This design comes from an exercise in tuning for small area and a short achievable clock period on the open sky130 flow, not from production work. Where RTL was checked, it was by simulation tests only, not by an equivalence proof against the original. Some runs may be left out. An edit can pass the tests and still lose a function that they never use. The RTL of runs 3, 6, 7 and 15 to 18 was laid out without a check of its function. No activity file was given, so power comes from the tool's default toggle rates.

`design/flow/design.v`:
```
`timescale 1 ns / 1 ns 
module add4rpl (a,
   b,
   cin,
   cout,
   sum);
input   [3:0] a;  
input   [3:0] b;  
input   cin;  
output  cout;  
output  [3:0] sum;  
wire    cout; 
wire    [3:0] sum; 
wire    [3:0] cry;  
assign sum[0] = a[0] ^ b[0] ^ cry[0]; 
assign sum[1] = a[1] ^ b[1] ^ cry[1]; 
assign sum[2] = a[2] ^ b[2] ^ cry[2]; 
assign sum[3] = a[3] ^ b[3] ^ cry[3]; 
assign cry[0] = cin; 
assign cry[1] = a[0] & b[0] | cry[0] & a[0] | cry[0] & b[0]; 
assign cry[2] = a[1] & b[1] | cry[1] & a[1] | cry[1] & b[1]; 
assign cry[3] = a[2] & b[2] | cry[2] & a[2] | cry[2] & b[2]; 
assign cout = a[3] & b[3] | cry[3] & a[3] | cry[3] & b[3]; 
endmodule  
`timescale 1 ns / 1 ns  
module addsub8 (a,
   b,
   cin,
   cout4,
   cout8,
   sub,
   sum);
input   [7:0] a;  
input   [7:0] b;  
input   cin;  
output  cout4;  
output  cout8;  
input   sub;  
output  [7:0] sum;  
wire    cout4; 
wire    cout8; 
wire    [7:0] sum; 
wire    [7:0] b_sub;  
wire    [7:0] sub_v;  
wire    cout4l;  
assign sub_v = {{{{{{{sub , sub} , sub} , sub} , sub} , sub} , sub} , sub}; 
assign b_sub = b ^ sub_v; 
assign cout4 = cout4l; 
add4rpl addh (.a(a[7:4]),
          .b(b_sub[7:4]),
          .cin(cout4l),
          .cout(cout8),
.sum(sum[7:4]));
add4rpl addl (.a(a[3:0]),
          .b(b_sub[3:0]),
          .cin(cin),
          .cout(cout4l),
          .sum(sum[3:0]));
endmodule  
`timescale 1 ns / 1 ns  
module alu_log (a,
   b,
   cin,
   cout,
   ctl,
   y);
input   [7:0] a;  
input   [7:0] b;  
input   cin;  
output  cout;  
input   [2:0] ctl;  
output  [7:0] y;  
wire    cout; 
wire    [7:0] y; 
assign y = ctl == 3'b 010 ? {a[6:0] , cin} : 
	ctl == 3'b 011 ? {cin , a[7:1]} : 
	ctl == 3'b 100 ? a & b : 
	ctl == 3'b 101 ? a | b : 
	ctl == 3'b 110 ? a ^ b : 
	~a & b; 
assign cout = ctl == 3'b 010 ? a[7] : 
	a[0]; 
endmodule  
`timescale 1 ns / 1 ns  
module bcd_adj (datai,
   datao,
   bcd_en,
   cin4,
   cin8,
   cout,
   sub);
input   [7:0] datai;  
output  [7:0] datao;  
input   bcd_en;  
input   cin4;  
input   cin8;  
output  cout;  
input   sub;  
wire    [7:0] datao; 
wire    cout; 
wire    [7:0] b;  
wire    cout4;  
wire    cin4l;  
wire    cout8;  
wire    gnd;  
wire    lo_adj;  
wire    hi_adj;  
wire    lo_adj_sub;  
wire    hi_adj_sub;  
assign lo_adj = bcd_en & ~sub & (cin4 | 
		datai[3] & ~(~datai[2] & ~datai[1])); 
assign lo_adj_sub = bcd_en & sub & ~cin4; 
assign hi_adj = bcd_en & ~sub & (cin8 | 
		datai[7] & ~(~cout4 & 
		~datai[6] & ~datai[5] | cout4 & ~datai[6] & ~datai[5] & ~datai[4])); 
assign hi_adj_sub = bcd_en & sub & ~cin8; 
assign b[7:4] = hi_adj_sub == 1'b 1 ? 4'b 1010 : 
	hi_adj == 1'b 1 ? 4'b 0110 : 
	4'b 0000; 
assign b[3:0] = lo_adj_sub == 1'b 1 ? 4'b 1010 : 
	lo_adj == 1'b 1 ? 4'b 0110 : 
	4'b 0000; 
assign cout = cin8 | cout8 & ~hi_adj_sub; 
assign cin4l = cout4 & ~lo_adj_sub; 
assign gnd = 1'b 0; 
add4rpl addh (.a(datai[7:4]),
          .b(b[7:4]),
          .cin(cin4l),
          .cout(cout8),
.sum(datao[7:4]));
add4rpl addl (.a(datai[3:0]),
          .b(b[3:0]),
.cin(gnd),
          .cout(cout4),
          .sum(datao[3:0]));
endmodule  
`timescale 1 ns / 1 ns
module m6502alu (jreg, kreg, alu_ctl, alu2op, alu_out);
input   [7:0] jreg;
input   [7:0] kreg;
input   [11:0] alu_ctl;
output  [5:0] alu2op;
output  [7:0] alu_out;
wire sub = alu_ctl[0];
wire cin = alu_ctl[4];
wire bcd_en = alu_ctl[3];
wire [7:0] j = jreg;
wire [7:0] sx = {{7{kreg[7]}}, 1'b1};
wire [7:0] bs_p = alu_ctl[7] ? kreg ^ {8{sub}} : alu_ctl[6] ? sx ^ {8{sub}} : {8{sub}};
wire [7:0] bs_g = ({8{alu_ctl[7]}} & kreg | {8{alu_ctl[6] & ~alu_ctl[7]}} & sx) ^ {8{sub}};
wire [7:0] g = j & bs_g;
wire [7:0] p = j ^ bs_p;
wire g10 = g[1] | p[1] & g[0];            wire p10 = p[1] & p[0];
wire g32 = g[3] | p[3] & g[2];            wire p32 = p[3] & p[2];
wire g54 = g[5] | p[5] & g[4];            wire p54 = p[5] & p[4];
wire g76 = g[7] | p[7] & g[6];            wire p76 = p[7] & p[6];
wire g30 = g32 | p32 & g10;               wire p30 = p32 & p10;
wire g74 = g76 | p76 & g54;               wire p74 = p76 & p54;
wire [8:0] c;
assign c[0] = cin;
assign c[1] = g[0] | p[0] & cin;
assign c[2] = g10 | p10 & cin;
assign c[3] = g[2] | p[2] & c[2];
assign c[4] = g30 | p30 & cin;
assign c[5] = g[4] | p[4] & c[4];
assign c[6] = g54 | p54 & c[4];
assign c[7] = g[6] | p[6] & c[6];
assign c[8] = g74 | p74 & c[4];
wire [7:0] d = p ^ c[7:0];                 
wire cout4 = c[4];
wire cout8 = c[8];
wire lo_adj     = bcd_en & ~sub & (cout4 | d[3] & (d[2] | d[1]));
wire lo_adj_sub = bcd_en & sub & ~cout4;
wire lo_ge10    = d[3] & (d[2] | d[1]);
wire c4p        = lo_adj & lo_ge10;        
wire cin4l      = c4p;
wire hi_adj     = bcd_en & ~sub & (cout8 | d[7] & (d[6] | d[5] | c4p & d[4]));
wire hi_adj_sub = bcd_en & sub & ~cout8;
wire [3:0] lo = lo_adj_sub ? {~(d[3] ^ (d[2] & d[1])), d[2] ^ d[1], ~d[1], d[0]} :
                lo_adj     ? {d[3] ^ (d[2] | d[1]), ~(d[2] ^ d[1]), ~d[1], d[0]} : d[3:0];
wire [3:0] h = d[7:4];
wire [3:0] h_p1 = {h[3] ^ (h[2] & h[1] & h[0]), h[2] ^ (h[1] & h[0]), h[1] ^ h[0], ~h[0]};
wire [3:0] h_p6 = {h[3] ^ (h[2] | h[1]), ~(h[2] ^ h[1]), ~h[1], h[0]};
wire [3:0] h_p7 = {h[3] ^ (h[2] | h[1] | h[0]), ~(h[2] ^ (h[1] | h[0])), ~(h[1] ^ h[0]), ~h[0]};
wire [3:0] h_pa = {~(h[3] ^ (h[2] & h[1])), h[2] ^ h[1], ~h[1], h[0]};
wire c8_p6 = h[3] & (h[2] | h[1]);
wire c8_p7 = h[3] & (h[2] | h[1] | h[0]);
wire c8_p1 = &h;
wire [3:0] hi = hi_adj_sub ? h_pa :
                hi_adj ? (cin4l ? h_p7 : h_p6) :
                cin4l ? h_p1 : h;
wire c8p = hi_adj ? (cin4l ? c8_p7 : c8_p6) : cin4l & c8_p1;
wire [7:0] bcd_out = {hi, lo};
wire bcd_cout = cout8 | c8p & ~hi_adj_sub;
wire [7:0] dcd = 8'b1 << alu_ctl[10:8];
wire [7:0] log_b_pre = alu_ctl[7] ? kreg : alu_ctl[6] ? dcd : 8'h00;
wire [7:0] lb = alu_ctl[11] ? ~log_b_pre : log_b_pre;
reg [7:0] log_out;
always @* begin
   case (alu_ctl[2:0])
   3'b010: log_out = {j[6:0], cin};
   3'b011: log_out = {cin, j[7:1]};
   3'b100: log_out = j & lb;
   3'b101: log_out = j | lb;
   3'b110: log_out = j ^ lb;
   default: log_out = ~j & lb;
   endcase
end
wire log_cout = alu_ctl[2:0] == 3'b010 ? j[7] : j[0];
wire [7:0] res = alu_ctl[5] ? 8'h00 : alu_ctl[2:1] == 2'b00 ? bcd_out : log_out;
assign alu_out = res;
wire z_flag = res == 8'h00;
wire v_flag = (~sub ^ j[7] ^ kreg[7]) & (d[7] ^ j[7]);
wire alu_cout = alu_ctl[2:1] == 2'b00 ? bcd_cout : log_cout;
wire bra_carry = cout8 ^ kreg[7] ^ (&j);
assign alu2op = {res[7], v_flag, cout8, bra_carry, z_flag, alu_cout};
endmodule
`timescale 1 ns / 1 ns  
module rg8l (di,
   ld,
   dout,
   clk);
input   [7:0] di;  
input   ld;  
output  [7:0] dout;  
input   clk;  
wire    [7:0] dout; 
reg     [7:0] ido;  
assign dout = ido; 
always @(posedge clk)
   begin : ff1
   if (ld == 1'b 1)
      begin
      ido <= di;
      end
   end
endmodule  
`timescale 1 ns / 1 ns  
module rg8l2 (dia,
   dib,
   lda,
   ldb,
   dout,
   clk);
input   [7:0] dia;  
input   [7:0] dib;  
input   lda;  
input   ldb;  
output  [7:0] dout;  
input   clk;  
wire    [7:0] dout; 
reg     [7:0] ido; 
wire    [7:0] idi; 
wire    ld; 
assign dout = ido; 
assign ld = lda | ldb; 
assign idi = lda == 1'b 1 ? dia : 
	dib; 
always @(posedge clk)
   begin : ff1
   if (ld == 1'b 1)
      begin
      ido <= idi;
      end
   end
endmodule  
`timescale 1 ns / 1 ns  
module s_reg (clk,
   reset,
   datai,
   datao,
   load,
   up,
   cnt_enb);
input   clk;  
input   reset; 
input   [7:0] datai;  
output  [7:0] datao;  
input   load;  
input   up;  
input   cnt_enb; 
wire    [7:0] datao; 
reg     [7:0] dataol;  
assign datao = dataol; 
always @(posedge clk)
   begin
   if (reset == 1'b 1)
      begin
      dataol <= 8'b 00000000;
      end
   else if (load == 1'b 1 )
      begin
      dataol <= datai;
      end
   else if (cnt_enb == 1'b 1 & up == 1'b 1 )
      begin
      dataol <= dataol + 1;
      end
   else if (cnt_enb == 1'b 1 & up == 1'b 0 )
      begin
      dataol <= dataol - 1;
      end
   else
      begin
      dataol <= dataol;
      end
   end
endmodule  
`timescale 1 ns / 1 ns  
module prog_cnt (clk,
   reset,
   alu,
   cntoh,
   cntol,
   datai,
   datao,
   prog_ctl);
input   clk;  
input   reset;  
input   [7:0] alu;  
output  [7:0] cntoh;  
output  [7:0] cntol;  
input   [7:0] datai;  
input   [7:0] datao;  
input   [6:0] prog_ctl;  
parameter RST_vec_hi = 8'b 11111111;  
parameter NMI_vec_lo = 8'b 11111010; 
parameter RST_vec_lo = 8'b 11111100; 
parameter IRQ_vec_lo = 8'b 11111110; 
wire    [7:0] cntoh; 
wire    [7:0] cntol; 
wire    [7:0] cntih;  
wire    [7:0] cntil;  
reg     [7:0] hreg;  
wire    [7:0] hreg_in;  
reg     [15:0] pc;  
assign cntoh = pc[15:8]; 
assign cntol = pc[7:0]; 
assign hreg_in = prog_ctl[3] == 1'b 1 ? datai : 
	alu; 
assign cntil = prog_ctl[6:5] == 2'b 10 ? RST_vec_lo : 
	prog_ctl[6:5] == 2'b 01 ? NMI_vec_lo : 
	prog_ctl[6:5] == 2'b 11 ? IRQ_vec_lo : 
	prog_ctl[4] == 1'b 1 ? alu : 
	hreg; 
assign cntih = prog_ctl[6:5] != 2'b 00 ? RST_vec_hi : 
	prog_ctl[3] == 1'b 1 ? datai : 
	datao; 
always @(posedge clk)
   begin : counter
   if (reset == 1'b 1)
      begin
      pc <= {RST_vec_hi , RST_vec_lo};
      end
   else if (prog_ctl[2] == 1'b 1 | prog_ctl[4] == 1'b 1 )
      begin
      pc <= {cntih , cntil};
      end
   else if (prog_ctl[0] == 1'b 1 )
      begin
      pc <= pc + 1;
      end
   else
      begin
      pc <= pc;
      end
   if (reset == 1'b 1)
      begin
      hreg <= RST_vec_lo;
      end
   else if (prog_ctl[1] == 1'b 1 )
      begin
      hreg <= hreg_in;
      end
   else
      begin
      hreg <= hreg;
      end
   end
endmodule  
`timescale 1 ns / 1 ns  
module mx81_8 (a,
   b,
   c,
   d,
   e,
   f,
   g,
   h,
   s,
   y);
input   [7:0] a;  
input   [7:0] b;  
input   [7:0] c;  
input   [7:0] d;  
input   [7:0] e;  
input   [7:0] f;  
input   [7:0] g;  
input   [7:0] h;  
input   [2:0] s;  
output  [7:0] y;  
reg     [7:0] y; 
always @(a or b or c or d or e
 or f or g or h or s)
   begin
   case (s)
   3'b 000:
      begin
      y <= a;
      end
   3'b 001:
      begin
      y <= b;
      end
   3'b 010:
      begin
      y <= c;
      end
   3'b 011:
      begin
      y <= d;
      end
   3'b 100:
      begin
      y <= e;
      end
   3'b 101:
      begin
      y <= f;
      end
   3'b 110:
      begin
      y <= g;
      end
   3'b 111:
      begin
      y <= h;
      end
   default:
      begin
      y <= {{{{{{{1'b x , 1'b x} , 1'b x} , 1'b x} , 1'b x} , 1'b x} , 1'b x} , 1'b x};
      end
   endcase
   end
endmodule  
`timescale 1 ns / 1 ns  
module adl_mux (alu,
   pcl,
   dreg,
   sreg,
   clk,
   lreg_ld,
   sel,
   y);
input   [7:0] alu;  
input   [7:0] pcl;  
input   [7:0] dreg;  
input   [7:0] sreg;  
input   clk;  
input   lreg_ld;  
input   [1:0] sel;  
output  [7:0] y;  
wire    [7:0] y; 
wire    [7:0] lreg;  
assign y = sel == 2'b 00 ? pcl : 
	sel == 2'b 01 ? dreg : 
	sel == 2'b 10 ? sreg : 
	sel == 2'b 11 ? lreg : 
	{{{{{{{1'b x , 1'b x} , 1'b x} , 1'b x} , 1'b x} , 1'b x} , 1'b x} , 1'b x}; 
rg8l lrg (.di(alu),
          .ld(lreg_ld),
          .dout(lreg),
          .clk(clk));
endmodule  
`timescale 1 ns / 1 ns  
module adh_mux (alu,
   pch,
   dreg,
   sel,
   y);
input   [7:0] alu;  
input   [7:0] pch;  
input   [7:0] dreg;  
input   [3:0] sel;  
output  [7:0] y;  
parameter zero = 8'b 00000000;  
parameter one = 8'b 00000001;  
wire    [7:0] y; 
wire    [7:0] pre_y;  
assign y = sel == 4'b 0000 ? pch : 
	pre_y; 
assign pre_y[0] = (alu[0] & sel[3] | dreg[0] & sel[2] | sel[0]) & ~sel[1]; 
assign pre_y[1] = (alu[1] & sel[3] | dreg[1] & sel[2]) & ~(sel[1] | sel[0]); 
assign pre_y[2] = (alu[2] & sel[3] | dreg[2] & sel[2]) & ~(sel[1] | sel[0]); 
assign pre_y[3] = (alu[3] & sel[3] | dreg[3] & sel[2]) & ~(sel[1] | sel[0]); 
assign pre_y[4] = (alu[4] & sel[3] | dreg[4] & sel[2]) & ~(sel[1] | sel[0]); 
assign pre_y[5] = (alu[5] & sel[3] | dreg[5] & sel[2]) & ~(sel[1] | sel[0]); 
assign pre_y[6] = (alu[6] & sel[3] | dreg[6] & sel[2]) & ~(sel[1] | sel[0]); 
assign pre_y[7] = (alu[7] & sel[3] | dreg[7] & sel[2]) & ~(sel[1] | sel[0]); 
endmodule  
`timescale 1 ns / 1 ns
module op_dcd (
   input  [7:0] opcode,
   input  [8:1] state,
   input  [7:0] psrl,
   input  type1_calc, type2_calc, type2_write, type2_done, type3_calc,
   input  z_flag_f, branch_carry_f,
   input  reset_proc, nmi_proc, irq_proc, nmi_pend, irq, resetl,
   input  rdy,
   input  [5:0] alu2op,
   input  [7:0] datai,
   input  sob_n, sob_n_f,
   input  syncl,
   output sync_dcd, vpa, we_d_n,
   output [11:0] alu_ctl_d,
   output [2:0] alu_ld,
   output sreg_up, sreg_cen,
   output [6:0] prog_ctl,
   output [6:0] rg_load,
   output [1:0] adl_sel,
   output [3:0] adh_sel,
   output [2:0] domux_sel,
   output reg [7:0] psr_d,
   output type1_read, type2_read, type3_read,
   output opcode_ld,
   output [7:0] opcode_in,
   output [8:1] state_in,
   output irq_pend,
   output adh_alu);
parameter BRK = 8'b 00000000; 
parameter ORAINX = 8'b 00000001; 
parameter TSBZPG = 8'b 00000100; 
parameter ORAZPG = 8'b 00000101; 
parameter ASLZPG = 8'b 00000110; 
parameter RMB0 = 8'b 00000111; 
parameter BBR0 = 8'b 00001111; 
parameter PHP = 8'b 00001000; 
parameter ORAIMM = 8'b 00001001; 
parameter ASLACC = 8'b 00001010; 
parameter TSBABS = 8'b 00001100; 
parameter ORAABS = 8'b 00001101; 
parameter ASLABS = 8'b 00001110; 
parameter BPL = 8'b 00010000; 
parameter ORAINY = 8'b 00010001; 
parameter ORAIND = 8'b 00010010; 
parameter TRBZPG = 8'b 00010100; 
parameter ORAZPX = 8'b 00010101; 
parameter ASLZPX = 8'b 00010110; 
parameter RMB1 = 8'b 00010111; 
parameter CLC = 8'b 00011000; 
parameter ORAABY = 8'b 00011001; 
parameter INCA = 8'b 00011010; 
parameter TRBABS = 8'b 00011100; 
parameter ORAABX = 8'b 00011101; 
parameter ASLABX = 8'b 00011110; 
parameter JSR = 8'b 00100000; 
parameter BITZPG = 8'b 00100100; 
parameter ROLZPG = 8'b 00100110; 
parameter RMB2 = 8'b 00100111; 
parameter PLP = 8'b 00101000; 
parameter ANDIMM = 8'b 00101001; 
parameter ROLACC = 8'b 00101010; 
parameter BITABS = 8'b 00101100; 
parameter BMI = 8'b 00110000; 
parameter BITZPX = 8'b 00110100; 
parameter ANDIND = 8'b 00110010; 
parameter RMB3 = 8'b 00110111; 
parameter SEC = 8'b 00111000; 
parameter DECA = 8'b 00111010; 
parameter BITABX = 8'b 00111100; 
parameter RTI = 8'b 01000000; 
parameter LSRZPG = 8'b 01000110; 
parameter RMB4 = 8'b 01000111; 
parameter LSRACC = 8'b 01001010; 
parameter PHA = 8'b 01001000; 
parameter EORIMM = 8'b 01001001; 
parameter JMP = 8'b 01001100; 
parameter BVC = 8'b 01010000; 
parameter EORIND = 8'b 01010010; 
parameter RMB5 = 8'b 01010111; 
parameter CLI = 8'b 01011000; 
parameter PHY = 8'b 01011010; 
parameter RTS = 8'b 01100000; 
parameter ADCINX = 8'b 01100001; 
parameter STZZPG = 8'b 01100100; 
parameter ADCZPG = 8'b 01100101; 
parameter RORZPG = 8'b 01100110; 
parameter RMB6 = 8'b 01100111; 
parameter RORACC = 8'b 01101010; 
parameter JMPIND = 8'b 01101100; 
parameter PLA = 8'b 01101000; 
parameter ADCIMM = 8'b 01101001; 
parameter BVS = 8'b 01110000; 
parameter ADCINY = 8'b 01110001; 
parameter ADCIND = 8'b 01110010; 
parameter STZZPX = 8'b 01110100; 
parameter RMB7 = 8'b 01110111; 
parameter SEI = 8'b 01111000; 
parameter PLY = 8'b 01111010; 
parameter JMPAIX = 8'b 01111100; 
parameter BRA = 8'b 10000000; 
parameter STAINX = 8'b 10000001; 
parameter STYZPG = 8'b 10000100; 
parameter STAZPG = 8'b 10000101; 
parameter STXZPG = 8'b 10000110; 
parameter SMB0 = 8'b 10000111; 
parameter DEY = 8'b 10001000; 
parameter BITIMM = 8'b 10001001; 
parameter TXA = 8'b 10001010; 
parameter STYABS = 8'b 10001100; 
parameter STAABS = 8'b 10001101; 
parameter STXABS = 8'b 10001110; 
parameter BCC = 8'b 10010000; 
parameter STAINY = 8'b 10010001; 
parameter STAIND = 8'b 10010010; 
parameter STYZPX = 8'b 10010100; 
parameter STAZPX = 8'b 10010101; 
parameter STXZPY = 8'b 10010110; 
parameter SMB1 = 8'b 10010111; 
parameter TYA = 8'b 10011000; 
parameter STAABY = 8'b 10011001; 
parameter TXS = 8'b 10011010; 
parameter STZABS = 8'b 10011100; 
parameter STAABX = 8'b 10011101; 
parameter STZABX = 8'b 10011110; 
parameter LDYIMM = 8'b 10100000; 
parameter LDXIMM = 8'b 10100010; 
parameter LDYZPG = 8'b 10100100; 
parameter LDXZPG = 8'b 10100110; 
parameter SMB2 = 8'b 10100111; 
parameter TAY = 8'b 10101000; 
parameter LDAIMM = 8'b 10101001; 
parameter TAX = 8'b 10101010; 
parameter LDYABS = 8'b 10101100; 
parameter LDXABS = 8'b 10101110; 
parameter BCS = 8'b 10110000; 
parameter LDAIND = 8'b 10110010; 
parameter LDYZPX = 8'b 10110100; 
parameter LDXZPY = 8'b 10110110; 
parameter SMB3 = 8'b 10110111; 
parameter CLV = 8'b 10111000; 
parameter TSX = 8'b 10111010; 
parameter LDYABX = 8'b 10111100; 
parameter LDXABY = 8'b 10111110; 
parameter CPYIMM = 8'b 11000000; 
parameter CPYZPG = 8'b 11000100; 
parameter DECZPG = 8'b 11000110; 
parameter SMB4 = 8'b 11000111; 
parameter INY = 8'b 11001000; 
parameter CMPIMM = 8'b 11001001; 
parameter DEX = 8'b 11001010; 
parameter CPYABS = 8'b 11001100; 
parameter DECABS = 8'b 11001110; 
parameter BNE = 8'b 11010000; 
parameter CMPIND = 8'b 11010010; 
parameter DECZPX = 8'b 11010110; 
parameter SMB5 = 8'b 11010111; 
parameter CLD = 8'b 11011000; 
parameter PHX = 8'b 11011010; 
parameter DECABX = 8'b 11011110; 
parameter CPXIMM = 8'b 11100000; 
parameter CPXZPG = 8'b 11100100; 
parameter INCZPG = 8'b 11100110; 
parameter SMB6 = 8'b 11100111; 
parameter CPXABS = 8'b 11101100; 
parameter INX = 8'b 11101000; 
parameter SBCIMM = 8'b 11101001; 
parameter NOP = 8'b 11101010; 
parameter INCABS = 8'b 11101110; 
parameter BEQ = 8'b 11110000; 
parameter SBCIND = 8'b 11110010; 
parameter INCZPX = 8'b 11110110; 
parameter SMB7 = 8'b 11110111; 
parameter SED = 8'b 11111000; 
parameter PLX = 8'b 11111010; 
parameter INCABX = 8'b 11111110; 
wire pc_load;
wire pc_h_load;
wire pc_cen;
wire pc_sel_datai;
wire [1:0] pc_vec_sel;
wire pcl_alu_ld;
wire aregd_load;
wire dregi_load;
wire drego_load;
wire sreg_load;
wire xreg_load;
wire yreg_load;
wire lreg_load;
wire jregi_load;
wire jrego_load;
wire kregi_load;
wire adh_dreg;
wire adh_zpg;
wire adh_onepg;
wire [2:0] domux_001;
wire [2:0] domux_010;
wire [2:0] domux_011;
wire [2:0] domux_100;
wire [2:0] domux_101;
wire [2:0] domux_110;
wire [2:0] domux_111;
wire interrupt;
wire imp2psr;
wire imp2tx;
wire imp2inc;
wire imm_1_addr;
wire rel_addr;
wire zpg_1_addr;
wire zpx_1_addr;
wire abs_1_addr;
wire abx_1_addr;
wire aby_1_addr;
wire inx_1_addr;
wire iny_1_addr;
wire ind_1_addr;
wire imm_3_addr;
wire zpg_3_addr;
wire zpx_3_addr;
wire abs_3_addr;
wire abx_3_addr;
wire acc_addr;
wire zpg_rmw_addr;
wire zpx_rmw_addr;
wire abs_rmw_addr;
wire abx_rmw_addr;
wire branch_take;
wire adc_op;
wire lda_op;
wire cmp_op;
wire cpx_op;
wire cpy_op;
wire ora_op;
wire and_op;
wire eor_op;
wire sta_op;
wire sbc_op;
wire asl_op;
wire lsr_op;
wire rol_op;
wire ror_op;
wire inc_op;
wire dec_op;
wire ldx_op;
wire ldy_op;
wire stx_op;
wire sty_op;
wire bit_op;
wire rmb_op;
wire smb_op;
wire bbx_op;
wire stz_op;
wire trb_op;
wire tsb_op;
wire [1:0] alu_ctl_bsel;
wire alu_ctl_carry;
wire alu_ctl_bcd;
wire [2:0] alu_ctl_mode;
wire log_b_inv;
assign we_d_n = opcode == BRK & reset_proc == 1'b 0 & 
		(state[1] == 1'b 1 | state[2] == 1'b 1 | state[3] == 1'b 1) | 
		(opcode == PHA | opcode == PHP | 
		opcode == PHX | opcode == PHY) & 
		state[1] == 1'b 1 | opcode == JSR & 
		(state[2] == 1'b 1 | state[3] == 1'b 1) | opcode == STAZPG & 
		state[1] == 1'b 1 | opcode == STAZPX & 
		state[2] == 1'b 1 | opcode == STAABS & 
		state[2] == 1'b 1 | opcode == STAABX & 
		state[2] == 1'b 1 | opcode == STAABY & 
		state[2] == 1'b 1 | opcode == STAIND & 
		state[3] == 1'b 1 | opcode == STAINX & 
		state[4] == 1'b 1 | opcode == STAINY & 
		state[3] == 1'b 1 | opcode == STXZPG & 
		state[1] == 1'b 1 | opcode == STXZPY & 
		state[2] == 1'b 1 | opcode == STXABS & 
		state[2] == 1'b 1 | opcode == STYZPG & 
		state[1] == 1'b 1 | opcode == STYZPX & 
		state[2] == 1'b 1 | opcode == STYABS & 
		state[2] == 1'b 1 | opcode == STZZPG & 
		state[1] == 1'b 1 | opcode == STZZPX & 
		state[2] == 1'b 1 | opcode == STZABS & 
		state[2] == 1'b 1 | opcode == STZABX & 
		state[3] == 1'b 1 | type2_calc == 1'b 1 ? 1'b 0 : 
	1'b 1; 
always @*
   begin : elr
   if (resetl == 1'b 1)
      begin
      psr_d[7] = 1'b 0;
      end
   else
      begin
      if (rdy == 1'b 1 & (
		(opcode == PLP | opcode == RTI) & 
		state[2] == 1'b 1 | type3_read == 1'b 1 & 
		bit_op == 1'b 1))
         begin
         psr_d[7] = datai[7];
         end
      else if (rdy == 1'b 1 & (type1_calc == 1'b 1 & 
		(adc_op == 1'b 1 | sbc_op == 1'b 1 | 
		asl_op == 1'b 1 | lsr_op == 1'b 1 | 
		ror_op == 1'b 1 | rol_op == 1'b 1 | 
		cmp_op == 1'b 1 | eor_op == 1'b 1 | 
		and_op == 1'b 1 | ora_op == 1'b 1 | 
		lda_op == 1'b 1) | type3_calc == 1'b 1 & 
		(cpx_op == 1'b 1 | cpy_op == 1'b 1 | 
		ldx_op == 1'b 1 | ldy_op == 1'b 1) | 
		type2_write == 1'b 1 & (asl_op == 1'b 1 | 
		lsr_op == 1'b 1 | ror_op == 1'b 1 | 
		rol_op == 1'b 1 | dec_op == 1'b 1 | 
		inc_op == 1'b 1) | state[2] == 1'b 1 & (imp2inc == 1'b 1 | 
		imp2tx == 1'b 1 & ~(opcode == 
		TXS)) | state[3] == 1'b 1 & (opcode == PLA | 
		opcode == PLX | opcode == PLY)) )
         begin
         psr_d[7] = alu2op[5];
         end
      else
         begin
         psr_d[7] = psrl[7];
         end
      end
   if (resetl == 1'b 1)
      begin
      psr_d[6] = 1'b 0;
      end
   else
      begin
      if (sob_n == 1'b 0 & sob_n_f == 1'b 1)
         begin
         psr_d[6] = 1'b 1;
         end
      else if (rdy == 1'b 1 & (
		(opcode == PLP | opcode == RTI) & 
		state[2] == 1'b 1 | type3_read == 1'b 1 & 
		bit_op == 1'b 1) )
         begin
         psr_d[6] = datai[6];
         end
      else if (rdy == 1'b 1 & opcode == CLV & 
		state[2] == 1'b 1 )
         begin
         psr_d[6] = 1'b 0;
         end
      else if (rdy == 1'b 1 & type1_calc == 1'b 1 & 
		(adc_op == 1'b 1 | sbc_op == 1'b 1) )
         begin
         psr_d[6] = alu2op[4];
         end
      else
         begin
         psr_d[6] = psrl[6];
         end
      end
   if (resetl == 1'b 1)
      begin
      psr_d[5] = 1'b 0;
      end
   else
      begin
      if (rdy == 1'b 1 & (opcode == PLP | 
		opcode == RTI) & state[2] == 1'b 1)
         begin
         psr_d[5] = datai[5];
         end
      else
         begin
         psr_d[5] = psrl[5];
         end
      end
   if (resetl == 1'b 1)
      begin
      psr_d[4] = 1'b 0;
      end
   else
      begin
      if (rdy == 1'b 1 & opcode == RTI & 
		state[2] == 1'b 1)
         begin
         psr_d[4] = 1'b 0;
         end
      else if (rdy == 1'b 1 & opcode == PLP & 
		state[2] == 1'b 1 )
         begin
         psr_d[4] = datai[4];
         end
      else if (rdy == 1'b 1 & opcode == BRK & 
		state[1] == 1'b 1 & interrupt == 1'b 0 )
         begin
         psr_d[4] = 1'b 1;
         end
      else
         begin
         psr_d[4] = psrl[4];
         end
      end
   if (resetl == 1'b 1)
      begin
      psr_d[3] = 1'b 0;
      end
   else
      begin
      if (rdy == 1'b 1 & (opcode == PLP | 
		opcode == RTI) & state[2] == 1'b 1)
         begin
         psr_d[3] = datai[3];
         end
      else if (rdy == 1'b 1 & opcode == CLD & 
		state[2] == 1'b 1 )
         begin
         psr_d[3] = 1'b 0;
         end
      else if (rdy == 1'b 1 & opcode == SED & 
		state[2] == 1'b 1 )
         begin
         psr_d[3] = 1'b 1;
         end
      else
         begin
         psr_d[3] = psrl[3];
         end
      end
   if (resetl == 1'b 1)
      begin
      psr_d[2] = 1'b 1;
      end
   else
      begin
      if (rdy == 1'b 1 & (opcode == PLP | 
		opcode == RTI) & state[2] == 1'b 1)
         begin
         psr_d[2] = datai[2];
         end
      else if (rdy == 1'b 1 & (state[5] == 1'b 1 & opcode == BRK | 
		opcode == SEI & state[2] == 1'b 1) )
         begin
         psr_d[2] = 1'b 1;
         end
      else if (rdy == 1'b 1 & opcode == CLI & 
		state[2] == 1'b 1 )
         begin
         psr_d[2] = 1'b 0;
         end
      else
         begin
         psr_d[2] = psrl[2];
         end
      end
   if (resetl == 1'b 1)
      begin
      psr_d[1] = 1'b 0;
      end
   else
      begin
      if (rdy == 1'b 1 & (opcode == PLP | 
		opcode == RTI) & state[2] == 1'b 1)
         begin
         psr_d[1] = datai[1];
         end
      else if (rdy == 1'b 1 & (type1_calc == 1'b 1 & 
		(adc_op == 1'b 1 | sbc_op == 1'b 1 | 
		asl_op == 1'b 1 | lsr_op == 1'b 1 | 
		ror_op == 1'b 1 | rol_op == 1'b 1 | 
		cmp_op == 1'b 1 | eor_op == 1'b 1 | 
		and_op == 1'b 1 | ora_op == 1'b 1 | 
		lda_op == 1'b 1) | type3_calc == 1'b 1 & 
		(cpx_op == 1'b 1 | cpy_op == 1'b 1 | 
		ldx_op == 1'b 1 | ldy_op == 1'b 1) | 
		type2_write == 1'b 1 & (asl_op == 1'b 1 | 
		lsr_op == 1'b 1 | ror_op == 1'b 1 | 
		rol_op == 1'b 1 | dec_op == 1'b 1 | 
		inc_op == 1'b 1) | state[2] == 1'b 1 & (imp2inc == 1'b 1 | 
		imp2tx == 1'b 1 & ~(opcode == 
		TXS)) | type3_calc == 1'b 1 & bit_op == 
		1'b 1 | type2_done == 1'b 1 & (tsb_op == 
		1'b 1 | trb_op == 1'b 1) | state[3] == 1'b 1 & (opcode == PLA | 
		opcode == PLX | opcode == PLY)) )
         begin
         psr_d[1] = alu2op[1];
         end
      else
         begin
         psr_d[1] = psrl[1];
         end
      end
   if (resetl == 1'b 1)
      begin
      psr_d[0] = 1'b 0;
      end
   else
      begin
      if (rdy == 1'b 1 & opcode == CLC & 
		state[2] == 1'b 1)
         begin
         psr_d[0] = 1'b 0;
         end
      else if (rdy == 1'b 1 & opcode == SEC & 
		state[2] == 1'b 1 )
         begin
         psr_d[0] = 1'b 1;
         end
      else if (rdy == 1'b 1 & (opcode == PLP | 
		opcode == RTI) & state[2] == 1'b 1 )
         begin
         psr_d[0] = datai[0];
         end
      else if (rdy == 1'b 1 & (type1_calc == 1'b 1 & 
		(adc_op == 1'b 1 | sbc_op == 1'b 1 | 
		asl_op == 1'b 1 | lsr_op == 1'b 1 | 
		ror_op == 1'b 1 | rol_op == 1'b 1 | 
		cmp_op == 1'b 1) | type3_calc == 1'b 1 & 
		(cpx_op == 1'b 1 | cpy_op == 1'b 1) | 
		type2_write == 1'b 1 & (asl_op == 1'b 1 | 
		lsr_op == 1'b 1 | ror_op == 1'b 1 | 
		rol_op == 1'b 1)) )
         begin
         psr_d[0] = alu2op[0];
         end
      else
         begin
         psr_d[0] = psrl[0];
         end
      end
   end
assign opcode_ld = syncl & rdy | resetl; 
assign opcode_in = resetl == 1'b 1 | nmi_pend == 1'b 1 | 
		irq_pend == 1'b 1 ? BRK : 
	datai; 
assign irq_pend = irq & ~psrl[2] & ~nmi_pend; 
assign state_in = opcode_ld == 1'b 1 ? 8'b 00000001 : 
	{state[7:1] , 1'b 0}; 
assign sync_dcd = opcode == BRK & state[7] == 1'b 1 | opcode == RTI & 
		state[5] == 1'b 1 | opcode == RTS & 
		state[5] == 1'b 1 | opcode == JSR & 
		state[6] == 1'b 1 | opcode == JMPIND & 
		state[5] == 1'b 1 | opcode == JMPAIX & 
		state[6] == 1'b 1 | opcode == STZABX & 
		state[5] == 1'b 1 | state[4] == 1'b 1 & bbx_op == 1'b 1 & 
		branch_take == 1'b 0 | state[5] == 1'b 1 & bbx_op == 1'b 1 & 
		branch_carry_f == 1'b 0 | state[6] == 1'b 1 & bbx_op == 1'b 1 | 
		state[2] == 1'b 1 & rel_addr == 1'b 1 & 
		branch_take == 1'b 0 | state[3] == 1'b 1 & rel_addr == 1'b 1 & 
		branch_carry_f == 1'b 0 | state[4] == 1'b 1 & rel_addr == 1'b 1 | 
		state[3] == 1'b 1 & (opcode == JMP | 
		opcode == PLX | opcode == PLY | 
		opcode == PHX | opcode == PHY | 
		opcode == PLA | opcode == PLP | 
		opcode == PHA | opcode == PHP) | 
		state[2] == 1'b 1 & (opcode == NOP | 
		imp2psr == 1'b 1 | imp2tx == 1'b 1 | 
		imp2inc == 1'b 1) | type3_calc == 1'b 1 | 
		type2_done == 1'b 1 | type1_calc == 1'b 1 | 
		state[8] == 1'b 1 ? 1'b 1 : 
	1'b 0; 
assign domux_001 = opcode == TAY | opcode == TAX | 
		type1_read == 1'b 1 | acc_addr == 1'b 1 & 
		state[1] == 1'b 1 | 
		(tsb_op == 1'b 1 | trb_op == 1'b 1) & 
		type2_read == 1'b 1 | bit_op == 1'b 1 & 
		type3_read == 1'b 1 | 
		(opcode == INCA | opcode == DECA) & 
		state[1] == 1'b 1 | opcode == PHA & 
		state[2] == 1'b 1 ? 3'b 001 : 
	3'b 000; 
assign domux_010 = opcode == PHP & state[2] == 1'b 1 | opcode == BRK & 
		state[4] == 1'b 1 ? 3'b 010 : 
	3'b 000; 
assign domux_011 = opcode == TSX ? 3'b 011 : 
	3'b 000; 
assign domux_101 = opcode == PHY & state[2] == 1'b 1 | opcode == TYA | 
		cpy_op == 1'b 1 & type3_read == 1'b 1 | 
		sty_op == 1'b 1 & type3_read == 1'b 1 | 
		(opcode == INY | opcode == DEY) & 
		state[1] == 1'b 1 | aby_1_addr == 1'b 1 & 
		state[1] == 1'b 1 | iny_1_addr == 1'b 1 & 
		state[2] == 1'b 1 | opcode == TYA | 
		opcode == STXZPY & state[1] == 1'b 1 | opcode == LDXZPY & 
		state[1] == 1'b 1 | opcode == LDXABY & 
		state[1] == 1'b 1 ? 3'b 101 : 
	3'b 000; 
assign domux_100 = opcode == PHX & state[2] == 1'b 1 | cpx_op == 1'b 1 & 
		type3_read == 1'b 1 | stx_op == 1'b 1 & 
		type3_read == 1'b 1 | opcode == TXA | 
		opcode == TXS | 
		(opcode == INX | opcode == DEX) & 
		state[1] == 1'b 1 | opcode == JMPAIX & 
		state[1] == 1'b 1 | opcode == STZABX & 
		state[1] == 1'b 1 | zpx_rmw_addr == 1'b 1 & 
		state[1] == 1'b 1 | abx_rmw_addr == 1'b 1 & 
		state[1] == 1'b 1 | inx_1_addr == 1'b 1 & 
		state[1] == 1'b 1 | abx_1_addr == 1'b 1 & 
		state[1] == 1'b 1 | abx_3_addr == 1'b 1 & 
		state[1] == 1'b 1 | zpx_1_addr == 1'b 1 & 
		state[1] == 1'b 1 | zpx_3_addr == 1'b 1 & 
		state[1] == 1'b 1 ? 3'b 100 : 
	3'b 000; 
assign domux_110 = opcode == BRK & state[2] == 1'b 1 | bbx_op == 1'b 1 & 
		state[4] == 1'b 1 | rel_addr == 1'b 1 & 
		state[2] == 1'b 1 | opcode == JSR & 
		state[3] == 1'b 1 ? 3'b 110 : 
	3'b 000; 
assign domux_111 = opcode == BRK & state[3] == 1'b 1 | bbx_op == 1'b 1 & 
		state[3] == 1'b 1 | rel_addr == 1'b 1 & 
		state[1] == 1'b 1 | opcode == JSR & 
		state[4] == 1'b 1 ? 3'b 111 : 
	3'b 000; 
assign domux_sel = domux_001 | domux_010 | domux_011 | domux_100 | 
		domux_101 | domux_110 | domux_111; 
assign adh_alu = abx_3_addr == 1'b 1 & state[3] == 1'b 1 | 
		(abx_1_addr == 1'b 1 | aby_1_addr == 1'b 1) & 
		state[3] == 1'b 1 | iny_1_addr == 1'b 1 & 
		state[4] == 1'b 1 ? 1'b 1 : 
	1'b 0; 
assign adh_dreg = abs_rmw_addr == 1'b 1 & (state[3] == 1'b 1 | state[4] == 1'b 1 | state[5] == 1'b 1) | abx_rmw_addr == 1'b 1 & 
		(state[4] == 1'b 1 | state[5] == 1'b 1 | state[6] == 1'b 1) | opcode == STZABX & 
		state[4] == 1'b 1 | abs_1_addr == 1'b 1 & 
		state[3] == 1'b 1 | abs_3_addr == 1'b 1 & 
		state[3] == 1'b 1 | ind_1_addr == 1'b 1 & 
		state[4] == 1'b 1 | inx_1_addr == 1'b 1 & 
		state[5] == 1'b 1 ? 1'b 1 : 
	1'b 0; 
assign adh_zpg = zpg_rmw_addr == 1'b 1 & (state[2] == 1'b 1 | state[3] == 1'b 1 | state[4] == 1'b 1) | zpx_rmw_addr == 1'b 1 & 
		(state[3] == 1'b 1 | state[4] == 1'b 1 | state[5] == 1'b 1) | zpg_1_addr == 1'b 1 & 
		state[2] == 1'b 1 | zpg_3_addr == 1'b 1 & 
		state[2] == 1'b 1 | zpx_1_addr == 1'b 1 & 
		state[3] == 1'b 1 | zpx_3_addr == 1'b 1 & 
		state[3] == 1'b 1 | bbx_op == 1'b 1 & 
		state[2] == 1'b 1 | ind_1_addr == 1'b 1 & 
		(state[2] == 1'b 1 | state[3] == 1'b 1) | inx_1_addr == 1'b 1 & 
		(state[3] == 1'b 1 | state[4] == 1'b 1) | iny_1_addr == 1'b 1 & 
		(state[2] == 1'b 1 | state[3] == 1'b 1) ? 1'b 1 : 
	1'b 0; 
assign adh_onepg = opcode == BRK & (state[2] == 1'b 1 | state[3] == 1'b 1 | state[4] == 1'b 1) | 
		(opcode == PHA | opcode == PHP | 
		opcode == PLA | opcode == PLP | 
		opcode == PLX | opcode == PHX | 
		opcode == PLY | opcode == PHY) & 
		state[2] == 1'b 1 | opcode == RTI & 
		~(state[5] == 1'b 1) | opcode == RTS & 
		~(state[5] == 1'b 1) | opcode == JSR & 
		(state[3] == 1'b 1 | state[4] == 1'b 1) ? 1'b 1 : 
	1'b 0; 
assign adh_sel = {{{adh_alu , adh_dreg} , adh_zpg} , adh_onepg}; 
assign adl_sel = bbx_op == 1'b 1 & state[2] == 1'b 1 | zpg_1_addr == 1'b 1 & 
		state[2] == 1'b 1 | zpg_3_addr == 1'b 1 & 
		state[2] == 1'b 1 | iny_1_addr == 1'b 1 & 
		state[2] == 1'b 1 | ind_1_addr == 1'b 1 & 
		state[2] == 1'b 1 | 
		(type2_read == 1'b 1 | type2_calc == 1'b 1 | 
		type2_write == 1'b 1) & zpg_rmw_addr == 1'b 1 ? 2'b 01 : 
	opcode == BITABS & state[3] == 1'b 1 | opcode == STZABX & 
		state[4] == 1'b 1 | zpx_1_addr == 1'b 1 & 
		state[3] == 1'b 1 | zpx_3_addr == 1'b 1 & 
		state[3] == 1'b 1 | abs_1_addr == 1'b 1 & 
		state[3] == 1'b 1 | abs_3_addr == 1'b 1 & 
		state[3] == 1'b 1 | abx_1_addr == 1'b 1 & 
		state[3] == 1'b 1 | abx_3_addr == 1'b 1 & 
		state[3] == 1'b 1 | aby_1_addr == 1'b 1 & 
		state[3] == 1'b 1 | ind_1_addr == 1'b 1 & 
		(state[3] == 1'b 1 | state[4] == 1'b 1) | iny_1_addr == 1'b 1 & 
		(state[3] == 1'b 1 | state[4] == 1'b 1) | inx_1_addr == 1'b 1 & 
		(state[3] == 1'b 1 | state[4] == 1'b 1 | state[5] == 1'b 1) | type2_read == 1'b 1 | 
		type2_calc == 1'b 1 | type2_write == 1'b 1 ? 2'b 11 : 
	opcode == BRK & (state[2] == 1'b 1 | state[3] == 1'b 1 | state[4] == 1'b 1) | 
		(opcode == PHA | opcode == PHP | 
		opcode == PLA | opcode == PLP | 
		opcode == PLX | opcode == PHX | 
		opcode == PLY | opcode == PHY) & 
		state[2] == 1'b 1 | opcode == RTI & 
		~(state[5] == 1'b 1) | opcode == RTS & 
		~(state[5] == 1'b 1) | opcode == JSR & 
		(state[3] == 1'b 1 | state[4] == 1'b 1) ? 2'b 10 : 
	2'b 00; 
assign pc_cen = rdy == 1'b 1 & (syncl == 1'b 1 & 
		nmi_pend == 1'b 0 & irq_pend == 1'b 0 | 
		opcode == BRK & interrupt == 1'b 0 & 
		state[1] == 1'b 1 | opcode == BRK & 
		state[5] == 1'b 1 | imm_1_addr == 1'b 1 & 
		state[1] == 1'b 1 | imm_3_addr == 1'b 1 & 
		state[1] == 1'b 1 | bbx_op == 1'b 1 & 
		state[1] == 1'b 1 | bbx_op == 1'b 1 & 
		state[3] == 1'b 1 | rel_addr == 1'b 1 & 
		state[1] == 1'b 1 | zpg_1_addr == 1'b 1 & 
		state[1] == 1'b 1 | zpg_3_addr == 1'b 1 & 
		state[1] == 1'b 1 | zpg_rmw_addr == 1'b 1 & 
		state[1] == 1'b 1 | zpx_rmw_addr == 1'b 1 & 
		state[1] == 1'b 1 | zpx_1_addr == 1'b 1 & 
		state[1] == 1'b 1 | zpx_3_addr == 1'b 1 & 
		state[1] == 1'b 1 | iny_1_addr == 1'b 1 & 
		state[1] == 1'b 1 | ind_1_addr == 1'b 1 & 
		state[1] == 1'b 1 | 
		(abs_1_addr == 1'b 1 | abx_1_addr == 1'b 1 | 
		aby_1_addr == 1'b 1 | abs_3_addr == 1'b 1 | 
		abx_3_addr == 1'b 1 | opcode == STZABX | 
		abs_rmw_addr == 1'b 1 | abx_rmw_addr == 1'b 1) & 
		(state[1] == 1'b 1 | state[2] == 1'b 1) | inx_1_addr == 1'b 1 & 
		state[1] == 1'b 1 | opcode == JMPAIX & 
		(state[1] == 1'b 1 | state[4] == 1'b 1) | opcode == JSR & 
		state[1] == 1'b 1 | opcode == RTS & 
		state[4] == 1'b 1 | opcode == JMP & 
		state[1] == 1'b 1 | opcode == JMPIND & 
		(state[1] == 1'b 1 | state[3] == 1'b 1)) ? 1'b 1 : 
	1'b 0; 
assign pc_load = resetl == 1'b 1 | rdy == 1'b 1 & 
		(opcode == BRK & state[4] == 1'b 1 | opcode == BRK & 
		state[6] == 1'b 1 | bbx_op == 1'b 1 & 
		state[5] == 1'b 1 & branch_carry_f == 1'b 1 | 
		rel_addr == 1'b 1 & state[3] == 1'b 1 & branch_carry_f == 1'b 1 | 
		opcode == RTI & state[4] == 1'b 1 | opcode == RTS & 
		state[3] == 1'b 1 | opcode == JMP & 
		state[2] == 1'b 1 | opcode == JMPAIX & 
		state[3] == 1'b 1 | opcode == JMPAIX & 
		state[5] == 1'b 1 | opcode == JMPIND & 
		state[2] == 1'b 1 | opcode == JSR & 
		state[5] == 1'b 1 | opcode == JMPIND & 
		state[4] == 1'b 1) ? 1'b 1 : 
	1'b 0; 
assign pc_h_load = resetl == 1'b 1 | bbx_op == 1'b 1 & 
		state[4] == 1'b 1 | rel_addr == 1'b 1 & 
		state[2] == 1'b 1 | opcode == BRK & 
		state[5] == 1'b 1 | opcode == RTI & 
		state[3] == 1'b 1 | opcode == RTS & 
		state[2] == 1'b 1 | opcode == JMP & 
		state[1] == 1'b 1 | opcode == JMPIND & 
		state[1] == 1'b 1 | opcode == JMPAIX & 
		state[2] == 1'b 1 | opcode == JMPAIX & 
		state[4] == 1'b 1 | opcode == JSR & 
		state[1] == 1'b 1 | opcode == JMPIND & 
		state[3] == 1'b 1 ? 1'b 1 : 
	1'b 0; 
assign pc_sel_datai = bbx_op == 1'b 1 & (state[4] == 1'b 1 | state[5] == 1'b 1) | rel_addr == 1'b 1 & 
		(state[2] == 1'b 1 | state[3] == 1'b 1) | opcode == JMPAIX & 
		(state[2] == 1'b 1 | state[3] == 1'b 1) | opcode == JSR & 
		state[5] == 1'b 1 ? 1'b 0 : 
	1'b 1; 
assign pc_vec_sel = resetl == 1'b 1 | opcode == BRK & 
		state[4] == 1'b 1 & reset_proc == 1'b 1 ? 2'b 10 : 
	opcode == BRK & state[4] == 1'b 1 & nmi_proc == 1'b 1 ? 2'b 01 : 
	opcode == BRK & state[4] == 1'b 1 ? 2'b 11 : 
	2'b 00; 
assign vpa = opcode == BRK & (state[5] == 1'b 1 | state[6] == 1'b 1) ? 1'b 1 : 
	1'b 0; 
assign pcl_alu_ld = bbx_op == 1'b 1 & branch_take == 1'b 1 & 
		alu2op[2] == 1'b 0 & state[4] == 1'b 1 | rel_addr == 1'b 1 & 
		branch_take == 1'b 1 & alu2op[2] == 1'b 0 & state[2] == 1'b 1 ? 1'b 1 : 
	1'b 0; 
assign prog_ctl = {{{{{pc_vec_sel , pcl_alu_ld} , pc_sel_datai} , pc_load} , pc_h_load} , pc_cen}; 
assign sreg_cen = rdy == 1'b 1 & (opcode == BRK & 
		state[2] == 1'b 1 | opcode == BRK & 
		state[3] == 1'b 1 | opcode == BRK & 
		state[4] == 1'b 1 | 
		(opcode == PHA | opcode == PHP | 
		opcode == PHX | opcode == PHY) & 
		state[2] == 1'b 1 | opcode == RTI & 
		(state[1] == 1'b 1 | state[2] == 1'b 1 | state[3] == 1'b 1) | opcode == RTS & 
		(state[1] == 1'b 1 | state[2] == 1'b 1) | opcode == JSR & 
		(state[3] == 1'b 1 | state[4] == 1'b 1) | 
		(opcode == PLA | opcode == PLP | 
		opcode == PLX | opcode == PLY) & 
		state[1] == 1'b 1) ? 1'b 1 : 
	1'b 0; 
assign sreg_up = opcode == RTS | opcode == RTI | 
		(opcode == PLA | opcode == PLP | 
		opcode == PLX | opcode == PLY) & 
		state[1] == 1'b 1 ? 1'b 1 : 
	1'b 0; 
assign interrupt = reset_proc | nmi_proc | irq_proc; 
assign aregd_load = resetl == 1'b 1 | type1_calc == 1'b 1 & 
		(adc_op == 1'b 1 | ora_op == 1'b 1 | 
		eor_op == 1'b 1 | and_op == 1'b 1 | 
		sbc_op == 1'b 1 | lda_op == 1'b 1 | 
		acc_addr == 1'b 1) | 
		(opcode == DECA | opcode == INCA) & 
		state[2] == 1'b 1 | 
		(opcode == TXA | opcode == TYA) & 
		state[1] == 1'b 1 | opcode == PLA & 
		state[3] == 1'b 1 ? 1'b 1 : 
	1'b 0; 
assign dregi_load = rdy == 1'b 1 & (bbx_op == 1'b 1 & 
		state[1] == 1'b 1 | zpg_1_addr == 1'b 1 & 
		state[1] == 1'b 1 | zpg_3_addr == 1'b 1 & 
		state[1] == 1'b 1 | abs_1_addr == 1'b 1 & 
		state[2] == 1'b 1 | abs_3_addr == 1'b 1 & 
		state[2] == 1'b 1 | abs_rmw_addr == 1'b 1 & 
		state[2] == 1'b 1 | zpg_rmw_addr == 1'b 1 & 
		state[1] == 1'b 1 | ind_1_addr == 1'b 1 & 
		state[1] == 1'b 1 | ind_1_addr == 1'b 1 & 
		state[3] == 1'b 1 | inx_1_addr == 1'b 1 & 
		state[4] == 1'b 1 | iny_1_addr == 1'b 1 & 
		state[1] == 1'b 1) ? 1'b 1 : 
	1'b 0; 
assign drego_load = resetl == 1'b 1 | rdy == 1'b 1 & 
		(opcode == STZABX & state[3] == 1'b 1 | abx_rmw_addr == 1'b 1 & 
		state[3] == 1'b 1) ? 1'b 1 : 
	1'b 0; 
assign sreg_load = opcode == TXS & state[1] == 1'b 1 ? 1'b 1 : 
	1'b 0; 
assign xreg_load = resetl == 1'b 1 | type3_calc == 1'b 1 & 
		ldx_op == 1'b 1 | opcode == PLX & 
		state[3] == 1'b 1 | 
		(opcode == INX | opcode == DEX) & 
		state[2] == 1'b 1 | 
		(opcode == TAX | opcode == TSX) & 
		state[1] == 1'b 1 ? 1'b 1 : 
	1'b 0; 
assign yreg_load = resetl == 1'b 1 | type3_calc == 1'b 1 & 
		ldy_op == 1'b 1 | 
		(opcode == INY | opcode == DEY) & 
		state[2] == 1'b 1 | opcode == PLY & 
		state[3] == 1'b 1 | opcode == TAY & 
		state[1] == 1'b 1 ? 1'b 1 : 
	1'b 0; 
assign lreg_load = resetl == 1'b 1 | rdy == 1'b 1 & 
		(abs_1_addr == 1'b 1 & state[2] == 1'b 1 | abs_3_addr == 1'b 1 & 
		state[2] == 1'b 1 | zpx_rmw_addr == 1'b 1 & 
		state[2] == 1'b 1 | abs_rmw_addr == 1'b 1 & 
		state[2] == 1'b 1 | abx_rmw_addr == 1'b 1 & 
		state[2] == 1'b 1 | 
		(abx_1_addr == 1'b 1 | aby_1_addr == 1'b 1 | 
		abx_3_addr == 1'b 1 | opcode == STZABX) & 
		state[2] == 1'b 1 | inx_1_addr == 1'b 1 & 
		(state[2] == 1'b 1 | state[3] == 1'b 1 | state[4] == 1'b 1) | iny_1_addr == 1'b 1 & 
		(state[2] == 1'b 1 | state[3] == 1'b 1) | ind_1_addr == 1'b 1 & 
		(state[2] == 1'b 1 | state[3] == 1'b 1) | opcode == BITABS & 
		state[2] == 1'b 1 | zpx_1_addr == 1'b 1 & 
		state[2] == 1'b 1 | zpx_3_addr == 1'b 1 & 
		state[2] == 1'b 1) ? 1'b 1 : 
	1'b 0; 
assign rg_load = {{{{{{lreg_load , yreg_load} , xreg_load} , sreg_load} , drego_load} , dregi_load} , aregd_load}; 
assign alu_ctl_d = {{{{{{log_b_inv , opcode[6:4]} , alu_ctl_bsel} , resetl} , alu_ctl_carry} , alu_ctl_bcd} , alu_ctl_mode}; 
assign alu_ctl_mode = trb_op == 1'b 1 & type2_calc == 1'b 1 ? 3'b 111 : 
	type1_read == 1'b 1 & eor_op == 1'b 1 ? 3'b 110 : 
	opcode == STZZPG & state[1] == 1'b 1 | opcode == STZZPX & 
		state[2] == 1'b 1 | opcode == STZABS & 
		state[2] == 1'b 1 | opcode == STZABX & 
		state[3] == 1'b 1 | bbx_op == 1'b 1 & 
		state[2] == 1'b 1 | type1_read == 1'b 1 & 
		and_op == 1'b 1 | bit_op == 1'b 1 & 
		type3_read == 1'b 1 | trb_op == 1'b 1 & 
		type2_write == 1'b 1 | tsb_op == 1'b 1 & 
		type2_write == 1'b 1 | rmb_op == 1'b 1 & 
		type2_calc == 1'b 1 ? 3'b 100 : 
	(type1_read == 1'b 1 | type2_read == 1'b 1 | 
		type2_calc == 1'b 1) & (asl_op == 1'b 1 | 
		rol_op == 1'b 1) ? 3'b 010 : 
	(type1_read == 1'b 1 | type2_read == 1'b 1 | 
		type2_calc == 1'b 1) & (lsr_op == 1'b 1 | 
		ror_op == 1'b 1) ? 3'b 011 : 
	(type2_read == 1'b 1 | type2_calc == 1'b 1) & 
		dec_op == 1'b 1 | 
		(opcode == DEX | opcode == DEY | 
		opcode == DECA) & state[1] == 1'b 1 | type1_read == 1'b 1 & 
		(sbc_op == 1'b 1 | cmp_op == 1'b 1) | 
		type3_read == 1'b 1 & (cpx_op == 1'b 1 | 
		cpy_op == 1'b 1) ? 3'b 001 : 
	bbx_op == 1'b 1 & (state[3] == 1'b 1 | state[4] == 1'b 1) | rel_addr == 1'b 1 & 
		(state[1] == 1'b 1 | state[2] == 1'b 1) | 
		(opcode == INX | opcode == INY | 
		opcode == INCA) & state[1] == 1'b 1 | opcode == JMPAIX & 
		(state[1] == 1'b 1 | state[2] == 1'b 1) | zpx_1_addr == 1'b 1 & 
		state[1] == 1'b 1 | zpx_3_addr == 1'b 1 & 
		state[1] == 1'b 1 | inx_1_addr == 1'b 1 & 
		(state[1] == 1'b 1 | state[2] == 1'b 1) | 
		(abx_1_addr == 1'b 1 | aby_1_addr == 1'b 1 | 
		abx_3_addr == 1'b 1 | opcode == STZABX) & 
		(state[1] == 1'b 1 | state[2] == 1'b 1) | ind_1_addr == 1'b 1 & 
		state[1] == 1'b 1 | iny_1_addr == 1'b 1 & 
		(state[1] == 1'b 1 | state[2] == 1'b 1 | state[3] == 1'b 1) | zpx_rmw_addr == 1'b 1 & 
		state[1] == 1'b 1 | abx_rmw_addr == 1'b 1 & 
		(state[1] == 1'b 1 | state[2] == 1'b 1) | 
		(type2_read == 1'b 1 | type2_calc == 1'b 1) & 
		inc_op == 1'b 1 | type1_read == 1'b 1 & 
		adc_op == 1'b 1 ? 3'b 000 : 
	3'b 101; 
assign alu_ctl_bcd = psrl[3] == 1'b 1 & type1_read == 1'b 1 & 
		(adc_op == 1'b 1 | sbc_op == 1'b 1) ? 1'b 1 : 
	1'b 0; 
assign alu_ctl_carry = (opcode == INX | opcode == INY | 
		opcode == INCA) & state[1] == 1'b 1 | bbx_op == 1'b 1 & 
		state[3] == 1'b 1 | rel_addr == 1'b 1 & 
		state[1] == 1'b 1 | inx_1_addr == 1'b 1 & 
		state[2] == 1'b 1 | iny_1_addr == 1'b 1 & 
		state[1] == 1'b 1 | ind_1_addr == 1'b 1 & 
		state[1] == 1'b 1 | 
		(type2_read == 1'b 1 | type2_calc == 1'b 1) & 
		inc_op == 1'b 1 | type1_read == 1'b 1 & 
		cmp_op == 1'b 1 | type3_read == 1'b 1 & 
		(cpx_op == 1'b 1 | cpy_op == 1'b 1) ? 1'b 1 : 
	type1_read == 1'b 1 & (adc_op == 1'b 1 | 
		sbc_op == 1'b 1) | 
		(type2_read == 1'b 1 | type2_calc == 1'b 1 | 
		type1_read == 1'b 1) & (ror_op == 1'b 1 | 
		rol_op == 1'b 1) ? psrl[0] : 
	opcode == JMPAIX & state[2] == 1'b 1 | abx_rmw_addr == 1'b 1 & 
		state[2] == 1'b 1 | iny_1_addr == 1'b 1 & 
		state[3] == 1'b 1 | 
		(abx_1_addr == 1'b 1 | aby_1_addr == 1'b 1 | 
		abx_3_addr == 1'b 1 | opcode == STZABX) & 
		state[2] == 1'b 1 ? alu2op[3] : 
	1'b 0; 
assign alu_ctl_bsel = bbx_op == 1'b 1 & state[4] == 1'b 1 | rel_addr == 1'b 1 & 
		state[2] == 1'b 1 | bbx_op == 1'b 1 & 
		state[2] == 1'b 1 | smb_op == 1'b 1 & 
		type2_calc == 1'b 1 | rmb_op == 1'b 1 & 
		type2_calc == 1'b 1 ? 2'b 01 : 
	type1_read == 1'b 1 & ~(lda_op == 
		1'b 1) | type3_read == 1'b 1 & (cpx_op == 
		1'b 1 | cpy_op == 1'b 1 | bit_op == 
		1'b 1) | opcode == JMPAIX & state[1] == 1'b 1 | opcode == STZABX & 
		state[1] == 1'b 1 | bbx_op == 1'b 1 & 
		state[3] == 1'b 1 | trb_op == 1'b 1 & 
		(type2_calc == 1'b 1 | type2_write == 1'b 1) | 
		tsb_op == 1'b 1 & (type2_calc == 1'b 1 | 
		type2_write == 1'b 1) | rel_addr == 1'b 1 & 
		state[1] == 1'b 1 | inx_1_addr == 1'b 1 & 
		(state[1] == 1'b 1 | state[2] == 1'b 1) | abx_3_addr == 1'b 1 & 
		state[1] == 1'b 1 | abx_1_addr == 1'b 1 & 
		state[1] == 1'b 1 | aby_1_addr == 1'b 1 & 
		state[1] == 1'b 1 | iny_1_addr == 1'b 1 & 
		state[2] == 1'b 1 | zpx_rmw_addr == 1'b 1 & 
		state[1] == 1'b 1 | abx_rmw_addr == 1'b 1 & 
		state[1] == 1'b 1 | zpx_3_addr == 1'b 1 & 
		state[1] == 1'b 1 | zpx_1_addr == 1'b 1 & 
		state[1] == 1'b 1 ? 2'b 10 : 
	2'b 00; 
assign log_b_inv = rmb_op == 1'b 1 & type2_calc == 1'b 1 ? 1'b 1 : 
	1'b 0; 
assign jregi_load = rdy == 1'b 1 & (type2_read == 1'b 1 & 
		~(tsb_op == 1'b 1 | trb_op == 
		1'b 1) | opcode == JMPAIX & state[2] == 1'b 1 | opcode == JSR & 
		state[2] == 1'b 1 | 
		(opcode == PLA | opcode == PLX | 
		opcode == PLY) & state[2] == 1'b 1 | opcode == STZABX & 
		state[2] == 1'b 1 | bbx_op == 1'b 1 & 
		state[2] == 1'b 1 | abs_1_addr == 1'b 1 & 
		state[1] == 1'b 1 | abs_3_addr == 1'b 1 & 
		state[1] == 1'b 1 | inx_1_addr == 1'b 1 & 
		state[3] == 1'b 1 | ind_1_addr == 1'b 1 & 
		(state[1] == 1'b 1 | state[2] == 1'b 1) | iny_1_addr == 1'b 1 & 
		(state[1] == 1'b 1 | state[3] == 1'b 1) | 
		(abx_1_addr == 1'b 1 | aby_1_addr == 1'b 1) & 
		state[2] == 1'b 1 | abx_3_addr == 1'b 1 & 
		state[2] == 1'b 1 | abs_rmw_addr == 1'b 1 & 
		state[1] == 1'b 1 | abx_rmw_addr == 1'b 1 & 
		state[2] == 1'b 1 | lda_op == 1'b 1 & 
		type1_read == 1'b 1 | ldx_op == 1'b 1 & 
		type3_read == 1'b 1 | ldy_op == 1'b 1 & 
		type3_read == 1'b 1) ? 1'b 1 : 
	1'b 0; 
assign jrego_load = resetl == 1'b 1 | rdy == 1'b 1 & 
		(state[1] == 1'b 1 & (imp2inc == 1'b 1 | 
		imp2tx == 1'b 1) | opcode == STZABX & 
		state[1] == 1'b 1 | type1_read == 1'b 1 | 
		type3_read == 1'b 1 | type2_read == 1'b 1 & 
		(tsb_op == 1'b 1 | trb_op == 1'b 1) | 
		zpx_1_addr == 1'b 1 & state[1] == 1'b 1 | zpx_3_addr == 1'b 1 & 
		state[1] == 1'b 1 | abx_1_addr == 1'b 1 & 
		state[1] == 1'b 1 | abx_3_addr == 1'b 1 & 
		state[1] == 1'b 1 | aby_1_addr == 1'b 1 & 
		state[1] == 1'b 1 | inx_1_addr == 1'b 1 & 
		state[1] == 1'b 1 | iny_1_addr == 1'b 1 & 
		state[2] == 1'b 1 | zpx_rmw_addr == 1'b 1 & 
		state[1] == 1'b 1 | abx_rmw_addr == 1'b 1 & 
		state[1] == 1'b 1 | opcode == JMPAIX & 
		state[1] == 1'b 1 | bbx_op == 1'b 1 & 
		(state[3] == 1'b 1 | state[4] == 1'b 1) | rel_addr == 1'b 1 & 
		(state[1] == 1'b 1 | state[2] == 1'b 1)) ? 1'b 1 : 
	1'b 0; 
assign kregi_load = resetl == 1'b 1 | rdy == 1'b 1 & 
		(type1_read == 1'b 1 | type3_read == 1'b 1 | 
		opcode == JMPAIX & state[1] == 1'b 1 | opcode == STZABX & 
		state[1] == 1'b 1 | bbx_op == 1'b 1 & 
		state[3] == 1'b 1 | type2_read == 1'b 1 & 
		(tsb_op == 1'b 1 | trb_op == 1'b 1) | 
		rel_addr == 1'b 1 & state[1] == 1'b 1 | zpx_rmw_addr == 1'b 1 & 
		state[1] == 1'b 1 | abx_rmw_addr == 1'b 1 & 
		state[1] == 1'b 1 | zpx_1_addr == 1'b 1 & 
		state[1] == 1'b 1 | zpx_3_addr == 1'b 1 & 
		state[1] == 1'b 1 | abx_1_addr == 1'b 1 & 
		state[1] == 1'b 1 | abx_3_addr == 1'b 1 & 
		state[1] == 1'b 1 | aby_1_addr == 1'b 1 & 
		state[1] == 1'b 1 | iny_1_addr == 1'b 1 & 
		state[2] == 1'b 1 | inx_1_addr == 1'b 1 & 
		state[1] == 1'b 1) ? 1'b 1 : 
	1'b 0; 
assign alu_ld = {{kregi_load , jrego_load} , jregi_load}; 
assign imp2psr = opcode == CLC | opcode == SEC | 
		opcode == CLI | opcode == SEI | 
		opcode == CLV | opcode == CLD | 
		opcode == SED ? 1'b 1 : 
	1'b 0; 
assign imp2tx = opcode == TXA | opcode == TXS | 
		opcode == TAX | opcode == TSX | 
		opcode == TYA | opcode == TAY ? 1'b 1 : 
	1'b 0; 
assign imp2inc = opcode == DECA | opcode == INCA | 
		opcode == DEX | opcode == DEY | 
		opcode == INX | opcode == INY ? 1'b 1 : 
	1'b 0; 
assign imm_1_addr = opcode[4:0] == 5'b 01001 ? 1'b 1 : 
	1'b 0; 
assign rel_addr = opcode[4:0] == BPL[4:0] | opcode == BRA ? 1'b 1 : 
	1'b 0; 
assign branch_take = opcode[3] == BPL[3] & (opcode[7:5] == BPL[7:5] & psrl[7] == 1'b 0 | opcode[7:5] == BMI[7:5] & psrl[7] == 1'b 1 | opcode[7:5] == BVC[7:5] & psrl[6] == 1'b 0 | opcode[7:5] == BVS[7:5] & psrl[6] == 1'b 1 | opcode[7:5] == BCC[7:5] & psrl[0] == 1'b 0 | opcode[7:5] == BCS[7:5] & psrl[0] == 1'b 1 | opcode[7:5] == BNE[7:5] & psrl[1] == 1'b 0 | opcode[7:5] == BEQ[7:5] & psrl[1] == 1'b 1 | opcode[7:4] == BRA[7:4]) | opcode[3] == BBR0[3] & ~z_flag_f == opcode[7] ? 1'b 1 : 
	1'b 0; 
assign zpg_1_addr = opcode[4:0] == ADCZPG[4:0] ? 1'b 1 : 
	1'b 0; 
assign zpx_1_addr = opcode[4:0] == ORAZPX[4:0] ? 1'b 1 : 
	1'b 0; 
assign abs_1_addr = opcode[4:0] == ORAABS[4:0] ? 1'b 1 : 
	1'b 0; 
assign abx_1_addr = opcode[4:0] == ORAABX[4:0] ? 1'b 1 : 
	1'b 0; 
assign aby_1_addr = opcode[4:0] == ORAABY[4:0] ? 1'b 1 : 
	1'b 0; 
assign inx_1_addr = opcode[4:0] == ADCINX[4:0] ? 1'b 1 : 
	1'b 0; 
assign iny_1_addr = opcode[4:0] == ADCINY[4:0] ? 1'b 1 : 
	1'b 0; 
assign ind_1_addr = opcode[4:0] == ADCIND[4:0] ? 1'b 1 : 
	1'b 0; 
assign acc_addr = opcode[7] == ASLACC[7] & opcode[4:0] == ASLACC[4:0] ? 1'b 1 : 
	1'b 0; 
assign zpg_rmw_addr = opcode[7] == ASLZPG[7] & opcode[4:0] == ASLZPG[4:0] | opcode == DECZPG | opcode == 
		INCZPG | rmb_op == 1'b 1 | smb_op == 
		1'b 1 | opcode == TRBZPG | opcode == 
		TSBZPG ? 1'b 1 : 
	1'b 0; 
assign zpx_rmw_addr = opcode[7] == ASLZPX[7] & opcode[4:0] == ASLZPX[4:0] | opcode == DECZPX | opcode == 
		INCZPX ? 1'b 1 : 
	1'b 0; 
assign abs_rmw_addr = opcode[7] == ASLABS[7] & opcode[4:0] == ASLABS[4:0] | opcode == DECABS | opcode == 
		INCABS | opcode == TRBABS | opcode == 
		TSBABS ? 1'b 1 : 
	1'b 0; 
assign abx_rmw_addr = opcode[7] == ASLABX[7] & opcode[4:0] == ASLABX[4:0] | opcode == DECABX | opcode == 
		INCABX ? 1'b 1 : 
	1'b 0; 
assign imm_3_addr = opcode == LDYIMM | opcode == LDXIMM | 
		opcode == CPXIMM | opcode == CPYIMM | 
		opcode == BITIMM ? 1'b 1 : 
	1'b 0; 
assign zpg_3_addr = opcode == BITZPG | opcode == STYZPG | 
		opcode == LDYZPG | opcode == CPYZPG | 
		opcode == CPXZPG | opcode == LDXZPG | 
		opcode == STXZPG | opcode == STZZPG ? 1'b 1 : 
	1'b 0; 
assign zpx_3_addr = opcode == LDXZPY | opcode == LDYZPX | 
		opcode == STXZPY | opcode == STYZPX | 
		opcode == BITZPX | opcode == STZZPX ? 1'b 1 : 
	1'b 0; 
assign abs_3_addr = opcode == STYABS | opcode == STXABS | 
		opcode == CPXABS | opcode == CPYABS | 
		opcode == BITABS | opcode == LDXABS | 
		opcode == LDYABS | opcode == STZABS ? 1'b 1 : 
	1'b 0; 
assign abx_3_addr = opcode == LDYABX | opcode == LDXABY | 
		opcode == BITABX ? 1'b 1 : 
	1'b 0; 
assign type1_read = imm_1_addr == 1'b 1 & state[1] == 1'b 1 | acc_addr == 1'b 1 & 
		state[1] == 1'b 1 | inx_1_addr == 1'b 1 & 
		state[5] == 1'b 1 | iny_1_addr == 1'b 1 & 
		state[4] == 1'b 1 | ind_1_addr == 1'b 1 & 
		state[4] == 1'b 1 | zpx_1_addr == 1'b 1 & 
		state[3] == 1'b 1 | abs_1_addr == 1'b 1 & 
		state[3] == 1'b 1 | abx_1_addr == 1'b 1 & 
		state[3] == 1'b 1 | aby_1_addr == 1'b 1 & 
		state[3] == 1'b 1 | zpg_1_addr == 1'b 1 & 
		state[2] == 1'b 1 ? 1'b 1 : 
	1'b 0; 
assign type2_read = zpg_rmw_addr == 1'b 1 & state[2] == 1'b 1 | zpx_rmw_addr == 1'b 1 & 
		state[3] == 1'b 1 | abs_rmw_addr == 1'b 1 & 
		state[3] == 1'b 1 | abx_rmw_addr == 1'b 1 & 
		state[4] == 1'b 1 ? 1'b 1 : 
	1'b 0; 
assign type3_read = imm_3_addr & state[1] | zpg_3_addr & state[2] | zpx_3_addr & state[3] | abs_3_addr & state[3] | abx_3_addr & state[3]; 
assign adc_op = opcode[7:5] == ADCIMM[7:5] & opcode[1:0] == ADCIMM[1:0] | opcode == ADCIND ? 1'b 1 : 
	1'b 0; 
assign sbc_op = opcode[7:5] == SBCIMM[7:5] & opcode[1:0] == SBCIMM[1:0] | opcode == SBCIND ? 1'b 1 : 
	1'b 0; 
assign ora_op = opcode[7:5] == ORAIMM[7:5] & opcode[1:0] == ORAIMM[1:0] | opcode == ORAIND ? 1'b 1 : 
	1'b 0; 
assign and_op = opcode[7:5] == ANDIMM[7:5] & opcode[1:0] == ANDIMM[1:0] | opcode == ANDIND ? 1'b 1 : 
	1'b 0; 
assign eor_op = opcode[7:5] == EORIMM[7:5] & opcode[1:0] == EORIMM[1:0] | opcode == EORIND ? 1'b 1 : 
	1'b 0; 
assign sta_op = opcode[7:5] == STAZPG[7:5] & opcode[1:0] == STAZPG[1:0] | opcode == STAIND ? 1'b 1 : 
	1'b 0; 
assign lda_op = opcode[7:5] == LDAIMM[7:5] & opcode[1:0] == LDAIMM[1:0] | opcode == LDAIND ? 1'b 1 : 
	1'b 0; 
assign cmp_op = opcode[7:5] == CMPIMM[7:5] & opcode[1:0] == CMPIMM[1:0] | opcode == CMPIND ? 1'b 1 : 
	1'b 0; 
assign asl_op = opcode[7:5] == ASLZPG[7:5] & opcode[2:0] == ASLZPG[2:0] | opcode == ASLACC ? 1'b 1 : 
	1'b 0; 
assign lsr_op = opcode[7:5] == LSRZPG[7:5] & opcode[2:0] == LSRZPG[2:0] | opcode == LSRACC ? 1'b 1 : 
	1'b 0; 
assign ror_op = opcode[7:5] == RORZPG[7:5] & opcode[2:0] == RORZPG[2:0] | opcode == RORACC ? 1'b 1 : 
	1'b 0; 
assign rol_op = opcode[7:5] == ROLZPG[7:5] & opcode[2:0] == ROLZPG[2:0] | opcode == ROLACC ? 1'b 1 : 
	1'b 0; 
assign inc_op = opcode[7:5] == INCZPG[7:5] & opcode[2:0] == INCZPG[2:0] ? 1'b 1 : 
	1'b 0; 
assign dec_op = opcode[7:5] == DECZPG[7:5] & opcode[2:0] == DECZPG[2:0] ? 1'b 1 : 
	1'b 0; 
assign cpx_op = opcode == CPXIMM | opcode == CPXZPG | 
		opcode == CPXABS ? 1'b 1 : 
	1'b 0; 
assign cpy_op = opcode == CPYIMM | opcode == CPYZPG | 
		opcode == CPYABS ? 1'b 1 : 
	1'b 0; 
assign ldx_op = opcode == LDXIMM | opcode == LDXZPG | 
		opcode == LDXZPY | opcode == LDXABS | 
		opcode == LDXABY ? 1'b 1 : 
	1'b 0; 
assign ldy_op = opcode == LDYIMM | opcode == LDYZPG | 
		opcode == LDYZPX | opcode == LDYABS | 
		opcode == LDYABX ? 1'b 1 : 
	1'b 0; 
assign stx_op = opcode == STXZPG | opcode == STXZPY | 
		opcode == STXABS ? 1'b 1 : 
	1'b 0; 
assign sty_op = opcode == STYZPG | opcode == STYZPX | 
		opcode == STYABS ? 1'b 1 : 
	1'b 0; 
assign bit_op = opcode == BITZPG | opcode == BITABS | 
		opcode == BITIMM | opcode == BITZPX | 
		opcode == BITABX ? 1'b 1 : 
	1'b 0; 
assign rmb_op = opcode == RMB0 | opcode == RMB1 | 
		opcode == RMB2 | opcode == RMB3 | 
		opcode == RMB4 | opcode == RMB5 | 
		opcode == RMB6 | opcode == RMB7 ? 1'b 1 : 
	1'b 0; 
assign smb_op = opcode == SMB0 | opcode == SMB1 | 
		opcode == SMB2 | opcode == SMB3 | 
		opcode == SMB4 | opcode == SMB5 | 
		opcode == SMB6 | opcode == SMB7 ? 1'b 1 : 
	1'b 0; 
assign bbx_op = opcode[3:0] == BBR0[3:0] ? 1'b 1 : 
	1'b 0; 
assign stz_op = opcode == STZZPG | opcode == STZZPX | 
		opcode == STZABS | opcode == STZABX ? 1'b 1 : 
	1'b 0; 
assign trb_op = opcode == TRBZPG | opcode == TRBABS ? 1'b 1 : 
	1'b 0; 
assign tsb_op = opcode == TSBZPG | opcode == TSBABS ? 1'b 1 : 
	1'b 0; 
endmodule  
`timescale 1 ns / 1 ns
module m6502_org (clk, addr, dataenb, datai, datao, irq_n, nmi_n, sob_n, res_n,
   rdy, vpa, sync, we_n);
input   clk;
output  [15:0] addr;
output  dataenb;
input   [7:0] datai;
output  [7:0] datao;
input   irq_n;
input   nmi_n;
input   sob_n;
input   res_n;
input   rdy;
output  vpa;
output  sync;
output  we_n;
reg  [7:0] opcode;
reg  [8:1] state;
reg  [7:0] psrl;
reg  [11:0] alu_ctl;
reg  wel_n, z_flag_f, branch_carry_f, sob_n_f;
reg  type1_calc, type2_calc, type2_write, type2_done, type3_calc;
reg  resetl, reset_proc, nmi_proc, irq_proc, irq, nmi_pend, nmi1, nmi2;
reg  [7:0] areg, xreg, yreg, sreg, dreg, jreg, kreg, lreg, hreg;
reg  [15:0] pc;
reg  syncl, vpa_r, dataenb_r;
reg  [2:0] domux_sel;
reg  [15:0] addr_r;
reg  [7:0] datao_r;
wire we_d_n, sreg_up, sreg_cen, opcode_ld, irq_pend;
wire type1_read, type2_read, type3_read;
wire [11:0] alu_ctl_d;
wire [2:0] alu_ld;
wire [6:0] prog_ctl;
wire [6:0] rg_load;
wire [7:0] psr_d, opcode_in;
wire [8:1] state_in;
wire [5:0] alu2op;
wire [7:0] alu_out;
op_dcd sm (.opcode(opcode), .state(state), .psrl(psrl),
   .type1_calc(type1_calc), .type2_calc(type2_calc), .type2_write(type2_write),
   .type2_done(type2_done), .type3_calc(type3_calc),
   .z_flag_f(z_flag_f), .branch_carry_f(branch_carry_f),
   .reset_proc(reset_proc), .nmi_proc(nmi_proc), .irq_proc(irq_proc),
   .nmi_pend(nmi_pend), .irq(irq), .resetl(resetl), .rdy(rdy),
   .alu2op(alu2op), .datai(datai), .sob_n(sob_n), .sob_n_f(sob_n_f),
   .syncl(syncl),
   .sync_dcd(), .vpa(), .we_d_n(we_d_n), .alu_ctl_d(alu_ctl_d),
   .alu_ld(alu_ld), .sreg_up(sreg_up), .sreg_cen(sreg_cen),
   .prog_ctl(prog_ctl), .rg_load(rg_load), .adl_sel(),
   .adh_sel(), .domux_sel(), .psr_d(psr_d),
   .type1_read(type1_read), .type2_read(type2_read), .type3_read(type3_read),
   .opcode_ld(opcode_ld), .opcode_in(opcode_in), .state_in(state_in),
   .irq_pend(irq_pend), .adh_alu());
m6502alu alu (.jreg(jreg), .kreg(kreg), .alu_ctl(alu_ctl), .alu2op(alu2op),
   .alu_out(alu_out));
reg [7:0] dataol;
always @* begin
   case (domux_sel)
   3'b000: dataol = alu_out;
   3'b001: dataol = areg;
   3'b010: dataol = psrl;
   3'b011: dataol = sreg;
   3'b100: dataol = xreg;
   3'b101: dataol = yreg;
   3'b110: dataol = pc[15:8];
   default: dataol = pc[7:0];
   endcase
end
wire reset_proc_n = resetl ? 1'b1 : state[6] ? 1'b0 : reset_proc;
wire irq_proc_n = (irq_pend & syncl & rdy) ? 1'b1 : (state[6] | resetl) ? 1'b0 : irq_proc;
wire nmi_proc_n = (nmi_pend & syncl & rdy) ? 1'b1 : (state[6] | resetl) ? 1'b0 : nmi_proc;
wire nmi_pend_n = (~nmi2 & nmi1) ? 1'b1 : (nmi_proc | resetl) ? 1'b0 : nmi_pend;
wire [11:0] alu_ctl_n = rdy ? alu_ctl_d : alu_ctl;
wire wel_n_n = rdy ? we_d_n : wel_n;
wire z_flag_f_n = rdy ? alu2op[1] : z_flag_f;
wire branch_carry_f_n = rdy ? alu2op[2] : branch_carry_f;
wire type1_calc_n = rdy ? type1_read : type1_calc;
wire type2_done_n = rdy ? type2_write : type2_done;
wire type2_write_n = rdy ? type2_calc : type2_write;
wire type2_calc_n = rdy ? type2_read : type2_calc;
wire type3_calc_n = rdy ? type3_read : type3_calc;
wire sob_n_f_n = rdy ? sob_n : sob_n_f;
wire [8:1] state_n = rdy ? state_in : state;
wire [7:0] opcode_n = opcode_ld ? opcode_in : opcode;
wire [7:0] areg_n = rg_load[0] ? dataol : areg;
wire [7:0] dreg_n = rg_load[1] ? datai : rg_load[2] ? dataol : dreg;
wire [7:0] xreg_n = rg_load[4] ? dataol : xreg;
wire [7:0] yreg_n = rg_load[5] ? dataol : yreg;
wire [7:0] lreg_n = rg_load[6] ? alu_out : lreg;
wire [7:0] jreg_n = alu_ld[0] ? datai : alu_ld[1] ? dataol : jreg;
wire [7:0] kreg_n = alu_ld[2] ? datai : kreg;
wire [7:0] sreg_n = resetl ? 8'h00 : rg_load[3] ? dataol :
                    sreg_cen ? (sreg_up ? sreg + 8'd1 : sreg - 8'd1) : sreg;
wire [7:0] cntil = prog_ctl[6:5] == 2'b10 ? 8'hFC :
                   prog_ctl[6:5] == 2'b01 ? 8'hFA :
                   prog_ctl[6:5] == 2'b11 ? 8'hFE :
                   prog_ctl[4] ? alu_out : hreg;
wire [7:0] cntih = prog_ctl[6:5] != 2'b00 ? 8'hFF :
                   prog_ctl[3] ? datai : dataol;
wire [15:0] pc_n = resetl ? 16'hFFFC :
                   (prog_ctl[2] | prog_ctl[4]) ? {cntih, cntil} :
                   prog_ctl[0] ? pc + 16'd1 : pc;
wire [7:0] hreg_n = resetl ? 8'hFC : prog_ctl[1] ? (prog_ctl[3] ? datai : alu_out) : hreg;
wire sync_n, vpa_n, adh_alu_n;
wire [1:0] adl_sel_n;
wire [3:0] adh_sel_n;
wire [2:0] domux_sel_n;
op_dcd nx (.opcode(opcode_n), .state(state_n), .psrl(psr_d),
   .type1_calc(type1_calc_n), .type2_calc(type2_calc_n), .type2_write(type2_write_n),
   .type2_done(type2_done_n), .type3_calc(type3_calc_n),
   .z_flag_f(z_flag_f_n), .branch_carry_f(branch_carry_f_n),
   .reset_proc(reset_proc_n), .nmi_proc(nmi_proc_n), .irq_proc(irq_proc_n),
   .nmi_pend(nmi_pend_n), .irq(~irq_n), .resetl(~res_n), .rdy(1'b0),
   .alu2op(6'b0), .datai(8'h00), .sob_n(1'b1), .sob_n_f(1'b1),
   .syncl(1'b0),
   .sync_dcd(sync_n), .vpa(vpa_n), .we_d_n(), .alu_ctl_d(),
   .alu_ld(), .sreg_up(), .sreg_cen(),
   .prog_ctl(), .rg_load(), .adl_sel(adl_sel_n),
   .adh_sel(adh_sel_n), .domux_sel(domux_sel_n), .psr_d(),
   .type1_read(), .type2_read(), .type3_read(),
   .opcode_ld(), .opcode_in(), .state_in(),
   .irq_pend(), .adh_alu(adh_alu_n));
wire [7:0] alu_adr_n = jreg_n + {7'b0, alu_ctl_n[4]};
wire [7:0] addrl_n = adl_sel_n == 2'b00 ? pc_n[7:0] :
                     adl_sel_n == 2'b01 ? dreg_n :
                     adl_sel_n == 2'b10 ? sreg_n : lreg_n;
wire [7:0] pre_y_n;
assign pre_y_n[0] = (alu_adr_n[0] & adh_sel_n[3] | dreg_n[0] & adh_sel_n[2] | adh_sel_n[0]) & ~adh_sel_n[1];
assign pre_y_n[7:1] = (alu_adr_n[7:1] & {7{adh_sel_n[3]}} | dreg_n[7:1] & {7{adh_sel_n[2]}}) & ~{7{adh_sel_n[1] | adh_sel_n[0]}};
wire [7:0] addrh_n = adh_sel_n == 4'b0000 ? pc_n[15:8] : pre_y_n;
wire [7:0] alu_nx;
m6502alu alu2 (.jreg(jreg), .kreg(kreg), .alu_ctl(alu_ctl_d & 12'hFF7), .alu2op(),
   .alu_out(alu_nx));
wire [7:0] alu_wr_n = rdy ? alu_nx : alu_out;
reg [7:0] datao_n;
always @* begin
   case (domux_sel_n)
   3'b000: datao_n = alu_wr_n;
   3'b001: datao_n = areg_n;
   3'b010: datao_n = psr_d;
   3'b011: datao_n = sreg_n;
   3'b100: datao_n = xreg_n;
   3'b101: datao_n = yreg_n;
   3'b110: datao_n = pc_n[15:8];
   default: datao_n = pc_n[7:0];
   endcase
end
assign addr = addr_r;
assign datao = datao_r;
assign we_n = wel_n;
assign dataenb = dataenb_r;
assign sync = syncl;
assign vpa = vpa_r;
always @(posedge clk) begin
   psrl <= psr_d;
   reset_proc <= reset_proc_n;
   irq_proc <= irq_proc_n;
   nmi_proc <= nmi_proc_n;
   resetl <= ~res_n;
   irq <= ~irq_n;
   nmi_pend <= nmi_pend_n;
   nmi2 <= nmi1;
   nmi1 <= ~nmi_n;
   alu_ctl <= alu_ctl_n;
   wel_n <= wel_n_n;
   dataenb_r <= ~wel_n_n;
   z_flag_f <= z_flag_f_n;
   branch_carry_f <= branch_carry_f_n;
   type1_calc <= type1_calc_n;
   type2_done <= type2_done_n;
   type2_write <= type2_write_n;
   type2_calc <= type2_calc_n;
   type3_calc <= type3_calc_n;
   sob_n_f <= sob_n_f_n;
   state <= state_n;
   opcode <= opcode_n;
   areg <= areg_n;
   dreg <= dreg_n;
   xreg <= xreg_n;
   yreg <= yreg_n;
   lreg <= lreg_n;
   jreg <= jreg_n;
   kreg <= kreg_n;
   sreg <= sreg_n;
   pc <= pc_n;
   hreg <= hreg_n;
   syncl <= sync_n;
   vpa_r <= vpa_n;
   domux_sel <= domux_sel_n;
   addr_r <= {addrh_n, addrl_n};
   datao_r <= datao_n;
end
endmodule
```
`design/flow/run.sh`:
```
#!/bin/bash
# synth_recipe.tcl (not shown) runs the flow's synth.tcl, then flattens the netlist and writes it again
# the make line also repeats each setting of config.mk as NAME=value (left out here)
make -C /OpenROAD-flow-scripts/flow DESIGN_CONFIG=/design/flow/config.mk WORK_HOME=/design/flow/orfs CLKGATE_MAP_FILE= SYNTH_SCRIPT=/design/flow/synth_recipe.tcl finish
```
`design/flow/config.mk`:
```
export PLATFORM = sky130hd
export DESIGN_NAME = m6502_org
export DESIGN_NICKNAME = m6502_org
export VERILOG_FILES = /design/flow/design.v
export SDC_FILE = /design/flow/constraint.sdc
export NUM_CORES = 4
export LEC_CHECK = 0
export CAP_MARGIN = 20
export CORE_MARGIN = 2
export CORE_UTILIZATION = 40
export SLEW_MARGIN = 20
```
`design/flow/constraint.sdc`:
```
create_clock -name core_clock -period 14.0 [get_ports {clk}]
set_input_delay 2.8000 -clock core_clock [delete_from_list [all_inputs] [get_ports {clk}]]
set_output_delay 2.8000 -clock core_clock [all_outputs]
set_load 0.01 [all_outputs]
```
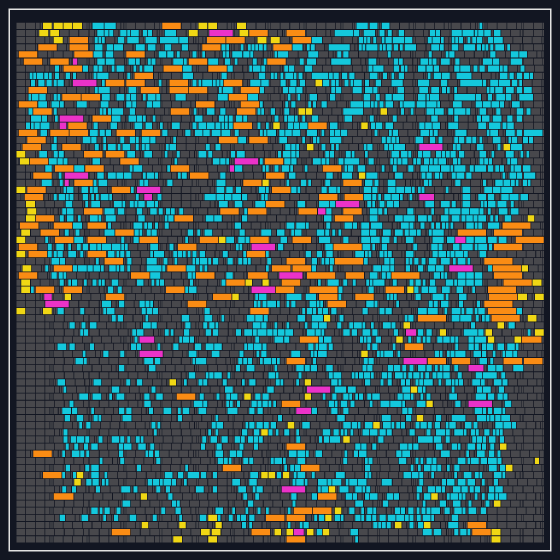
*Cells coloured by class, run 1*
Fill, decap, tap and diode cells in grey.
Key: clock drivers and dummy loads = magenta [cells 32]; other buffers and delay cells = yellow [cells 101]; all other logic = cyan [cells 1893]; flip-flops = orange [cells 171]
num rows: 73
Core ar.: 0.0400 mm^2
Final Util: 0.446
Seq area share: 0.203
Final Cell Area: 0.0178 mm^2

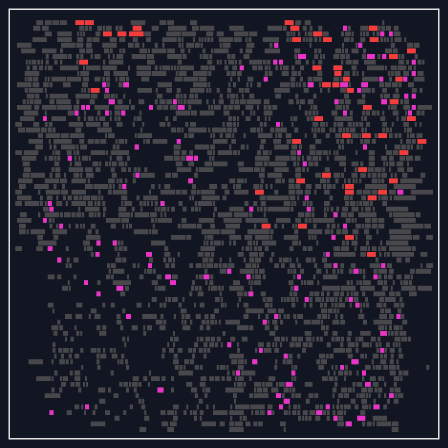
*Gate-type map, run 1*
Key: adder and majority cells = red [cells 48]; AND and OR gates = magenta [cells 121, where all over the die]
Layout Cells excl Fill: 2722
fraction of area in multi-input gates: 0.660

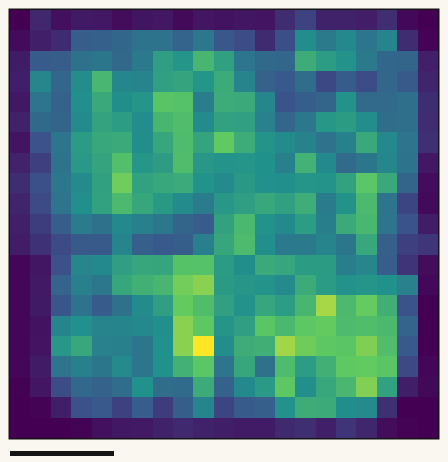
*Wire density map, run 1*
Bar = 50 um. The die is cut into 21 by 21 equal tiles; dark purple is low, yellow is high, scaled to the fullest tile. Values are wire area over tile area, all layers added.
The densest ninth of the die: centre. The fullest tile reaches 0.86. The emptiest ninth of the die: lower left. 35% of the tiles are over half the peak. The mean over all tiles is 0.34.

run 1: cells in the mapped netlist (all sizes together) (30+ instances only):
cell | instances | area, um^2
xnor2 | 64 | 561
nand2 | 232 | 871
mux2i | 34 | 357
nor2b | 31 | 194
and3 | 31 | 194
buf | 58 | 294
a31oi | 41 | 284
nor3 | 65 | 352
a21oi | 159 | 800
nand2b | 33 | 206
nand3 | 64 | 325
xor2 | 30 | 263
o21ai | 127 | 647
ha | 42 | 526
clkbuf | 99 | 372
mux2 | 32 | 360
dfxtp | 151 | 3020
inv | 80 | 300
nor4 | 32 | 206
nor2 | 207 | 777
a22oi | 40 | 300
o22ai | 44 | 275
run 1: logic make-up after synthesis:
| kind of cell | Yosys count | synth area share |
|---|---|---|
| mux | 66 | 0.0439 |
| compound gates | 751 | 0.322 |
| simple gates | 846 | 0.263 |
| fa+ha+maj | 48 | 0.0365 |
| flops | 171 | 0.222 |
| xor+xnor | 95 | 0.0518 |
| buf+inv | 244 | 0.0608 |
run 1: through the flow:
step / area, um^2 / utilization / hold slack [ns] / total power [W]
after floorplan: 16300 / - / 0.331 / 0.00174
after global placement: 17200 / 0.430 / 0.387 / 0.00230
after detailed placement: 17200 / 0.430 / 0.376 / 0.00231
after CTS: 17800 / 0.445 / 0.389 / 0.00282
after global routing: 17800 / 0.446 / 0.400 / 0.00301
final: 17800 / 0.446 / 0.386 / 0.00287
run 1: layout make-up:
class	instances	share of cell area
multi-input combinational	1806	0.660
sequential	171	0.203
timing repair buffer	101	0.0480
tap	525	0.0368
clock buffer	18	0.0253
inverter	87	0.0183
clock inverter	14	0.00828
run 1: metal layers:
metal  global-route usage  vias to the layer above  part of all wire
met1                0.543                     9116              0.42
met2                0.580                     1296              0.42
met4                0.185                        2             0.050
li1                     -                     8298                 -
met3               0.0899                      260              0.11
met5                    0                        -           0.00017
run 1: critical path: cells and delay by family:
| family | cells | cell delay [ns] |
|---|---|---|
| buffers and inverters | 3 | 1.67 |
| AOI/OAI and AO/OA | 7 | 2.08 |
| and+or+nand+nor | 5 | 2.08 |
run 1: final timing paths:
kind | slack [ns] | start | to
max | 5.72 | datai[5] | datao_r[6]
min | 0.39 | nmi1 | nmi2
min reg2reg | 0.39 | nmi1 | nmi2
max reg2reg | 6.93 | alu_ctl[7] | syncl
==> summary.md, run 1 <==
| Metric | Value |
|---|---|
| Most frequent cells in the layout | nand2_1 (232), nor2_1 (207), a21oi_1 (156), dfxtp_1 (148), o21ai_0 (117) |
| Final hold vios | 0 |
| Clk. pwr | 0.000506 W |
| Drt initial violations | 3038 |
| Clock Tree Root | clkbuf_16 |
| Outcome | finished clean |
| Die area | 0.0424 mm^2 |
| Period utilization | 0.592 |
| Seq power | 0.000745 W |
| HP Class | reg2reg |
| Area of the multi-input gates | 0.0118 mm^2 |
| Inst Count DP | 2690 |
| Final setup viols | 0 |
| Cells along the critical path | clkdlybuf4s50_1, inv_1, nor4_1, nor2_1, inv_2, a32oi_1, o22ai_1, a21o_1, nor2_1, o21ai_1, nor2_1, a32o_1, a2111oi_0, nor3b_1, a32oi_1 |
| Clock buffer depth | 2 |
| Logic gate share of total power | 0.565 |
| Drt wl/cell | 30.8 um |
| CP arrival | 8.65 ns |
| Share of layout cells above drive strength 1 | 0.0960 |
| DR vias/cell | 6.97 |
| Most frequent CP cell | nor2_1 |
| First-pass GRT wire length | 122000 um |
| Slowest stage delay, CP | 0.99 ns |
| DP Wirelength | 63300 um |
| CTS Buf Count | 17 |
| PortBufs | 41 |
| Average size of a mapped cell | 7.35 um^2 |
| Die Y | 206 um |
| Hold path cells | 0 |
| Clock slew at reported path FFs | 0.09 ns |
| Post-CTS Setup Bufs | 0 |
| Via count of the first global-routing pass | 17600 |
| PD cells | 161 mW/mm^2 |
| Antenna violations before repair | 1 |
| Ys Warns | 3 |
| 1st-pass router iterations | 9 |
| CP max FO | 12 |
| Global placement routability congestion | 1.01 |
| Max-Cap Viols | 0 |
| FMAX | 0.121 GHz |
| IO Count | 42 |
| Critical path launch point type | input pin |
| Reg area | 0.00363 mm^2 |
| CTS tree | built |
| Worst-skew pair later-pin latency | 0.51 ns |
| Seq cells post-synth | 171 |
| Layout overhead on the synthesized area | 9.28% |
| Internal | 0.00145 W |
| Clk sinks | 171 |
| Reg2Reg Depth | 21 |
| Setup tns final | 0 ns |
| Crit path required time | 14.37 ns |
| Hold_buf cts | 0 |
| Net Sw Frac | 0.497 |
| Total wire length | 83900 um |
| Static leakage | 6.49 nW |
| Clock network power share | 0.176 |
| Seq/Total Area, Yosys | 0.222 |
| Commonest non-fill, non-tap cell in the layout | nand2_1 |
| Gr ovfl total | 0 |
| Sequential share of power | 0.259 |
| Antenna cells | 0 |
| Slew HR | 0.227 |
==> run 1 -> run 2 <==
--- a/design/flow/config.mk
+++ b/design/flow/config.mk
@@ -7,5 +7,6 @@
 export LEC_CHECK = 0
-export CAP_MARGIN = 20
+export ABC_AREA = 1
+export CAP_MARGIN = 60
 export CORE_MARGIN = 2
 export CORE_UTILIZATION = 40
-export SLEW_MARGIN = 20
+export SLEW_MARGIN = 60
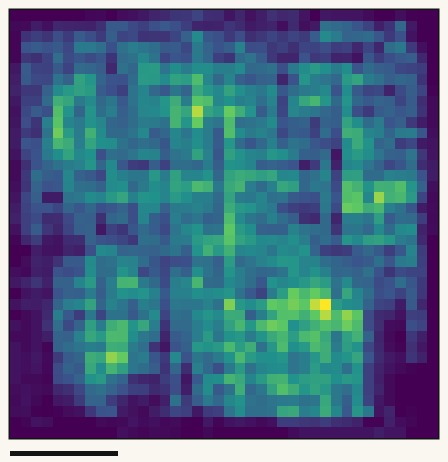
*Wire density map, run 2*
Bar = 50 um. The die is cut into 40 by 40 equal tiles; dark purple is low, yellow is high, scaled to the fullest tile. Values are wire area over tile area, all layers added.
The fullest tile reaches 1.0. The emptiest ninth of the die: lower left. The mean over all tiles is 0.32. The densest ninth of the die: centre. 17% of the tiles are over half the peak. 6.9% of the tiles are nearly empty.
GRT Total Usage: 0.373
drt wl/cell: 24.0 um
Vias: 18300

==> run 2 against run 1 <==
- still clean on timing, DRC and antenna
- count of clock-buffer cells in the layout is 1 higher
- die area is 7.4% lower
- hold slack lost 0.0044 ns
- combinational power about the same
- sequential cell count is the same
- worst setup slack improved by 1.7 ns
- fmax is 25% higher
- critical path depth rose by 6
- non-clock buffer count down 39
- sequential share of layout area increased by 1.3 points
- largest cell class unchanged
==> summary.md, run 2 <==
| Metric | Value |
|---|---|
| DP Wirelength | 59100 um (-6.7%) |
| Hold_buf cts | 0 (unchanged) |
| PortBufs | 41 (unchanged) |
| Count leader, synth | nand2_1 |
| Reg2reg setup slack | 8.27 ns (+1.34 ns) |
| Static leakage | 7.77 nW (+20%) |
| Post-DRT Antenna Nets | 0 |
| Slowest stage delay, CP | 0.78 ns (-0.21 ns) |
| Antenna violations before repair | 0 (-1) |
| HP Class | reg2reg |
| Average size of a mapped cell | 5.99 um^2 (-18%) |
| First-pass GRT wire length | 108000 um (-12%) |
| 1st-pass router iterations | 6 (-3) |
| Final hold vios | 0 (unchanged) |
| Setup tns final | 0 ns (unchanged) |
| Die Y | 198 um (-3.8%) |
| Synth unique cells | 65 |
| Commonest non-fill, non-tap cell in the layout | nand2_1 |
| CTS tree | built |
| Period utilization | 0.473 (-0.118) |
| Seq/Total Area, Yosys | 0.240 (+0.0182) |
| CP startpoint | datai[4] |
| Layout overhead on the synthesized area | 11.3% |
| Clk sinks | 171 (unchanged) |
| Reg2reg start | opcode[7] |
| Clock slew at reported path FFs | 0.08 ns (about the same) |
| Seq cells post-synth | 171 (unchanged) |
| IO Count | 42 (unchanged) |
| Worst r2r dst | datao_r[6] |
| Cells along the critical path | clkdlybuf4s50_1, inv_1, o21ai_1, o21ai_1, buf_4, inv_1, nor2_1, nand2_1, nand3_1, nand2_1, nand3_1, nor2_1, a21oi_1, nor2_2, nand3_1, nor2_2, inv_2, a21oi_1, o21ai_0, o211ai_1, nand2_1 |
| Gr ovfl total | 0 (unchanged) |
| Most frequent cells in the layout | nand2_1 (720), inv_1 (270), nor2_1 (236), o21ai_0 (205), nand3_1 (200) |
| Core ar. | 0.0374 mm^2 (-6.5%) |
| Post-CTS Setup Bufs | 0 (unchanged) |
| Layout Cells excl Fill | 3064 (+13%) |
| Largest registers | addr_r: 16 flops, pc: 16 flops, alu_ctl: 12 flops |
| CTS Buf Count | 17 (unchanged) |
| Share of layout cells above drive strength 1 | 0.0854 (-0.0106) |
| Critical path launch point type | input pin |
| Synth top cells by count | nand2_1 (721), inv_1 (272), nor2_1 (242) |
| Drt initial violations | 2622 (-14%) |
| Clock buffer depth | 2 (unchanged) |
| FMAX | 0.151 GHz (+25%) |
| Final Util | 0.449 (+0.00313) |
| Max-Cap Viols | 0 (unchanged) |
| Delay-heaviest family, CP | buffers and inverters |
| Total wire length | 73500 um (-12%) |
| Worst-skew pair later-pin latency | 0.46 ns (-0.05 ns) |
| Tot Pwr | 0.00292 W (+1.4%) |
| Ys Warns | 3 (unchanged) |
| Via count of the first global-routing pass | 16700 (-4.9%) |
| Inst Count DP | 3031 (+13%) |
| Top-area cell type share of the netlist area | 0.200 (+0.0152) |
| Crit path buf inv count | 5 (+2) |
| Clock Tree Root | clkbuf_16 |
| Final setup viols | 0 (unchanged) |
| CP arrival | 6.96 ns (-1.69 ns) |
| Reg2Reg Depth | 28 (+33%) |
| PD cells | 174 mW/mm^2 (+7.8%) |
| Global placement routability congestion | 1.04 (+2.6%) |
| Slew HR | 0.553 (+0.326) |
| Max H-tree Level | 4 |
| Crit path required time | 14.34 ns (-0.03 ns) |
| Synth top area cells | dfxtp_1 (20%), nand2_1 (18%), o21ai_0 (6.9%), inv_1 (6.8%), nand3_1 (6.7%) |
| Worst path depth | 21 (+6) |
| Synth area leader | dfxtp_1 |
| Outcome | finished clean |
| CP max FO | 21 (+9) |
| Worst Setup EP | addr_r[5] |
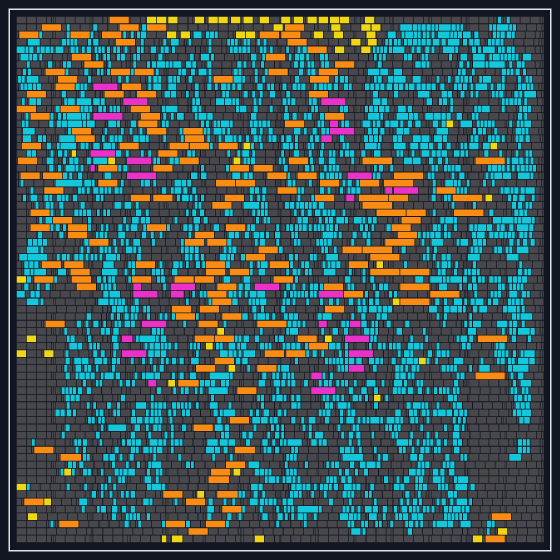
*Cells coloured by class, run 2*
Fill, decap, tap and diode cells in grey.
Key: all other logic = cyan [cells 2287]; clock drivers and dummy loads = magenta [cells 32]; flip-flops = orange [cells 171]; other buffers and delay cells = yellow [cells 62]
num rows: 71
Seq area share: 0.216
Final Cell Area: 0.0168 mm^2

run 2: cell types whose count changed after synthesis, sizes merged, moves of 53 or more:
| cell | before | now |
|---|---|---|
| inv | 80 | 313 |
| nand3 | 64 | 208 |
| clkbuf | 99 | 33 |
| nand2 | 232 | 747 |
| nor2 | 207 | 272 |
| xnor2 | 64 | 11 |
| o21ai | 127 | 247 |
run 2: layer usage:
layer	GRT usage	vias up	part of all wire
met5	0	-	0
met4	0.184	0	0.059
met3	0.0531	273	0.097
met2	0.593	1145	0.44
met1	0.493	8429	0.41
li1	-	8435	-
run 2: through the flow:
step	setup WS, ns	instance area (um^2)	hold WS, ns
floorplan	8.76	15100	0.331
global placement	6.87	16000	0.379
detailed placement	7.05	16100	0.371
CTS	7.52	16700	0.383
global route	7.07	16800	0.392
finish	7.37	16800	0.381
run 2: worst min-delay path by stage:
stage	start	endpoint	slack, ns	cells past startpoint
final	nmi1	nmi2	0.38	0
after global routing	nmi1	nmi2	0.39	0
after global placement	nmi1	nmi2	0.38	0
after detailed placement	nmi1	nmi2	0.37	0
after floorplan	nmi1	nmi2	0.33	0
after CTS	nmi1	nmi2	0.38	0
run 2: layout make-up:
| type | count | area, um^2 |
|---|---|---|
| Sequential cell | 171 | 3630 |
| Antenna cell | 1 | 2.50 |
| Inverter | 321 | 1200 |
| Tap cell | 511 | 639 |
| Multi-Input combinational cell | 1966 | 10100 |
| Fill cell | 4081 | 20600 |
| Timing Repair Buffer | 62 | 564 |
| Clock inverter | 13 | 170 |
| Clock buffer | 19 | 447 |
run 2: logic make-up (layout without fill, tap and decap cells):
| logic type | Yosys count | in the layout | share of synthesized area |
|---|---|---|---|
| simple gates | 1363 | 1363 | 0.396 |
| compound gates | 500 | 500 | 0.195 |
| buf+inv | 381 | 415 | 0.0983 |
| xor+xnor | 60 | 60 | 0.0348 |
| fa+ha+maj | 43 | 43 | 0.0362 |
| other cells | 0 | 1 | 0 |
| flops | 171 | 171 | 0.240 |
run 2: power by group:
group	switching (W)	internal (W)	total [W]
sequential	0.000124	0.000625	0.000749
clock	0.000247	0.000280	0.000526
combinational	0.00114	0.000500	0.00164
total	0.00151	0.00141	0.00292
==> run 2 -> run 3 <==
--- a/design/flow/design.v
+++ b/design/flow/design.v
@@ -1674,6 +1674,8 @@
 reg  [15:0] pc;
-reg  syncl, vpa_r, dataenb_r;
+reg  syncl, vpa_r;
 reg  [2:0] domux_sel;
-reg  [15:0] addr_r;
-reg  [7:0] datao_r;
+reg  [1:0] adl_sel;
+reg  [3:0] adh_sel;
+reg  [7:0] alu_adr;        
+reg  [7:0] alu_wr;         
 wire we_d_n, sreg_up, sreg_cen, opcode_ld, irq_pend;
@@ -1705,15 +1707,17 @@
    .alu_out(alu_out));
-reg [7:0] dataol;
+reg [7:0] dataor;
 always @* begin
    case (domux_sel)
-   3'b000: dataol = alu_out;
-   3'b001: dataol = areg;
-   3'b010: dataol = psrl;
-   3'b011: dataol = sreg;
-   3'b100: dataol = xreg;
-   3'b101: dataol = yreg;
-   3'b110: dataol = pc[15:8];
-   default: dataol = pc[7:0];
+   3'b000: dataor = 8'h00;
+   3'b001: dataor = areg;
+   3'b010: dataor = psrl;
+   3'b011: dataor = sreg;
+   3'b100: dataor = xreg;
+   3'b101: dataor = yreg;
+   3'b110: dataor = pc[15:8];
+   default: dataor = pc[7:0];
    endcase
 end
+wire dsel_alu = domux_sel == 3'b000;
+wire [7:0] dataol = dsel_alu ? alu_out : dataor;
 wire reset_proc_n = resetl ? 1'b1 : state[6] ? 1'b0 : reset_proc;
@@ -1773,9 +1777,2 @@
 wire [7:0] alu_adr_n = jreg_n + {7'b0, alu_ctl_n[4]};
-wire [7:0] addrl_n = adl_sel_n == 2'b00 ? pc_n[7:0] :
-                     adl_sel_n == 2'b01 ? dreg_n :
-                     adl_sel_n == 2'b10 ? sreg_n : lreg_n;
-wire [7:0] pre_y_n;
-assign pre_y_n[0] = (alu_adr_n[0] & adh_sel_n[3] | dreg_n[0] & adh_sel_n[2] | adh_sel_n[0]) & ~adh_sel_n[1];
-assign pre_y_n[7:1] = (alu_adr_n[7:1] & {7{adh_sel_n[3]}} | dreg_n[7:1] & {7{adh_sel_n[2]}}) & ~{7{adh_sel_n[1] | adh_sel_n[0]}};
-wire [7:0] addrh_n = adh_sel_n == 4'b0000 ? pc_n[15:8] : pre_y_n;
 wire [7:0] alu_nx;
@@ -1784,19 +1781,13 @@
 wire [7:0] alu_wr_n = rdy ? alu_nx : alu_out;
-reg [7:0] datao_n;
-always @* begin
-   case (domux_sel_n)
-   3'b000: datao_n = alu_wr_n;
-   3'b001: datao_n = areg_n;
-   3'b010: datao_n = psr_d;
-   3'b011: datao_n = sreg_n;
-   3'b100: datao_n = xreg_n;
-   3'b101: datao_n = yreg_n;
-   3'b110: datao_n = pc_n[15:8];
-   default: datao_n = pc_n[7:0];
-   endcase
-end
-assign addr = addr_r;
-assign datao = datao_r;
+wire [7:0] addrl = adl_sel == 2'b00 ? pc[7:0] :
+                   adl_sel == 2'b01 ? dreg :
+                   adl_sel == 2'b10 ? sreg : lreg;
+wire [7:0] pre_y;
+assign pre_y[0] = (alu_adr[0] & adh_sel[3] | dreg[0] & adh_sel[2] | adh_sel[0]) & ~adh_sel[1];
+assign pre_y[7:1] = (alu_adr[7:1] & {7{adh_sel[3]}} | dreg[7:1] & {7{adh_sel[2]}}) & ~{7{adh_sel[1] | adh_sel[0]}};
+wire [7:0] addrh = adh_sel == 4'b0000 ? pc[15:8] : pre_y;
+assign addr = {addrh, addrl};
+assign datao = dsel_alu ? alu_wr : dataor;
 assign we_n = wel_n;
-assign dataenb = dataenb_r;
+assign dataenb = ~wel_n;
 assign sync = syncl;
@@ -1815,3 +1806,2 @@
    wel_n <= wel_n_n;
-   dataenb_r <= ~wel_n_n;
    z_flag_f <= z_flag_f_n;
@@ -1839,4 +1829,6 @@
    domux_sel <= domux_sel_n;
-   addr_r <= {addrh_n, addrl_n};
-   datao_r <= datao_n;
+   adl_sel <= adl_sel_n;
+   adh_sel <= adh_sel_n;
+   alu_adr <= alu_adr_n;
+   alu_wr <= alu_wr_n;
 end
--- a/design/flow/config.mk
+++ b/design/flow/config.mk
@@ -8,5 +8,5 @@
 export ABC_AREA = 1
-export CAP_MARGIN = 60
+export CAP_MARGIN = 20
 export CORE_MARGIN = 2
 export CORE_UTILIZATION = 40
-export SLEW_MARGIN = 60
+export SLEW_MARGIN = 20
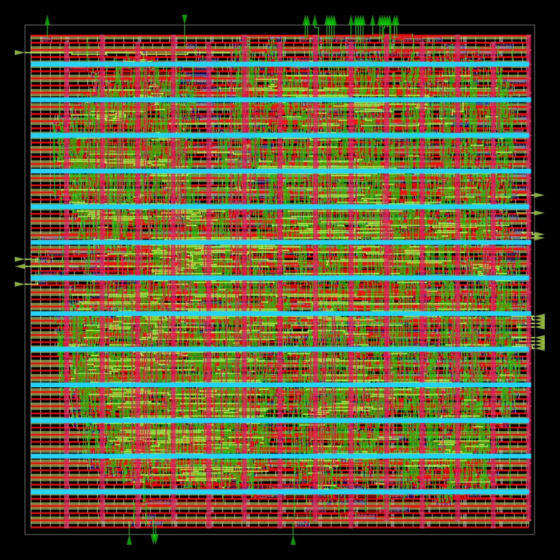
*Finished layout with every layer on, run 3*
total wire length: 62700 um
Final Util: 0.444
Die Y: 194 um
die width: 194 um

==> run 3 against run 2 <==
- critical path type unchanged
- clock skew is 0.0013 ns higher
- critical path depth is 6 lower
- count of clock-buffer cells in the layout stayed put
- cell count is 11% lower
==> summary.md, run 3 <==
| Metric | Value |
|---|---|
| Clk sinks | 168 (-1.8%) |
| Synth Area in XOR/XNOR | 0.0421 (+0.00723) |
| Largest net degree at the start of global routing | 33 |
| Global placement routability congestion | 1.03 (-0.86%) |
| RSZ-0062 raised after global routing | false |
| Ys Warns | 3 (unchanged) |
| Synthesized area | 0.0145 mm^2 |
| DRC | 0 |
| Setup skew after layout | 0.0174 ns |
| Slowest stage delay, CP | 0.60 ns (-0.18 ns) |
| GRT Total Usage | 0.329 (-0.0436) |
| Num rows | 69 (-2.8%) |
| Max H-tree Level | 4 (unchanged) |
| Post-DP Area | 0.0152 mm^2 (-5.4%) |
| Crit path required time | 14.34 ns (about the same) |
| Antenna cells | 0 (-1) |
| Net count after synthesis | 2285 |
| Slowest library cell on the worst path | a21oi_1 |
| Synth top area cells | dfxtp_1 (15%), nand2_1 (13%), edfxtp_1 (13%), inv_1 (7.6%), o21ai_0 (7.3%) |
| Post-synthesis compound-gate area fraction | 0.210 (+0.0157) |
| Minimum hold slack | 0.380 ns (-0.00131 ns) |
| Cells after synthesis | 2228 |
| Setup tns final | 0 ns (unchanged) |
| Area of the multi-input gates | 0.00893 mm^2 (-12%) |
| Share of layout cells above drive strength 1 | 0.0759 (-0.00956) |
| Cells along the critical path | buf_2, buf_4, inv_1, nor2_1, inv_1, nor2_1, a21oi_1, inv_1, nor2_1, nand2_1, a2111oi_0, nand4_1, nor3_1, nand2_1, o211a_1 |
| Clock Tree Root | clkbuf_16 |
| Vias | 16400 (-10%) |
| Clock slew at reported path FFs | 0.07 ns (about the same) |
| Synth top cells by count | nand2_1 (512), inv_1 (295), nor2_1 (246) |
| Final Cell Area | 0.0158 mm^2 (-5.7%) |
| Period utilization | 0.467 (-0.00637) |
| Most flops, register | pc |
| Critical path launch point type | input pin |
| CP arrival | 6.88 ns (-0.08 ns) |
| Number of flip-flops under the largest register name | 16 |
| PostCTS Resize Cnt | 0 |
| Crit end category | flip-flop |
| Via count of the first global-routing pass | 15500 (-7.4%) |
| Drt initial violations | 1931 (-26%) |
| First-pass GRT wire length | 94600 um (-13%) |
| DP Wirelength | 49100 um (-17%) |
| Max Slew Vio Count | 0 |
| Static leakage | 7.05 nW (-9.2%) |
| PortBufs | 41 (unchanged) |
| Gr ovfl total | 0 (unchanged) |
| IO Count | 42 (unchanged) |
| Most frequent cells in the layout | nand2_1 (512), inv_1 (295), nor2_1 (246), o21ai_0 (212), nand3_1 (130) |
| Top-area cell type share of the netlist area | 0.148 (-0.0528) |
| Min Tclk post-route | 6.54 ns |
| Post-DRT Antenna Nets | 0 (unchanged) |
| Clock buffer depth | 2 (unchanged) |
| Hold_sp | nmi1 |
| PD cells | 204 mW/mm^2 (+17%) |
| Reg2reg start | alu_ctl[0] |
| Pre-CTS setup slack | 7.10 ns (+0.0535 ns) |
| Hold_buf cts | 0 (unchanged) |
| Core ar. | 0.0357 mm^2 (-4.7%) |
| Slew @ Worst Pin | 1.17 ns |
| Post-CTS Setup Bufs | 0 (unchanged) |
| Seq/Total Area, Yosys | 0.274 (+0.0335) |
| Inst Count DP | 2682 (-12%) |
| Antenna violations before repair | 1 (+1) |
| Simple-Gate Fraction of Synth Area | 0.324 (-0.0715) |
| Reg area | 0.00397 mm^2 (+9.5%) |
| Die area | 0.0378 mm^2 |
| Max-Cap Viols | 0 (unchanged) |
| Drt wl/cell | 23.1 um (-3.9%) |
| Largest registers | pc: 16 flops, alu_ctl: 12 flops |
| Post-synth EDFFs | 61 |
| Final WS setup | 7.46 ns (+0.0892 ns) |
| Average size of a mapped cell | 6.51 um^2 (+8.8%) |
| Layout overhead on the synthesized area | 9.08% |
| FMAX | 0.153 GHz (+1.4%) |
| CP startpoint | rdy |
| Post-synthesis mux area share | 0 (unchanged) |
| Adder-cell share of the synthesized area | 0.0384 (+0.00219) |
| Outcome | finished clean |
| Final hold vios | 0 (unchanged) |
| CTS tree | built |
| Crit path buf inv count | 5 (unchanged) |
| Kind of critical path | in2reg |
| Slew HR | 0.216 (-0.337) |
| Final setup viols | 0 (unchanged) |
| Synth async-reset ratio | 0 |
| Top_reg_cell synth | dfxtp_1 |
| Nets | 2298 |
| Synth area leader | dfxtp_1 |
| Synth unique cells | 80 (+23%) |
| Largest family of logic cells by synthesized area | simple AND/OR/NAND/NOR gates |
| Count leader, synth | nand2_1 |
| CP max FO | 32 (+52%) |
| Max VDD drop | 0.0982 mV |
| Delay-heaviest family, CP | buffers and inverters |
| # fillers | 3760 (-7.9%) |
| Worst-skew pair later-pin latency | 0.46 ns (about the same) |
| 1st-pass router iterations | 7 (+1) |
| Tot Pwr | 0.00322 W (+11%) |
| Seq cells post-synth | 168 (-1.8%) |
| HP Class | reg2reg |
| CTS Buf Count | 17 (unchanged) |
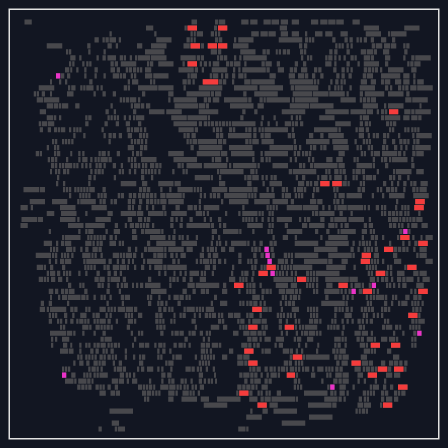
*Gate-type map, run 3*
Key: adder and majority cells = red [cells 44]; AND and OR gates = magenta [cells 11]
commonest non-fill, non-tap cell in the layout: nand2_1
fraction of area in multi-input gates: 0.564
Layout Cells excl Fill: 2715

-- run 3: cell count changes after synthesis, moves of 7 or more --
cell,delta
inv_2,-13
xnor2_1,-7
a221oi_1,+8
a21oi_1,-40
o221ai_1,+11
edfxtp_1,+41
nand3_1,-71
o2111ai_1,+7
nand2_1,-209
inv_1,+23
dfxtp_1,-44
nand4_1,-17
xor2_1,+13
o21ai_1,-25
-- run 3: cell type report --
type	count	area share
tap	461	0.0364
clock buffer	19	0.0287
clock inverter	13	0.00775
sequential	168	0.251
timing repair buffer	54	0.0318
inverter	336	0.0801
multi-input combinational	1664	0.564
-- run 3: worst paths after layout --
path / end / slack, ns / cells past startpoint
setup / recovery: adl_sel[1] / 7.46 / 15
hold reg to reg: nmi2 / 0.38 / 0
setup reg to reg: alu_adr[7] / 8.55 / 27
hold / removal: nmi2 / 0.38 / 0
-- run 3: power breakdown --
| group | switching (W) | internal (W) | total (W) |
|---|---|---|---|
| Combinational | 0.00131 | 0.000601 | 0.00191 |
| Sequential | 0.000144 | 0.000682 | 0.000827 |
| Clock | 0.000241 | 0.000247 | 0.000488 |
| Total | 0.00169 | 0.00153 | 0.00322 |
-- run 3: worst register-to-register path: stages (launching register included) --
cell and delay, ns:
edfxtp_1 0.63, inv_1 0.43, nand3_1 0.17, nand3_1 0.16, nand2_1 0.06, nand2_1 0.08
o21bai_2 0.07, nand2_1 0.11, nand2_1 0.12, ha_1 0.22, or2_2 0.30, xor2_1 0.42
inv_1 0.15, ha_1 0.24, inv_1 0.06, o211ai_1 0.11, nand3_2 0.14, nand2_2 0.10
nand2_1 0.08, nand3_1 0.08, a21oi_2 0.49, nand2_1 0.10, nand2_1 0.37, a21oi_1 0.14
a21oi_2 0.26, nand3_1 0.11, nand2_1 0.08, nand2_1 0.07
-- run 3: cells by family after synthesis --
kind of cell             count (synthesis)
flip-flops                             168
AND/OR/NAND/NOR                       1066
AO/OA/AOI/OAI                          486
adder cells (fa/ha/maj)                 44
buffers and inverters                  396
XOR/XNOR                                68
-- run 3: per-layer routing --
| layer | up-vias | routed length [um] | global-route usage |
|---|---|---|---|
| met5 | - | 0 | 0 |
| met4 | 0 | 3340 | 0.163 |
| met3 | 191 | 5930 | 0.0547 |
| met2 | 1002 | 28100 | 0.528 |
| met1 | 7724 | 25300 | 0.429 |
| li1 | 7523 | - | - |
==> run 3 -> run 4 <==
--- a/design/flow/design.v
+++ b/design/flow/design.v
@@ -137,3 +137,3 @@
 `timescale 1 ns / 1 ns
-module m6502alu (jreg, kreg, alu_ctl, alu2op, alu_out);
+module m6502alu (jreg, kreg, alu_ctl, alu2op, alu_out, log_out);
 input   [7:0] jreg;
@@ -143,2 +143,3 @@
 output  [7:0] alu_out;
+output  [7:0] log_out;       
 wire sub = alu_ctl[0];
@@ -1679,3 +1680,2 @@
 reg  [7:0] alu_adr;        
-reg  [7:0] alu_wr;         
 wire we_d_n, sreg_up, sreg_cen, opcode_ld, irq_pend;
@@ -1690,2 +1690,4 @@
 wire [7:0] alu_out;
+wire [7:0] log_out;
+reg  [7:0] alu_r;          
 op_dcd sm (.opcode(opcode), .state(state), .psrl(psrl),
@@ -1701,3 +1703,3 @@
    .prog_ctl(prog_ctl), .rg_load(rg_load), .adl_sel(),
-   .adh_sel(), .domux_sel(), .psr_d(psr_d),
+   .adh_sel(), .domux_sel(), .psr_d(),
    .type1_read(type1_read), .type2_read(type2_read), .type3_read(type3_read),
@@ -1705,4 +1707,23 @@
    .irq_pend(irq_pend), .adh_alu());
+wire [7:0] psr_d1;
+op_dcd sm1 (.opcode(opcode), .state(state), .psrl(psrl),
+   .type1_calc(type1_calc), .type2_calc(type2_calc), .type2_write(type2_write),
+   .type2_done(type2_done), .type3_calc(type3_calc),
+   .z_flag_f(z_flag_f), .branch_carry_f(branch_carry_f),
+   .reset_proc(reset_proc), .nmi_proc(nmi_proc), .irq_proc(irq_proc),
+   .nmi_pend(nmi_pend), .irq(irq), .resetl(resetl), .rdy(1'b1),
+   .alu2op(alu2op), .datai(datai), .sob_n(sob_n), .sob_n_f(sob_n_f),
+   .syncl(syncl),
+   .sync_dcd(), .vpa(), .we_d_n(), .alu_ctl_d(),
+   .alu_ld(), .sreg_up(), .sreg_cen(),
+   .prog_ctl(), .rg_load(), .adl_sel(),
+   .adh_sel(), .domux_sel(), .psr_d(psr_d1),
+   .type1_read(), .type2_read(), .type3_read(),
+   .opcode_ld(), .opcode_in(), .state_in(),
+   .irq_pend(), .adh_alu());
+wire sob_fall = ~sob_n & sob_n_f;
+wire [7:0] psr_d0 = resetl ? 8'b0000_0100 : {psrl[7], psrl[6] | sob_fall, psrl[5:0]};
+assign psr_d = rdy ? psr_d1 : psr_d0;
 m6502alu alu (.jreg(jreg), .kreg(kreg), .alu_ctl(alu_ctl), .alu2op(alu2op),
-   .alu_out(alu_out));
+   .alu_out(alu_out), .log_out(log_out));
 reg [7:0] dataor;
@@ -1757,26 +1778,47 @@
 wire [7:0] hreg_n = resetl ? 8'hFC : prog_ctl[1] ? (prog_ctl[3] ? datai : alu_out) : hreg;
-wire sync_n, vpa_n, adh_alu_n;
-wire [1:0] adl_sel_n;
-wire [3:0] adh_sel_n;
-wire [2:0] domux_sel_n;
-op_dcd nx (.opcode(opcode_n), .state(state_n), .psrl(psr_d),
-   .type1_calc(type1_calc_n), .type2_calc(type2_calc_n), .type2_write(type2_write_n),
-   .type2_done(type2_done_n), .type3_calc(type3_calc_n),
-   .z_flag_f(z_flag_f_n), .branch_carry_f(branch_carry_f_n),
-   .reset_proc(reset_proc_n), .nmi_proc(nmi_proc_n), .irq_proc(irq_proc_n),
-   .nmi_pend(nmi_pend_n), .irq(~irq_n), .resetl(~res_n), .rdy(1'b0),
+wire ld1 = syncl | resetl;
+wire [7:0] opcode_n1 = ld1 ? opcode_in : opcode;
+wire [8:1] state_n1 = ld1 ? 8'b0000_0001 : {state[7:1], 1'b0};
+wire sync_n1, vpa_n1, adh_alu_n1;
+wire [1:0] adl_sel_n1;
+wire [3:0] adh_sel_n1;
+wire [2:0] domux_sel_n1;
+op_dcd nx (.opcode(opcode_n1), .state(state_n1), .psrl(psr_d1),
+   .type1_calc(type1_read), .type2_calc(type2_read), .type2_write(type2_calc),
+   .type2_done(type2_write), .type3_calc(type3_read),
+   .z_flag_f(alu2op[1]), .branch_carry_f(alu2op[2]),
+   .reset_proc(1'b0), .nmi_proc(1'b0), .irq_proc(1'b0),
+   .nmi_pend(1'b0), .irq(1'b0), .resetl(1'b0), .rdy(1'b0),
    .alu2op(6'b0), .datai(8'h00), .sob_n(1'b1), .sob_n_f(1'b1),
    .syncl(1'b0),
-   .sync_dcd(sync_n), .vpa(vpa_n), .we_d_n(), .alu_ctl_d(),
+   .sync_dcd(sync_n1), .vpa(vpa_n1), .we_d_n(), .alu_ctl_d(),
    .alu_ld(), .sreg_up(), .sreg_cen(),
-   .prog_ctl(), .rg_load(), .adl_sel(adl_sel_n),
-   .adh_sel(adh_sel_n), .domux_sel(domux_sel_n), .psr_d(),
+   .prog_ctl(), .rg_load(), .adl_sel(adl_sel_n1),
+   .adh_sel(adh_sel_n1), .domux_sel(domux_sel_n1), .psr_d(),
    .type1_read(), .type2_read(), .type3_read(),
    .opcode_ld(), .opcode_in(), .state_in(),
-   .irq_pend(), .adh_alu(adh_alu_n));
-wire [7:0] alu_adr_n = jreg_n + {7'b0, alu_ctl_n[4]};
-wire [7:0] alu_nx;
-m6502alu alu2 (.jreg(jreg), .kreg(kreg), .alu_ctl(alu_ctl_d & 12'hFF7), .alu2op(),
-   .alu_out(alu_nx));
-wire [7:0] alu_wr_n = rdy ? alu_nx : alu_out;
+   .irq_pend(), .adh_alu(adh_alu_n1));
+wire sync_b, vpa_b;
+wire [1:0] adl_sel_b;
+wire [3:0] adh_sel_b;
+wire [2:0] domux_sel_b;
+op_dcd brk (.opcode(8'h00), .state(state), .psrl(psrl),
+   .type1_calc(type1_calc), .type2_calc(type2_calc), .type2_write(type2_write),
+   .type2_done(type2_done), .type3_calc(type3_calc),
+   .z_flag_f(z_flag_f), .branch_carry_f(branch_carry_f),
+   .reset_proc(1'b0), .nmi_proc(1'b0), .irq_proc(1'b0),
+   .nmi_pend(1'b0), .irq(1'b0), .resetl(1'b0), .rdy(1'b0),
+   .alu2op(6'b0), .datai(8'h00), .sob_n(1'b1), .sob_n_f(1'b1),
+   .syncl(1'b0),
+   .sync_dcd(sync_b), .vpa(vpa_b), .we_d_n(), .alu_ctl_d(),
+   .alu_ld(), .sreg_up(), .sreg_cen(),
+   .prog_ctl(), .rg_load(), .adl_sel(adl_sel_b),
+   .adh_sel(adh_sel_b), .domux_sel(domux_sel_b), .psr_d(),
+   .type1_read(), .type2_read(), .type3_read(),
+   .opcode_ld(), .opcode_in(), .state_in(),
+   .irq_pend(), .adh_alu());
+wire bv2 = state[2] & opcode[7:6] == 2'b01 & opcode[4:0] == 5'b10000;
+wire sync_n0 = bv2 ? psr_d0[6] ^ opcode[5] : syncl;
+wire [7:0] alu_adr_n = rdy ? datai + {7'b0, alu2op[3]} : alu_adr;
+wire [7:0] alu_wr = alu_ctl[5] ? 8'h00 : alu_ctl[2] ? log_out : alu_r;
 wire [7:0] addrl = adl_sel == 2'b00 ? pc[7:0] :
@@ -1826,9 +1868,16 @@
    hreg <= hreg_n;
-   syncl <= sync_n;
-   vpa_r <= vpa_n;
-   domux_sel <= domux_sel_n;
-   adl_sel <= adl_sel_n;
-   adh_sel <= adh_sel_n;
+   syncl <= rdy ? sync_n1 : resetl ? sync_b : sync_n0;
+   if (rdy) begin
+      vpa_r <= vpa_n1;
+      domux_sel <= domux_sel_n1;
+      adl_sel <= adl_sel_n1;
+      adh_sel <= adh_sel_n1;
+   end else if (resetl) begin
+      vpa_r <= vpa_b;
+      domux_sel <= domux_sel_b;
+      adl_sel <= adl_sel_b;
+      adh_sel <= adh_sel_b;
+   end
    alu_adr <= alu_adr_n;
-   alu_wr <= alu_wr_n;
+   alu_r <= alu_out;
 end
--- a/design/flow/config.mk
+++ b/design/flow/config.mk
@@ -8,5 +8,5 @@
 export ABC_AREA = 1
-export CAP_MARGIN = 20
+export CAP_MARGIN = 60
 export CORE_MARGIN = 2
 export CORE_UTILIZATION = 40
-export SLEW_MARGIN = 20
+export SLEW_MARGIN = 60
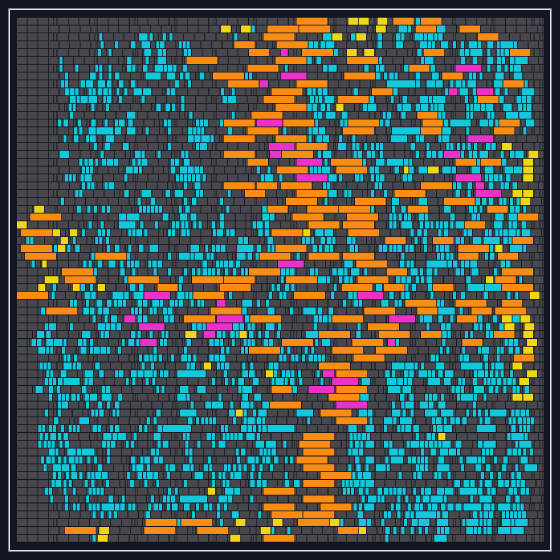
*Cells coloured by class, run 4*
Fill, decap, tap and diode cells in grey.
Key: clock drivers and dummy loads = magenta [cells 32]; other buffers and delay cells = yellow [cells 63]; all other logic = cyan [cells 1726]; flip-flops = orange [cells 168]
Core ar.: 0.0334 mm^2
Final Cell Area: 0.0153 mm^2
Seq area share: 0.298
num rows: 67

==> run 4 against run 3 <==
- routed wire length down 7.3%
- combinational power down 45%
- sequential cell count unchanged
- synthesized cell count down 13%
- sequential share of layout area up 4.7 points
- clock power up 5.3%
- register-to-register slack better by 0.43 ns
- clock skew down 0.0033 ns
- first-iteration DRC count up 2.6%
- largest cell class unchanged
- highest routed layer unchanged
==> summary.md, run 4 <==
| Metric | Value |
|---|---|
| Final hold vios | 0 (unchanged) |
| Final WS setup | 7.54 ns (+0.0789 ns) |
| Clk sinks | 168 (unchanged) |
| Commonest non-fill, non-tap cell in the layout | nand2_1 |
| Layout overhead on the synthesized area | 13.4% |
| Seq/Total Area, Yosys | 0.338 (+0.0644) |
| Largest net degree at the start of global routing | 55 (+67%) |
| Clock Tree Root | clkbuf_16 |
| GRT Total Usage | 0.328 (-0.00160) |
| Hold EP | nmi2 |
| Met3 usage | 0.0642 (+0.00951) |
| Inst Count DP | 2403 (-10%) |
| Most frequent cells in the layout | nand2_1 (380), inv_1 (289), nor2_1 (244), o21ai_0 (187), edfxtp_1 (119) |
| Min Tclk post-route | 6.46 ns (-0.0789 ns) |
| Crit path required time | 11.20 ns (-3.14 ns) |
| Synth unique cells | 71 (-11%) |
| Clock slew at reported path FFs | 0.07 ns (about the same) |
| Seq cells post-synth | 168 (unchanged) |
| Average size of a mapped cell | 6.94 um^2 (+6.5%) |
| Number of flip-flops under the largest register name | 16 (unchanged) |
| Worst-skew pair later-pin latency | 0.45 ns (about the same) |
| Total wire length | 58100 um (-7.3%) |
| Internal | 0.00127 W (-17%) |
| CTS Buf Count | 17 (unchanged) |
| Max H-tree Level | 4 (unchanged) |
| Top_reg_cell synth | edfxtp_1 |
| Max VDD drop | 0.0967 mV (-1.6%) |
| Outcome | finished clean |
| Synth async-reset ratio | 0 (unchanged) |
| Count leader, synth | nand2_1 |
| Crit end category | primary output |
| Share of layout cells above drive strength 1 | 0.0789 (+0.00307) |
| Final Util | 0.458 (+0.0137) |
| Synth area leader | edfxtp_1 |
| CP arrival | 3.66 ns (-3.22 ns) |
| First-pass GRT wire length | 86800 um (-8.3%) |
| Period utilization | 0.461 (-0.00564) |
| Reg2reg setup slack | 8.98 ns (+0.43 ns) |
| Pre-CTS setup slack | 7.55 ns (+0.452 ns) |
| FMAX | 0.155 GHz (+1.2%) |
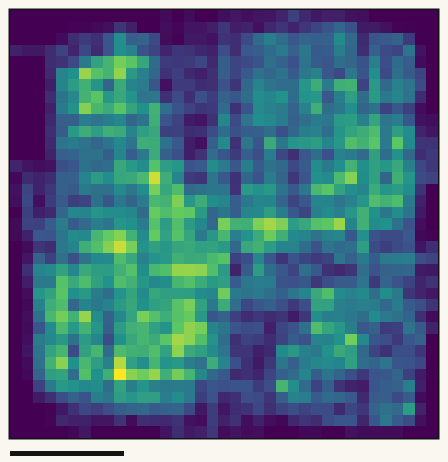
*Wire density map, run 4*
Bar = 50 um. The die is cut into 37 by 37 equal tiles; dark purple is low, yellow is high, scaled to the fullest tile. Values are wire area over tile area, all layers added.
23% of the tiles are over half the peak. 9.9% of the tiles are nearly empty. The emptiest ninth of the die: top centre. The mean over all tiles is 0.28. The fullest tile reaches 0.84. The densest ninth of the die: centre.

==> run 4: cell count changes after synthesis, moves of 10 or more <==
| cell | change |
|---|---|
| ha_1 | -12 |
| inv_2 | -10 |
| nand2_1 | -129 |
| o21ai_1 | +26 |
| o21ai_0 | -19 |
| nor3_1 | -23 |
| edfxtp_1 | +58 |
| xor2_1 | -23 |
| dfxtp_1 | -58 |
| nand3_1 | -24 |
==> run 4: routing by layer <==
layer,share of wire,up-vias
li1,-,6716
met1,0.41,6880
met2,0.45,760
met3,0.089,160
met4,0.049,0
met5,0,-
==> run 4: area by class of cell <==
cell class,instances,area share
well taps,448,0.0367
clock buffers,17,0.0279
clock inverters,15,0.0134
inverters,315,0.0779
flip-flops and latches,168,0.298
multi-input cells,1411,0.508
repair buffers,63,0.0381
==> run 4: logic make-up (layout without fill, tap and decap cells) <==
kind of cell	after synthesis	count (layout)	synth area share
AND/OR/NAND/NOR	845	845	0.271
buffers and inverters	362	410	0.105
flip-flops	168	168	0.338
XOR/XNOR	47	47	0.0317
AO/OA/AOI/OAI	488	488	0.225
adder cells (fa/ha/maj)	31	31	0.0294
==> run 4: how the worst max path moves through the flow <==
| stage | slack, ns | to | startpoint | cells past startpoint |
|---|---|---|---|---|
| after detailed placement | 7.55 | domux_sel[0] | datai[4] | 18 |
| after global placement | 7.49 | domux_sel[0] | datai[4] | 18 |
| after CTS | 7.56 | datao[3] | alu_ctl[7] | 13 |
| after global routing | 7.33 | datao[3] | alu_ctl[7] | 13 |
| final | 7.54 | datao[3] | alu_ctl[7] | 13 |
| after floorplan | 9.03 | datao[2] | alu_ctl[7] | 13 |
==> run 4: worst max-delay path, cell delays in order (launching register included) <==
cell	delay, ns
edfxtp_1	0.56
inv_4	0.12
nand2_1	0.11
or2_1	0.27
o21ai_0	0.25
xor2_1	0.28
ha_1	0.28
nand2_1	0.06
o21ai_0	0.07
o31ai_1	0.42
nand2_1	0.12
o211ai_1	0.11
nand2_1	0.07
clkdlybuf4s50_1	0.48
==> run 4: power by group through the flow <==
stage          Sequential [W]  Clock [W]  Combinational, W
2_1_floorplan        0.000708          0          0.000670
3_3_place_gp         0.000753          0          0.000987
3_5_place_dp         0.000749          0           0.00102
4_1_cts              0.000738   0.000513           0.00103
5_1_grt              0.000747   0.000535           0.00116
6_report             0.000738   0.000514           0.00105
==> run 4 -> run 5 <==
--- a/design/flow/config.mk
+++ b/design/flow/config.mk
@@ -8,5 +8,5 @@
 export ABC_AREA = 1
-export CAP_MARGIN = 60
+export CAP_MARGIN = 20
 export CORE_MARGIN = 2
 export CORE_UTILIZATION = 40
-export SLEW_MARGIN = 60
+export SLEW_MARGIN = 20
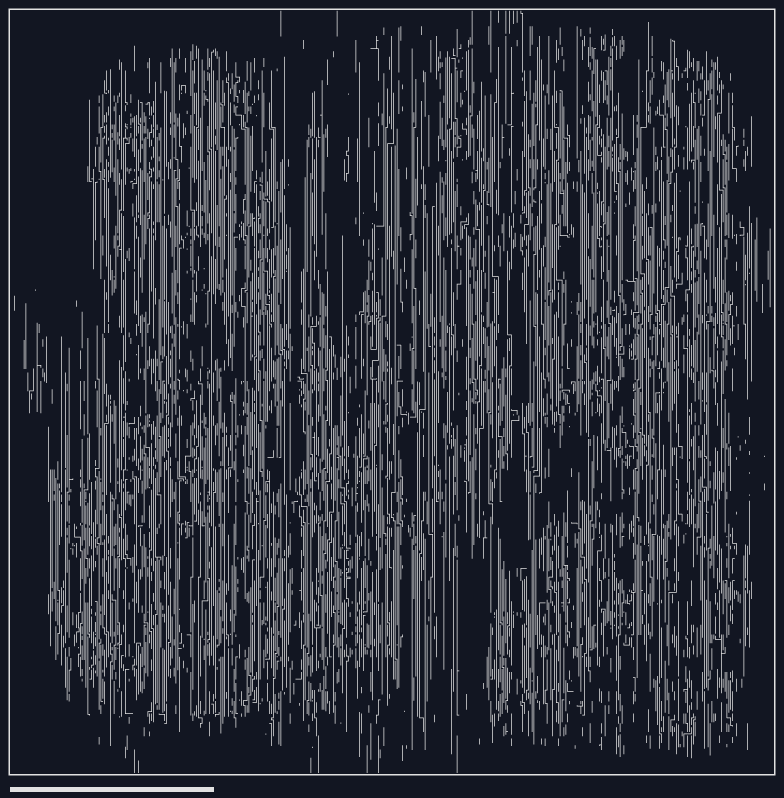
*M2 wires, run 5*
Bar = 50 um.
The layer carries 26.4 mm of wire. 1669 nets have wire on it. The layer holds 46% of the routed length. The wires run mostly vertical. The longest straight run is 85.2 um.

==> run 5 against run 4 <==
- hold slack gained 0.0016 ns
- critical path depth unchanged
- critical path type unchanged
- sequential power rose by 1%
==> summary.md, run 5 <==
| Metric | Value |
|---|---|
| Seq cells post-synth | 168 (unchanged) |
| Clock slew at reported path FFs | 0.08 ns (about the same) |
| Min Tclk post-route | 6.45 ns (-0.00843 ns) |
| Worst Setup EP | datao[3] |
| Slowest library cell on the worst path | edfxtp_1 |
| FMAX | 0.155 GHz (+0.13%) |
| Net count after synthesis | 1986 |
| Slowest stage delay, CP | 0.57 ns (about the same) |
| Crit end category | primary output |
| Crit path required time | 11.20 ns (about the same) |
| Kind of critical path | reg2out |
| Top_reg_cell synth | edfxtp_1 |
| Average size of a mapped cell | 6.94 um^2 (unchanged) |
| Max VDD drop | 0.0961 mV (-0.64%) |
| Pre-CTS setup slack | 7.53 ns (-0.0187 ns) |
| Worst-skew pair later-pin latency | 0.45 ns (about the same) |
| Share of layout cells above drive strength 1 | 0.0566 (-0.0223) |
| Layout overhead on the synthesized area | 10.6% |
| Count leader, synth | nand2_1 |
| Seq/Total Area, Yosys | 0.338 (unchanged) |
| Reg2reg setup slack | 8.79 ns (-0.19 ns) |
| Antenna cells | 0 |
| Outcome | finished clean |
| Synth async-reset ratio | 0 (unchanged) |
| Period utilization | 0.461 (-0.000602) |
| Max H-tree Level | 4 (unchanged) |
| CP max FO | 10 |
| Number of flip-flops under the largest register name | 16 (unchanged) |
| Largest net degree at the start of global routing | 55 (unchanged) |
| First-pass GRT wire length | 86300 um (-0.56%) |
| Clk sinks | 168 (unchanged) |
| Num rows | 67 (unchanged) |
| CP startpoint | alu_ctl[7] |
| Core ar. | 0.0334 mm^2 (unchanged) |
| CTS Buf Count | 17 (unchanged) |
| Most frequent CP cell | nand2_1 |
| Total wire length | 57600 um (-0.85%) |
| Most frequent cells in the layout | nand2_1 (383), inv_1 (292), nor2_1 (251), o21ai_0 (193), edfxtp_1 (119) |
| Synth area leader | edfxtp_1 |
| Initial Util | 0.404 |
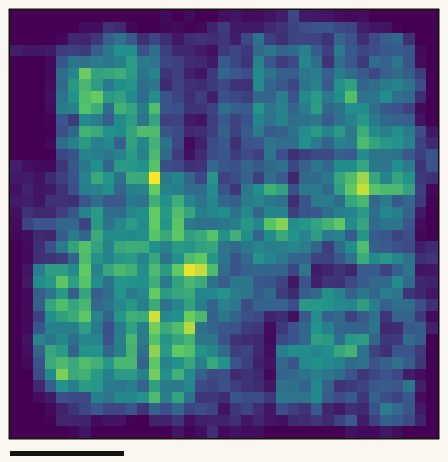
*Wire density map, run 5*
Bar = 50 um. The die is cut into 37 by 37 equal tiles; dark purple is low, yellow is high, scaled to the fullest tile. Values are wire area over tile area, all layers added.
The fullest tile reaches 0.89. The densest ninth of the die: centre. The mean over all tiles is 0.27. 10% of the tiles are nearly empty. The emptiest ninth of the die: top centre.
drt wl/cell: 23.7 um
GRT Total Usage: 0.327

run 5: worst min path at each step:
stage,cells after the start,to,startpoint
2_1_floorplan,0,nmi2,nmi1
3_3_place_gp,0,nmi2,nmi1
3_5_place_dp,0,nmi2,nmi1
4_1_cts,0,nmi2,nmi1
5_1_grt,0,nmi2,nmi1
6_report,0,nmi2,nmi1
run 5: per-stage QoR:
stage,util,power [W],cells,hold WS [ns],cell area [um^2]
final,0.447,0.00225,2426,0.387,14900
after global routing,0.447,0.00238,2426,0.398,14900
after CTS,0.447,0.00223,2426,0.399,14900
after detailed placement,0.428,0.00175,2394,0.383,14300
after global placement,0.428,0.00174,2394,0.384,14300
after floorplan,-,0.00138,1941,0.331,13500
run 5: logic make-up (layout without fill, tap and decap cells):
| group | Yosys count | in the layout | share of synthesized area |
|---|---|---|---|
| xor+xnor | 47 | 47 | 0.0317 |
| compound gates | 488 | 488 | 0.225 |
| simple gates | 845 | 845 | 0.271 |
| buf+inv | 362 | 399 | 0.105 |
| fa+ha+maj | 31 | 31 | 0.0294 |
| flops | 168 | 168 | 0.338 |
run 5: power by group through the flow:
stage	sequential (W)	clock, W	combinational, W
after floorplan	0.000708	0	0.000670
after global placement	0.000753	0	0.000987
after detailed placement	0.000754	0	0.000993
final	0.000748	0.000483	0.00101
after CTS	0.000743	0.000487	0.000998
after global routing	0.000756	0.000506	0.00112
run 5: per-layer routing:
layer	global-route usage	wire length (um)	vias up
met5	0	0	-
met4	0.144	2640	0
met3	0.0529	4490	141
met2	0.535	26400	715
met1	0.426	24100	6777
li1	-	-	6701
run 5: final cells by class:
| type | instances | area, um^2 | share of cell area |
|---|---|---|---|
| inverter | 315 | 1190 | 0.0797 |
| timing repair buffer | 52 | 488 | 0.0328 |
| sequential | 168 | 4550 | 0.306 |
| multi-input combinational | 1411 | 7510 | 0.504 |
| tap | 448 | 561 | 0.0376 |
| clock inverter | 15 | 178 | 0.0119 |
| clock buffer | 17 | 425 | 0.0286 |
run 5: worst max-delay path: cells and delay by family, from the launching register on:
kind / cells / cell delay [ns]
xor gates and xnor gates: 1 / 0.27
buffers and inverters: 2 / 0.60
adders and majority gates: 1 / 0.28
AOI/OAI and AO/OA: 4 / 0.88
DFF: 1 / 0.57
and+or+nand+nor: 5 / 0.61
==> run 5 -> run 6 <==
--- a/design/flow/design.v
+++ b/design/flow/design.v
@@ -1779,9 +1779,7 @@
 wire ld1 = syncl | resetl;
-wire [7:0] opcode_n1 = ld1 ? opcode_in : opcode;
-wire [8:1] state_n1 = ld1 ? 8'b0000_0001 : {state[7:1], 1'b0};
-wire sync_n1, vpa_n1, adh_alu_n1;
-wire [1:0] adl_sel_n1;
-wire [3:0] adh_sel_n1;
-wire [2:0] domux_sel_n1;
-op_dcd nx (.opcode(opcode_n1), .state(state_n1), .psrl(psr_d1),
+wire sync_a, vpa_a, sync_f, vpa_f;
+wire [1:0] adl_sel_a, adl_sel_f;
+wire [3:0] adh_sel_a, adh_sel_f;
+wire [2:0] domux_sel_a, domux_sel_f;
+op_dcd nxa (.opcode(opcode), .state({state[7:1], 1'b0}), .psrl(psr_d1),
    .type1_calc(type1_read), .type2_calc(type2_read), .type2_write(type2_calc),
@@ -1793,9 +1791,29 @@
    .syncl(1'b0),
-   .sync_dcd(sync_n1), .vpa(vpa_n1), .we_d_n(), .alu_ctl_d(),
+   .sync_dcd(sync_a), .vpa(vpa_a), .we_d_n(), .alu_ctl_d(),
    .alu_ld(), .sreg_up(), .sreg_cen(),
-   .prog_ctl(), .rg_load(), .adl_sel(adl_sel_n1),
-   .adh_sel(adh_sel_n1), .domux_sel(domux_sel_n1), .psr_d(),
+   .prog_ctl(), .rg_load(), .adl_sel(adl_sel_a),
+   .adh_sel(adh_sel_a), .domux_sel(domux_sel_a), .psr_d(),
    .type1_read(), .type2_read(), .type3_read(),
    .opcode_ld(), .opcode_in(), .state_in(),
-   .irq_pend(), .adh_alu(adh_alu_n1));
+   .irq_pend(), .adh_alu());
+op_dcd nxf (.opcode(opcode_in), .state(8'b0000_0001), .psrl(psr_d1),
+   .type1_calc(type1_read), .type2_calc(type2_read), .type2_write(type2_calc),
+   .type2_done(type2_write), .type3_calc(type3_read),
+   .z_flag_f(alu2op[1]), .branch_carry_f(alu2op[2]),
+   .reset_proc(1'b0), .nmi_proc(1'b0), .irq_proc(1'b0),
+   .nmi_pend(1'b0), .irq(1'b0), .resetl(1'b0), .rdy(1'b0),
+   .alu2op(6'b0), .datai(8'h00), .sob_n(1'b1), .sob_n_f(1'b1),
+   .syncl(1'b0),
+   .sync_dcd(sync_f), .vpa(vpa_f), .we_d_n(), .alu_ctl_d(),
+   .alu_ld(), .sreg_up(), .sreg_cen(),
+   .prog_ctl(), .rg_load(), .adl_sel(adl_sel_f),
+   .adh_sel(adh_sel_f), .domux_sel(domux_sel_f), .psr_d(),
+   .type1_read(), .type2_read(), .type3_read(),
+   .opcode_ld(), .opcode_in(), .state_in(),
+   .irq_pend(), .adh_alu());
+wire sync_n1 = ld1 ? sync_f : sync_a;
+wire vpa_n1 = ld1 ? vpa_f : vpa_a;
+wire [1:0] adl_sel_n1 = ld1 ? adl_sel_f : adl_sel_a;
+wire [3:0] adh_sel_n1 = ld1 ? adh_sel_f : adh_sel_a;
+wire [2:0] domux_sel_n1 = ld1 ? domux_sel_f : domux_sel_a;
 wire sync_b, vpa_b;
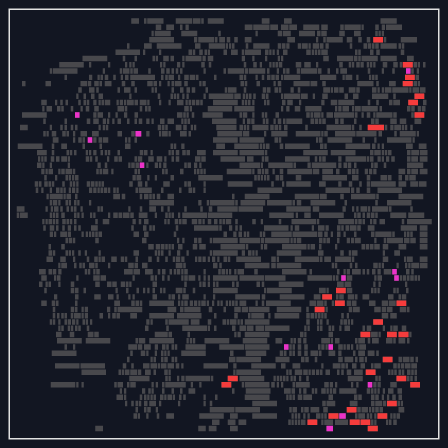
*Gate-type map, run 6*
Key: adder and majority cells = red [cells 31, where a vertical strip on the right]; AND and OR gates = magenta [cells 13, where all over the die]
Layout Cells excl Fill: 2362
fraction of area in multi-input gates: 0.496

==> run 6 against run 5 <==
- fmax is 0.74% higher
- worst setup slack better by 0.047 ns
- cell count is 2.6% lower
- area after synthesis is 2.0% lower
- combinational power is 7% lower
- via count is 1.9% lower
- clock power hardly changed
- sequential share of layout area is 0.52 points higher
- power is 3.8% lower
- sequential power is 2% lower
- clock skew is 0.0036 ns higher
- synthesized cell count is 3.3% lower
==> summary.md, run 6 <==
| Metric | Value |
|---|---|
| Synthesized area | 0.0132 mm^2 |
| Initial Util | 0.406 (+0.00189) |
| Crit end category | primary output |
| Clock slew at reported path FFs | 0.08 ns (about the same) |
| CP max FO | 14 (+4) |
| Core ar. | 0.0325 mm^2 (-2.5%) |
| FMAX | 0.156 GHz (+0.74%) |
| Largest net degree at the start of global routing | 53 (-3.6%) |
| Synth Area in XOR/XNOR | 0.0343 (+0.00265) |
| Synth async-reset ratio | 0 (unchanged) |
| Seq/Total Area, Yosys | 0.345 (+0.00699) |
| Adder-cell share of the synthesized area | 0.0300 (+0.000607) |
| Max VDD drop | 0.0925 mV (-3.7%) |
| Synth area leader | edfxtp_1 |
| Crit path buf inv count | 2 (unchanged) |
| Most frequent cells in the layout | nand2_1 (341), inv_1 (288), nor2_1 (269), o21ai_0 (173), edfxtp_1 (119) |
| Slowest stage delay, CP | 0.71 ns (+0.14 ns) |
| Period utilization | 0.457 (-0.00339) |
| Top_reg_cell synth | edfxtp_1 |
| Minimum hold slack | 0.358 ns (-0.0290 ns) |
| CTS Buf Count | 17 (unchanged) |
| Average size of a mapped cell | 7.03 um^2 (+1.4%) |
| Largest family of logic cells by synthesized area | simple AND/OR/NAND/NOR gates |
| Slowest library cell on the worst path | edfxtp_1 |
| Count leader, synth | nand2_1 |
| Critical path launch point type | flip-flop |
| Kind of critical path | reg2out |
| Max H-tree Level | 4 (unchanged) |
| Num rows | 66 (-1.5%) |
| Clk sinks | 168 (unchanged) |
| Worst-skew pair later-pin latency | 0.44 ns (about the same) |
| First-pass GRT wire length | 83200 um (-3.5%) |
| Share of layout cells above drive strength 1 | 0.0630 (+0.00640) |
| Post-synthesis compound-gate area fraction | 0.207 (-0.0181) |
| Outcome | finished clean |
| Simple-Gate Fraction of Synth Area | 0.279 (+0.00816) |
| Seq cells post-synth | 168 (unchanged) |
| Antenna cells | 0 (unchanged) |
| Delay-heaviest family, CP | buffers and inverters |
| Synth top area cells | edfxtp_1 (27%), nand2_1 (9.7%), inv_1 (8.2%), nor2_1 (7.7%), dfxtp_1 (7.4%) |
| Layout overhead on the synthesized area | 11.0% |
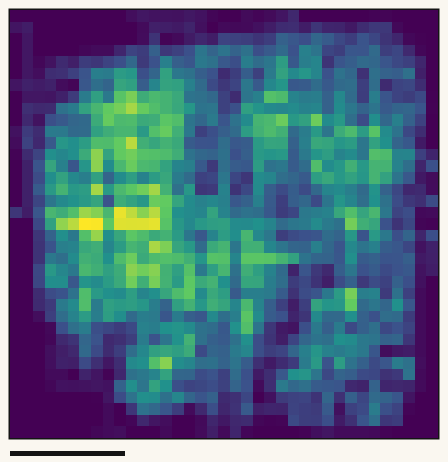
*Wire density map, run 6*
Bar = 50 um. The die is cut into 37 by 37 equal tiles; dark purple is low, yellow is high, scaled to the fullest tile. Values are wire area over tile area, all layers added.
22% of the tiles are over half the peak. The mean over all tiles is 0.28. The emptiest ninth of the die: lower left. 14% of the tiles are nearly empty.
Vias: 14100
drt wl/cell: 23.8 um
GRT Total Usage: 0.329
total wire length: 56200 um

## run 6: cell types whose count changed after synthesis, sizes merged, moves of 5 or more
cell	delta
o21ai	-36
nand2	-28
nor2	+20
inv	-17
nand3	-12
a31oi	-9
clkinv	+7
o31ai	+7
or2	+6
a211oi	-5
nor4	+5
o22ai	-5
o41ai	-5
## run 6: power by group
part	total, W	internal [W]	switching, W
combinational	0.000943	0.000308	0.000635
clock	0.000483	0.000252	0.000231
sequential	0.000734	0.000650	0.0000835
## run 6: per-layer routing
layer | global-route usage | routed length [um] | part of all wire | vias up
li1 | - | - | - | 6444
met1 | 0.426 | 22700 | 0.40 | 6599
met2 | 0.516 | 24700 | 0.44 | 799
met3 | 0.0558 | 4910 | 0.087 | 213
met4 | 0.192 | 3890 | 0.069 | 2
met5 | 0 | 16 | 0.00028 | -
## run 6: cell families (layout without fill, tap and decap cells)
family / count (synthesis) / after routing
buffers and inverters: 352 / 396
AND/OR/NAND/NOR: 836 / 836
XOR/XNOR: 50 / 50
adder cells (fa/ha/maj): 31 / 31
AO/OA/AOI/OAI: 439 / 439
flip-flops: 168 / 168
## run 6: worst paths after layout
check | start | endpoint | slack, ns | depth (start not counted)
hold reg to reg | nmi1 | nmi2 | 0.36 | 0
setup / recovery | alu_ctl[0] | datao[7] | 7.60 | 7
setup reg to reg | alu_ctl[0] | pc[14] | 8.62 | 27
hold / removal | nmi1 | nmi2 | 0.36 | 0
## run 6: cell type report
| cell class | count | area [um^2] | share of cell area |
|---|---|---|---|
| clock buffer | 19 | 464 | 0.0317 |
| clock inverter | 13 | 124 | 0.00846 |
| timing repair buffer | 59 | 541 | 0.0369 |
| sequential | 168 | 4550 | 0.311 |
| inverter | 305 | 1150 | 0.0785 |
| tap | 442 | 553 | 0.0378 |
| multi-input combinational | 1356 | 7260 | 0.496 |
## run 6: metrics by stage
| stage | utilization | total power (W) | cell area (um^2) | setup WS [ns] |
|---|---|---|---|---|
| after floorplan | - | 0.00132 | 13200 | 9.06 |
| after global placement | 0.432 | 0.00165 | 14000 | 8.07 |
| after detailed placement | 0.432 | 0.00166 | 14100 | 8.09 |
| after CTS | 0.450 | 0.00214 | 14600 | 7.63 |
| after global routing | 0.450 | 0.00228 | 14600 | 7.33 |
| final | 0.450 | 0.00216 | 14600 | 7.60 |
==> run 6 -> run 7 <==
--- a/design/flow/design.v
+++ b/design/flow/design.v
@@ -1690,4 +1690,3 @@
 wire [7:0] alu_out;
-wire [7:0] log_out;
-reg  [7:0] alu_r;          
+reg  [7:0] alu_wr;         
 op_dcd sm (.opcode(opcode), .state(state), .psrl(psrl),
@@ -1727,3 +1726,3 @@
 m6502alu alu (.jreg(jreg), .kreg(kreg), .alu_ctl(alu_ctl), .alu2op(alu2op),
-   .alu_out(alu_out), .log_out(log_out));
+   .alu_out(alu_out), .log_out());
 reg [7:0] dataor;
@@ -1840,3 +1839,15 @@
 wire [7:0] alu_adr_n = rdy ? datai + {7'b0, alu2op[3]} : alu_adr;
-wire [7:0] alu_wr = alu_ctl[5] ? 8'h00 : alu_ctl[2] ? log_out : alu_r;
+wire [7:0] wr_dcd = 8'b1 << alu_ctl_d[10:8];
+wire [7:0] wr_lbp = alu_ctl_d[7] ? kreg : alu_ctl_d[6] ? wr_dcd : 8'h00;
+wire [7:0] wr_lb = alu_ctl_d[11] ? ~wr_lbp : wr_lbp;
+reg  [7:0] wr_log;
+always @* begin
+   case (alu_ctl_d[1:0])
+   2'b00: wr_log = jreg & wr_lb;
+   2'b01: wr_log = jreg | wr_lb;
+   2'b10: wr_log = jreg ^ wr_lb;
+   default: wr_log = ~jreg & wr_lb;
+   endcase
+end
+wire [7:0] alu_wr_n = (rdy & alu_ctl_d[2]) ? (alu_ctl_d[5] ? 8'h00 : wr_log) : alu_out;
 wire [7:0] addrl = adl_sel == 2'b00 ? pc[7:0] :
@@ -1899,3 +1910,3 @@
    alu_adr <= alu_adr_n;
-   alu_r <= alu_out;
+   alu_wr <= alu_wr_n;
 end
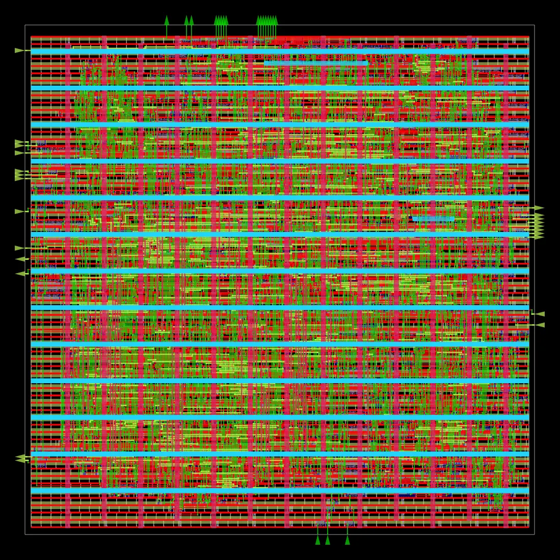
*Finished layout with every layer on, run 7*
Final Cell Area: 0.0152 mm^2
total wire length: 59300 um
Final Util: 0.452
Layout Cells excl Fill: 2452

==> run 7 against run 6 <==
- combinational power is 6% higher
- final area increased by 3.9%
- critical endpoint is now datao[5]
- clock skew is 0.0042 ns lower
- via count up 4.1%
- first-iteration DRC count fell by 0.36%
- core utilization up 0.16 points
- still clean on timing, DRC and antenna
- routed wire length increased by 5.6%
- critical path depth stayed put
- sequential power up 1%
==> summary.md, run 7 <==
| Metric | Value |
|---|---|
| PD cells | 146 mW/mm^2 |
| CTS Buf Count | 17 (unchanged) |
| Hold path cells | 0 (unchanged) |
| M1 wire length | 25100 um (+11%) |
| Grt met1 use | 0.454 (+0.0286) |
| Synth top area cells | edfxtp_1 (26%), nand2_1 (9.9%), o21ai_0 (8.1%), inv_1 (7.3%), dfxtp_1 (7.1%) |
| Metal3 WL | 5340 um (+8.8%) |
| Die area | 0.0358 mm^2 |
| Outcome | finished clean |
| DP Wirelength | 46800 um |
| PortBufs | 41 |
| Internal | 0.00122 W (+0.63%) |
| FMAX | 0.169 GHz (+8.1%) |
| Top layer in use | met5 |
| Count leader, synth | nand2_1 |
| Cells along the critical path | inv_1, nor3_1, a221oi_1, o221ai_1, o21ai_0, nand2_1, clkdlybuf4s50_1 |
| Final hold vios | 0 |
| DRC | 0 |
| Max Slew Vio Count | 0 |
| Critical path launch point type | flip-flop |
| Synth async-reset ratio | 0 (unchanged) |
| Post-synth EDFFs | 119 |
| Static leakage | 6.50 nW |
| DR vias/cell | 5.97 |
| Reg2Reg Depth | 23 (-15%) |
| Seq cells post-synth | 168 (unchanged) |
| Synthesized area | 0.0137 mm^2 (+4.1%) |
| Top-area cell type share of the netlist area | 0.260 |
| Worst path depth | 7 (unchanged) |
| Crit path buf inv count | 2 (unchanged) |
| Kind of critical path | reg2out |
| Layout overhead on the synthesized area | 10.8% |
| Number of flip-flops under the largest register name | 16 |
| Slew @ Worst Pin | 1.16 ns |
| Synth unique cells | 73 |
| Crit end category | primary output |
| Gr ovfl total | 0 |
| Nets | 2046 |
| Min Tclk post-route | 5.92 ns |
| Max H-tree Level | 4 (unchanged) |
| Top_reg_cell synth | edfxtp_1 |
| Die Y | 189 um |
| Die width | 189 um |
| Most frequent cells in the layout | nand2_1 (364), inv_1 (268), nor2_1 (240), o21ai_0 (221), edfxtp_1 (119) |
| GRT Total Usage | 0.331 (+0.00242) |
| Drt initial violations | 1940 |
| Clock network power share | 0.217 (-0.007) |
| Net Sw Frac | 0.453 (+0.0130) |
| Share of layout cells above drive strength 1 | 0.0734 (+0.0104) |
| Slowest library cell on the worst path | nor3_1 |
| Largest net degree at the start of global routing | 51 (-3.8%) |
| Minimum hold slack | 0.356 ns (-0.00134 ns) |
| P_sw | 0.00101 W (+6.1%) |
| Final WS setup | 8.08 ns (+0.480 ns) |
| Average size of a mapped cell | 7.00 um^2 (-0.43%) |
| Met3 usage | 0.0569 (+0.00114) |
| Slowest stage delay, CP | 0.68 ns (-0.03 ns) |
| Drt wl/cell | 24.2 um (+1.7%) |
| Synth area leader | edfxtp_1 |
| GRT busiest layer | met2 |
| Via count of the first global-routing pass | 14000 |
| CP max FO | 9 (-5) |
| CTS tree | built |
| Clk sinks | 168 (unchanged) |
| Global placement routability congestion | 1.04 |
| First-pass GRT wire length | 88600 um (+6.5%) |
| Pre-CTS setup slack | 8.19 ns (+0.104 ns) |
| Max-Cap Viols | 0 |
| Met2 Wirelength | 26000 um (+5.5%) |
| Max VDD drop | 0.101 mV (+9.3%) |
| Worst-skew pair later-pin latency | 0.45 ns (about the same) |
| Post-DRT Antenna Nets | 0 |
| Seq/Total Area, Yosys | 0.331 (-0.0137) |
| Initial Util | 0.408 (+0.00219) |
| Num rows | 67 (+1.5%) |
| Synth top cells by count | nand2_1 (364), inv_1 (268), nor2_1 (240) |
| Clock Tree Root | clkbuf_16 |
| Sequential share of power | 0.333 (-0.007) |
| Core ar. | 0.0337 mm^2 (+3.6%) |
| Period utilization | 0.423 (-0.0343) |
| Hold_buf cts | 0 |
| Logic gate share of total power | 0.450 (+0.013) |
| Ys Warns | 3 |
| Delay-heaviest family, CP | simple AND/OR/NAND/NOR gates |
| Tot Pwr | 0.00223 W (+3.0%) |
| RSZ-0062 raised after global routing | false |
| Clock slew at reported path FFs | 0.07 ns (about the same) |
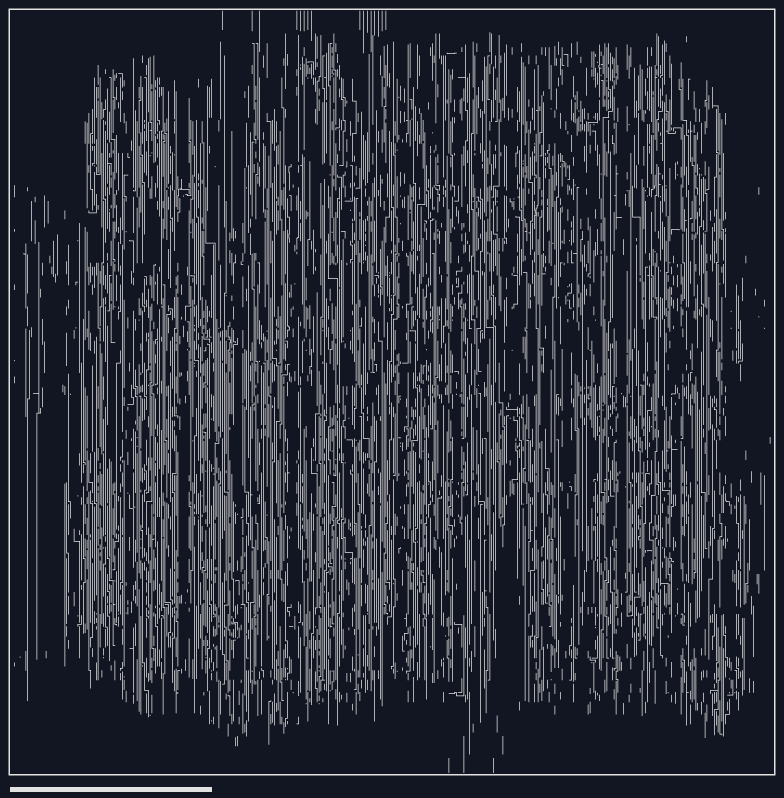
*M2 wires, run 7*
Bar = 50 um.
The layer carries 26.0 mm of wire. The wires run mostly vertical. 1647 nets have wire on it.
GR Util met2: 0.511
Vias: 14600

==> run 7: cell types whose count changed after synthesis, sizes merged, moves of 7 or more <==
cell	before	now
o31ai	18	6
o22ai	22	8
xor2	43	59
o21ai	198	252
nand4	13	20
nor2	283	262
a21oi	68	96
clkbuf	27	34
nand2	366	386
o2111ai	14	5
ha	30	41
==> run 7: metrics by stage <==
stage	instances	area [um^2]
final	2452	15200
after global routing	2451	15200
after CTS	2451	15200
after detailed placement	2419	14600
after global placement	2418	14600
after floorplan	1962	13700
==> run 7: logic make-up after synthesis <==
logic type / synth area share
buffers and inverters: 0.0985
AND/OR/NAND/NOR: 0.270
adder cells (fa/ha/maj): 0.0388
flip-flops: 0.331
AO/OA/AOI/OAI: 0.219
XOR/XNOR: 0.0420
==> run 7: area by class of cell <==
class / count / area, um^2
Antenna cell: 1 / 2.50
Clock buffer: 18 / 439
Clock inverter: 14 / 151
Fill cell: 3550 / 18500
Inverter: 296 / 1120
Multi-Input combinational cell: 1447 / 7850
Sequential cell: 168 / 4550
Tap cell: 448 / 561
Timing Repair Buffer: 60 / 548
==> run 7: final timing paths <==
| kind | from | to | slack, ns |
|---|---|---|---|
| setup / recovery | domux_sel[2] | datao[5] | 8.08 |
| hold reg to reg | nmi1 | nmi2 | 0.36 |
| setup reg to reg | alu_ctl[0] | jreg[5] | 8.64 |
| hold / removal | nmi1 | nmi2 | 0.36 |
==> run 7: power groups by stage <==
stage	Clock (W)	Sequential [W]	Combinational, W
4_1_cts	0.000484	0.000737	0.000985
6_report	0.000482	0.000742	0.00100
5_1_grt	0.000505	0.000748	0.00110
2_1_floorplan	0	0.000700	0.000663
3_5_place_dp	0	0.000747	0.000980
3_3_place_gp	0	0.000747	0.000966
==> run 7: worst reg2reg max path, stage by stage, from the launching register on <==
cell and delay [ns]:
edfxtp_1 0.78, inv_2 0.29, nand3_1 0.18, nand3_1 0.17
nand2_1 0.10, nand2_1 0.07, o21bai_2 0.16, ha_1 0.17
nor2_1 0.05, xnor2_1 0.27, inv_1 0.08, ha_1 0.22
nand2_1 0.14, inv_1 0.13, ha_1 0.23, o21ai_2 0.17
nand3_4 0.13, nand3_1 0.08, nand2_1 0.05, o21ai_1 0.12
nand2_1 0.33, o21ai_1 0.81, nand2_1 0.10, o21ai_0 0.25
==> run 7 -> run 8 <==
--- a/design/flow/design.v
+++ b/design/flow/design.v
@@ -1676,6 +1676,5 @@
 reg  syncl, vpa_r;
-reg  [2:0] domux_sel;
-reg  [1:0] adl_sel;
-reg  [3:0] adh_sel;
-reg  [7:0] alu_adr;        
+reg  [7:0] dsel;           
+reg  [3:0] asel;           
+reg  h_pc, h_alu, h_alu0, h_dreg, h_dreg0, h_one;    
 wire we_d_n, sreg_up, sreg_cen, opcode_ld, irq_pend;
@@ -1727,16 +1726,6 @@
    .alu_out(alu_out), .log_out());
-reg [7:0] dataor;
-always @* begin
-   case (domux_sel)
-   3'b000: dataor = 8'h00;
-   3'b001: dataor = areg;
-   3'b010: dataor = psrl;
-   3'b011: dataor = sreg;
-   3'b100: dataor = xreg;
-   3'b101: dataor = yreg;
-   3'b110: dataor = pc[15:8];
-   default: dataor = pc[7:0];
-   endcase
-end
-wire dsel_alu = domux_sel == 3'b000;
+wire [7:0] dataor = {8{dsel[1]}} & areg | {8{dsel[2]}} & psrl | {8{dsel[3]}} & sreg |
+                    {8{dsel[4]}} & xreg | {8{dsel[5]}} & yreg | {8{dsel[6]}} & pc[15:8] |
+                    {8{dsel[7]}} & pc[7:0];
+wire dsel_alu = dsel[0];
 wire [7:0] dataol = dsel_alu ? alu_out : dataor;
@@ -1836,5 +1825,8 @@
    .irq_pend(), .adh_alu());
+wire vpa_nx = rdy ? vpa_n1 : vpa_b;
+wire [2:0] domux_sel_nx = rdy ? domux_sel_n1 : domux_sel_b;
+wire [1:0] adl_sel_nx = rdy ? adl_sel_n1 : adl_sel_b;
+wire [3:0] adh_sel_nx = rdy ? adh_sel_n1 : adh_sel_b;
 wire bv2 = state[2] & opcode[7:6] == 2'b01 & opcode[4:0] == 5'b10000;
 wire sync_n0 = bv2 ? psr_d0[6] ^ opcode[5] : syncl;
-wire [7:0] alu_adr_n = rdy ? datai + {7'b0, alu2op[3]} : alu_adr;
 wire [7:0] wr_dcd = 8'b1 << alu_ctl_d[10:8];
@@ -1852,9 +1844,8 @@
 wire [7:0] alu_wr_n = (rdy & alu_ctl_d[2]) ? (alu_ctl_d[5] ? 8'h00 : wr_log) : alu_out;
-wire [7:0] addrl = adl_sel == 2'b00 ? pc[7:0] :
-                   adl_sel == 2'b01 ? dreg :
-                   adl_sel == 2'b10 ? sreg : lreg;
-wire [7:0] pre_y;
-assign pre_y[0] = (alu_adr[0] & adh_sel[3] | dreg[0] & adh_sel[2] | adh_sel[0]) & ~adh_sel[1];
-assign pre_y[7:1] = (alu_adr[7:1] & {7{adh_sel[3]}} | dreg[7:1] & {7{adh_sel[2]}}) & ~{7{adh_sel[1] | adh_sel[0]}};
-wire [7:0] addrh = adh_sel == 4'b0000 ? pc[15:8] : pre_y;
+wire [7:0] alu_adr = jreg + {7'b0, alu_ctl[4]};
+wire [7:0] addrl = {8{asel[0]}} & pc[7:0] | {8{asel[1]}} & dreg | {8{asel[2]}} & sreg |
+                   {8{asel[3]}} & lreg;
+wire [7:0] addrh;
+assign addrh[0] = h_pc & pc[8] | h_alu0 & alu_adr[0] | h_dreg0 & dreg[0] | h_one;
+assign addrh[7:1] = {7{h_pc}} & pc[15:9] | {7{h_alu}} & alu_adr[7:1] | {7{h_dreg}} & dreg[7:1];
 assign addr = {addrh, addrl};
@@ -1898,14 +1889,13 @@
    syncl <= rdy ? sync_n1 : resetl ? sync_b : sync_n0;
-   if (rdy) begin
-      vpa_r <= vpa_n1;
-      domux_sel <= domux_sel_n1;
-      adl_sel <= adl_sel_n1;
-      adh_sel <= adh_sel_n1;
-   end else if (resetl) begin
-      vpa_r <= vpa_b;
-      domux_sel <= domux_sel_b;
-      adl_sel <= adl_sel_b;
-      adh_sel <= adh_sel_b;
+   if (rdy | resetl) begin
+      vpa_r <= vpa_nx;
+      dsel <= 8'b1 << domux_sel_nx;
+      asel <= 4'b1 << adl_sel_nx;
+      h_pc <= adh_sel_nx == 4'b0000;
+      h_alu <= adh_sel_nx[3] & ~adh_sel_nx[1] & ~adh_sel_nx[0];
+      h_alu0 <= adh_sel_nx[3] & ~adh_sel_nx[1];
+      h_dreg <= adh_sel_nx[2] & ~adh_sel_nx[1] & ~adh_sel_nx[0];
+      h_dreg0 <= adh_sel_nx[2] & ~adh_sel_nx[1];
+      h_one <= adh_sel_nx[0] & ~adh_sel_nx[1];
    end
-   alu_adr <= alu_adr_n;
    alu_wr <= alu_wr_n;
--- a/design/flow/config.mk
+++ b/design/flow/config.mk
@@ -8,5 +8,5 @@
 export ABC_AREA = 1
-export CAP_MARGIN = 20
+export CAP_MARGIN = 60
 export CORE_MARGIN = 2
 export CORE_UTILIZATION = 40
-export SLEW_MARGIN = 20
+export SLEW_MARGIN = 60
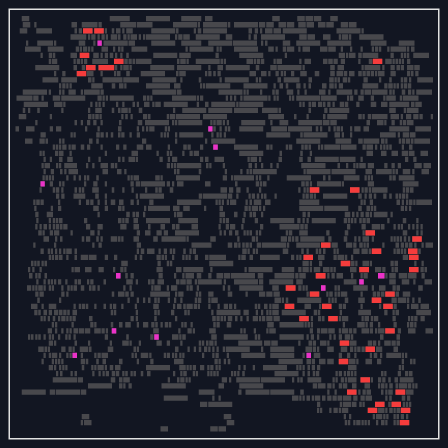
*Gate-type map, run 8*
Key: adder and majority cells = red [cells 42, where all over the die]; AND and OR gates = magenta [cells 12]
Layout Cells excl Fill: 2475
fraction of area in multi-input gates: 0.517

==> run 8 against run 7 <==
- still clean
- power grew 3.1%
- hold slack lost 0.0051 ns
- critical path depth grew 2
- clock power grew 3%
- synthesized cell count grew 1.0%
- routed wire length grew 2.1%
- final area grew 1.7%
- fmax grew 5.9%
- worst setup slack gained 0.33 ns
- critical path type unchanged
==> summary.md, run 8 <==
| Metric | Value |
|---|---|
| Max H-tree Level | 4 (unchanged) |
| Synthesized area | 0.0139 mm^2 (+0.87%) |
| Largest net degree at the start of global routing | 44 (-14%) |
| Max-Cap Viols | 0 (unchanged) |
| CP max FO | 7 (-2) |
| Post-DRT Antenna Nets | 0 (unchanged) |
| Clk sinks | 169 (+0.60%) |
| DP Wirelength | 47900 um (+2.5%) |
| Layout non-clock buf frac | 0.0379 (+0.00189) |
| Outcome | finished clean |
| Gr ovfl total | 0 (unchanged) |
| Max Slew Vio Count | 0 (unchanged) |
| Final WS setup | 8.41 ns (+0.327 ns) |
| Count leader, synth | nand2_1 |
| Clock slew at reported path FFs | 0.07 ns (about the same) |
| Inst Count DP | 2440 (+0.87%) |
| Die Y | 190 um (+0.43%) |
| Synth unique cells | 74 (+1.4%) |
| Top-area cell type share of the netlist area | 0.260 (about the same) |
| Reg area | 0.00458 mm^2 (+0.66%) |
| Share of layout cells above drive strength 1 | 0.0950 (+0.0217) |
| Global placement routability congestion | 1.04 (about the same) |
| Worst path depth | 9 (+2) |
| Delay-heaviest family, CP | buffers and inverters |
| Seq/Total Area, Yosys | 0.331 (-0.000706) |
| # fillers | 3671 (+3.4%) |
| Nets | 2063 (+0.83%) |
| Vias | 14900 (+2.0%) |
| Minimum hold slack | 0.351 ns (-0.00513 ns) |
| Synth top cells by count | nand2_1 (418), inv_1 (266), nor2_1 (251) |
| Number of flip-flops under the largest register name | 16 (unchanged) |
| Drt wl/cell | 24.5 um (+1.2%) |
| Max VDD drop | 0.0858 mV (-15%) |
| DRC | 0 (unchanged) |
| Slowest stage delay, CP | 0.62 ns (-0.06 ns) |
| Antenna cells | 0 (-1) |
| CTS tree | built |
| Leading cell kind | multi-input gates |
| Period utilization | 0.400 (-0.0234) |
| Slew @ Worst Pin | 0.625 ns (-0.537 ns) |
| Cells along the critical path | inv_1, nor2_1, inv_1, nor2_1, inv_1, o21ai_0, o211ai_1, o221ai_1, clkdlybuf4s50_1 |
| Synth async-reset ratio | 0 (unchanged) |
| Clock-cell share of area | 0.0381 (-0.000664) |
| Multi-input gates | 1450 (+0.21%) |
| PortBufs | 41 (unchanged) |
| Worst Setup EP | addr[15] |
| Kind of critical path | reg2out |
| Die width | 190 um (+0.43%) |
| Layout clock buffer count | 17 (-1) |
| Hold_buf cts | 0 (unchanged) |
| Reg2reg setup slack | 8.58 ns (-0.06 ns) |
| Initial Util | 0.403 (-0.00449) |
| Post-synth EDFFs | 120 (+0.84%) |
| RSZ-0062 raised after global routing | false |
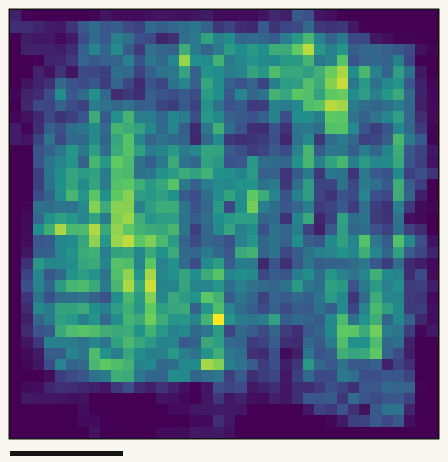
*Wire density map, run 8*
Bar = 50 um. The die is cut into 38 by 38 equal tiles; dark purple is low, yellow is high, scaled to the fullest tile. Values are wire area over tile area, all layers added.
12% of the tiles are nearly empty. The mean over all tiles is 0.28. The fullest tile reaches 0.88. The densest ninth of the die: middle left. 22% of the tiles are over half the peak.

-- run 8: changes by cell type in the layout (fill, tap and decap cells not counted), moves of 12 or more --
cell       previous run  this run
o21ai_0             221       151
o22ai_1               8        21
nor3_1               41        28
nand2_1             364       414
a21oi_1              94        66
o2111ai_1             5        17
-- run 8: routing by layer --
metal  wire [um]  global-route usage  share of wire
met5          11                   0        0.00018
met4        3430               0.170          0.057
met3        5440              0.0566          0.090
met2       26600               0.526           0.44
met1       25100               0.447           0.41
-- run 8: worst register-to-register path: stages, from the launching register on --
cell	delay (ns)
edfxtp_1	0.52
buf_4	0.25
inv_1	0.28
nand2_1	0.16
nor2_1	0.23
inv_1	0.08
nor2_2	0.48
a31oi_1	0.18
nor2_1	0.33
inv_2	0.08
nand2_1	0.09
a22oi_1	0.08
and2_1	0.22
nand2_2	0.20
inv_1	0.15
a21oi_2	0.25
nand2_1	0.10
a31oi_1	0.47
inv_1	0.13
ha_1	0.34
a221oi_1	0.32
nor2_1	0.08
nand2_1	0.06
o21ai_0	0.18
-- run 8: worst min path at each step --
| stage | start | end | slack [ns] | depth (start not counted) |
|---|---|---|---|---|
| floorplan | nmi1 | nmi2 | 0.33 | 0 |
| global placement | nmi1 | nmi2 | 0.34 | 0 |
| detailed placement | nmi1 | nmi2 | 0.34 | 0 |
| CTS | nmi1 | nmi2 | 0.35 | 0 |
| global route | nmi1 | nmi2 | 0.38 | 0 |
| finish | nmi1 | nmi2 | 0.35 | 0 |
-- run 8: power breakdown --
part	total [W]	switching [W]	internal, W
registers	0.000743	0.0000913	0.000651
logic	0.00106	0.000705	0.000350
clock network	0.000496	0.000229	0.000267
total	0.00229	0.00103	0.00127
-- run 8: logic make-up after synthesis --
group	Yosys count	synth area share
AOI/OAI and AO/OA	437	0.199
xor gates and xnor gates	59	0.0384
adders and majority gates	42	0.0385
buffers and inverters	363	0.103
DFF	169	0.331
and+or+nand+nor	912	0.290
-- run 8: stage by stage --
| step | cell area [um^2] | utilization |
|---|---|---|
| floorplan | 13900 | - |
| global placement | 14700 | 0.427 |
| detailed placement | 14800 | 0.432 |
| CTS | 15400 | 0.449 |
| global route | 15500 | 0.451 |
| finish | 15500 | 0.451 |
==> run 8 -> run 9 <==
--- a/design/flow/config.mk
+++ b/design/flow/config.mk
@@ -8,5 +8,5 @@
 export ABC_AREA = 1
-export CAP_MARGIN = 60
+export CAP_MARGIN = 20
 export CORE_MARGIN = 2
 export CORE_UTILIZATION = 40
-export SLEW_MARGIN = 60
+export SLEW_MARGIN = 20
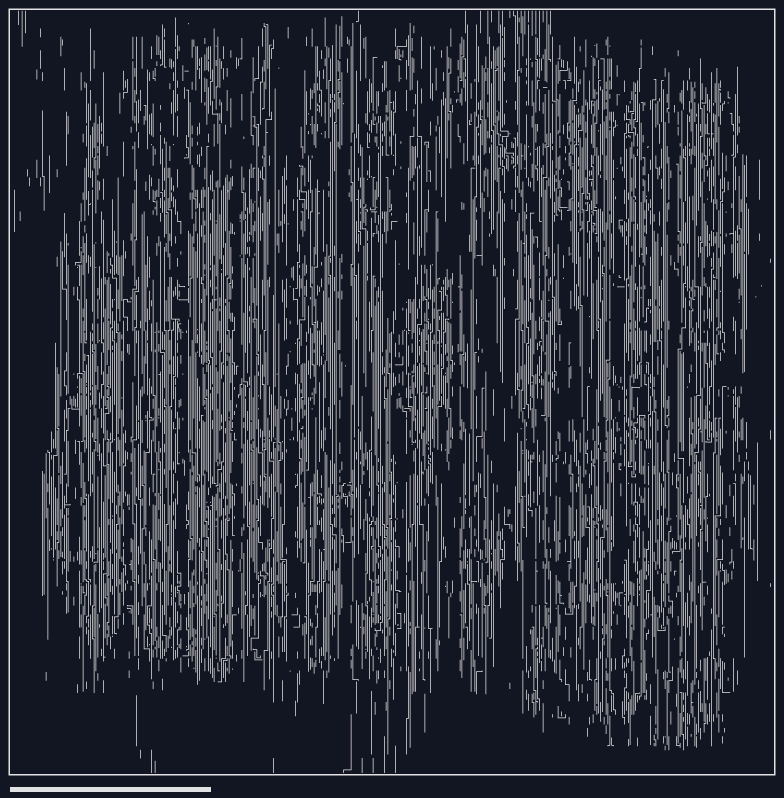
*M2 wires, run 9*
Bar = 50 um.
The layer holds 44% of the routed length. The longest straight run is 104 um.

==> run 9 against run 8 <==
- still clean on timing, DRC and antenna
- sequential power grew 0.7%
- sequential cell count is the same
- synthesized cell count is the same
- combinational power is essentially flat
- routed wire length shrank 0.33%
- non-clock buffer count shrank 8
- worst setup slack lost 0.018 ns
- sequential share of layout area grew 0.41 points
- critical path type is now in2reg
- critical endpoint is now dsel[0]
- largest power group unchanged
==> summary.md, run 9 <==
| Metric | Value |
|---|---|
| Initial Util | 0.403 (unchanged) |
| Max H-tree Level | 4 (unchanged) |
| Largest registers | pc: 16 flops, alu_ctl: 12 flops |
| Worst-skew pair later-pin latency | 0.46 ns |
| Synth async-reset ratio | 0 (unchanged) |
| Clock slew at reported path FFs | 0.07 ns (about the same) |
| Slowest stage delay, CP | 0.60 ns (-0.02 ns) |
| Final Util | 0.444 (-0.00615) |
| Post-CTS Setup Bufs | 0 |
| Slew HR | 0.217 |
| DP Wirelength | 47700 um (-0.51%) |
| Count leader, synth | nand2_1 |
| Delay-heaviest family, CP | compound AO/OA/AOI/OAI gates |
| Kind of critical path | in2reg |
| Reg2reg setup slack | 8.59 ns (about the same) |
| Max VDD drop | 0.0989 mV (+15%) |
| Antenna cells | 0 (unchanged) |
| Top-area cell type share of the netlist area | 0.260 (unchanged) |
| Slew @ Worst Pin | 1.14 ns (+0.519 ns) |
| Cells along the critical path | clkdlybuf4s50_1, clkinv_1, nor2_2, nor2_1, inv_1, nor2_1, o21ai_0, o311ai_1, a2111oi_1, nand3_1, o311ai_1, o21ai_1, or2_1, nor2_1 |
| P_sw | 0.00102 W (-0.90%) |
| Static leakage | 6.58 nW |
| Global placement routability congestion | 1.04 (unchanged) |
| Post-DRT Antenna Nets | 0 (unchanged) |
| Synth top cells by count | nand2_1 (418), inv_1 (266), nor2_1 (251) |
| IO Count | 42 |
| Period utilization | 0.401 (+0.00132) |
| Top_reg_cell synth | edfxtp_1 |
| Net Sw Frac | 0.443 (-0.00424) |
| CP max FO | 9 (+2) |
| Share of layout cells above drive strength 1 | 0.0750 (-0.0200) |
| Die Y | 190 um (unchanged) |
| Gr ovfl total | 0 (unchanged) |
| CTS tree | built |
| Clock network power share | 0.225 (+0.009) |
| DRC | 0 (unchanged) |
| Vias | 14800 (-0.84%) |
| Seq/Total Area, Yosys | 0.331 (unchanged) |
| Final WS setup | 8.39 ns (-0.0184 ns) |
| Die width | 190 um (unchanged) |
| Worst path depth | 14 (+5) |
| Drt initial violations | 2012 |
| Largest net degree at the start of global routing | 44 (unchanged) |
| Crit path buf inv count | 3 |
| Logic gate share of total power | 0.450 (-0.010) |
| Post-synth EDFFs | 120 (unchanged) |
| Synthesized area | 0.0139 mm^2 (unchanged) |
| Internal | 0.00128 W (+0.82%) |
| FMAX | 0.178 GHz |
| Num rows | 68 |
| # fillers | 3651 (-0.54%) |
| Commonest non-fill, non-tap cell in the layout | nand2_1 |
| Number of flip-flops under the largest register name | 16 (unchanged) |
| HP Class | reg2reg |
| Sequential share of power | 0.326 (+0.002) |
| Hold_buf cts | 0 (unchanged) |
| Nets | 2055 (-0.39%) |
| RSZ-0062 raised after global routing | false |
| Layout overhead on the synthesized area | 10.2% |
| Outcome | finished clean |
| Hold path cells | 0 (unchanged) |
| Synth area leader | edfxtp_1 |
| Core ar. | 0.0344 mm^2 |
| Die area | 0.0362 mm^2 |
| PortBufs | 41 (unchanged) |
| PostCTS Resize Cnt | 0 |
| Max-Cap Viols | 0 (unchanged) |
| Synth unique cells | 74 (unchanged) |
| Max Slew Vio Count | 0 (unchanged) |
| Clk sinks | 169 (unchanged) |
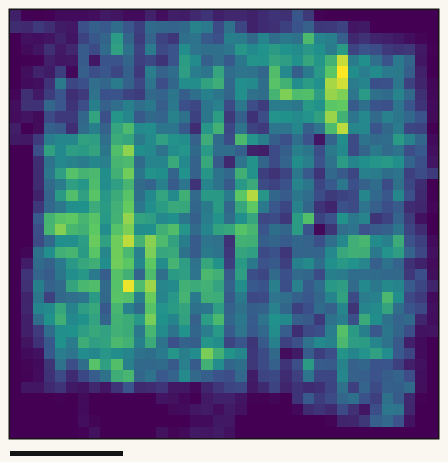
*Wire density map, run 9*
Bar = 50 um. The die is cut into 38 by 38 equal tiles; dark purple is low, yellow is high, scaled to the fullest tile. Values are wire area over tile area, all layers added.
The fullest tile reaches 0.90. 20% of the tiles are over half the peak. The mean over all tiles is 0.28. 12% of the tiles are nearly empty.
GRT Total Usage: 0.337
drt wl/cell: 24.5 um

run 9: power groups by stage:
stage | Combinational, W | Sequential, W | Clock, W
CTS | 0.00101 | 0.000744 | 0.000515
global placement | 0.000995 | 0.000754 | 0
finish | 0.00103 | 0.000748 | 0.000515
detailed placement | 0.00101 | 0.000754 | 0
floorplan | 0.000701 | 0.000698 | 0
global route | 0.00113 | 0.000756 | 0.000538
run 9: worst paths after layout:
check | startpoint | endpoint
setup / recovery | datai[4] | dsel[0]
hold / removal | nmi1 | nmi2
setup reg to reg | opcode[4] | jreg[5]
hold reg to reg | nmi1 | nmi2
run 9: cell families (layout without fill, tap and decap cells):
logic type                 after synthesis  after routing  share of synthesized area
adders and majority gates               42             42                     0.0385
and+or+nand+nor                        912            912                      0.290
buffers and inverters                  363            393                      0.103
xor gates and xnor gates                59             59                     0.0384
AOI/OAI and AO/OA                      437            437                      0.199
DFF                                    169            169                      0.331
run 9: metal layers:
layer / track usage / share of wire / up-vias
met5: 0 / 0.00020 / -
met4: 0.176 / 0.056 / 2
met3: 0.0517 / 0.088 / 172
met2: 0.527 / 0.44 / 872
met1: 0.450 / 0.41 / 7000
li1: - / - / 6767
run 9: final cells by class:
class,instances,area (um^2),share of cell area
flip-flops and latches,169,4580,0.300
clock inverters,15,186,0.0122
clock buffers,17,425,0.0278
well taps,455,569,0.0373
repair buffers,56,518,0.0339
multi-input cells,1450,7850,0.514
inverters,305,1150,0.0751
run 9: metrics by stage:
step	instance area (um^2)	std cells	hold slack [ns]
CTS	15300	2467	0.355
finish	15300	2467	0.352
global route	15300	2467	0.373
global placement	14700	2435	0.336
floorplan	13900	1982	0.331
detailed placement	14700	2435	0.342
==> run 9 -> run 10 <==
--- a/design/flow/design.v
+++ b/design/flow/design.v
@@ -1678,3 +1678,3 @@
 reg  [3:0] asel;           
-reg  h_pc, h_alu, h_alu0, h_dreg, h_dreg0, h_one;    
+reg  h_pc, h_alu, h_dreg, h_one;    
 wire we_d_n, sreg_up, sreg_cen, opcode_ld, irq_pend;
@@ -1730,3 +1730,23 @@
 wire dsel_alu = dsel[0];
-wire [7:0] dataol = dsel_alu ? alu_out : dataor;
+wire [2:0] domux_s1;
+op_dcd s1d (.opcode(opcode), .state(8'b0000_0001), .psrl(psrl),
+   .type1_calc(1'b0), .type2_calc(1'b0), .type2_write(1'b0),
+   .type2_done(1'b0), .type3_calc(1'b0),
+   .z_flag_f(1'b0), .branch_carry_f(1'b0),
+   .reset_proc(1'b0), .nmi_proc(1'b0), .irq_proc(1'b0),
+   .nmi_pend(1'b0), .irq(1'b0), .resetl(1'b0), .rdy(1'b0),
+   .alu2op(6'b0), .datai(8'h00), .sob_n(1'b1), .sob_n_f(1'b1),
+   .syncl(1'b0),
+   .sync_dcd(), .vpa(), .we_d_n(), .alu_ctl_d(),
+   .alu_ld(), .sreg_up(), .sreg_cen(),
+   .prog_ctl(), .rg_load(), .adl_sel(),
+   .adh_sel(), .domux_sel(domux_s1), .psr_d(),
+   .type1_read(), .type2_read(), .type3_read(),
+   .opcode_ld(), .opcode_in(), .state_in(),
+   .irq_pend(), .adh_alu());
+wire [7:0] dsel_s1 = 8'b1 << domux_s1;
+wire [7:0] dataor_s1 = {8{dsel_s1[1]}} & areg | {8{dsel_s1[2]}} & psrl | {8{dsel_s1[3]}} & sreg |
+                       {8{dsel_s1[4]}} & xreg | {8{dsel_s1[5]}} & yreg | {8{dsel_s1[6]}} & pc[15:8] |
+                       {8{dsel_s1[7]}} & pc[7:0];
+wire [7:0] dataol = state[1] ? (dsel_s1[0] ? alu_out : dataor_s1) : dsel_alu ? alu_out : dataor;
 wire reset_proc_n = resetl ? 1'b1 : state[6] ? 1'b0 : reset_proc;
@@ -1805,3 +1825,3 @@
 wire [3:0] adh_sel_n1 = ld1 ? adh_sel_f : adh_sel_a;
-wire [2:0] domux_sel_n1 = ld1 ? domux_sel_f : domux_sel_a;
+wire [2:0] domux_sel_n1 = ld1 ? 3'b000 : domux_sel_a;
 wire sync_b, vpa_b;
@@ -1848,3 +1868,3 @@
 wire [7:0] addrh;
-assign addrh[0] = h_pc & pc[8] | h_alu0 & alu_adr[0] | h_dreg0 & dreg[0] | h_one;
+assign addrh[0] = h_pc & pc[8] | h_alu & alu_adr[0] | h_dreg & dreg[0] | h_one;
 assign addrh[7:1] = {7{h_pc}} & pc[15:9] | {7{h_alu}} & alu_adr[7:1] | {7{h_dreg}} & dreg[7:1];
@@ -1894,7 +1914,5 @@
       h_pc <= adh_sel_nx == 4'b0000;
-      h_alu <= adh_sel_nx[3] & ~adh_sel_nx[1] & ~adh_sel_nx[0];
-      h_alu0 <= adh_sel_nx[3] & ~adh_sel_nx[1];
-      h_dreg <= adh_sel_nx[2] & ~adh_sel_nx[1] & ~adh_sel_nx[0];
-      h_dreg0 <= adh_sel_nx[2] & ~adh_sel_nx[1];
-      h_one <= adh_sel_nx[0] & ~adh_sel_nx[1];
+      h_alu <= adh_sel_nx[3];
+      h_dreg <= adh_sel_nx[2];
+      h_one <= adh_sel_nx[0];
    end
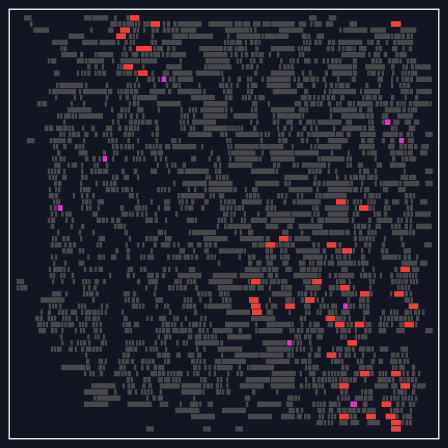
*Gate-type map, run 10*
Key: adder and majority cells = red [cells 42]; AND and OR gates = magenta [cells 8]

==> run 10 against run 9 <==
- largest power group unchanged
- critical path depth decreased by 5
- sequential cell count shrank 2
- clock skew grew 0.0072 ns
==> summary.md, run 10 <==
| Metric | Value |
|---|---|
| Kind of critical path | reg2out |
| Hold_buf cts | 0 (unchanged) |
| Die width | 190 um (-0.17%) |
| Reg2reg start | alu_ctl[0] |
| Worst r2r dst | syncl |
| Synth async-reset ratio | 0 (unchanged) |
| Layout Cells excl Fill | 2470 (+0.12%) |
| Post-synth EDFFs | 118 (-1.7%) |
| # fillers | 3577 (-2.0%) |
| Slew HR | 0.230 (+0.0123) |
| Crit path required time | 11.20 ns |
| Period utilization | 0.399 (-0.00216) |
| CTS Buf Count | 17 |
| Post-CTS Setup Bufs | 0 (unchanged) |
| Largest net degree at the start of global routing | 46 (+4.5%) |
| Seq/Total Area, Yosys | 0.328 (-0.00318) |
| Die area | 0.0360 mm^2 (-0.34%) |
| Hold path cells | 0 (unchanged) |
| Simple-Gate Fraction of Synth Area | 0.290 (-0.000515) |
| DP Wirelength | 49100 um (+2.9%) |
| Delay-heaviest family, CP | buffers and inverters |
| Hold EP | nmi2 |
| Clock slew at reported path FFs | 0.07 ns (about the same) |
| IO Count | 42 (unchanged) |
| Layout overhead on the synthesized area | 10.1% |
| Gr ovfl total | 0 (unchanged) |
| Synth Area in XOR/XNOR | 0.0365 (-0.00186) |
| Top_reg_cell synth | edfxtp_1 |
| Vias | 15200 (+2.6%) |
| Inst Count DP | 2437 (+0.082%) |
| Synth unique cells | 69 (-6.8%) |
| FMAX | 0.179 GHz (+0.54%) |
| GRT Total Usage | 0.348 (+0.0112) |
| CTS tree | built |
| Max VDD drop | 0.0885 mV (-11%) |
| Crit path buf inv count | 2 (-1) |
| Post-synthesis mux area share | 0 (unchanged) |
| Outcome | finished clean |
| Initial Util | 0.403 (-0.000423) |
| Antenna cells | 0 (unchanged) |
| Min Tclk post-route | 5.58 ns |
| Nets | 2058 (+0.15%) |
| Commonest non-fill, non-tap cell in the layout | nand2_1 |
| DRC | 0 (unchanged) |
| Net count after synthesis | 2049 |
| Post-synthesis compound-gate area fraction | 0.208 (+0.00958) |
| Largest registers | pc: 16 flops, alu_ctl: 12 flops |
| Largest family of logic cells by synthesized area | simple AND/OR/NAND/NOR gates |
| Cells along the critical path | ha_1, ha_1, nand2_1, nor2_1, inv_1, o21ai_0, nand3_1, o211ai_1, clkdlybuf4s50_1 |
| Share of layout cells above drive strength 1 | 0.0744 (-0.000608) |
| Reg2reg setup slack | 8.52 ns (-0.07 ns) |
| Clock buffer depth | 2 |
| Max H-tree Level | 4 (unchanged) |
| Adder-cell share of the synthesized area | 0.0386 (+0.000136) |
| Slew @ Worst Pin | 1.15 ns (+0.00495 ns) |
| Global placement routability congestion | 1.07 (+3.2%) |
| Drt wl/cell | 25.4 um (+3.8%) |
| Max-Cap Viols | 0 (unchanged) |
| Synthesized area | 0.0138 mm^2 (-0.35%) |
| P_sw | 0.00102 W (+0.84%) |
| Drt initial violations | 2153 (+7.0%) |
| HP Class | reg2reg |
| RSZ-0062 raised after global routing | false |
| PortBufs | 41 (unchanged) |
| Net Sw Frac | 0.452 (+0.00910) |
| PostCTS Resize Cnt | 0 (unchanged) |
| Max Slew Vio Count | 0 (unchanged) |
| CP max FO | 7 (-2) |
| Via count of the first global-routing pass | 14200 |
| Clock network power share | 0.219 (-0.006) |
| Logic gate share of total power | 0.454 (+0.004) |
| Static leakage | 6.58 nW (about the same) |
| Die Y | 190 um (-0.17%) |
| Internal | 0.00124 W (-2.8%) |
| Sequential share of power | 0.328 (+0.002) |
| Clk sinks | 167 (-1.2%) |
| Top-area cell type share of the netlist area | 0.257 (-0.00343) |
| Ys Warns | 3 |
| Synth area leader | edfxtp_1 |
| Post-DRT Antenna Nets | 0 (unchanged) |
| Worst-skew pair later-pin latency | 0.46 ns (about the same) |
| Post-DP Area | 0.0146 mm^2 (-0.44%) |
| Synth top cells by count | nand2_1 (451), inv_1 (253), nor2_1 (236) |
| Count leader, synth | nand2_1 |
| Final Cell Area | 0.0152 mm^2 (-0.49%) |
| Slowest stage delay, CP | 0.61 ns (about the same) |
| Number of flip-flops under the largest register name | 16 (unchanged) |
| Hold_sp | nmi1 |
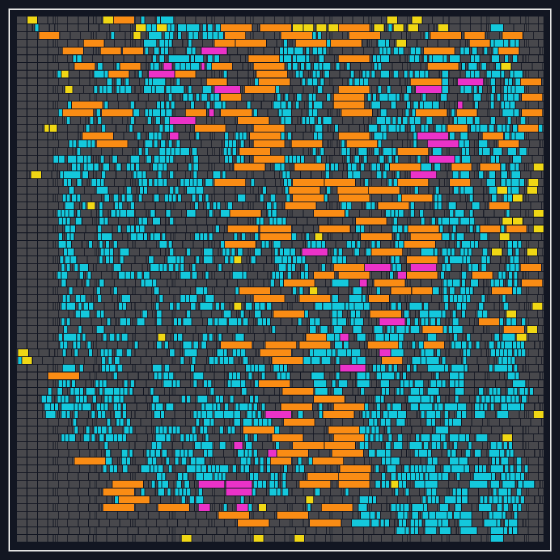
*Cells coloured by class, run 10*
Fill, decap, tap and diode cells in grey.
Key: clock drivers and dummy loads = magenta [cells 32]; flip-flops = orange [cells 167]; other buffers and delay cells = yellow [cells 54]; all other logic = cyan [cells 1762]
Seq area share: 0.298
Core ar.: 0.0343 mm^2
Final Util: 0.443
num rows: 68

run 10: layout make-up:
cell class                 instances  area (um^2)  area share
clock buffer                      17          425      0.0280
multi-input combinational       1477         7940       0.522
tap                              455          569      0.0374
sequential                       167         4520       0.298
timing repair buffer              54          503      0.0331
clock inverter                    15          168      0.0110
inverter                         285         1080      0.0709
run 10: cells by family (layout without fill, tap and decap cells):
kind of cell | Yosys count | count (layout)
buffers and inverters | 349 | 371
xor gates and xnor gates | 55 | 55
AOI/OAI and AO/OA | 458 | 458
DFF | 167 | 167
and+or+nand+nor | 922 | 922
adders and majority gates | 42 | 42
run 10: metal layers:
metal,GRT usage,vias to the layer above,part of all wire
met4,0.198,2,0.065
li1,-,6816,-
met3,0.0581,224,0.10
met1,0.452,7143,0.40
met5,0,-,0.00021
met2,0.550,1013,0.44
run 10: stage by stage:
step                      setup WS [ns]  utilization  total power (W)  hold WS, ns
after floorplan                    9.63            -          0.00139        0.331
after global placement             8.55        0.426          0.00174        0.342
after detailed placement           8.41        0.426          0.00175        0.350
after CTS                          8.45        0.443          0.00224        0.361
after global routing               7.98        0.443          0.00239        0.371
final                              8.42        0.443          0.00227        0.355
run 10: power groups by stage:
stage               sequential (W)  clock (W)  combinational (W)
detailed placement        0.000747          0            0.00100
finish                    0.000744   0.000496            0.00103
global route              0.000748   0.000515            0.00113
global placement          0.000748          0           0.000992
CTS                       0.000738   0.000497            0.00101
floorplan                 0.000686          0           0.000703
run 10: worst reg2reg max path, delay by kind of cell (launching register included):
family,cells,cell delay (ns)
AND/OR/NAND/NOR,23,2.40
buffers and inverters,9,0.92
adder cells (fa/ha/maj),4,0.74
flip-flops,1,0.71
XOR/XNOR,1,0.25
AO/OA/AOI/OAI,1,0.21
run 10: how the worst max path moves through the flow:
stage               startpoint       end  cells past startpoint
floorplan                  rdy   lreg[0]                      5
global placement           rdy   asel[2]                     11
detailed placement         rdy   asel[2]                     11
CTS                    jreg[0]  addr[14]                      9
global route        alu_ctl[0]     syncl                     38
finish                 jreg[0]  addr[14]                      9
==> run 10 -> run 11 <==
--- a/design/flow/config.mk
+++ b/design/flow/config.mk
@@ -10,3 +10,3 @@
 export CORE_MARGIN = 2
-export CORE_UTILIZATION = 40
+export CORE_UTILIZATION = 60
 export SLEW_MARGIN = 20
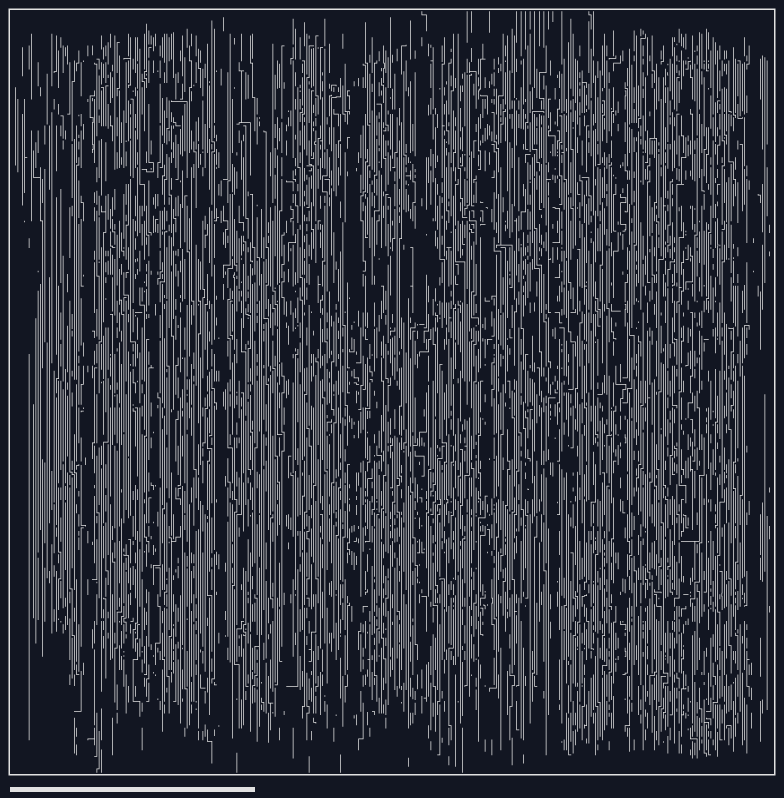
*M2 wires, run 11*
Bar = 50 um.
The layer carries 25.0 mm of wire. The longest straight run is 78.5 um. 1739 nets have wire on it. The wires run mostly vertical.

==> run 11 against run 10 <==
- register-to-register slack improved by 0.09 ns
- area after synthesis unchanged
- routed wire length is 4.4% lower
- still clean on timing, DRC and antenna
- sequential share of layout area grew 0.41 points
- critical path type unchanged
- critical path depth unchanged
- hold slack better by 0.010 ns
- count of clock-buffer cells in the layout is the same
- synthesized cell count is the same
- fmax rose by 2.0%
- clock power up 1%
- sequential cell count stayed put
==> summary.md, run 11 <==
| Metric | Value |
|---|---|
| Core ar. | 0.0226 mm^2 (-34%) |
| Largest registers | pc: 16 flops, alu_ctl: 12 flops |
| Kind of critical path | reg2out |
| Post-CTS Setup Bufs | 0 (unchanged) |
| Layout overhead on the synthesized area | 8.60% |
| Static leakage | 6.58 nW (about the same) |
| PortBufs | 41 (unchanged) |
| Cells along the critical path | ha_1, ha_1, nand2_1, nor2_1, inv_1, o21ai_0, nand3_1, o211ai_1, clkdlybuf4s50_1 |
| Synth unique cells | 69 (unchanged) |
| Max VDD drop | 0.100 mV (+13%) |
| Num rows | 55 (-19%) |
| Clk sinks | 167 (unchanged) |
| GRT Total Usage | 0.498 (+0.149) |
| Final Util | 0.662 (+0.219) |
| Pre-CTS setup slack | 8.77 ns (+0.358 ns) |
| Final WS setup | 8.53 ns (+0.109 ns) |
| Worst-skew pair later-pin latency | 0.46 ns (about the same) |
| Number of flip-flops under the largest register name | 16 (unchanged) |
| Clock buffer depth | 2 (unchanged) |
| Synth area leader | edfxtp_1 |
| Ys Warns | 3 (unchanged) |
| HP Class | reg2reg |
| DP Wirelength | 45300 um (-7.7%) |
| Clock slew at reported path FFs | 0.09 ns (+0.02 ns) |
| CP max FO | 7 (unchanged) |
| Nets | 2058 (unchanged) |
| Synthesized area | 0.0138 mm^2 (unchanged) |
| FMAX | 0.183 GHz (+2.0%) |
| Commonest non-fill, non-tap cell in the layout | nand2_1 |
| Drt initial violations | 2797 (+30%) |
| Synth top cells by count | nand2_1 (451), inv_1 (253), nor2_1 (236) |
| DRC | 0 (unchanged) |
| Seq/Total Area, Yosys | 0.328 (unchanged) |
| Gr ovfl total | 0 (unchanged) |
| Post-DP Area | 0.0144 mm^2 (-1.5%) |
| Synth async-reset ratio | 0 (unchanged) |
| Drt wl/cell | 26.0 um (+2.6%) |
| Slew HR | 0.168 (-0.0611) |
| Hold_sp | nmi1 |
| Period utilization | 0.391 (-0.00781) |
| Die area | 0.0242 mm^2 (-33%) |
| Largest net degree at the start of global routing | 45 (-2.2%) |
| Hold_buf cts | 0 (unchanged) |
| Initial Util | 0.610 (+0.207) |
| Slew @ Worst Pin | 1.24 ns (+0.0925 ns) |
| RSZ-0062 raised after global routing | false |
| Top_reg_cell synth | edfxtp_1 |
| CTS tree | built |
| Reg2reg start | opcode[7] |
| Slowest stage delay, CP | 0.59 ns (-0.02 ns) |
| Via count of the first global-routing pass | 15200 (+7.1%) |
| Delay-heaviest family, CP | buffers and inverters |
| Minimum hold slack | 0.365 ns (+0.0102 ns) |
| Net count after synthesis | 2049 (unchanged) |
| CTS Buf Count | 17 (unchanged) |
| PostCTS Resize Cnt | 0 (unchanged) |
| Max-Cap Viols | 0 (unchanged) |
| Max Slew Vio Count | 0 (unchanged) |
| Die Y | 156 um (-18%) |
| Count leader, synth | nand2_1 |
| Share of layout cells above drive strength 1 | 0.0739 (-0.000496) |
| Min Tclk post-route | 5.47 ns (-0.109 ns) |
| Outcome | finished clean |
| Crit path buf inv count | 2 (unchanged) |
| Post-synth EDFFs | 118 (unchanged) |
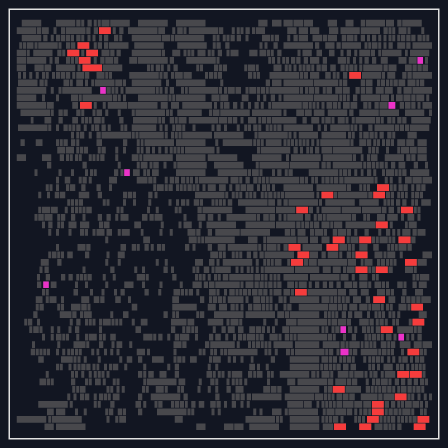
*Gate-type map, run 11*
Key: AND and OR gates = magenta [cells 8, where all over the die]; adder and majority cells = red [cells 42, where all over the die]

## run 11: layout make-up
type,instances,area [um^2]
Timing Repair Buffer,54,503
Multi-Input combinational cell,1477,7920
Inverter,285,1080
Sequential cell,167,4520
Fill cell,1954,7640
Clock inverter,15,190
Tap cell,285,357
Clock buffer,17,425
## run 11: kinds of logic (layout without fill, tap and decap cells)
kind of cell	after synthesis	in the layout	synth area share
buffers and inverters	349	371	0.0991
xor gates and xnor gates	55	55	0.0365
adders and majority gates	42	42	0.0386
DFF	167	167	0.328
and+or+nand+nor	922	922	0.290
AOI/OAI and AO/OA	458	458	0.208
## run 11: path summary, 6_finish.rpt
check,depth (start not counted),slack (ns),to
setup reg to reg,23,8.61,alu_wr[7]
setup / recovery,9,8.53,addr[14]
hold / removal,0,0.36,nmi2
hold reg to reg,0,0.36,nmi2
## run 11: layer usage
metal	part of all wire	global-route usage	vias to the layer above
met1	0.34	0.609	7127
met4	0.085	0.338	2
li1	-	-	6825
met3	0.16	0.165	410
met5	0.00028	0	-
met2	0.42	0.745	1476
## run 11: worst reg2reg max path: cells and delay by family (launching register included)
family	cells	cell delay (ns)
AO/OA/AOI/OAI	5	1.25
adder cells (fa/ha/maj)	1	0.54
buffers and inverters	4	0.57
flip-flops	1	0.63
AND/OR/NAND/NOR	13	2.26
## run 11: metrics by stage
stage                     power (W)  cells
after floorplan             0.00139   1993
after global placement      0.00169   2268
after detailed placement    0.00173   2268
after CTS                   0.00222   2300
after global routing        0.00239   2300
final                       0.00229   2300
## run 11: power by group
| part | switching, W | total, W | internal (W) |
|---|---|---|---|
| clock network | 0.000257 | 0.000502 | 0.000245 |
| logic | 0.000711 | 0.00105 | 0.000339 |
| registers | 0.000104 | 0.000742 | 0.000639 |
==> run 11 -> run 12 <==
--- a/design/flow/config.mk
+++ b/design/flow/config.mk
@@ -11,2 +11,3 @@
 export CORE_UTILIZATION = 60
+export GPL_TIMING_DRIVEN = 1
 export SLEW_MARGIN = 20
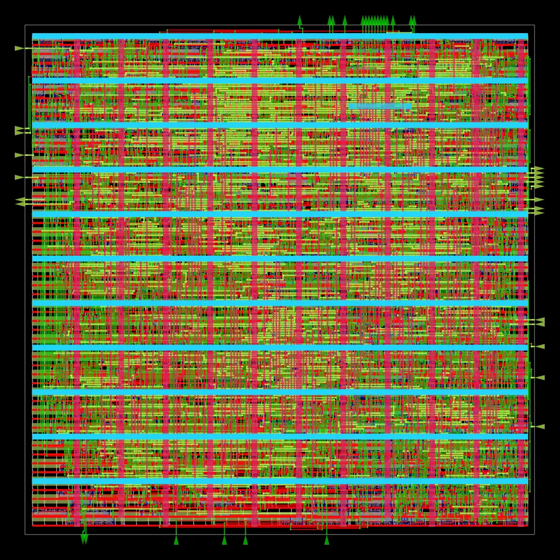
*Finished layout with every layer on, run 12*
IO Count: 42
Layout Cells excl Fill: 2300
Final Util: 0.662
die area: 0.0242 mm^2
total wire length: 59900 um

==> run 12 against run 11 <==
- core utilization is the same
- clock skew is the same
- clock power is essentially flat
- sequential power is essentially flat
- via count is the same
- global-route usage is the same
- still clean on timing, DRC and antenna
- die area is the same
- worst setup slack is the same
- combinational power is essentially flat
- non-clock buffer count is the same
- cell count is the same
==> summary.md, run 12 <==
| Metric | Value |
|---|---|
| Period utilization | 0.391 (unchanged) |
| RSZ-0062 raised after global routing | false |
| Cells along the critical path | ha_1, ha_1, nand2_1, nor2_1, inv_1, o21ai_0, nand3_1, o211ai_1, clkdlybuf4s50_1 |
| Slowest library cell on the worst path | edfxtp_1 |
| Worst-skew pair later-pin latency | 0.46 ns (about the same) |
| Outcome | finished clean |
| CP startpoint | jreg[0] |
| Kind of critical path | reg2out |
| Most frequent CP cell | ha_1 |
| Vias | 15800 |
| Slew HR | 0.168 (unchanged) |
| PD cells | 153 mW/mm^2 |
| Synth area leader | edfxtp_1 |
| Max Slew Vio Count | 0 (unchanged) |
| Die Y | 156 um (unchanged) |
| Delay-heaviest family, CP | buffers and inverters |
| Clock buffer depth | 2 (unchanged) |
| Ys Warns | 3 (unchanged) |
| Critical path launch point type | flip-flop |
| Crit end category | primary output |
| # fillers | 1954 (unchanged) |
| Reg2reg start | opcode[7] |
| Max H-tree Level | 4 |
| Post-synth EDFFs | 118 (unchanged) |
| CP max FO | 7 (unchanged) |
| Final hold vios | 0 |
| Slowest stage delay, CP | 0.59 ns (about the same) |
| Global placement routability congestion | 1.09 |
| Drt initial violations | 2797 (unchanged) |
| DR vias/cell | 6.89 |
| Synth unique cells | 69 (unchanged) |
| Max-Cap Viols | 0 (unchanged) |
| GRT Total Usage | 0.498 (unchanged) |
| CTS tree | built |
| Average size of a mapped cell | 6.93 um^2 |
| Post-CTS Setup Bufs | 0 (unchanged) |
| Inst Count DP | 2268 (unchanged) |
| Most frequent cells in the layout | nand2_1 (451), inv_1 (253), nor2_1 (236), o21ai_0 (168), edfxtp_1 (118) |
| Hold path cells | 0 (unchanged) |
| Largest net degree at the start of global routing | 45 (unchanged) |
| Synthesized area | 0.0138 mm^2 (unchanged) |
| DP Wirelength | 45300 um (unchanged) |
| Layout overhead on the synthesized area | 8.60% (unchanged) |
| First-pass GRT wire length | 89900 um |
| Synth top area cells | edfxtp_1 (26%), nand2_1 (12%), dfxtp_1 (7.1%), inv_1 (6.9%), nor2_1 (6.4%) |
| Top-area cell type share of the netlist area | 0.257 |
| DRC | 0 (unchanged) |
| Die width | 156 um |
| Antenna cells | 0 |
| Most flops, register | pc |
| Crit path required time | 11.20 ns |
| Min Tclk post-route | 5.47 ns (unchanged) |
| Final setup viols | 0 |
| Number of flip-flops under the largest register name | 16 (unchanged) |
| Nets | 2058 (unchanged) |
| Commonest non-fill, non-tap cell in the layout | nand2_1 |
| Antenna violations before repair | 2 |
| HP Class | reg2reg |
| Setup skew after layout | 0.0198 ns |
| Reg2Reg Depth | 23 (unchanged) |
| Clk sinks | 167 (unchanged) |
| Top_reg_cell synth | edfxtp_1 |
| Hold_sp | nmi1 |
| Minimum hold slack | 0.365 ns (unchanged) |
| Seq cells post-synth | 167 |
| Worst path depth | 9 (unchanged) |
| Drt wl/cell | 26.0 um (unchanged) |
| Hold_buf cts | 0 (unchanged) |
| Setup tns final | 0 ns |
| Clock Tree Root | clkbuf_16 |
| Net count after synthesis | 2049 (unchanged) |
| Initial Util | 0.610 (unchanged) |
| PostCTS Resize Cnt | 0 (unchanged) |
| Max VDD drop | 0.100 mV (unchanged) |
| Post-DRT Antenna Nets | 0 |
| Crit path buf inv count | 2 (unchanged) |
| PortBufs | 41 (unchanged) |
| Synth async-reset ratio | 0 (unchanged) |
| Seq/Total Area, Yosys | 0.328 (unchanged) |
| FMAX | 0.183 GHz (unchanged) |
| Count leader, synth | nand2_1 |
| CTS Buf Count | 17 (unchanged) |
| Static leakage | 6.58 nW (unchanged) |
| Clock slew at reported path FFs | 0.09 ns (about the same) |
| 1st-pass router iterations | 19 |
| Synth top cells by count | nand2_1 (451), inv_1 (253), nor2_1 (236) |
| Via count of the first global-routing pass | 15200 (unchanged) |
| Gr ovfl total | 0 (unchanged) |
| Largest registers | pc: 16 flops, alu_ctl: 12 flops |
| Share of layout cells above drive strength 1 | 0.0739 (unchanged) |
| Slew @ Worst Pin | 1.24 ns (unchanged) |
| Cells after synthesis | 1993 |
| CP arrival | 2.67 ns |
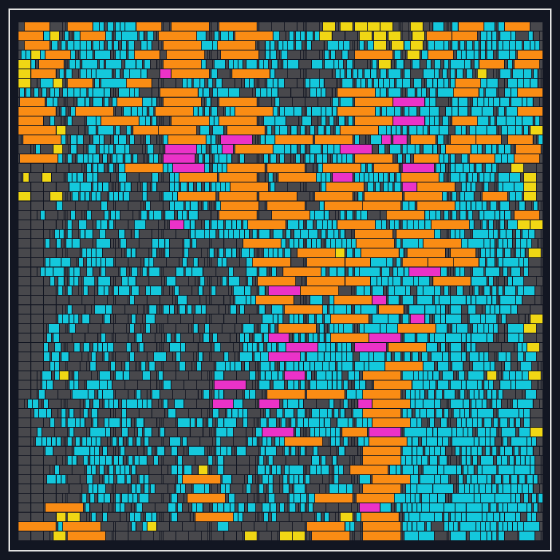
*Cells coloured by class, run 12*
Fill, decap, tap and diode cells in grey.
Key: clock drivers and dummy loads = magenta [cells 32]; all other logic = cyan [cells 1762]; other buffers and delay cells = yellow [cells 54]; flip-flops = orange [cells 167]
Final Cell Area: 0.0150 mm^2
num rows: 55
Core ar.: 0.0226 mm^2

run 12: metrics by stage:
stage,setup WS (ns),area [um^2],total power (W)
after global routing,8.17,15000,0.00239
after CTS,8.57,15000,0.00222
after detailed placement,8.77,14400,0.00173
after floorplan,9.63,13800,0.00139
final,8.53,15000,0.00229
after global placement,8.89,14400,0.00169
run 12: routing by layer:
metal,up-vias,track usage,part of all wire,wire length (um)
met5,-,0,0.00028,17
met4,2,0.338,0.085,5110
met3,410,0.165,0.16,9340
met2,1476,0.745,0.42,25000
met1,7127,0.609,0.34,20500
li1,6825,-,-,-
run 12: worst register-to-register path: stages, from the launching register on:
cell	delay [ns]
edfxtp_1	0.63
inv_4	0.28
nand2_1	0.11
nor2_2	0.27
inv_2	0.08
nor2_2	0.35
a31oi_1	0.15
nor2_1	0.41
inv_2	0.09
nand2_1	0.09
nand2_1	0.05
nand2_1	0.27
nor2_2	0.17
a21oi_1	0.33
inv_1	0.12
nor2_1	0.11
nor3b_1	0.06
a2111oi_0	0.33
nor2_1	0.17
ha_1	0.54
a221oi_1	0.35
nor2_1	0.11
nand2_1	0.09
o21ai_0	0.09
run 12: final timing paths:
check	to	slack [ns]
max	addr[14]	8.53
min	nmi2	0.36
max reg2reg	alu_wr[7]	8.61
min reg2reg	nmi2	0.36
run 12: logic make-up (layout without fill, tap and decap cells):
logic type / count (synthesis) / in the layout / synth area share
simple gates: 922 / 922 / 0.290
compound gates: 458 / 458 / 0.208
buf+inv: 349 / 371 / 0.0991
flops: 167 / 167 / 0.328
xor+xnor: 55 / 55 / 0.0365
fa+ha+maj: 42 / 42 / 0.0386
run 12: power by group:
part	total (W)	internal, W	switching, W
clock network	0.000502	0.000245	0.000257
logic	0.00105	0.000339	0.000711
registers	0.000742	0.000639	0.000104
run 12: cell type report:
type | instances | area (um^2) | area share
flip-flops and latches | 167 | 4520 | 0.302
inverters | 285 | 1080 | 0.0718
well taps | 285 | 357 | 0.0238
clock buffers | 17 | 425 | 0.0284
repair buffers | 54 | 503 | 0.0335
clock inverters | 15 | 190 | 0.0127
multi-input cells | 1477 | 7920 | 0.528
==> run 12 -> run 13 <==
--- a/design/flow/config.mk
+++ b/design/flow/config.mk
@@ -10,4 +10,3 @@
 export CORE_MARGIN = 2
-export CORE_UTILIZATION = 60
-export GPL_TIMING_DRIVEN = 1
+export CORE_UTILIZATION = 50
 export SLEW_MARGIN = 20
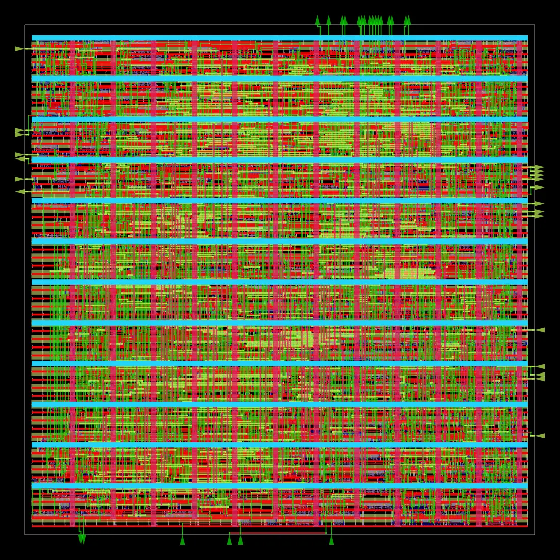
*Finished layout with every layer on, run 13*
total wire length: 60000 um
Die Y: 170 um

==> run 13 against run 12 <==
- combinational power barely moved
- core utilization is 10 points lower
- largest cell class unchanged
- non-clock buffer count is 2 lower
- sequential power hardly changed
- largest power group unchanged
- global-route usage shrank 8.2 points
==> summary.md, run 13 <==
| Metric | Value |
|---|---|
| Die area | 0.0290 mm^2 (+19%) |
| Period utilization | 0.392 (+0.000554) |
| CP max FO | 9 (+2) |
| Clk sinks | 167 (unchanged) |
| DR vias/cell | 6.49 (-5.8%) |
| DRC | 0 (unchanged) |
| Most flops, register | pc |
| GRT Total Usage | 0.416 (-0.0820) |
| Clock slew at reported path FFs | 0.08 ns (about the same) |
| Top-area cell type share of the netlist area | 0.257 (unchanged) |
| Count leader, synth | nand2_1 |
| Final setup viols | 0 (unchanged) |
| Average size of a mapped cell | 6.93 um^2 (unchanged) |
| Max VDD drop | 0.0735 mV (-27%) |
| CTS Buf Count | 17 (unchanged) |
| Cells along the critical path | clkinv_1, nor2_1, inv_1, o21ai_0, nand3_1, o211ai_1, clkdlybuf4s50_1 |
| Die width | 170 um (+9.3%) |
| FMAX | 0.182 GHz (-0.14%) |
| Antenna violations before repair | 0 (-2) |
| Slew HR | 0.302 (+0.134) |
| Largest registers | pc: 16 flops, alu_ctl: 12 flops |
| Synth top cells by count | nand2_1 (451), inv_1 (253), nor2_1 (236) |
| Setup skew after layout | 0.0242 ns (+0.00443 ns) |
| Nets | 2056 (-0.097%) |
| Outcome | finished clean |
| Final WS setup | 8.52 ns (-0.00776 ns) |
| Final hold vios | 0 (unchanged) |
| Synthesized area | 0.0138 mm^2 (unchanged) |
| Area of the multi-input gates | 0.00794 mm^2 (+0.24%) |
| Kind of critical path | reg2out |
| Most frequent cells in the layout | nand2_1 (451), inv_1 (253), nor2_1 (236), o21ai_0 (168), edfxtp_1 (118) |
| Met2 Wirelength | 25200 um (+1.1%) |
| Commonest non-fill, non-tap cell in the layout | nand2_1 |
| Synth unique cells | 69 (unchanged) |
| Slowest stage delay, CP | 0.56 ns (-0.03 ns) |
| IO Count | 42 (unchanged) |
| Max Slew Vio Count | 0 (unchanged) |
| PostCTS Resize Cnt | 0 (unchanged) |
| Via count of the first global-routing pass | 14100 (-7.4%) |
| Crit path buf inv count | 3 (+1) |
| Layout overhead on the synthesized area | 9.18% |
| Drt wl/cell | 25.5 um (-2.1%) |
| Delay-heaviest family, CP | buffers and inverters |
| Min Tclk post-route | 5.48 ns (+0.00776 ns) |
| PD cells | 151 mW/mm^2 (-1.5%) |
| Clock Tree Root | clkbuf_16 |
| Slew @ Worst Pin | 1.04 ns (-0.202 ns) |
| Gr ovfl total | 0 (unchanged) |
| Net count after synthesis | 2049 (unchanged) |
| Seq cells post-synth | 167 (unchanged) |
| Slowest library cell on the worst path | clkdlybuf4s50_1 |
| Crit end category | primary output |
| Metal3 WL | 7710 um (-17%) |
| DP Wirelength | 46500 um (+2.6%) |
| CP arrival | 2.68 ns (about the same) |
| HP Class | reg2reg |
| Seq/Total Area, Yosys | 0.328 (unchanged) |
| Hold_buf cts | 0 (unchanged) |
| Reg area | 0.00452 mm^2 (unchanged) |
| M1 wire length | 23400 um (+14%) |
| Crit path required time | 11.20 ns (about the same) |
| Max H-tree Level | 4 (unchanged) |
| Tot Pwr | 0.00227 W (-0.94%) |
| Final Cell Area | 0.0151 mm^2 (+0.53%) |
| Synth area leader | edfxtp_1 |
| Global placement routability congestion | 1.06 (-2.5%) |
| Setup tns final | 0 ns (unchanged) |
| Initial Util | 0.511 (-0.0990) |
| First-pass GRT wire length | 88500 um (-1.5%) |
| Antenna cells | 0 (unchanged) |
| Synth async-reset ratio | 0 (unchanged) |
| Number of flip-flops under the largest register name | 16 (unchanged) |
| Post-CTS Setup Bufs | 0 (unchanged) |
| Synth top area cells | edfxtp_1 (26%), nand2_1 (12%), dfxtp_1 (7.1%), inv_1 (6.9%), nor2_1 (6.4%) |
| RSZ-0062 raised after global routing | false |
| Drt initial violations | 2623 (-6.2%) |
| Critical path launch point type | flip-flop |
| Worst-skew pair later-pin latency | 0.46 ns (about the same) |
| Pre-CTS setup slack | 8.50 ns (-0.268 ns) |
| Cells after synthesis | 1993 (unchanged) |
| Largest net degree at the start of global routing | 46 (+2.2%) |
| Num rows | 60 (+9.1%) |
| Max-Cap Viols | 0 (unchanged) |
| CTS tree | built |
| Ys Warns | 3 (unchanged) |
| Static leakage | 6.58 nW (about the same) |
| Share of layout cells above drive strength 1 | 0.0745 (+0.000570) |
| Post-DRT Antenna Nets | 0 (unchanged) |
| # fillers | 2658 (+36%) |
| Post-synth EDFFs | 118 (unchanged) |
| Core ar. | 0.0270 mm^2 (+19%) |
| Top layer in use | met4 |
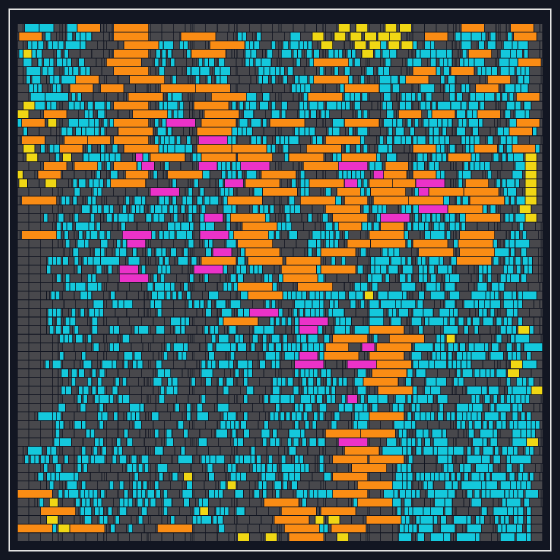
*Cells coloured by class, run 13*
Fill, decap, tap and diode cells in grey.
Key: clock drivers and dummy loads = magenta [cells 32]; flip-flops = orange [cells 167]; all other logic = cyan [cells 1762]; other buffers and delay cells = yellow [cells 52]

==> run 13: path summary, 6_finish.rpt <==
kind / cells past startpoint / endpoint / slack [ns] / startpoint
max reg2reg: 28 / pc[15] / 8.77 / alu_ctl[0]
min reg2reg: 0 / nmi2 / 0.36 / nmi1
max: 7 / addr[14] / 8.52 / jreg[4]
min: 0 / nmi2 / 0.36 / nmi1
==> run 13: routing by layer <==
metal,vias to the layer above,GRT usage
met4,0,0.227
li1,6814,-
met5,-,0
met2,1144,0.625
met3,227,0.104
met1,7089,0.548
==> run 13: kinds of logic after synthesis <==
family,share of synthesized area
XOR/XNOR,0.0365
flip-flops,0.328
adder cells (fa/ha/maj),0.0386
AO/OA/AOI/OAI,0.208
AND/OR/NAND/NOR,0.290
buffers and inverters,0.0991
==> run 13: cell type report <==
type                       instances  share of cell area
sequential                       167               0.300
inverter                         285              0.0714
tap                              341              0.0283
multi-input combinational       1477               0.527
clock buffer                      17              0.0282
clock inverter                    15              0.0130
timing repair buffer              52              0.0324
==> run 13: report_power, final <==
part           internal, W  switching (W)
clock             0.000246       0.000257
sequential        0.000639       0.000100
combinational     0.000336       0.000694
total              0.00122        0.00105
==> run 13: worst reg2reg max path, delay by kind of cell (launching register included) <==
kind | cells | cell delay [ns]
flip-flops | 1 | 0.67
AND/OR/NAND/NOR | 10 | 1.57
adder cells (fa/ha/maj) | 4 | 0.73
buffers and inverters | 8 | 0.83
AO/OA/AOI/OAI | 5 | 1.09
XOR/XNOR | 1 | 0.23
==> run 13: stage by stage <==
stage	util	std cells	hold slack (ns)
after global routing	0.558	2354	0.363
after floorplan	-	1993	0.331
after global placement	0.535	2322	0.337
after CTS	0.558	2354	0.362
final	0.558	2354	0.360
after detailed placement	0.535	2322	0.350
==> run 13 -> run 14 <==
--- a/design/flow/config.mk
+++ b/design/flow/config.mk
@@ -11,2 +11,3 @@
 export CORE_UTILIZATION = 50
+export CTS_BUF_LIST = sky130_fd_sc_hd__clkbuf_8 sky130_fd_sc_hd__clkbuf_16
 export SLEW_MARGIN = 20
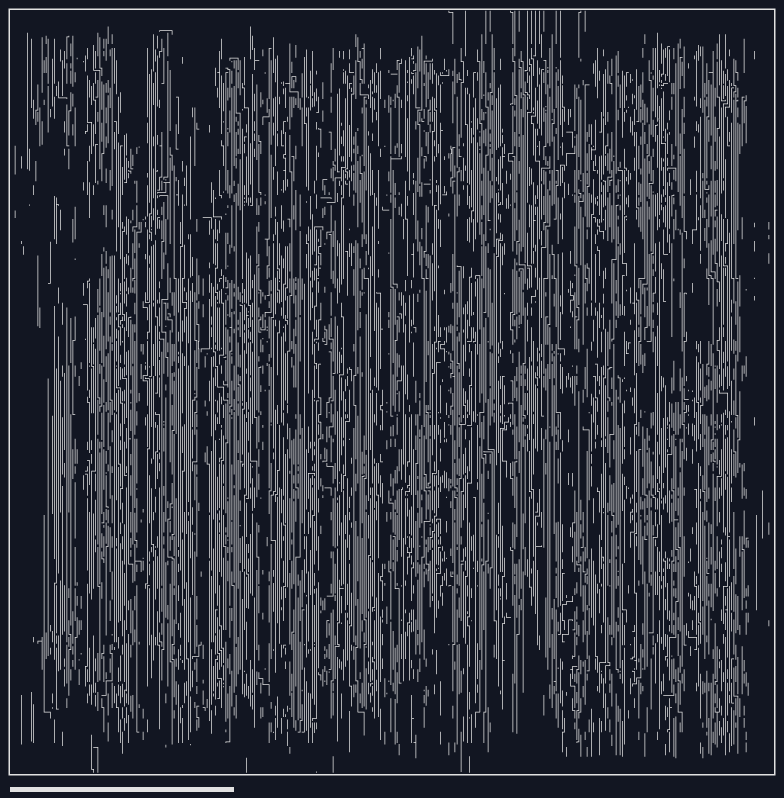
*M2 wires, run 14*
Bar = 50 um.
The longest straight run is 100 um. The layer carries 25.2 mm of wire. 1681 nets have wire on it.
GR Util met2: 0.625
Vias: 15300

==> run 14 against run 13 <==
- power did not move
- still clean
- routed wire length did not move
- critical path depth did not move
- critical path type unchanged
- cell count did not move
- final area did not move
- fmax did not move
- clock skew did not move
- highest routed layer unchanged
- non-clock buffer count did not move
- clock power barely moved
- synthesized cell count did not move
==> summary.md, run 14 <==
| Metric | Value |
|---|---|
| Outcome | finished clean |
| Cells after synthesis | 1993 (unchanged) |
| IO Count | 42 (unchanged) |
| Hold_buf cts | 0 (unchanged) |
| Number of flip-flops under the largest register name | 16 (unchanged) |
| CP arrival | 2.68 ns (about the same) |
| Top layer in use | met4 |
| Synth top cells by count | nand2_1 (451), inv_1 (253), nor2_1 (236) |
| Met2 Wirelength | 25200 um (unchanged) |
| PD cells | 151 mW/mm^2 (unchanged) |
| Drt wl/cell | 25.5 um (unchanged) |
| Critical path launch point type | flip-flop |
| Static leakage | 6.58 nW (unchanged) |
| Drt initial violations | 2623 (unchanged) |
| Antenna cells | 0 (unchanged) |
| Reg2Reg Depth | 28 (unchanged) |
| Reg2reg setup slack | 8.77 ns (about the same) |
| HP Class | reg2reg |
| Slew @ Worst Pin | 1.04 ns (unchanged) |
| Setup tns final | 0 ns (unchanged) |
| Count leader, synth | nand2_1 |
| Final Util | 0.558 (unchanged) |
| Synth async-reset ratio | 0 (unchanged) |
| Clock Tree Root | clkbuf_16 |
| Kind of critical path | reg2out |
| Largest net degree at the start of global routing | 46 (unchanged) |
| GRT Total Usage | 0.416 (unchanged) |
| Final Cell Area | 0.0151 mm^2 (unchanged) |
| Clock slew at reported path FFs | 0.08 ns (about the same) |
| Synth top area cells | edfxtp_1 (26%), nand2_1 (12%), dfxtp_1 (7.1%), inv_1 (6.9%), nor2_1 (6.4%) |
| Crit path required time | 11.20 ns (about the same) |
| First-pass GRT wire length | 88500 um (unchanged) |
| Initial Util | 0.511 (unchanged) |
| DP Wirelength | 46500 um (unchanged) |
| Die area | 0.0290 mm^2 (unchanged) |
| Largest registers | pc: 16 flops, alu_ctl: 12 flops |
| Final setup viols | 0 (unchanged) |
| Average size of a mapped cell | 6.93 um^2 (unchanged) |
| Synth area leader | edfxtp_1 |
| # fillers | 2658 (unchanged) |
| Hold EP | nmi2 |
| Worst r2r dst | pc[15] |
| Core ar. | 0.0270 mm^2 (unchanged) |
| Synthesized area | 0.0138 mm^2 (unchanged) |
| Post-synth EDFFs | 118 (unchanged) |
| Clk sinks | 167 (unchanged) |
| Max H-tree Level | 4 (unchanged) |
| Metal3 WL | 7710 um (unchanged) |
| FMAX | 0.182 GHz (unchanged) |
| Crit end category | primary output |
| Reg2reg start | alu_ctl[0] |
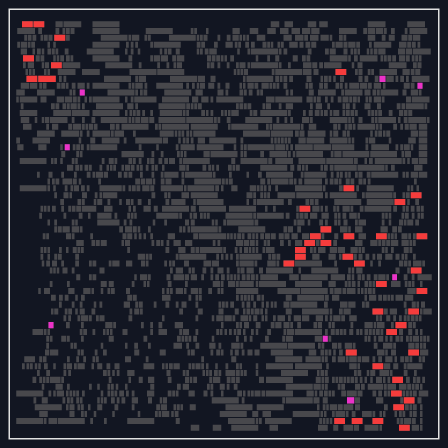
*Gate-type map, run 14*
Key: adder and majority cells = red [cells 42, where all over the die]; AND and OR gates = magenta [cells 8, where all over the die]

-- run 14: cell counts after synthesis --
Identical to the previous run, type by type.
-- run 14: area by class of cell --
| type | instances | area [um^2] | area share |
|---|---|---|---|
| Clock inverter | 15 | 196 | 0.0130 |
| Timing Repair Buffer | 52 | 488 | 0.0324 |
| Inverter | 285 | 1080 | 0.0714 |
| Sequential cell | 167 | 4520 | 0.300 |
| Clock buffer | 17 | 425 | 0.0282 |
| Multi-Input combinational cell | 1477 | 7940 | 0.527 |
| Tap cell | 341 | 427 | 0.0283 |
-- run 14: critical path, cell delays in order, from the launching register on --
cell and delay [ns]:
edfxtp_1 0.53, clkinv_1 0.43, nor2_1 0.25, inv_1 0.08, o21ai_0 0.15, nand3_1 0.13, o211ai_1 0.11, clkdlybuf4s50_1 0.56
-- run 14: how the worst max path moves through the flow --
stage | start | endpoint | cells past startpoint
finish | jreg[4] | addr[14] | 7
global route | alu_ctl[0] | syncl | 38
CTS | jreg[4] | addr[14] | 7
detailed placement | rdy | asel[2] | 11
global placement | rdy | asel[2] | 11
floorplan | rdy | lreg[0] | 5
-- run 14: kinds of logic (layout without fill, tap and decap cells) --
logic type,Yosys count,after routing,share of synthesized area
buffers and inverters,349,369,0.0991
flip-flops,167,167,0.328
XOR/XNOR,55,55,0.0365
AND/OR/NAND/NOR,922,922,0.290
adder cells (fa/ha/maj),42,42,0.0386
AO/OA/AOI/OAI,458,458,0.208
-- run 14: per-stage QoR --
stage / instances / setup slack, ns / hold WS (ns) / power, W
2_1_floorplan: 1993 / 9.63 / 0.331 / 0.00139
3_3_place_gp: 2322 / 8.67 / 0.337 / 0.00171
5_1_grt: 2354 / 8.22 / 0.363 / 0.00239
4_1_cts: 2354 / 8.54 / 0.362 / 0.00223
6_report: 2354 / 8.52 / 0.360 / 0.00227
3_5_place_dp: 2322 / 8.50 / 0.350 / 0.00174
-- run 14: metal layers --
layer | vias to the layer above | global-route usage
met2 | 1144 | 0.625
met4 | 0 | 0.227
li1 | 6814 | -
met3 | 227 | 0.104
met1 | 7089 | 0.548
met5 | - | 0
-- run 14: power by group --
part | leakage (nW) | total [W] | internal [W] | switching [W]
clock | 0.301 | 0.000504 | 0.000246 | 0.000257
combinational | 4.66 | 0.00103 | 0.000336 | 0.000694
sequential | 1.62 | 0.000739 | 0.000639 | 0.000100
==> run 14 -> run 15 <==
--- a/design/flow/design.v
+++ b/design/flow/design.v
@@ -1864,3 +1864,2 @@
 wire [7:0] alu_wr_n = (rdy & alu_ctl_d[2]) ? (alu_ctl_d[5] ? 8'h00 : wr_log) : alu_out;
-wire [7:0] alu_adr = jreg + {7'b0, alu_ctl[4]};
 wire [7:0] addrl = {8{asel[0]}} & pc[7:0] | {8{asel[1]}} & dreg | {8{asel[2]}} & sreg |
@@ -1876,2 +1875,4 @@
 assign vpa = vpa_r;
+reg  [7:0] alu_adr;
+wire [7:0] alu_adr_n = rdy ? datai + {7'b0, alu2op[3]} : alu_adr;
 always @(posedge clk) begin
@@ -1919,2 +1920,3 @@
    alu_wr <= alu_wr_n;
+   alu_adr <= alu_adr_n;
 end
--- a/design/flow/config.mk
+++ b/design/flow/config.mk
@@ -11,3 +11,2 @@
 export CORE_UTILIZATION = 50
-export CTS_BUF_LIST = sky130_fd_sc_hd__clkbuf_8 sky130_fd_sc_hd__clkbuf_16
 export SLEW_MARGIN = 20
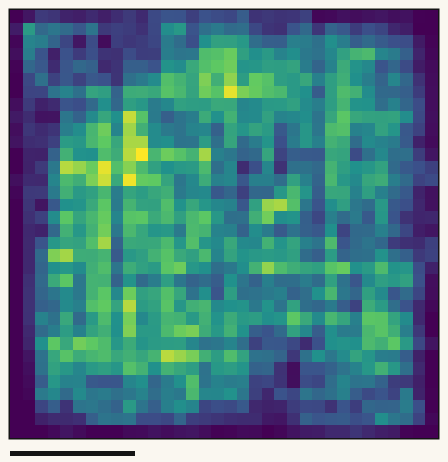
*Wire density map, run 15*
Bar = 50 um. The die is cut into 34 by 34 equal tiles; dark purple is low, yellow is high, scaled to the fullest tile. Values are wire area over tile area, all layers added.
35% of the tiles are over half the peak. The fullest tile reaches 0.91. The mean over all tiles is 0.36. 4.8% of the tiles are nearly empty.

==> run 15 against run 14 <==
- synthesized cell count fell by 0.30%
- sequential share of layout area rose by 1.1 points
- power rose by 2.8%
- clock power rose by 2%
- cell count rose by 1.6%
- largest power group unchanged
- first-iteration DRC count fell by 12%
- register-to-register slack got worse by 0.16 ns
- core utilization fell by 0.47 points
- routed wire length rose by 0.48%
- non-clock buffer count rose by 1
- final area rose by 1.7%
- fmax rose by 1.6%
==> summary.md, run 15 <==
| Metric | Value |
|---|---|
| Vias | 15200 (-0.49%) |
| Gr ovfl total | 0 |
| Clock slew at reported path FFs | 0.09 ns (about the same) |
| Nets | 2057 |
| IO Count | 42 (unchanged) |
| Hold_buf cts | 0 (unchanged) |
| CP max FO | 14 |
| Period utilization | 0.385 |
| Inst Count DP | 2360 (+1.6%) |
| Die Y | 171 um |
| CTS Buf Count | 17 |
| Clock buffer depth | 2 |
| DRC | 0 |
| Slowest library cell on the worst path | edfxtp_1 |
| Worst r2r dst | pc[14] |
| Slowest stage delay, CP | 0.76 ns (+0.20 ns) |
| Cells after synthesis | 1987 (-0.30%) |
| Setup skew after layout | 0.0226 ns |
| Die width | 171 um |
| Synth unique cells | 73 |
| Hold_sp | nmi1 |
| Clock Tree Root | clkbuf_16 |
| RSZ-0062 raised after global routing | false |
| Antenna violations before repair | 0 |
| Global placement routability congestion | 1.07 |
| 1st-pass router iterations | 6 |
| Max H-tree Level | 4 (unchanged) |
| Reg2reg setup slack | 8.61 ns (-0.16 ns) |
| Largest registers | pc: 16 flops, alu_ctl: 12 flops |
| Synth top area cells | edfxtp_1 (27%), nand2_1 (13%), dfxtp_1 (7.0%), nor2_1 (6.6%), inv_1 (6.5%) |
| First-pass GRT wire length | 88900 um (+0.39%) |
| Most flops, register | pc |
| Setup tns final | 0 ns (unchanged) |
| Reg2reg start | alu_ctl[0] |
| Critical path launch point type | flip-flop |
| Antenna cells | 0 (unchanged) |
| Final hold vios | 0 |
| Min Tclk post-route | 5.39 ns |
| Net count after synthesis | 2043 |
| Post-DRT Antenna Nets | 0 |
| PortBufs | 41 |
| CTS tree | built |
| Top_reg_cell synth | edfxtp_1 |
| Synth area leader | edfxtp_1 |
| Crit end category | flip-flop |
| Crit path buf inv count | 4 (+1) |
| Top-area cell type share of the netlist area | 0.270 |
| HP Class | reg2reg |
| Ys Warns | 3 |
| Final Util | 0.553 (-0.00465) |
| Die area | 0.0294 mm^2 (+1.4%) |
| Core ar. | 0.0277 mm^2 (+2.5%) |
| Worst-skew pair later-pin latency | 0.46 ns |
| Post-CTS Setup Bufs | 0 |
| Reg2Reg Depth | 30 (+7.1%) |
| Number of flip-flops under the largest register name | 16 (unchanged) |
| Num rows | 61 |
| Max VDD drop | 0.103 mV |
| Hold EP | nmi2 |
| Crit path required time | 14.36 ns (+3.16 ns) |
| Seq cells post-synth | 175 |
| Kind of critical path | reg2reg |
| DP Wirelength | 47600 um (+2.5%) |
| Drt initial violations | 2298 (-12%) |
| Most frequent cells in the layout | nand2_1 (479), nor2_1 (248), inv_1 (241), edfxtp_1 (126), o21ai_0 (124) |
| Drt wl/cell | 25.2 um (-1.1%) |
| Slew @ Worst Pin | 1.16 ns (+0.120 ns) |
| Largest net degree at the start of global routing | 51 (+11%) |
| FMAX | 0.185 GHz (+1.6%) |
| Synth top cells by count | nand2_1 (479), nor2_1 (248), inv_1 (241) |
| Slew HR | 0.223 |
| Via count of the first global-routing pass | 14100 |
| Synth async-reset ratio | 0 (unchanged) |
| Clk sinks | 175 (+4.8%) |
| Seq/Total Area, Yosys | 0.340 |
| GRT Total Usage | 0.415 (-0.000790) |
| Max Slew Vio Count | 0 |
| Final setup viols | 0 (unchanged) |
| Synthesized area | 0.0140 mm^2 (+1.4%) |
| PostCTS Resize Cnt | 0 |
| Average size of a mapped cell | 7.05 um^2 (+1.7%) |
| DR vias/cell | 6.35 |
| Static leakage | 6.77 nW (+2.9%) |
| Hold path cells | 0 |
| Delay-heaviest family, CP | simple AND/OR/NAND/NOR gates |
| Total wire length | 60300 um |
| Most frequent CP cell | nand2_1 |
| Outcome | finished clean |
| CP arrival | 5.75 ns (+3.07 ns) |
| Count leader, synth | nand2_1 |
| Commonest non-fill, non-tap cell in the layout | nand2_1 |
| Post-synth EDFFs | 126 (+6.8%) |
| Layout overhead on the synthesized area | 9.46% |
| Initial Util | 0.505 (-0.00558) |
| PD cells | 152 mW/mm^2 (+1.1%) |
| Share of layout cells above drive strength 1 | 0.0725 |
| Max-Cap Viols | 0 |
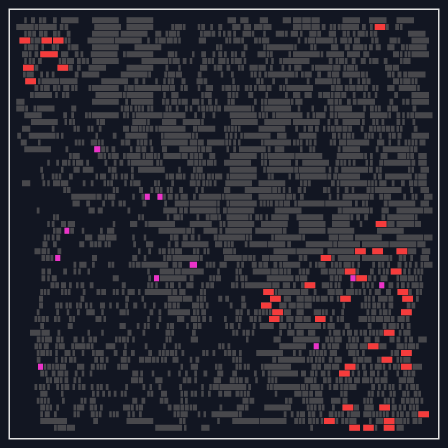
*Gate-type map, run 15*
Key: adder and majority cells = red [cells 42, where all over the die]; AND and OR gates = magenta [cells 11]
fraction of area in multi-input gates: 0.518
Layout Cells excl Fill: 2392

-- run 15: cell types whose count changed after synthesis, sizes merged, moves of 6 or more --
cell / delta
edfxtp: +8
o21ai: -43
nand2: +28
nor3: -9
a22oi: +6
o31ai: -9
inv: -7
clkbuf: -7
o221ai: -7
xor2: +13
-- run 15: cell families after synthesis --
| logic type | count (synthesis) | share of synthesized area |
|---|---|---|
| DFF | 175 | 0.340 |
| and+or+nand+nor | 956 | 0.292 |
| AOI/OAI and AO/OA | 415 | 0.193 |
| buffers and inverters | 332 | 0.0936 |
| adders and majority gates | 42 | 0.0381 |
| xor gates and xnor gates | 67 | 0.0430 |
-- run 15: worst max path at each step --
stage / startpoint / endpoint / slack, ns / cells past startpoint
2_1_floorplan: rdy / pc[12] / 9.57 / 9
3_3_place_gp: rdy / h_pc / 8.46 / 10
3_5_place_dp: rdy / h_pc / 8.33 / 10
4_1_cts: alu_ctl[0] / pc[14] / 8.76 / 30
5_1_grt: alu_ctl[0] / dreg[6] / 8.22 / 28
6_report: alu_ctl[0] / pc[14] / 8.61 / 30
-- run 15: cell type report --
cell class / count / area, um^2
Clock inverter: 15 / 199
Tap cell: 378 / 473
Multi-Input combinational cell: 1480 / 7940
Fill cell: 2754 / 12400
Inverter: 274 / 1040
Clock buffer: 17 / 425
Sequential cell: 175 / 4760
Timing Repair Buffer: 53 / 495
-- run 15: power breakdown --
part           switching (W)  leakage (nW)  internal [W]
combinational       0.000682          4.78      0.000335
clock               0.000264         0.302      0.000249
sequential          0.000129          1.69      0.000677
-- run 15: per-layer routing --
layer	global-route usage	vias to the layer above	wire length, um
met1	0.557	7102	24100
met3	0.0884	240	6920
met5	0	-	0
li1	-	6803	-
met2	0.611	1054	25100
met4	0.252	0	4150
-- run 15: per-stage QoR --
| stage | area [um^2] | hold slack (ns) | setup slack, ns | total power [W] |
|---|---|---|---|---|
| after CTS | 15300 | 0.418 | 8.76 | 0.00230 |
| after detailed placement | 14700 | 0.389 | 8.33 | 0.00179 |
| after global routing | 15300 | 0.429 | 8.22 | 0.00246 |
| after global placement | 14700 | 0.392 | 8.46 | 0.00177 |
| final | 15300 | 0.432 | 8.61 | 0.00234 |
| after floorplan | 14000 | 0.331 | 9.57 | 0.00142 |
==> run 15 -> run 16 <==
--- a/design/flow/design.v
+++ b/design/flow/design.v
@@ -1706,2 +1706,3 @@
 wire [7:0] psr_d1;
+wire [6:0] prog_ctl1;     
 op_dcd sm1 (.opcode(opcode), .state(state), .psrl(psrl),
@@ -1716,3 +1717,3 @@
    .alu_ld(), .sreg_up(), .sreg_cen(),
-   .prog_ctl(), .rg_load(), .adl_sel(),
+   .prog_ctl(prog_ctl1), .rg_load(), .adl_sel(),
    .adh_sel(), .domux_sel(), .psr_d(psr_d1),
@@ -1782,5 +1783,7 @@
                    prog_ctl[3] ? datai : dataol;
-wire [15:0] pc_n = resetl ? 16'hFFFC :
-                   (prog_ctl[2] | prog_ctl[4]) ? {cntih, cntil} :
-                   prog_ctl[0] ? pc + 16'd1 : pc;
+wire [15:0] pc_n1 = resetl ? 16'hFFFC :
+                    (prog_ctl1[2] | prog_ctl[4]) ? {cntih, cntil} :
+                    prog_ctl1[0] ? pc + 16'd1 : pc;
+wire [15:0] pc_n0 = resetl ? 16'hFFFC : prog_ctl[4] ? {cntih, cntil} : pc;
+wire [15:0] pc_n = rdy ? pc_n1 : pc_n0;
 wire [7:0] hreg_n = resetl ? 8'hFC : prog_ctl[1] ? (prog_ctl[3] ? datai : alu_out) : hreg;
--- a/design/flow/config.mk
+++ b/design/flow/config.mk
@@ -10,3 +10,3 @@
 export CORE_MARGIN = 2
-export CORE_UTILIZATION = 50
+export CORE_UTILIZATION = 40
 export SLEW_MARGIN = 20
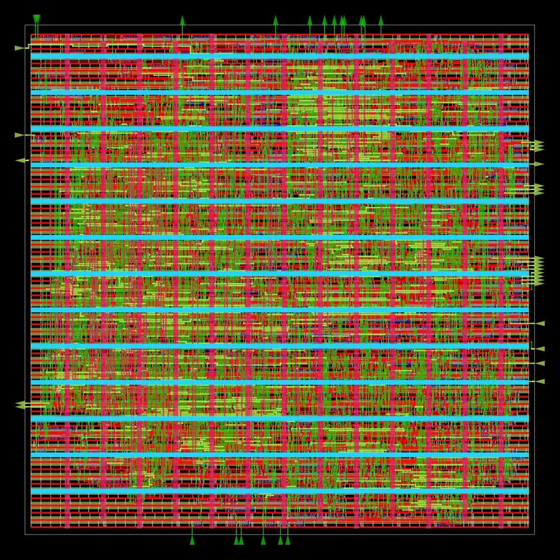
*Finished layout with every layer on, run 16*
die area: 0.0366 mm^2
num rows: 68
die width: 191 um
Layout Cells excl Fill: 2446

==> run 16 against run 15 <==
- still clean
- sequential share of layout area increased by 0.85 points
- combinational power fell by 13%
- non-clock buffer count is the same
- count of clock-buffer cells in the layout is 2 higher
- final area increased by 0.60%
- critical path depth shrank 21
- critical path type is now in2reg
- largest cell class unchanged
==> summary.md, run 16 <==
| Metric | Value |
|---|---|
| Outcome | finished clean |
| Net count after synthesis | 2020 (-1.1%) |
| Period utilization | 0.393 (+0.00782) |
| Average size of a mapped cell | 7.14 um^2 (+1.3%) |
| Final setup viols | 0 (unchanged) |
| Final Util | 0.446 (-0.107) |
| Reg2reg start | opcode[5] |
| Largest net degree at the start of global routing | 50 (-2.0%) |
| Max Slew Vio Count | 0 (unchanged) |
| Setup skew after layout | 0.0165 ns (-0.00609 ns) |
| Slew @ Worst Pin | 1.14 ns (-0.0206 ns) |
| IO Count | 42 (unchanged) |
| Critical path launch point type | input pin |
| Min Tclk post-route | 5.50 ns (+0.110 ns) |
| Crit path required time | 14.19 ns (-0.17 ns) |
| Top-area cell type share of the netlist area | 0.304 (+0.0338) |
| Share of layout cells above drive strength 1 | 0.0704 (-0.00214) |
| Seq/Total Area, Yosys | 0.351 (+0.0108) |
| Final WS setup | 8.50 ns (-0.110 ns) |
| Clock buffer depth | 2 (unchanged) |
| Kind of critical path | in2reg |
| Drt initial violations | 1935 (-16%) |
| # fillers | 3677 (+34%) |
| Clk sinks | 175 (unchanged) |
| Crit end category | flip-flop |
| Cells after synthesis | 1964 (-1.2%) |
| CTS Buf Count | 17 (unchanged) |
| Ys Warns | 3 (unchanged) |
| Most flops, register | pc |
| Core ar. | 0.0345 mm^2 (+25%) |
| CP max FO | 49 (+35) |
| DRC | 0 (unchanged) |
| Seq cells post-synth | 175 (unchanged) |
| DR vias/cell | 6.11 (-3.8%) |
| Post-CTS Setup Bufs | 0 (unchanged) |
| DP Wirelength | 49900 um (+4.8%) |
| Post-synth EDFFs | 142 (+13%) |
| Final hold vios | 0 (unchanged) |
| Synth async-reset ratio | 0 (unchanged) |
| Layout overhead on the synthesized area | 9.93% |
| CTS tree | built |
| Via count of the first global-routing pass | 14200 (+0.35%) |
| Top layer in use | met4 |
| RSZ-0062 raised after global routing | false |
| Synth top cells by count | nand2_1 (430), inv_1 (248), nor2_1 (241) |
| Hold_buf cts | 0 (unchanged) |
| Post-DRT Antenna Nets | 0 (unchanged) |
| Hold_sp | nmi1 |
| Synth top area cells | edfxtp_1 (30%), nand2_1 (12%), inv_1 (6.6%), nor2_1 (6.4%), dfxtp_1 (4.7%) |
| Reg2reg setup slack | 8.80 ns (+0.19 ns) |
| Clock slew at reported path FFs | 0.07 ns (-0.02 ns) |
| Nets | 2033 (-1.2%) |
| Synth unique cells | 71 (-2.7%) |
| CP arrival | 5.69 ns (-0.06 ns) |
| PD cells | 137 mW/mm^2 (-10%) |
| Area of the multi-input gates | 0.00781 mm^2 (-1.5%) |
| Max-Cap Viols | 0 (unchanged) |
| HP Class | reg2reg |
| Met2 Wirelength | 27800 um (+11%) |
| Global placement routability congestion | 1.09 (+1.4%) |
| Largest registers | pc: 16 flops, alu_ctl: 12 flops |
| Count leader, synth | nand2_1 |
| Initial Util | 0.406 (-0.0994) |
| Synth area leader | edfxtp_1 |
| 1st-pass router iterations | 6 (unchanged) |
| Static leakage | 6.64 nW (-2.0%) |
| Top_reg_cell synth | edfxtp_1 |
| Metal3 WL | 5490 um (-21%) |
| Max VDD drop | 0.108 mV (+4.7%) |
| FMAX | 0.182 GHz (-2.0%) |
| Antenna violations before repair | 1 (+1) |
| Clock Tree Root | clkbuf_16 |
| Pre-CTS setup slack | 8.04 ns (-0.290 ns) |
| Reg2Reg Depth | 21 (-30%) |
| Synthesized area | 0.0140 mm^2 (+0.17%) |
| PortBufs | 41 (unchanged) |
| Reg area | 0.00492 mm^2 (+3.4%) |
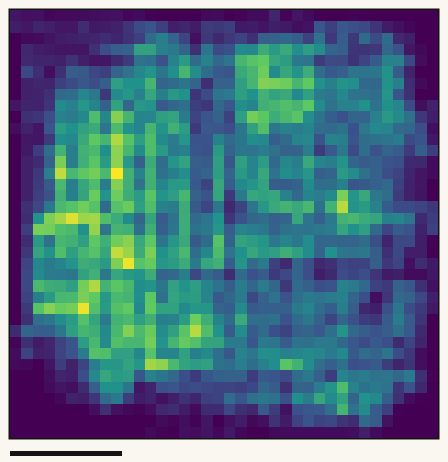
*Wire density map, run 16*
Bar = 50 um. The die is cut into 38 by 38 equal tiles; dark purple is low, yellow is high, scaled to the fullest tile. Values are wire area over tile area, all layers added.
24% of the tiles are over half the peak. 9.3% of the tiles are nearly empty. The densest ninth of the die: middle left.
Vias: 15000
drt wl/cell: 25.8 um
total wire length: 63100 um
GRT Total Usage: 0.347

-- run 16: metrics by stage --
step / power, W / hold WS (ns) / cell area, um^2 / cells
floorplan: 0.00131 / 0.331 / 14000 / 1964
finish: 0.00210 / 0.358 / 15400 / 2446
global placement: 0.00162 / 0.343 / 14800 / 2413
CTS: 0.00209 / 0.360 / 15400 / 2445
global route: 0.00223 / 0.367 / 15400 / 2445
detailed placement: 0.00162 / 0.348 / 14800 / 2413
-- run 16: critical path, stage by stage --
cell	delay [ns]
buf_2	0.07
buf_4	0.54
inv_1	0.46
nor2_1	0.56
inv_1	0.22
nor2_2	0.58
inv_1	0.18
nor2_1	0.15
a31oi_1	0.06
-- run 16: final cells by class --
type / instances / area share
diodes: 1 / 0.000162
clock buffers: 19 / 0.0287
clock inverters: 13 / 0.00803
inverters: 277 / 0.0679
multi-input cells: 1453 / 0.507
flip-flops and latches: 175 / 0.319
well taps: 455 / 0.0369
repair buffers: 53 / 0.0321
-- run 16: power by group --
part	total (W)	internal (W)	leakage, nW	switching [W]
registers	0.000750	0.000666	1.69	0.0000839
clock network	0.000472	0.000239	0.277	0.000233
logic	0.000883	0.000289	4.67	0.000594
total	0.00210	0.00119	6.64	0.000911
-- run 16: cell families (layout without fill, tap and decap cells) --
kind of cell	after synthesis	after routing	share of synthesized area
xor+xnor	67	67	0.0418
buf+inv	336	362	0.0939
simple gates	930	930	0.287
other cells	0	1	0
compound gates	414	414	0.188
fa+ha+maj	42	42	0.0380
flops	175	175	0.351
-- run 16: per-layer routing --
layer  GRT usage  vias up
met5           0        -
met4       0.191        0
met3      0.0525      174
met2       0.541      914
met1       0.462     7120
li1            -     6745
-- run 16: how the worst max path moves through the flow --
| stage | slack (ns) | from | endpoint | cells after the start |
|---|---|---|---|---|
| detailed placement | 8.04 | rdy | asel[2] | 11 |
| finish | 8.50 | rdy | pc[6] | 9 |
| global route | 8.31 | rdy | asel[0] | 11 |
| CTS | 8.52 | rdy | pc[6] | 9 |
| global placement | 8.21 | rdy | asel[2] | 11 |
| floorplan | 9.16 | rdy | pc[0] | 7 |
==> run 16 -> run 17 <==
--- a/design/flow/design.v
+++ b/design/flow/design.v
@@ -1689,2 +1689,3 @@
 wire [7:0] alu_out;
+wire [7:0] log_out;
 reg  [7:0] alu_wr;         
@@ -1726,3 +1727,3 @@
 m6502alu alu (.jreg(jreg), .kreg(kreg), .alu_ctl(alu_ctl), .alu2op(alu2op),
-   .alu_out(alu_out), .log_out());
+   .alu_out(alu_out), .log_out(log_out));
 wire [7:0] dataor = {8{dsel[1]}} & areg | {8{dsel[2]}} & psrl | {8{dsel[3]}} & sreg |
@@ -1790,2 +1791,4 @@
 wire ld1 = syncl | resetl;
+wire [7:0] psr_s = {psrl[7], psrl[6] | sob_fall, psrl[5:0]};
+wire z_log = alu_ctl[5] | ~|log_out;
 wire sync_a, vpa_a, sync_f, vpa_f;
@@ -1794,6 +1797,6 @@
 wire [2:0] domux_sel_a, domux_sel_f;
-op_dcd nxa (.opcode(opcode), .state({state[7:1], 1'b0}), .psrl(psr_d1),
+op_dcd nxa (.opcode(opcode), .state({state[7:1], 1'b0}), .psrl(psr_s),
    .type1_calc(type1_read), .type2_calc(type2_read), .type2_write(type2_calc),
    .type2_done(type2_write), .type3_calc(type3_read),
-   .z_flag_f(alu2op[1]), .branch_carry_f(alu2op[2]),
+   .z_flag_f(z_log), .branch_carry_f(alu2op[2]),
    .reset_proc(1'b0), .nmi_proc(1'b0), .irq_proc(1'b0),
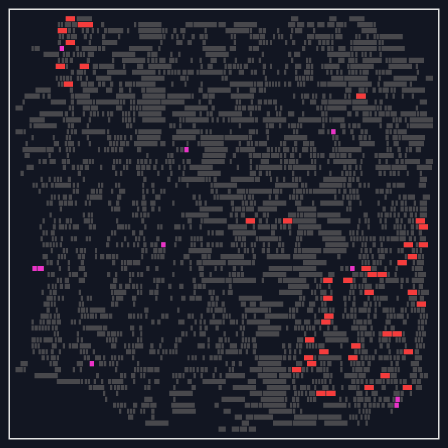
*Gate-type map, run 17*
Key: AND and OR gates = magenta [cells 10, where all over the die]; adder and majority cells = red [cells 42, where all over the die]

==> run 17 against run 16 <==
- first-iteration DRC count down 0.26%
- synthesized cell count up 7.2%
- cell count up 6.1%
- routed wire length up 4.3%
- global-route usage down 0.056 points
- count of clock-buffer cells in the layout down 2
- clock skew up 0.0044 ns
==> summary.md, run 17 <==
| Metric | Value |
|---|---|
| Total wire length | 65900 um (+4.3%) |
| Synth top cells by count | nand2_1 (550), inv_1 (265), nor2_1 (220) |
| Period utilization | 0.392 (-0.00134) |
| CTS Buf Count | 17 (unchanged) |
| PortBufs | 41 (unchanged) |
| Global placement routability congestion | 1.01 (-7.4%) |
| Final hold vios | 0 (unchanged) |
| Layout overhead on the synthesized area | 9.50% |
| Synthesized area | 0.0147 mm^2 (+4.9%) |
| Crit path required time | 11.20 ns (-2.99 ns) |
| Hold_buf cts | 0 (unchanged) |
| Final WS setup | 8.52 ns (+0.0188 ns) |
| Seq cells post-synth | 175 (unchanged) |
| DP Wirelength | 52300 um (+4.9%) |
| Die width | 196 um (+2.4%) |
| Setup skew after layout | 0.0209 ns (+0.00443 ns) |
| Static leakage | 7.31 nW (+10%) |
| Num rows | 70 (+2.9%) |
| Initial Util | 0.404 (-0.00237) |
| Post-CTS Setup Bufs | 0 (unchanged) |
| IO Count | 42 (unchanged) |
| RSZ-0062 raised after global routing | false |
| Antenna cells | 0 (-1) |
| Crit path buf inv count | 2 (-3) |
| Max-Cap Viols | 0 (unchanged) |
| Sequential share of power | 0.338 (-0.018) |
| Slowest stage delay, CP | 0.90 ns (+0.32 ns) |
| Antenna violations before repair | 0 (-1) |
| Worst-skew pair later-pin latency | 0.46 ns |
| P_sw | 0.00103 W (+13%) |
| Delay-heaviest family, CP | buffers and inverters |
| Net count after synthesis | 2161 (+7.0%) |
| Average size of a mapped cell | 6.99 um^2 (-2.2%) |
| DR vias/cell | 5.99 (-2.1%) |
| Via count of the first global-routing pass | 14800 (+4.5%) |
| Clk sinks | 175 (unchanged) |
| Synth area leader | edfxtp_1 |
| Kind of critical path | reg2out |
| Worst path depth | 4 (-5) |
| Synth unique cells | 73 (+2.8%) |
| Slew @ Worst Pin | 1.06 ns (-0.0802 ns) |
| Min Tclk post-route | 5.48 ns (-0.0188 ns) |
| PostCTS Resize Cnt | 0 |
| Vias | 15500 (+3.9%) |
| Largest registers | pc: 16 flops, alu_ctl: 12 flops |
| Logic gate share of total power | 0.440 (+0.021) |
| Top-area cell type share of the netlist area | 0.292 (-0.0121) |
| Nets | 2170 (+6.7%) |
| DRC | 0 (unchanged) |
| Reg2reg start | opcode[4] |
| Core ar. | 0.0364 mm^2 (+5.5%) |
| 1st-pass router iterations | 6 (unchanged) |
| Clock slew at reported path FFs | 0.08 ns (about the same) |
| Max Slew Vio Count | 0 (unchanged) |
| Slowest library cell on the worst path | edfxtp_1 |
| PD cells | 141 mW/mm^2 (+3.5%) |
| CP startpoint | dsel[0] |
| Number of flip-flops under the largest register name | 16 |
| Drt wl/cell | 25.4 um (-1.7%) |
| HP Class | reg2reg |
| Post-synth EDFFs | 143 (+0.70%) |
| Commonest non-fill, non-tap cell in the layout | nand2_1 |
| Final setup viols | 0 (unchanged) |
| Synth async-reset ratio | 0 (unchanged) |
| Synth top area cells | edfxtp_1 (29%), nand2_1 (14%), inv_1 (6.8%), nor2_1 (5.6%), nand3_1 (5.1%) |
| Most frequent CP cell | nand2_1 |
| CP max FO | 15 (-69%) |
| Clock buffer depth | 2 (unchanged) |
| Critical path launch point type | flip-flop |
| Most frequent cells in the layout | nand2_1 (550), inv_1 (265), nor2_1 (220), nand3_1 (150), edfxtp_1 (143) |
| Reg2Reg Depth | 16 (-24%) |
| Slew HR | 0.287 |
| Top_reg_cell synth | edfxtp_1 |
| Clock Tree Root | clkbuf_16 |
| Cells after synthesis | 2105 (+7.2%) |
| Crit end category | primary output |
| Cells along the critical path | clkinv_1, nand2_1, nand2_1, clkdlybuf4s50_1 |
| Outcome | finished clean |
| Worst Setup EP | datao[6] |
| Internal | 0.00125 W (+4.3%) |
| Most flops, register | pc |
| Seq/Total Area, Yosys | 0.335 (-0.0156) |
| Pre-CTS setup slack | 8.65 ns (+0.604 ns) |
| Drt initial violations | 1930 (-0.26%) |
| CP arrival | 2.68 ns (-3.01 ns) |
| Ys Warns | 3 (unchanged) |
| FMAX | 0.182 GHz (+0.34%) |
| Share of layout cells above drive strength 1 | 0.0912 (+0.0209) |
| Net Sw Frac | 0.452 (+0.0195) |
| Clock network power share | 0.222 (-0.002) |
| Max VDD drop | 0.0861 mV (-21%) |
| GRT Total Usage | 0.347 (-0.000564) |
| Reg2reg setup slack | 8.81 ns (about the same) |
| Count leader, synth | nand2_1 |
| Largest net degree at the start of global routing | 56 (+12%) |
| Post-DRT Antenna Nets | 0 (unchanged) |
| Die area | 0.0383 mm^2 (+4.8%) |
| CTS tree | built |
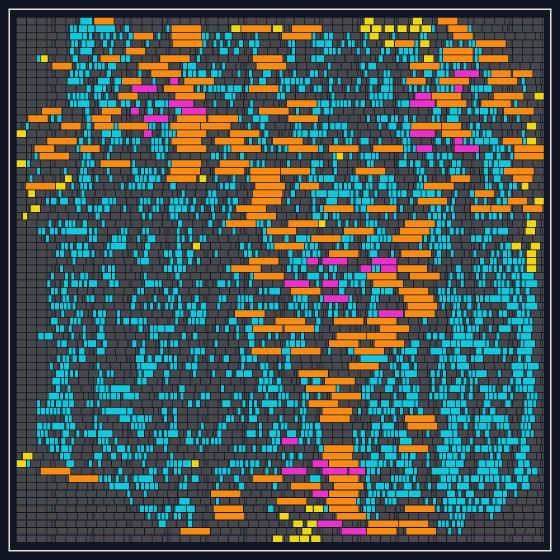
*Cells coloured by class, run 17*
Fill, decap, tap and diode cells in grey.
Key: clock drivers and dummy loads = magenta [cells 32]; other buffers and delay cells = yellow [cells 51]; flip-flops = orange [cells 175]; all other logic = cyan [cells 1869]

==> run 17: cell types whose count changed after synthesis, moves of 9 or more <==
cell,previous run,this run
inv_1,248,265
nand2_2,21,33
xor2_1,57,40
nand2_1,430,550
nor2_1,241,220
nand2_4,4,13
nand3_1,118,150
o221ai_1,12,2
a221oi_1,30,20
o21ai_0,131,113
==> run 17: area by class of cell <==
type                    count  area (um^2)
fillers                  3855        20300
multi-input cells        1567         8340
flip-flops and latches    175         4930
inverters                 302         1140
well taps                 468          586
repair buffers             51          480
clock buffers              17          425
clock inverters            15          196
==> run 17: power by group through the flow <==
| stage | combinational, W | clock, W | sequential [W] |
|---|---|---|---|
| finish | 0.00100 | 0.000504 | 0.000770 |
| global placement | 0.000975 | 0 | 0.000777 |
| floorplan | 0.000695 | 0 | 0.000716 |
| CTS | 0.000988 | 0.000510 | 0.000765 |
| global route | 0.00110 | 0.000529 | 0.000775 |
| detailed placement | 0.000982 | 0 | 0.000776 |
==> run 17: worst min path at each step <==
stage | startpoint | to | slack [ns] | depth (start not counted)
finish | nmi1 | nmi2 | 0.35 | 0
floorplan | nmi1 | nmi2 | 0.33 | 0
global placement | nmi1 | nmi2 | 0.34 | 0
CTS | nmi1 | nmi2 | 0.35 | 0
detailed placement | nmi1 | nmi2 | 0.34 | 0
global route | nmi1 | nmi2 | 0.38 | 0
==> run 17: logic make-up after synthesis <==
| kind of cell | synth area share |
|---|---|
| xor gates and xnor gates | 0.0363 |
| AOI/OAI and AO/OA | 0.155 |
| DFF | 0.335 |
| and+or+nand+nor | 0.337 |
| adders and majority gates | 0.0362 |
| buffers and inverters | 0.0994 |
==> run 17: per-stage QoR <==
step	cells	instance area, um^2	hold WS (ns)	total power, W	utilization
floorplan	2105	14700	0.331	0.00141	-
global placement	2563	15500	0.335	0.00175	0.425
detailed placement	2563	15500	0.338	0.00176	0.425
CTS	2595	16100	0.354	0.00226	0.442
global route	2595	16100	0.375	0.00241	0.442
finish	2595	16100	0.352	0.00227	0.442
==> run 17: metal layers <==
metal,GRT usage,wire length [um],part of all wire,vias up
li1,-,-,-,7090
met1,0.471,27400,0.42,7356
met2,0.548,29200,0.44,944
met3,0.0536,6120,0.093,147
met4,0.154,3110,0.047,0
met5,0,0,0,-
==> run 17 -> run 18 <==
--- a/design/flow/config.mk
+++ b/design/flow/config.mk
@@ -8,5 +8,5 @@
 export ABC_AREA = 1
-export CAP_MARGIN = 20
+export CAP_MARGIN = 50
 export CORE_MARGIN = 2
 export CORE_UTILIZATION = 40
-export SLEW_MARGIN = 20
+export SLEW_MARGIN = 50
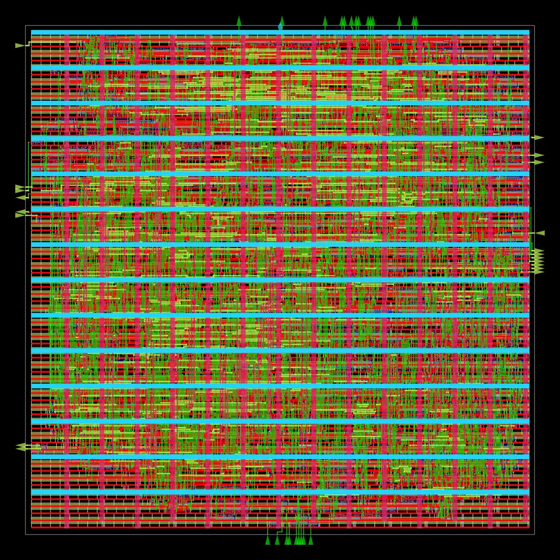
*Finished layout with every layer on, run 18*
total wire length: 66100 um
Final Cell Area: 0.0162 mm^2

==> run 18 against run 17 <==
- global-route usage is essentially flat
- clock skew shrank 0.0049 ns
- combinational power is essentially flat
- die area stayed put
- sequential share of layout area is 0.16 points lower
- worst setup slack improved by 0.055 ns
==> summary.md, run 18 <==
| Metric | Value |
|---|---|
| Drt wl/cell | 25.4 um (+0.22%) |
| HP Class | reg2reg |
| Crit path required time | 11.20 ns (about the same) |
| Pre-CTS setup slack | 8.66 ns (+0.0103 ns) |
| Drt initial violations | 1970 (+2.1%) |
| Setup skew after layout | 0.0160 ns (-0.00490 ns) |
| Seq/Total Area, Yosys | 0.335 (unchanged) |
| Outcome | finished clean |
| Share of layout cells above drive strength 1 | 0.0962 (+0.00504) |
| Hold path cells | 0 (unchanged) |
| Delay-heaviest family, CP | compound AO/OA/AOI/OAI gates |
| DRC | 0 (unchanged) |
| Post-DRT Antenna Nets | 0 (unchanged) |
| # fillers | 3859 (+0.10%) |
| Reg2Reg Depth | 24 (+8) |
| Number of flip-flops under the largest register name | 16 (unchanged) |
| Global placement routability congestion | 1.01 (unchanged) |
| Slew HR | 0.487 (+0.201) |
| RSZ-0062 raised after global routing | false |
| Area of the multi-input gates | 0.00841 mm^2 (+0.85%) |
| Post-CTS Setup Bufs | 0 (unchanged) |
| PostCTS Resize Cnt | 0 (unchanged) |
| CTS Buf Count | 17 (unchanged) |
| IO Count | 42 (unchanged) |
| Critical path launch point type | flip-flop |
| Synth top cells by count | nand2_1 (550), inv_1 (265), nor2_1 (220) |
| Max VDD drop | 0.108 mV (+25%) |
| Clock Tree Root | clkbuf_16 |
| Max Slew Vio Count | 0 (unchanged) |
| Largest net degree at the start of global routing | 56 (unchanged) |
| Final setup viols | 0 (unchanged) |
| FMAX | 0.184 GHz (+1.0%) |
| Num rows | 70 (unchanged) |
| Max-Cap Viols | 0 (unchanged) |
| Crit end category | primary output |
| DR vias/cell | 6.04 (+0.86%) |
| CP arrival | 2.63 ns (-0.05 ns) |
| Seq cells post-synth | 175 (unchanged) |
| Synth area leader | edfxtp_1 |
| Via count of the first global-routing pass | 14800 (+0.16%) |
| Most flops, register | pc |
| Worst path depth | 6 (+2) |
| Synth unique cells | 73 (unchanged) |
| Final WS setup | 8.57 ns (+0.0551 ns) |
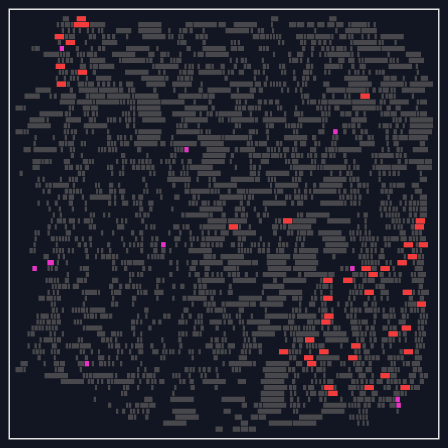
*Gate-type map, run 18*
Key: adder and majority cells = red [cells 42, where all over the die]; AND and OR gates = magenta [cells 10, where all over the die]
Layout Cells excl Fill: 2599
fraction of area in multi-input gates: 0.520

## run 18: worst reg2reg max path, delay by kind of cell, from the launching register on
family | cells | cell delay (ns)
compound gates | 6 | 1.36
xor+xnor | 1 | 0.14
fa+ha+maj | 1 | 0.40
buf+inv | 3 | 0.28
flops | 1 | 0.69
simple gates | 13 | 2.07
## run 18: final cells by class
cell class | instances | share of cell area
antenna | 1 | 0.000155
clock buffer | 18 | 0.0265
clock inverter | 13 | 0.0102
inverter | 302 | 0.0705
multi-input combinational | 1567 | 0.520
sequential | 175 | 0.305
tap | 468 | 0.0362
timing repair buffer | 55 | 0.0320
## run 18: worst paths after layout
check	start	endpoint	slack, ns
min reg2reg	nmi1	nmi2	0.35
max reg2reg	opcode[5]	sreg[7]	9.01
min	nmi1	nmi2	0.35
max	dsel[1]	datao[0]	8.57
## run 18: through the flow
stage / total power, W / instances / instance area, um^2 / util
2_1_floorplan: 0.00141 / 2105 / 14700 / -
3_3_place_gp: 0.00175 / 2563 / 15500 / 0.425
3_5_place_dp: 0.00176 / 2566 / 15600 / 0.427
4_1_cts: 0.00226 / 2597 / 16200 / 0.443
5_1_grt: 0.00240 / 2598 / 16200 / 0.444
6_report: 0.00228 / 2599 / 16200 / 0.444
## run 18: report_power, final
part           switching, W  internal (W)  total, W
registers         0.0000950      0.000671  0.000766
clock network      0.000218      0.000281  0.000498
logic              0.000680      0.000332   0.00101
## run 18: layer usage
metal / vias up / share of wire / GRT usage
li1: 7090 / - / -
met3: 169 / 0.093 / 0.0622
met1: 7472 / 0.42 / 0.467
met5: - / 0 / 0
met4: 0 / 0.050 / 0.154
met2: 963 / 0.44 / 0.546
## run 18: cell families after synthesis
| logic type | synth area share |
|---|---|
| flops | 0.335 |
| compound gates | 0.155 |
| fa+ha+maj | 0.0362 |
| simple gates | 0.337 |
| buf+inv | 0.0994 |
| xor+xnor | 0.0363 |

==> screenshots <==
Gate-type map.
Plate I
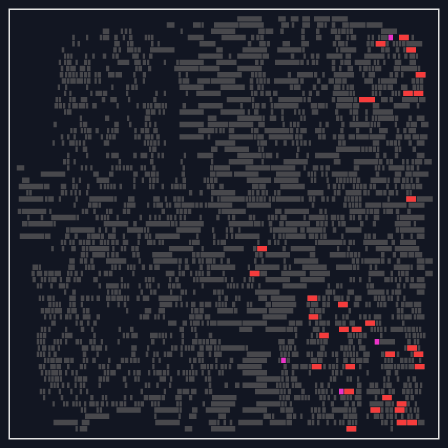
Plate II
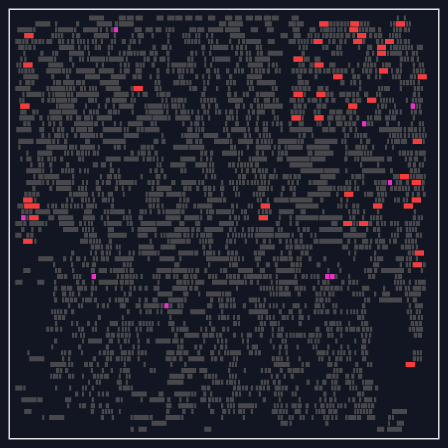
Plate III
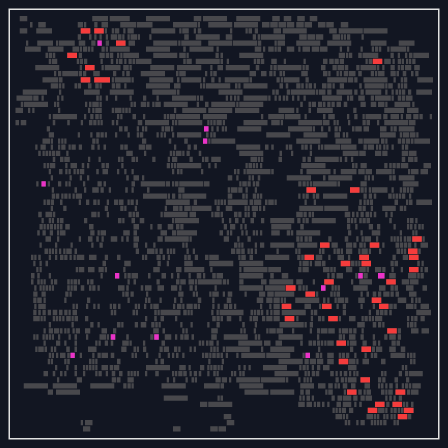
Plate IV
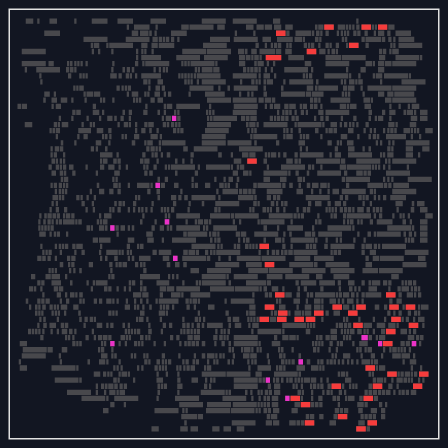
Plate V
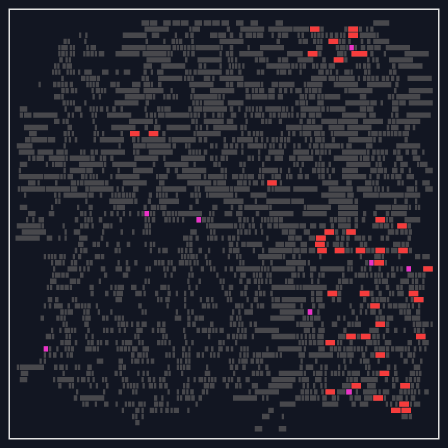
| picture | from |
|---|---|
| Plate I | run 5 |
| Plate II | run 2 |
| Plate IV | run 16 |
| Plate V | run 7 |
| Plate III | run 9 |


==> notes/layouts.md <==
Pictures saved along the way, in no particular order.

M2 wires.
Bar = 50 um.
panel A
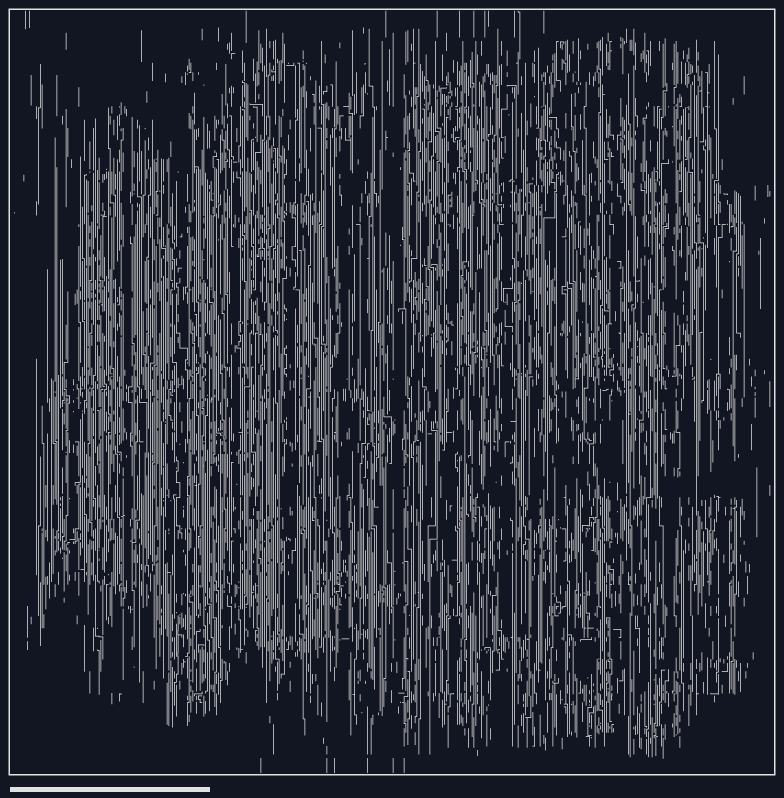
panel B
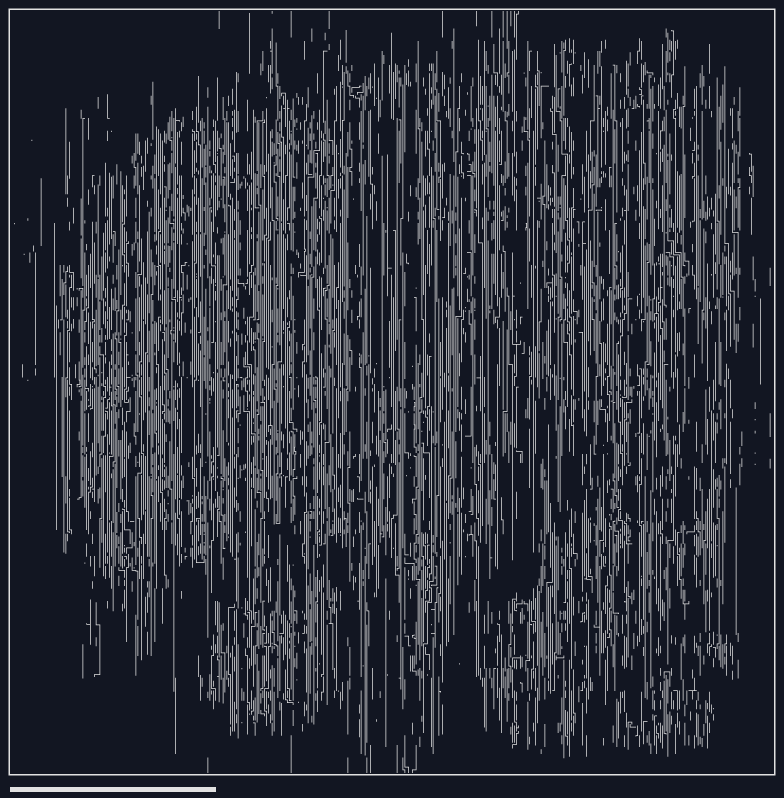
panel C
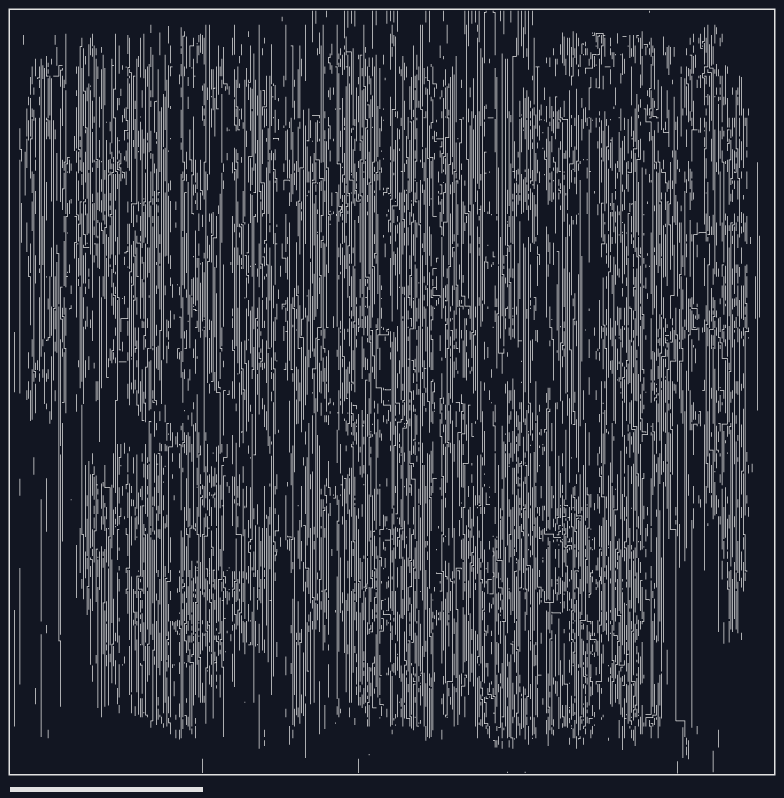
panel D
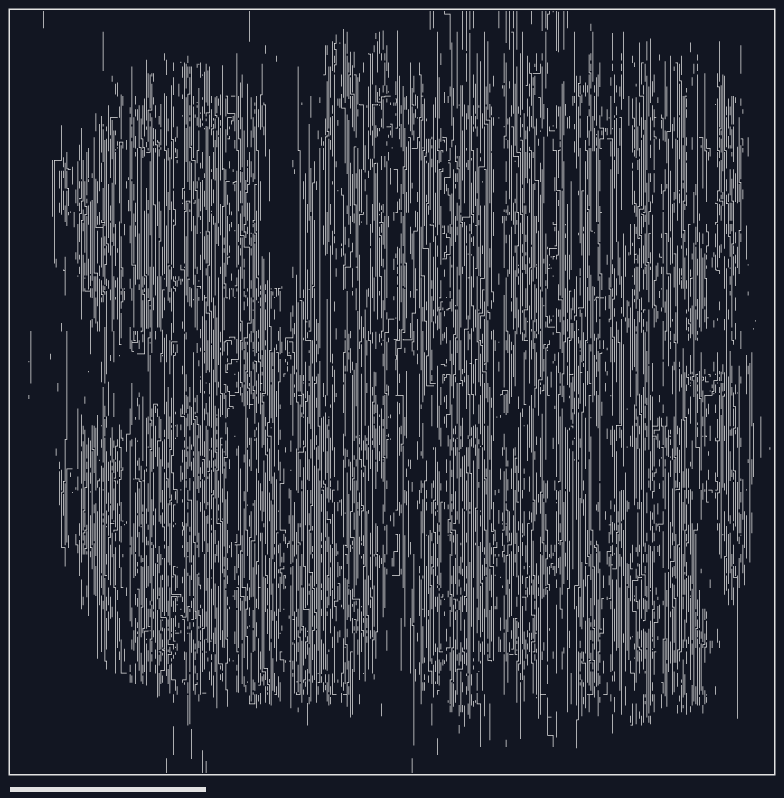
panel E
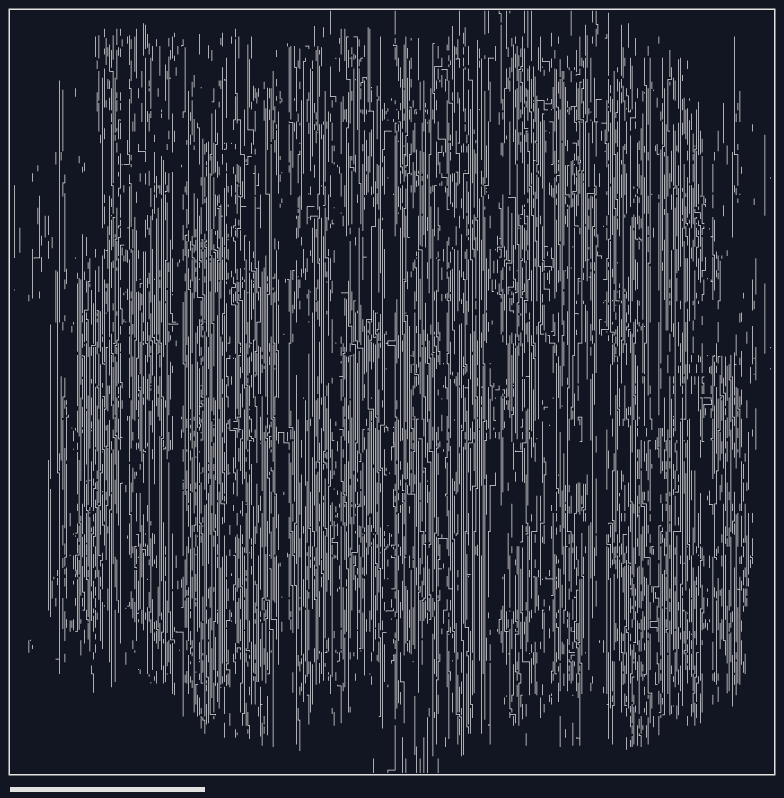
panel C: run 2
panel B: run 6
panel A: run 16
panel E: run 17
panel D: run 3

Key to panel E:
The layer carries 29.2 mm of wire. The wires run mostly vertical. The longest straight run is 73.4 um. 1762 nets have wire on it.

Setup slack of run 18, layout unchanged: 8.571 ns with ideal ports, 8.515 ns with driving cells assumed (clock clkbuf_16, inputs buf_2), 8.432 ns with port delays also shifted by the 0.498 ns mid clock arrival.
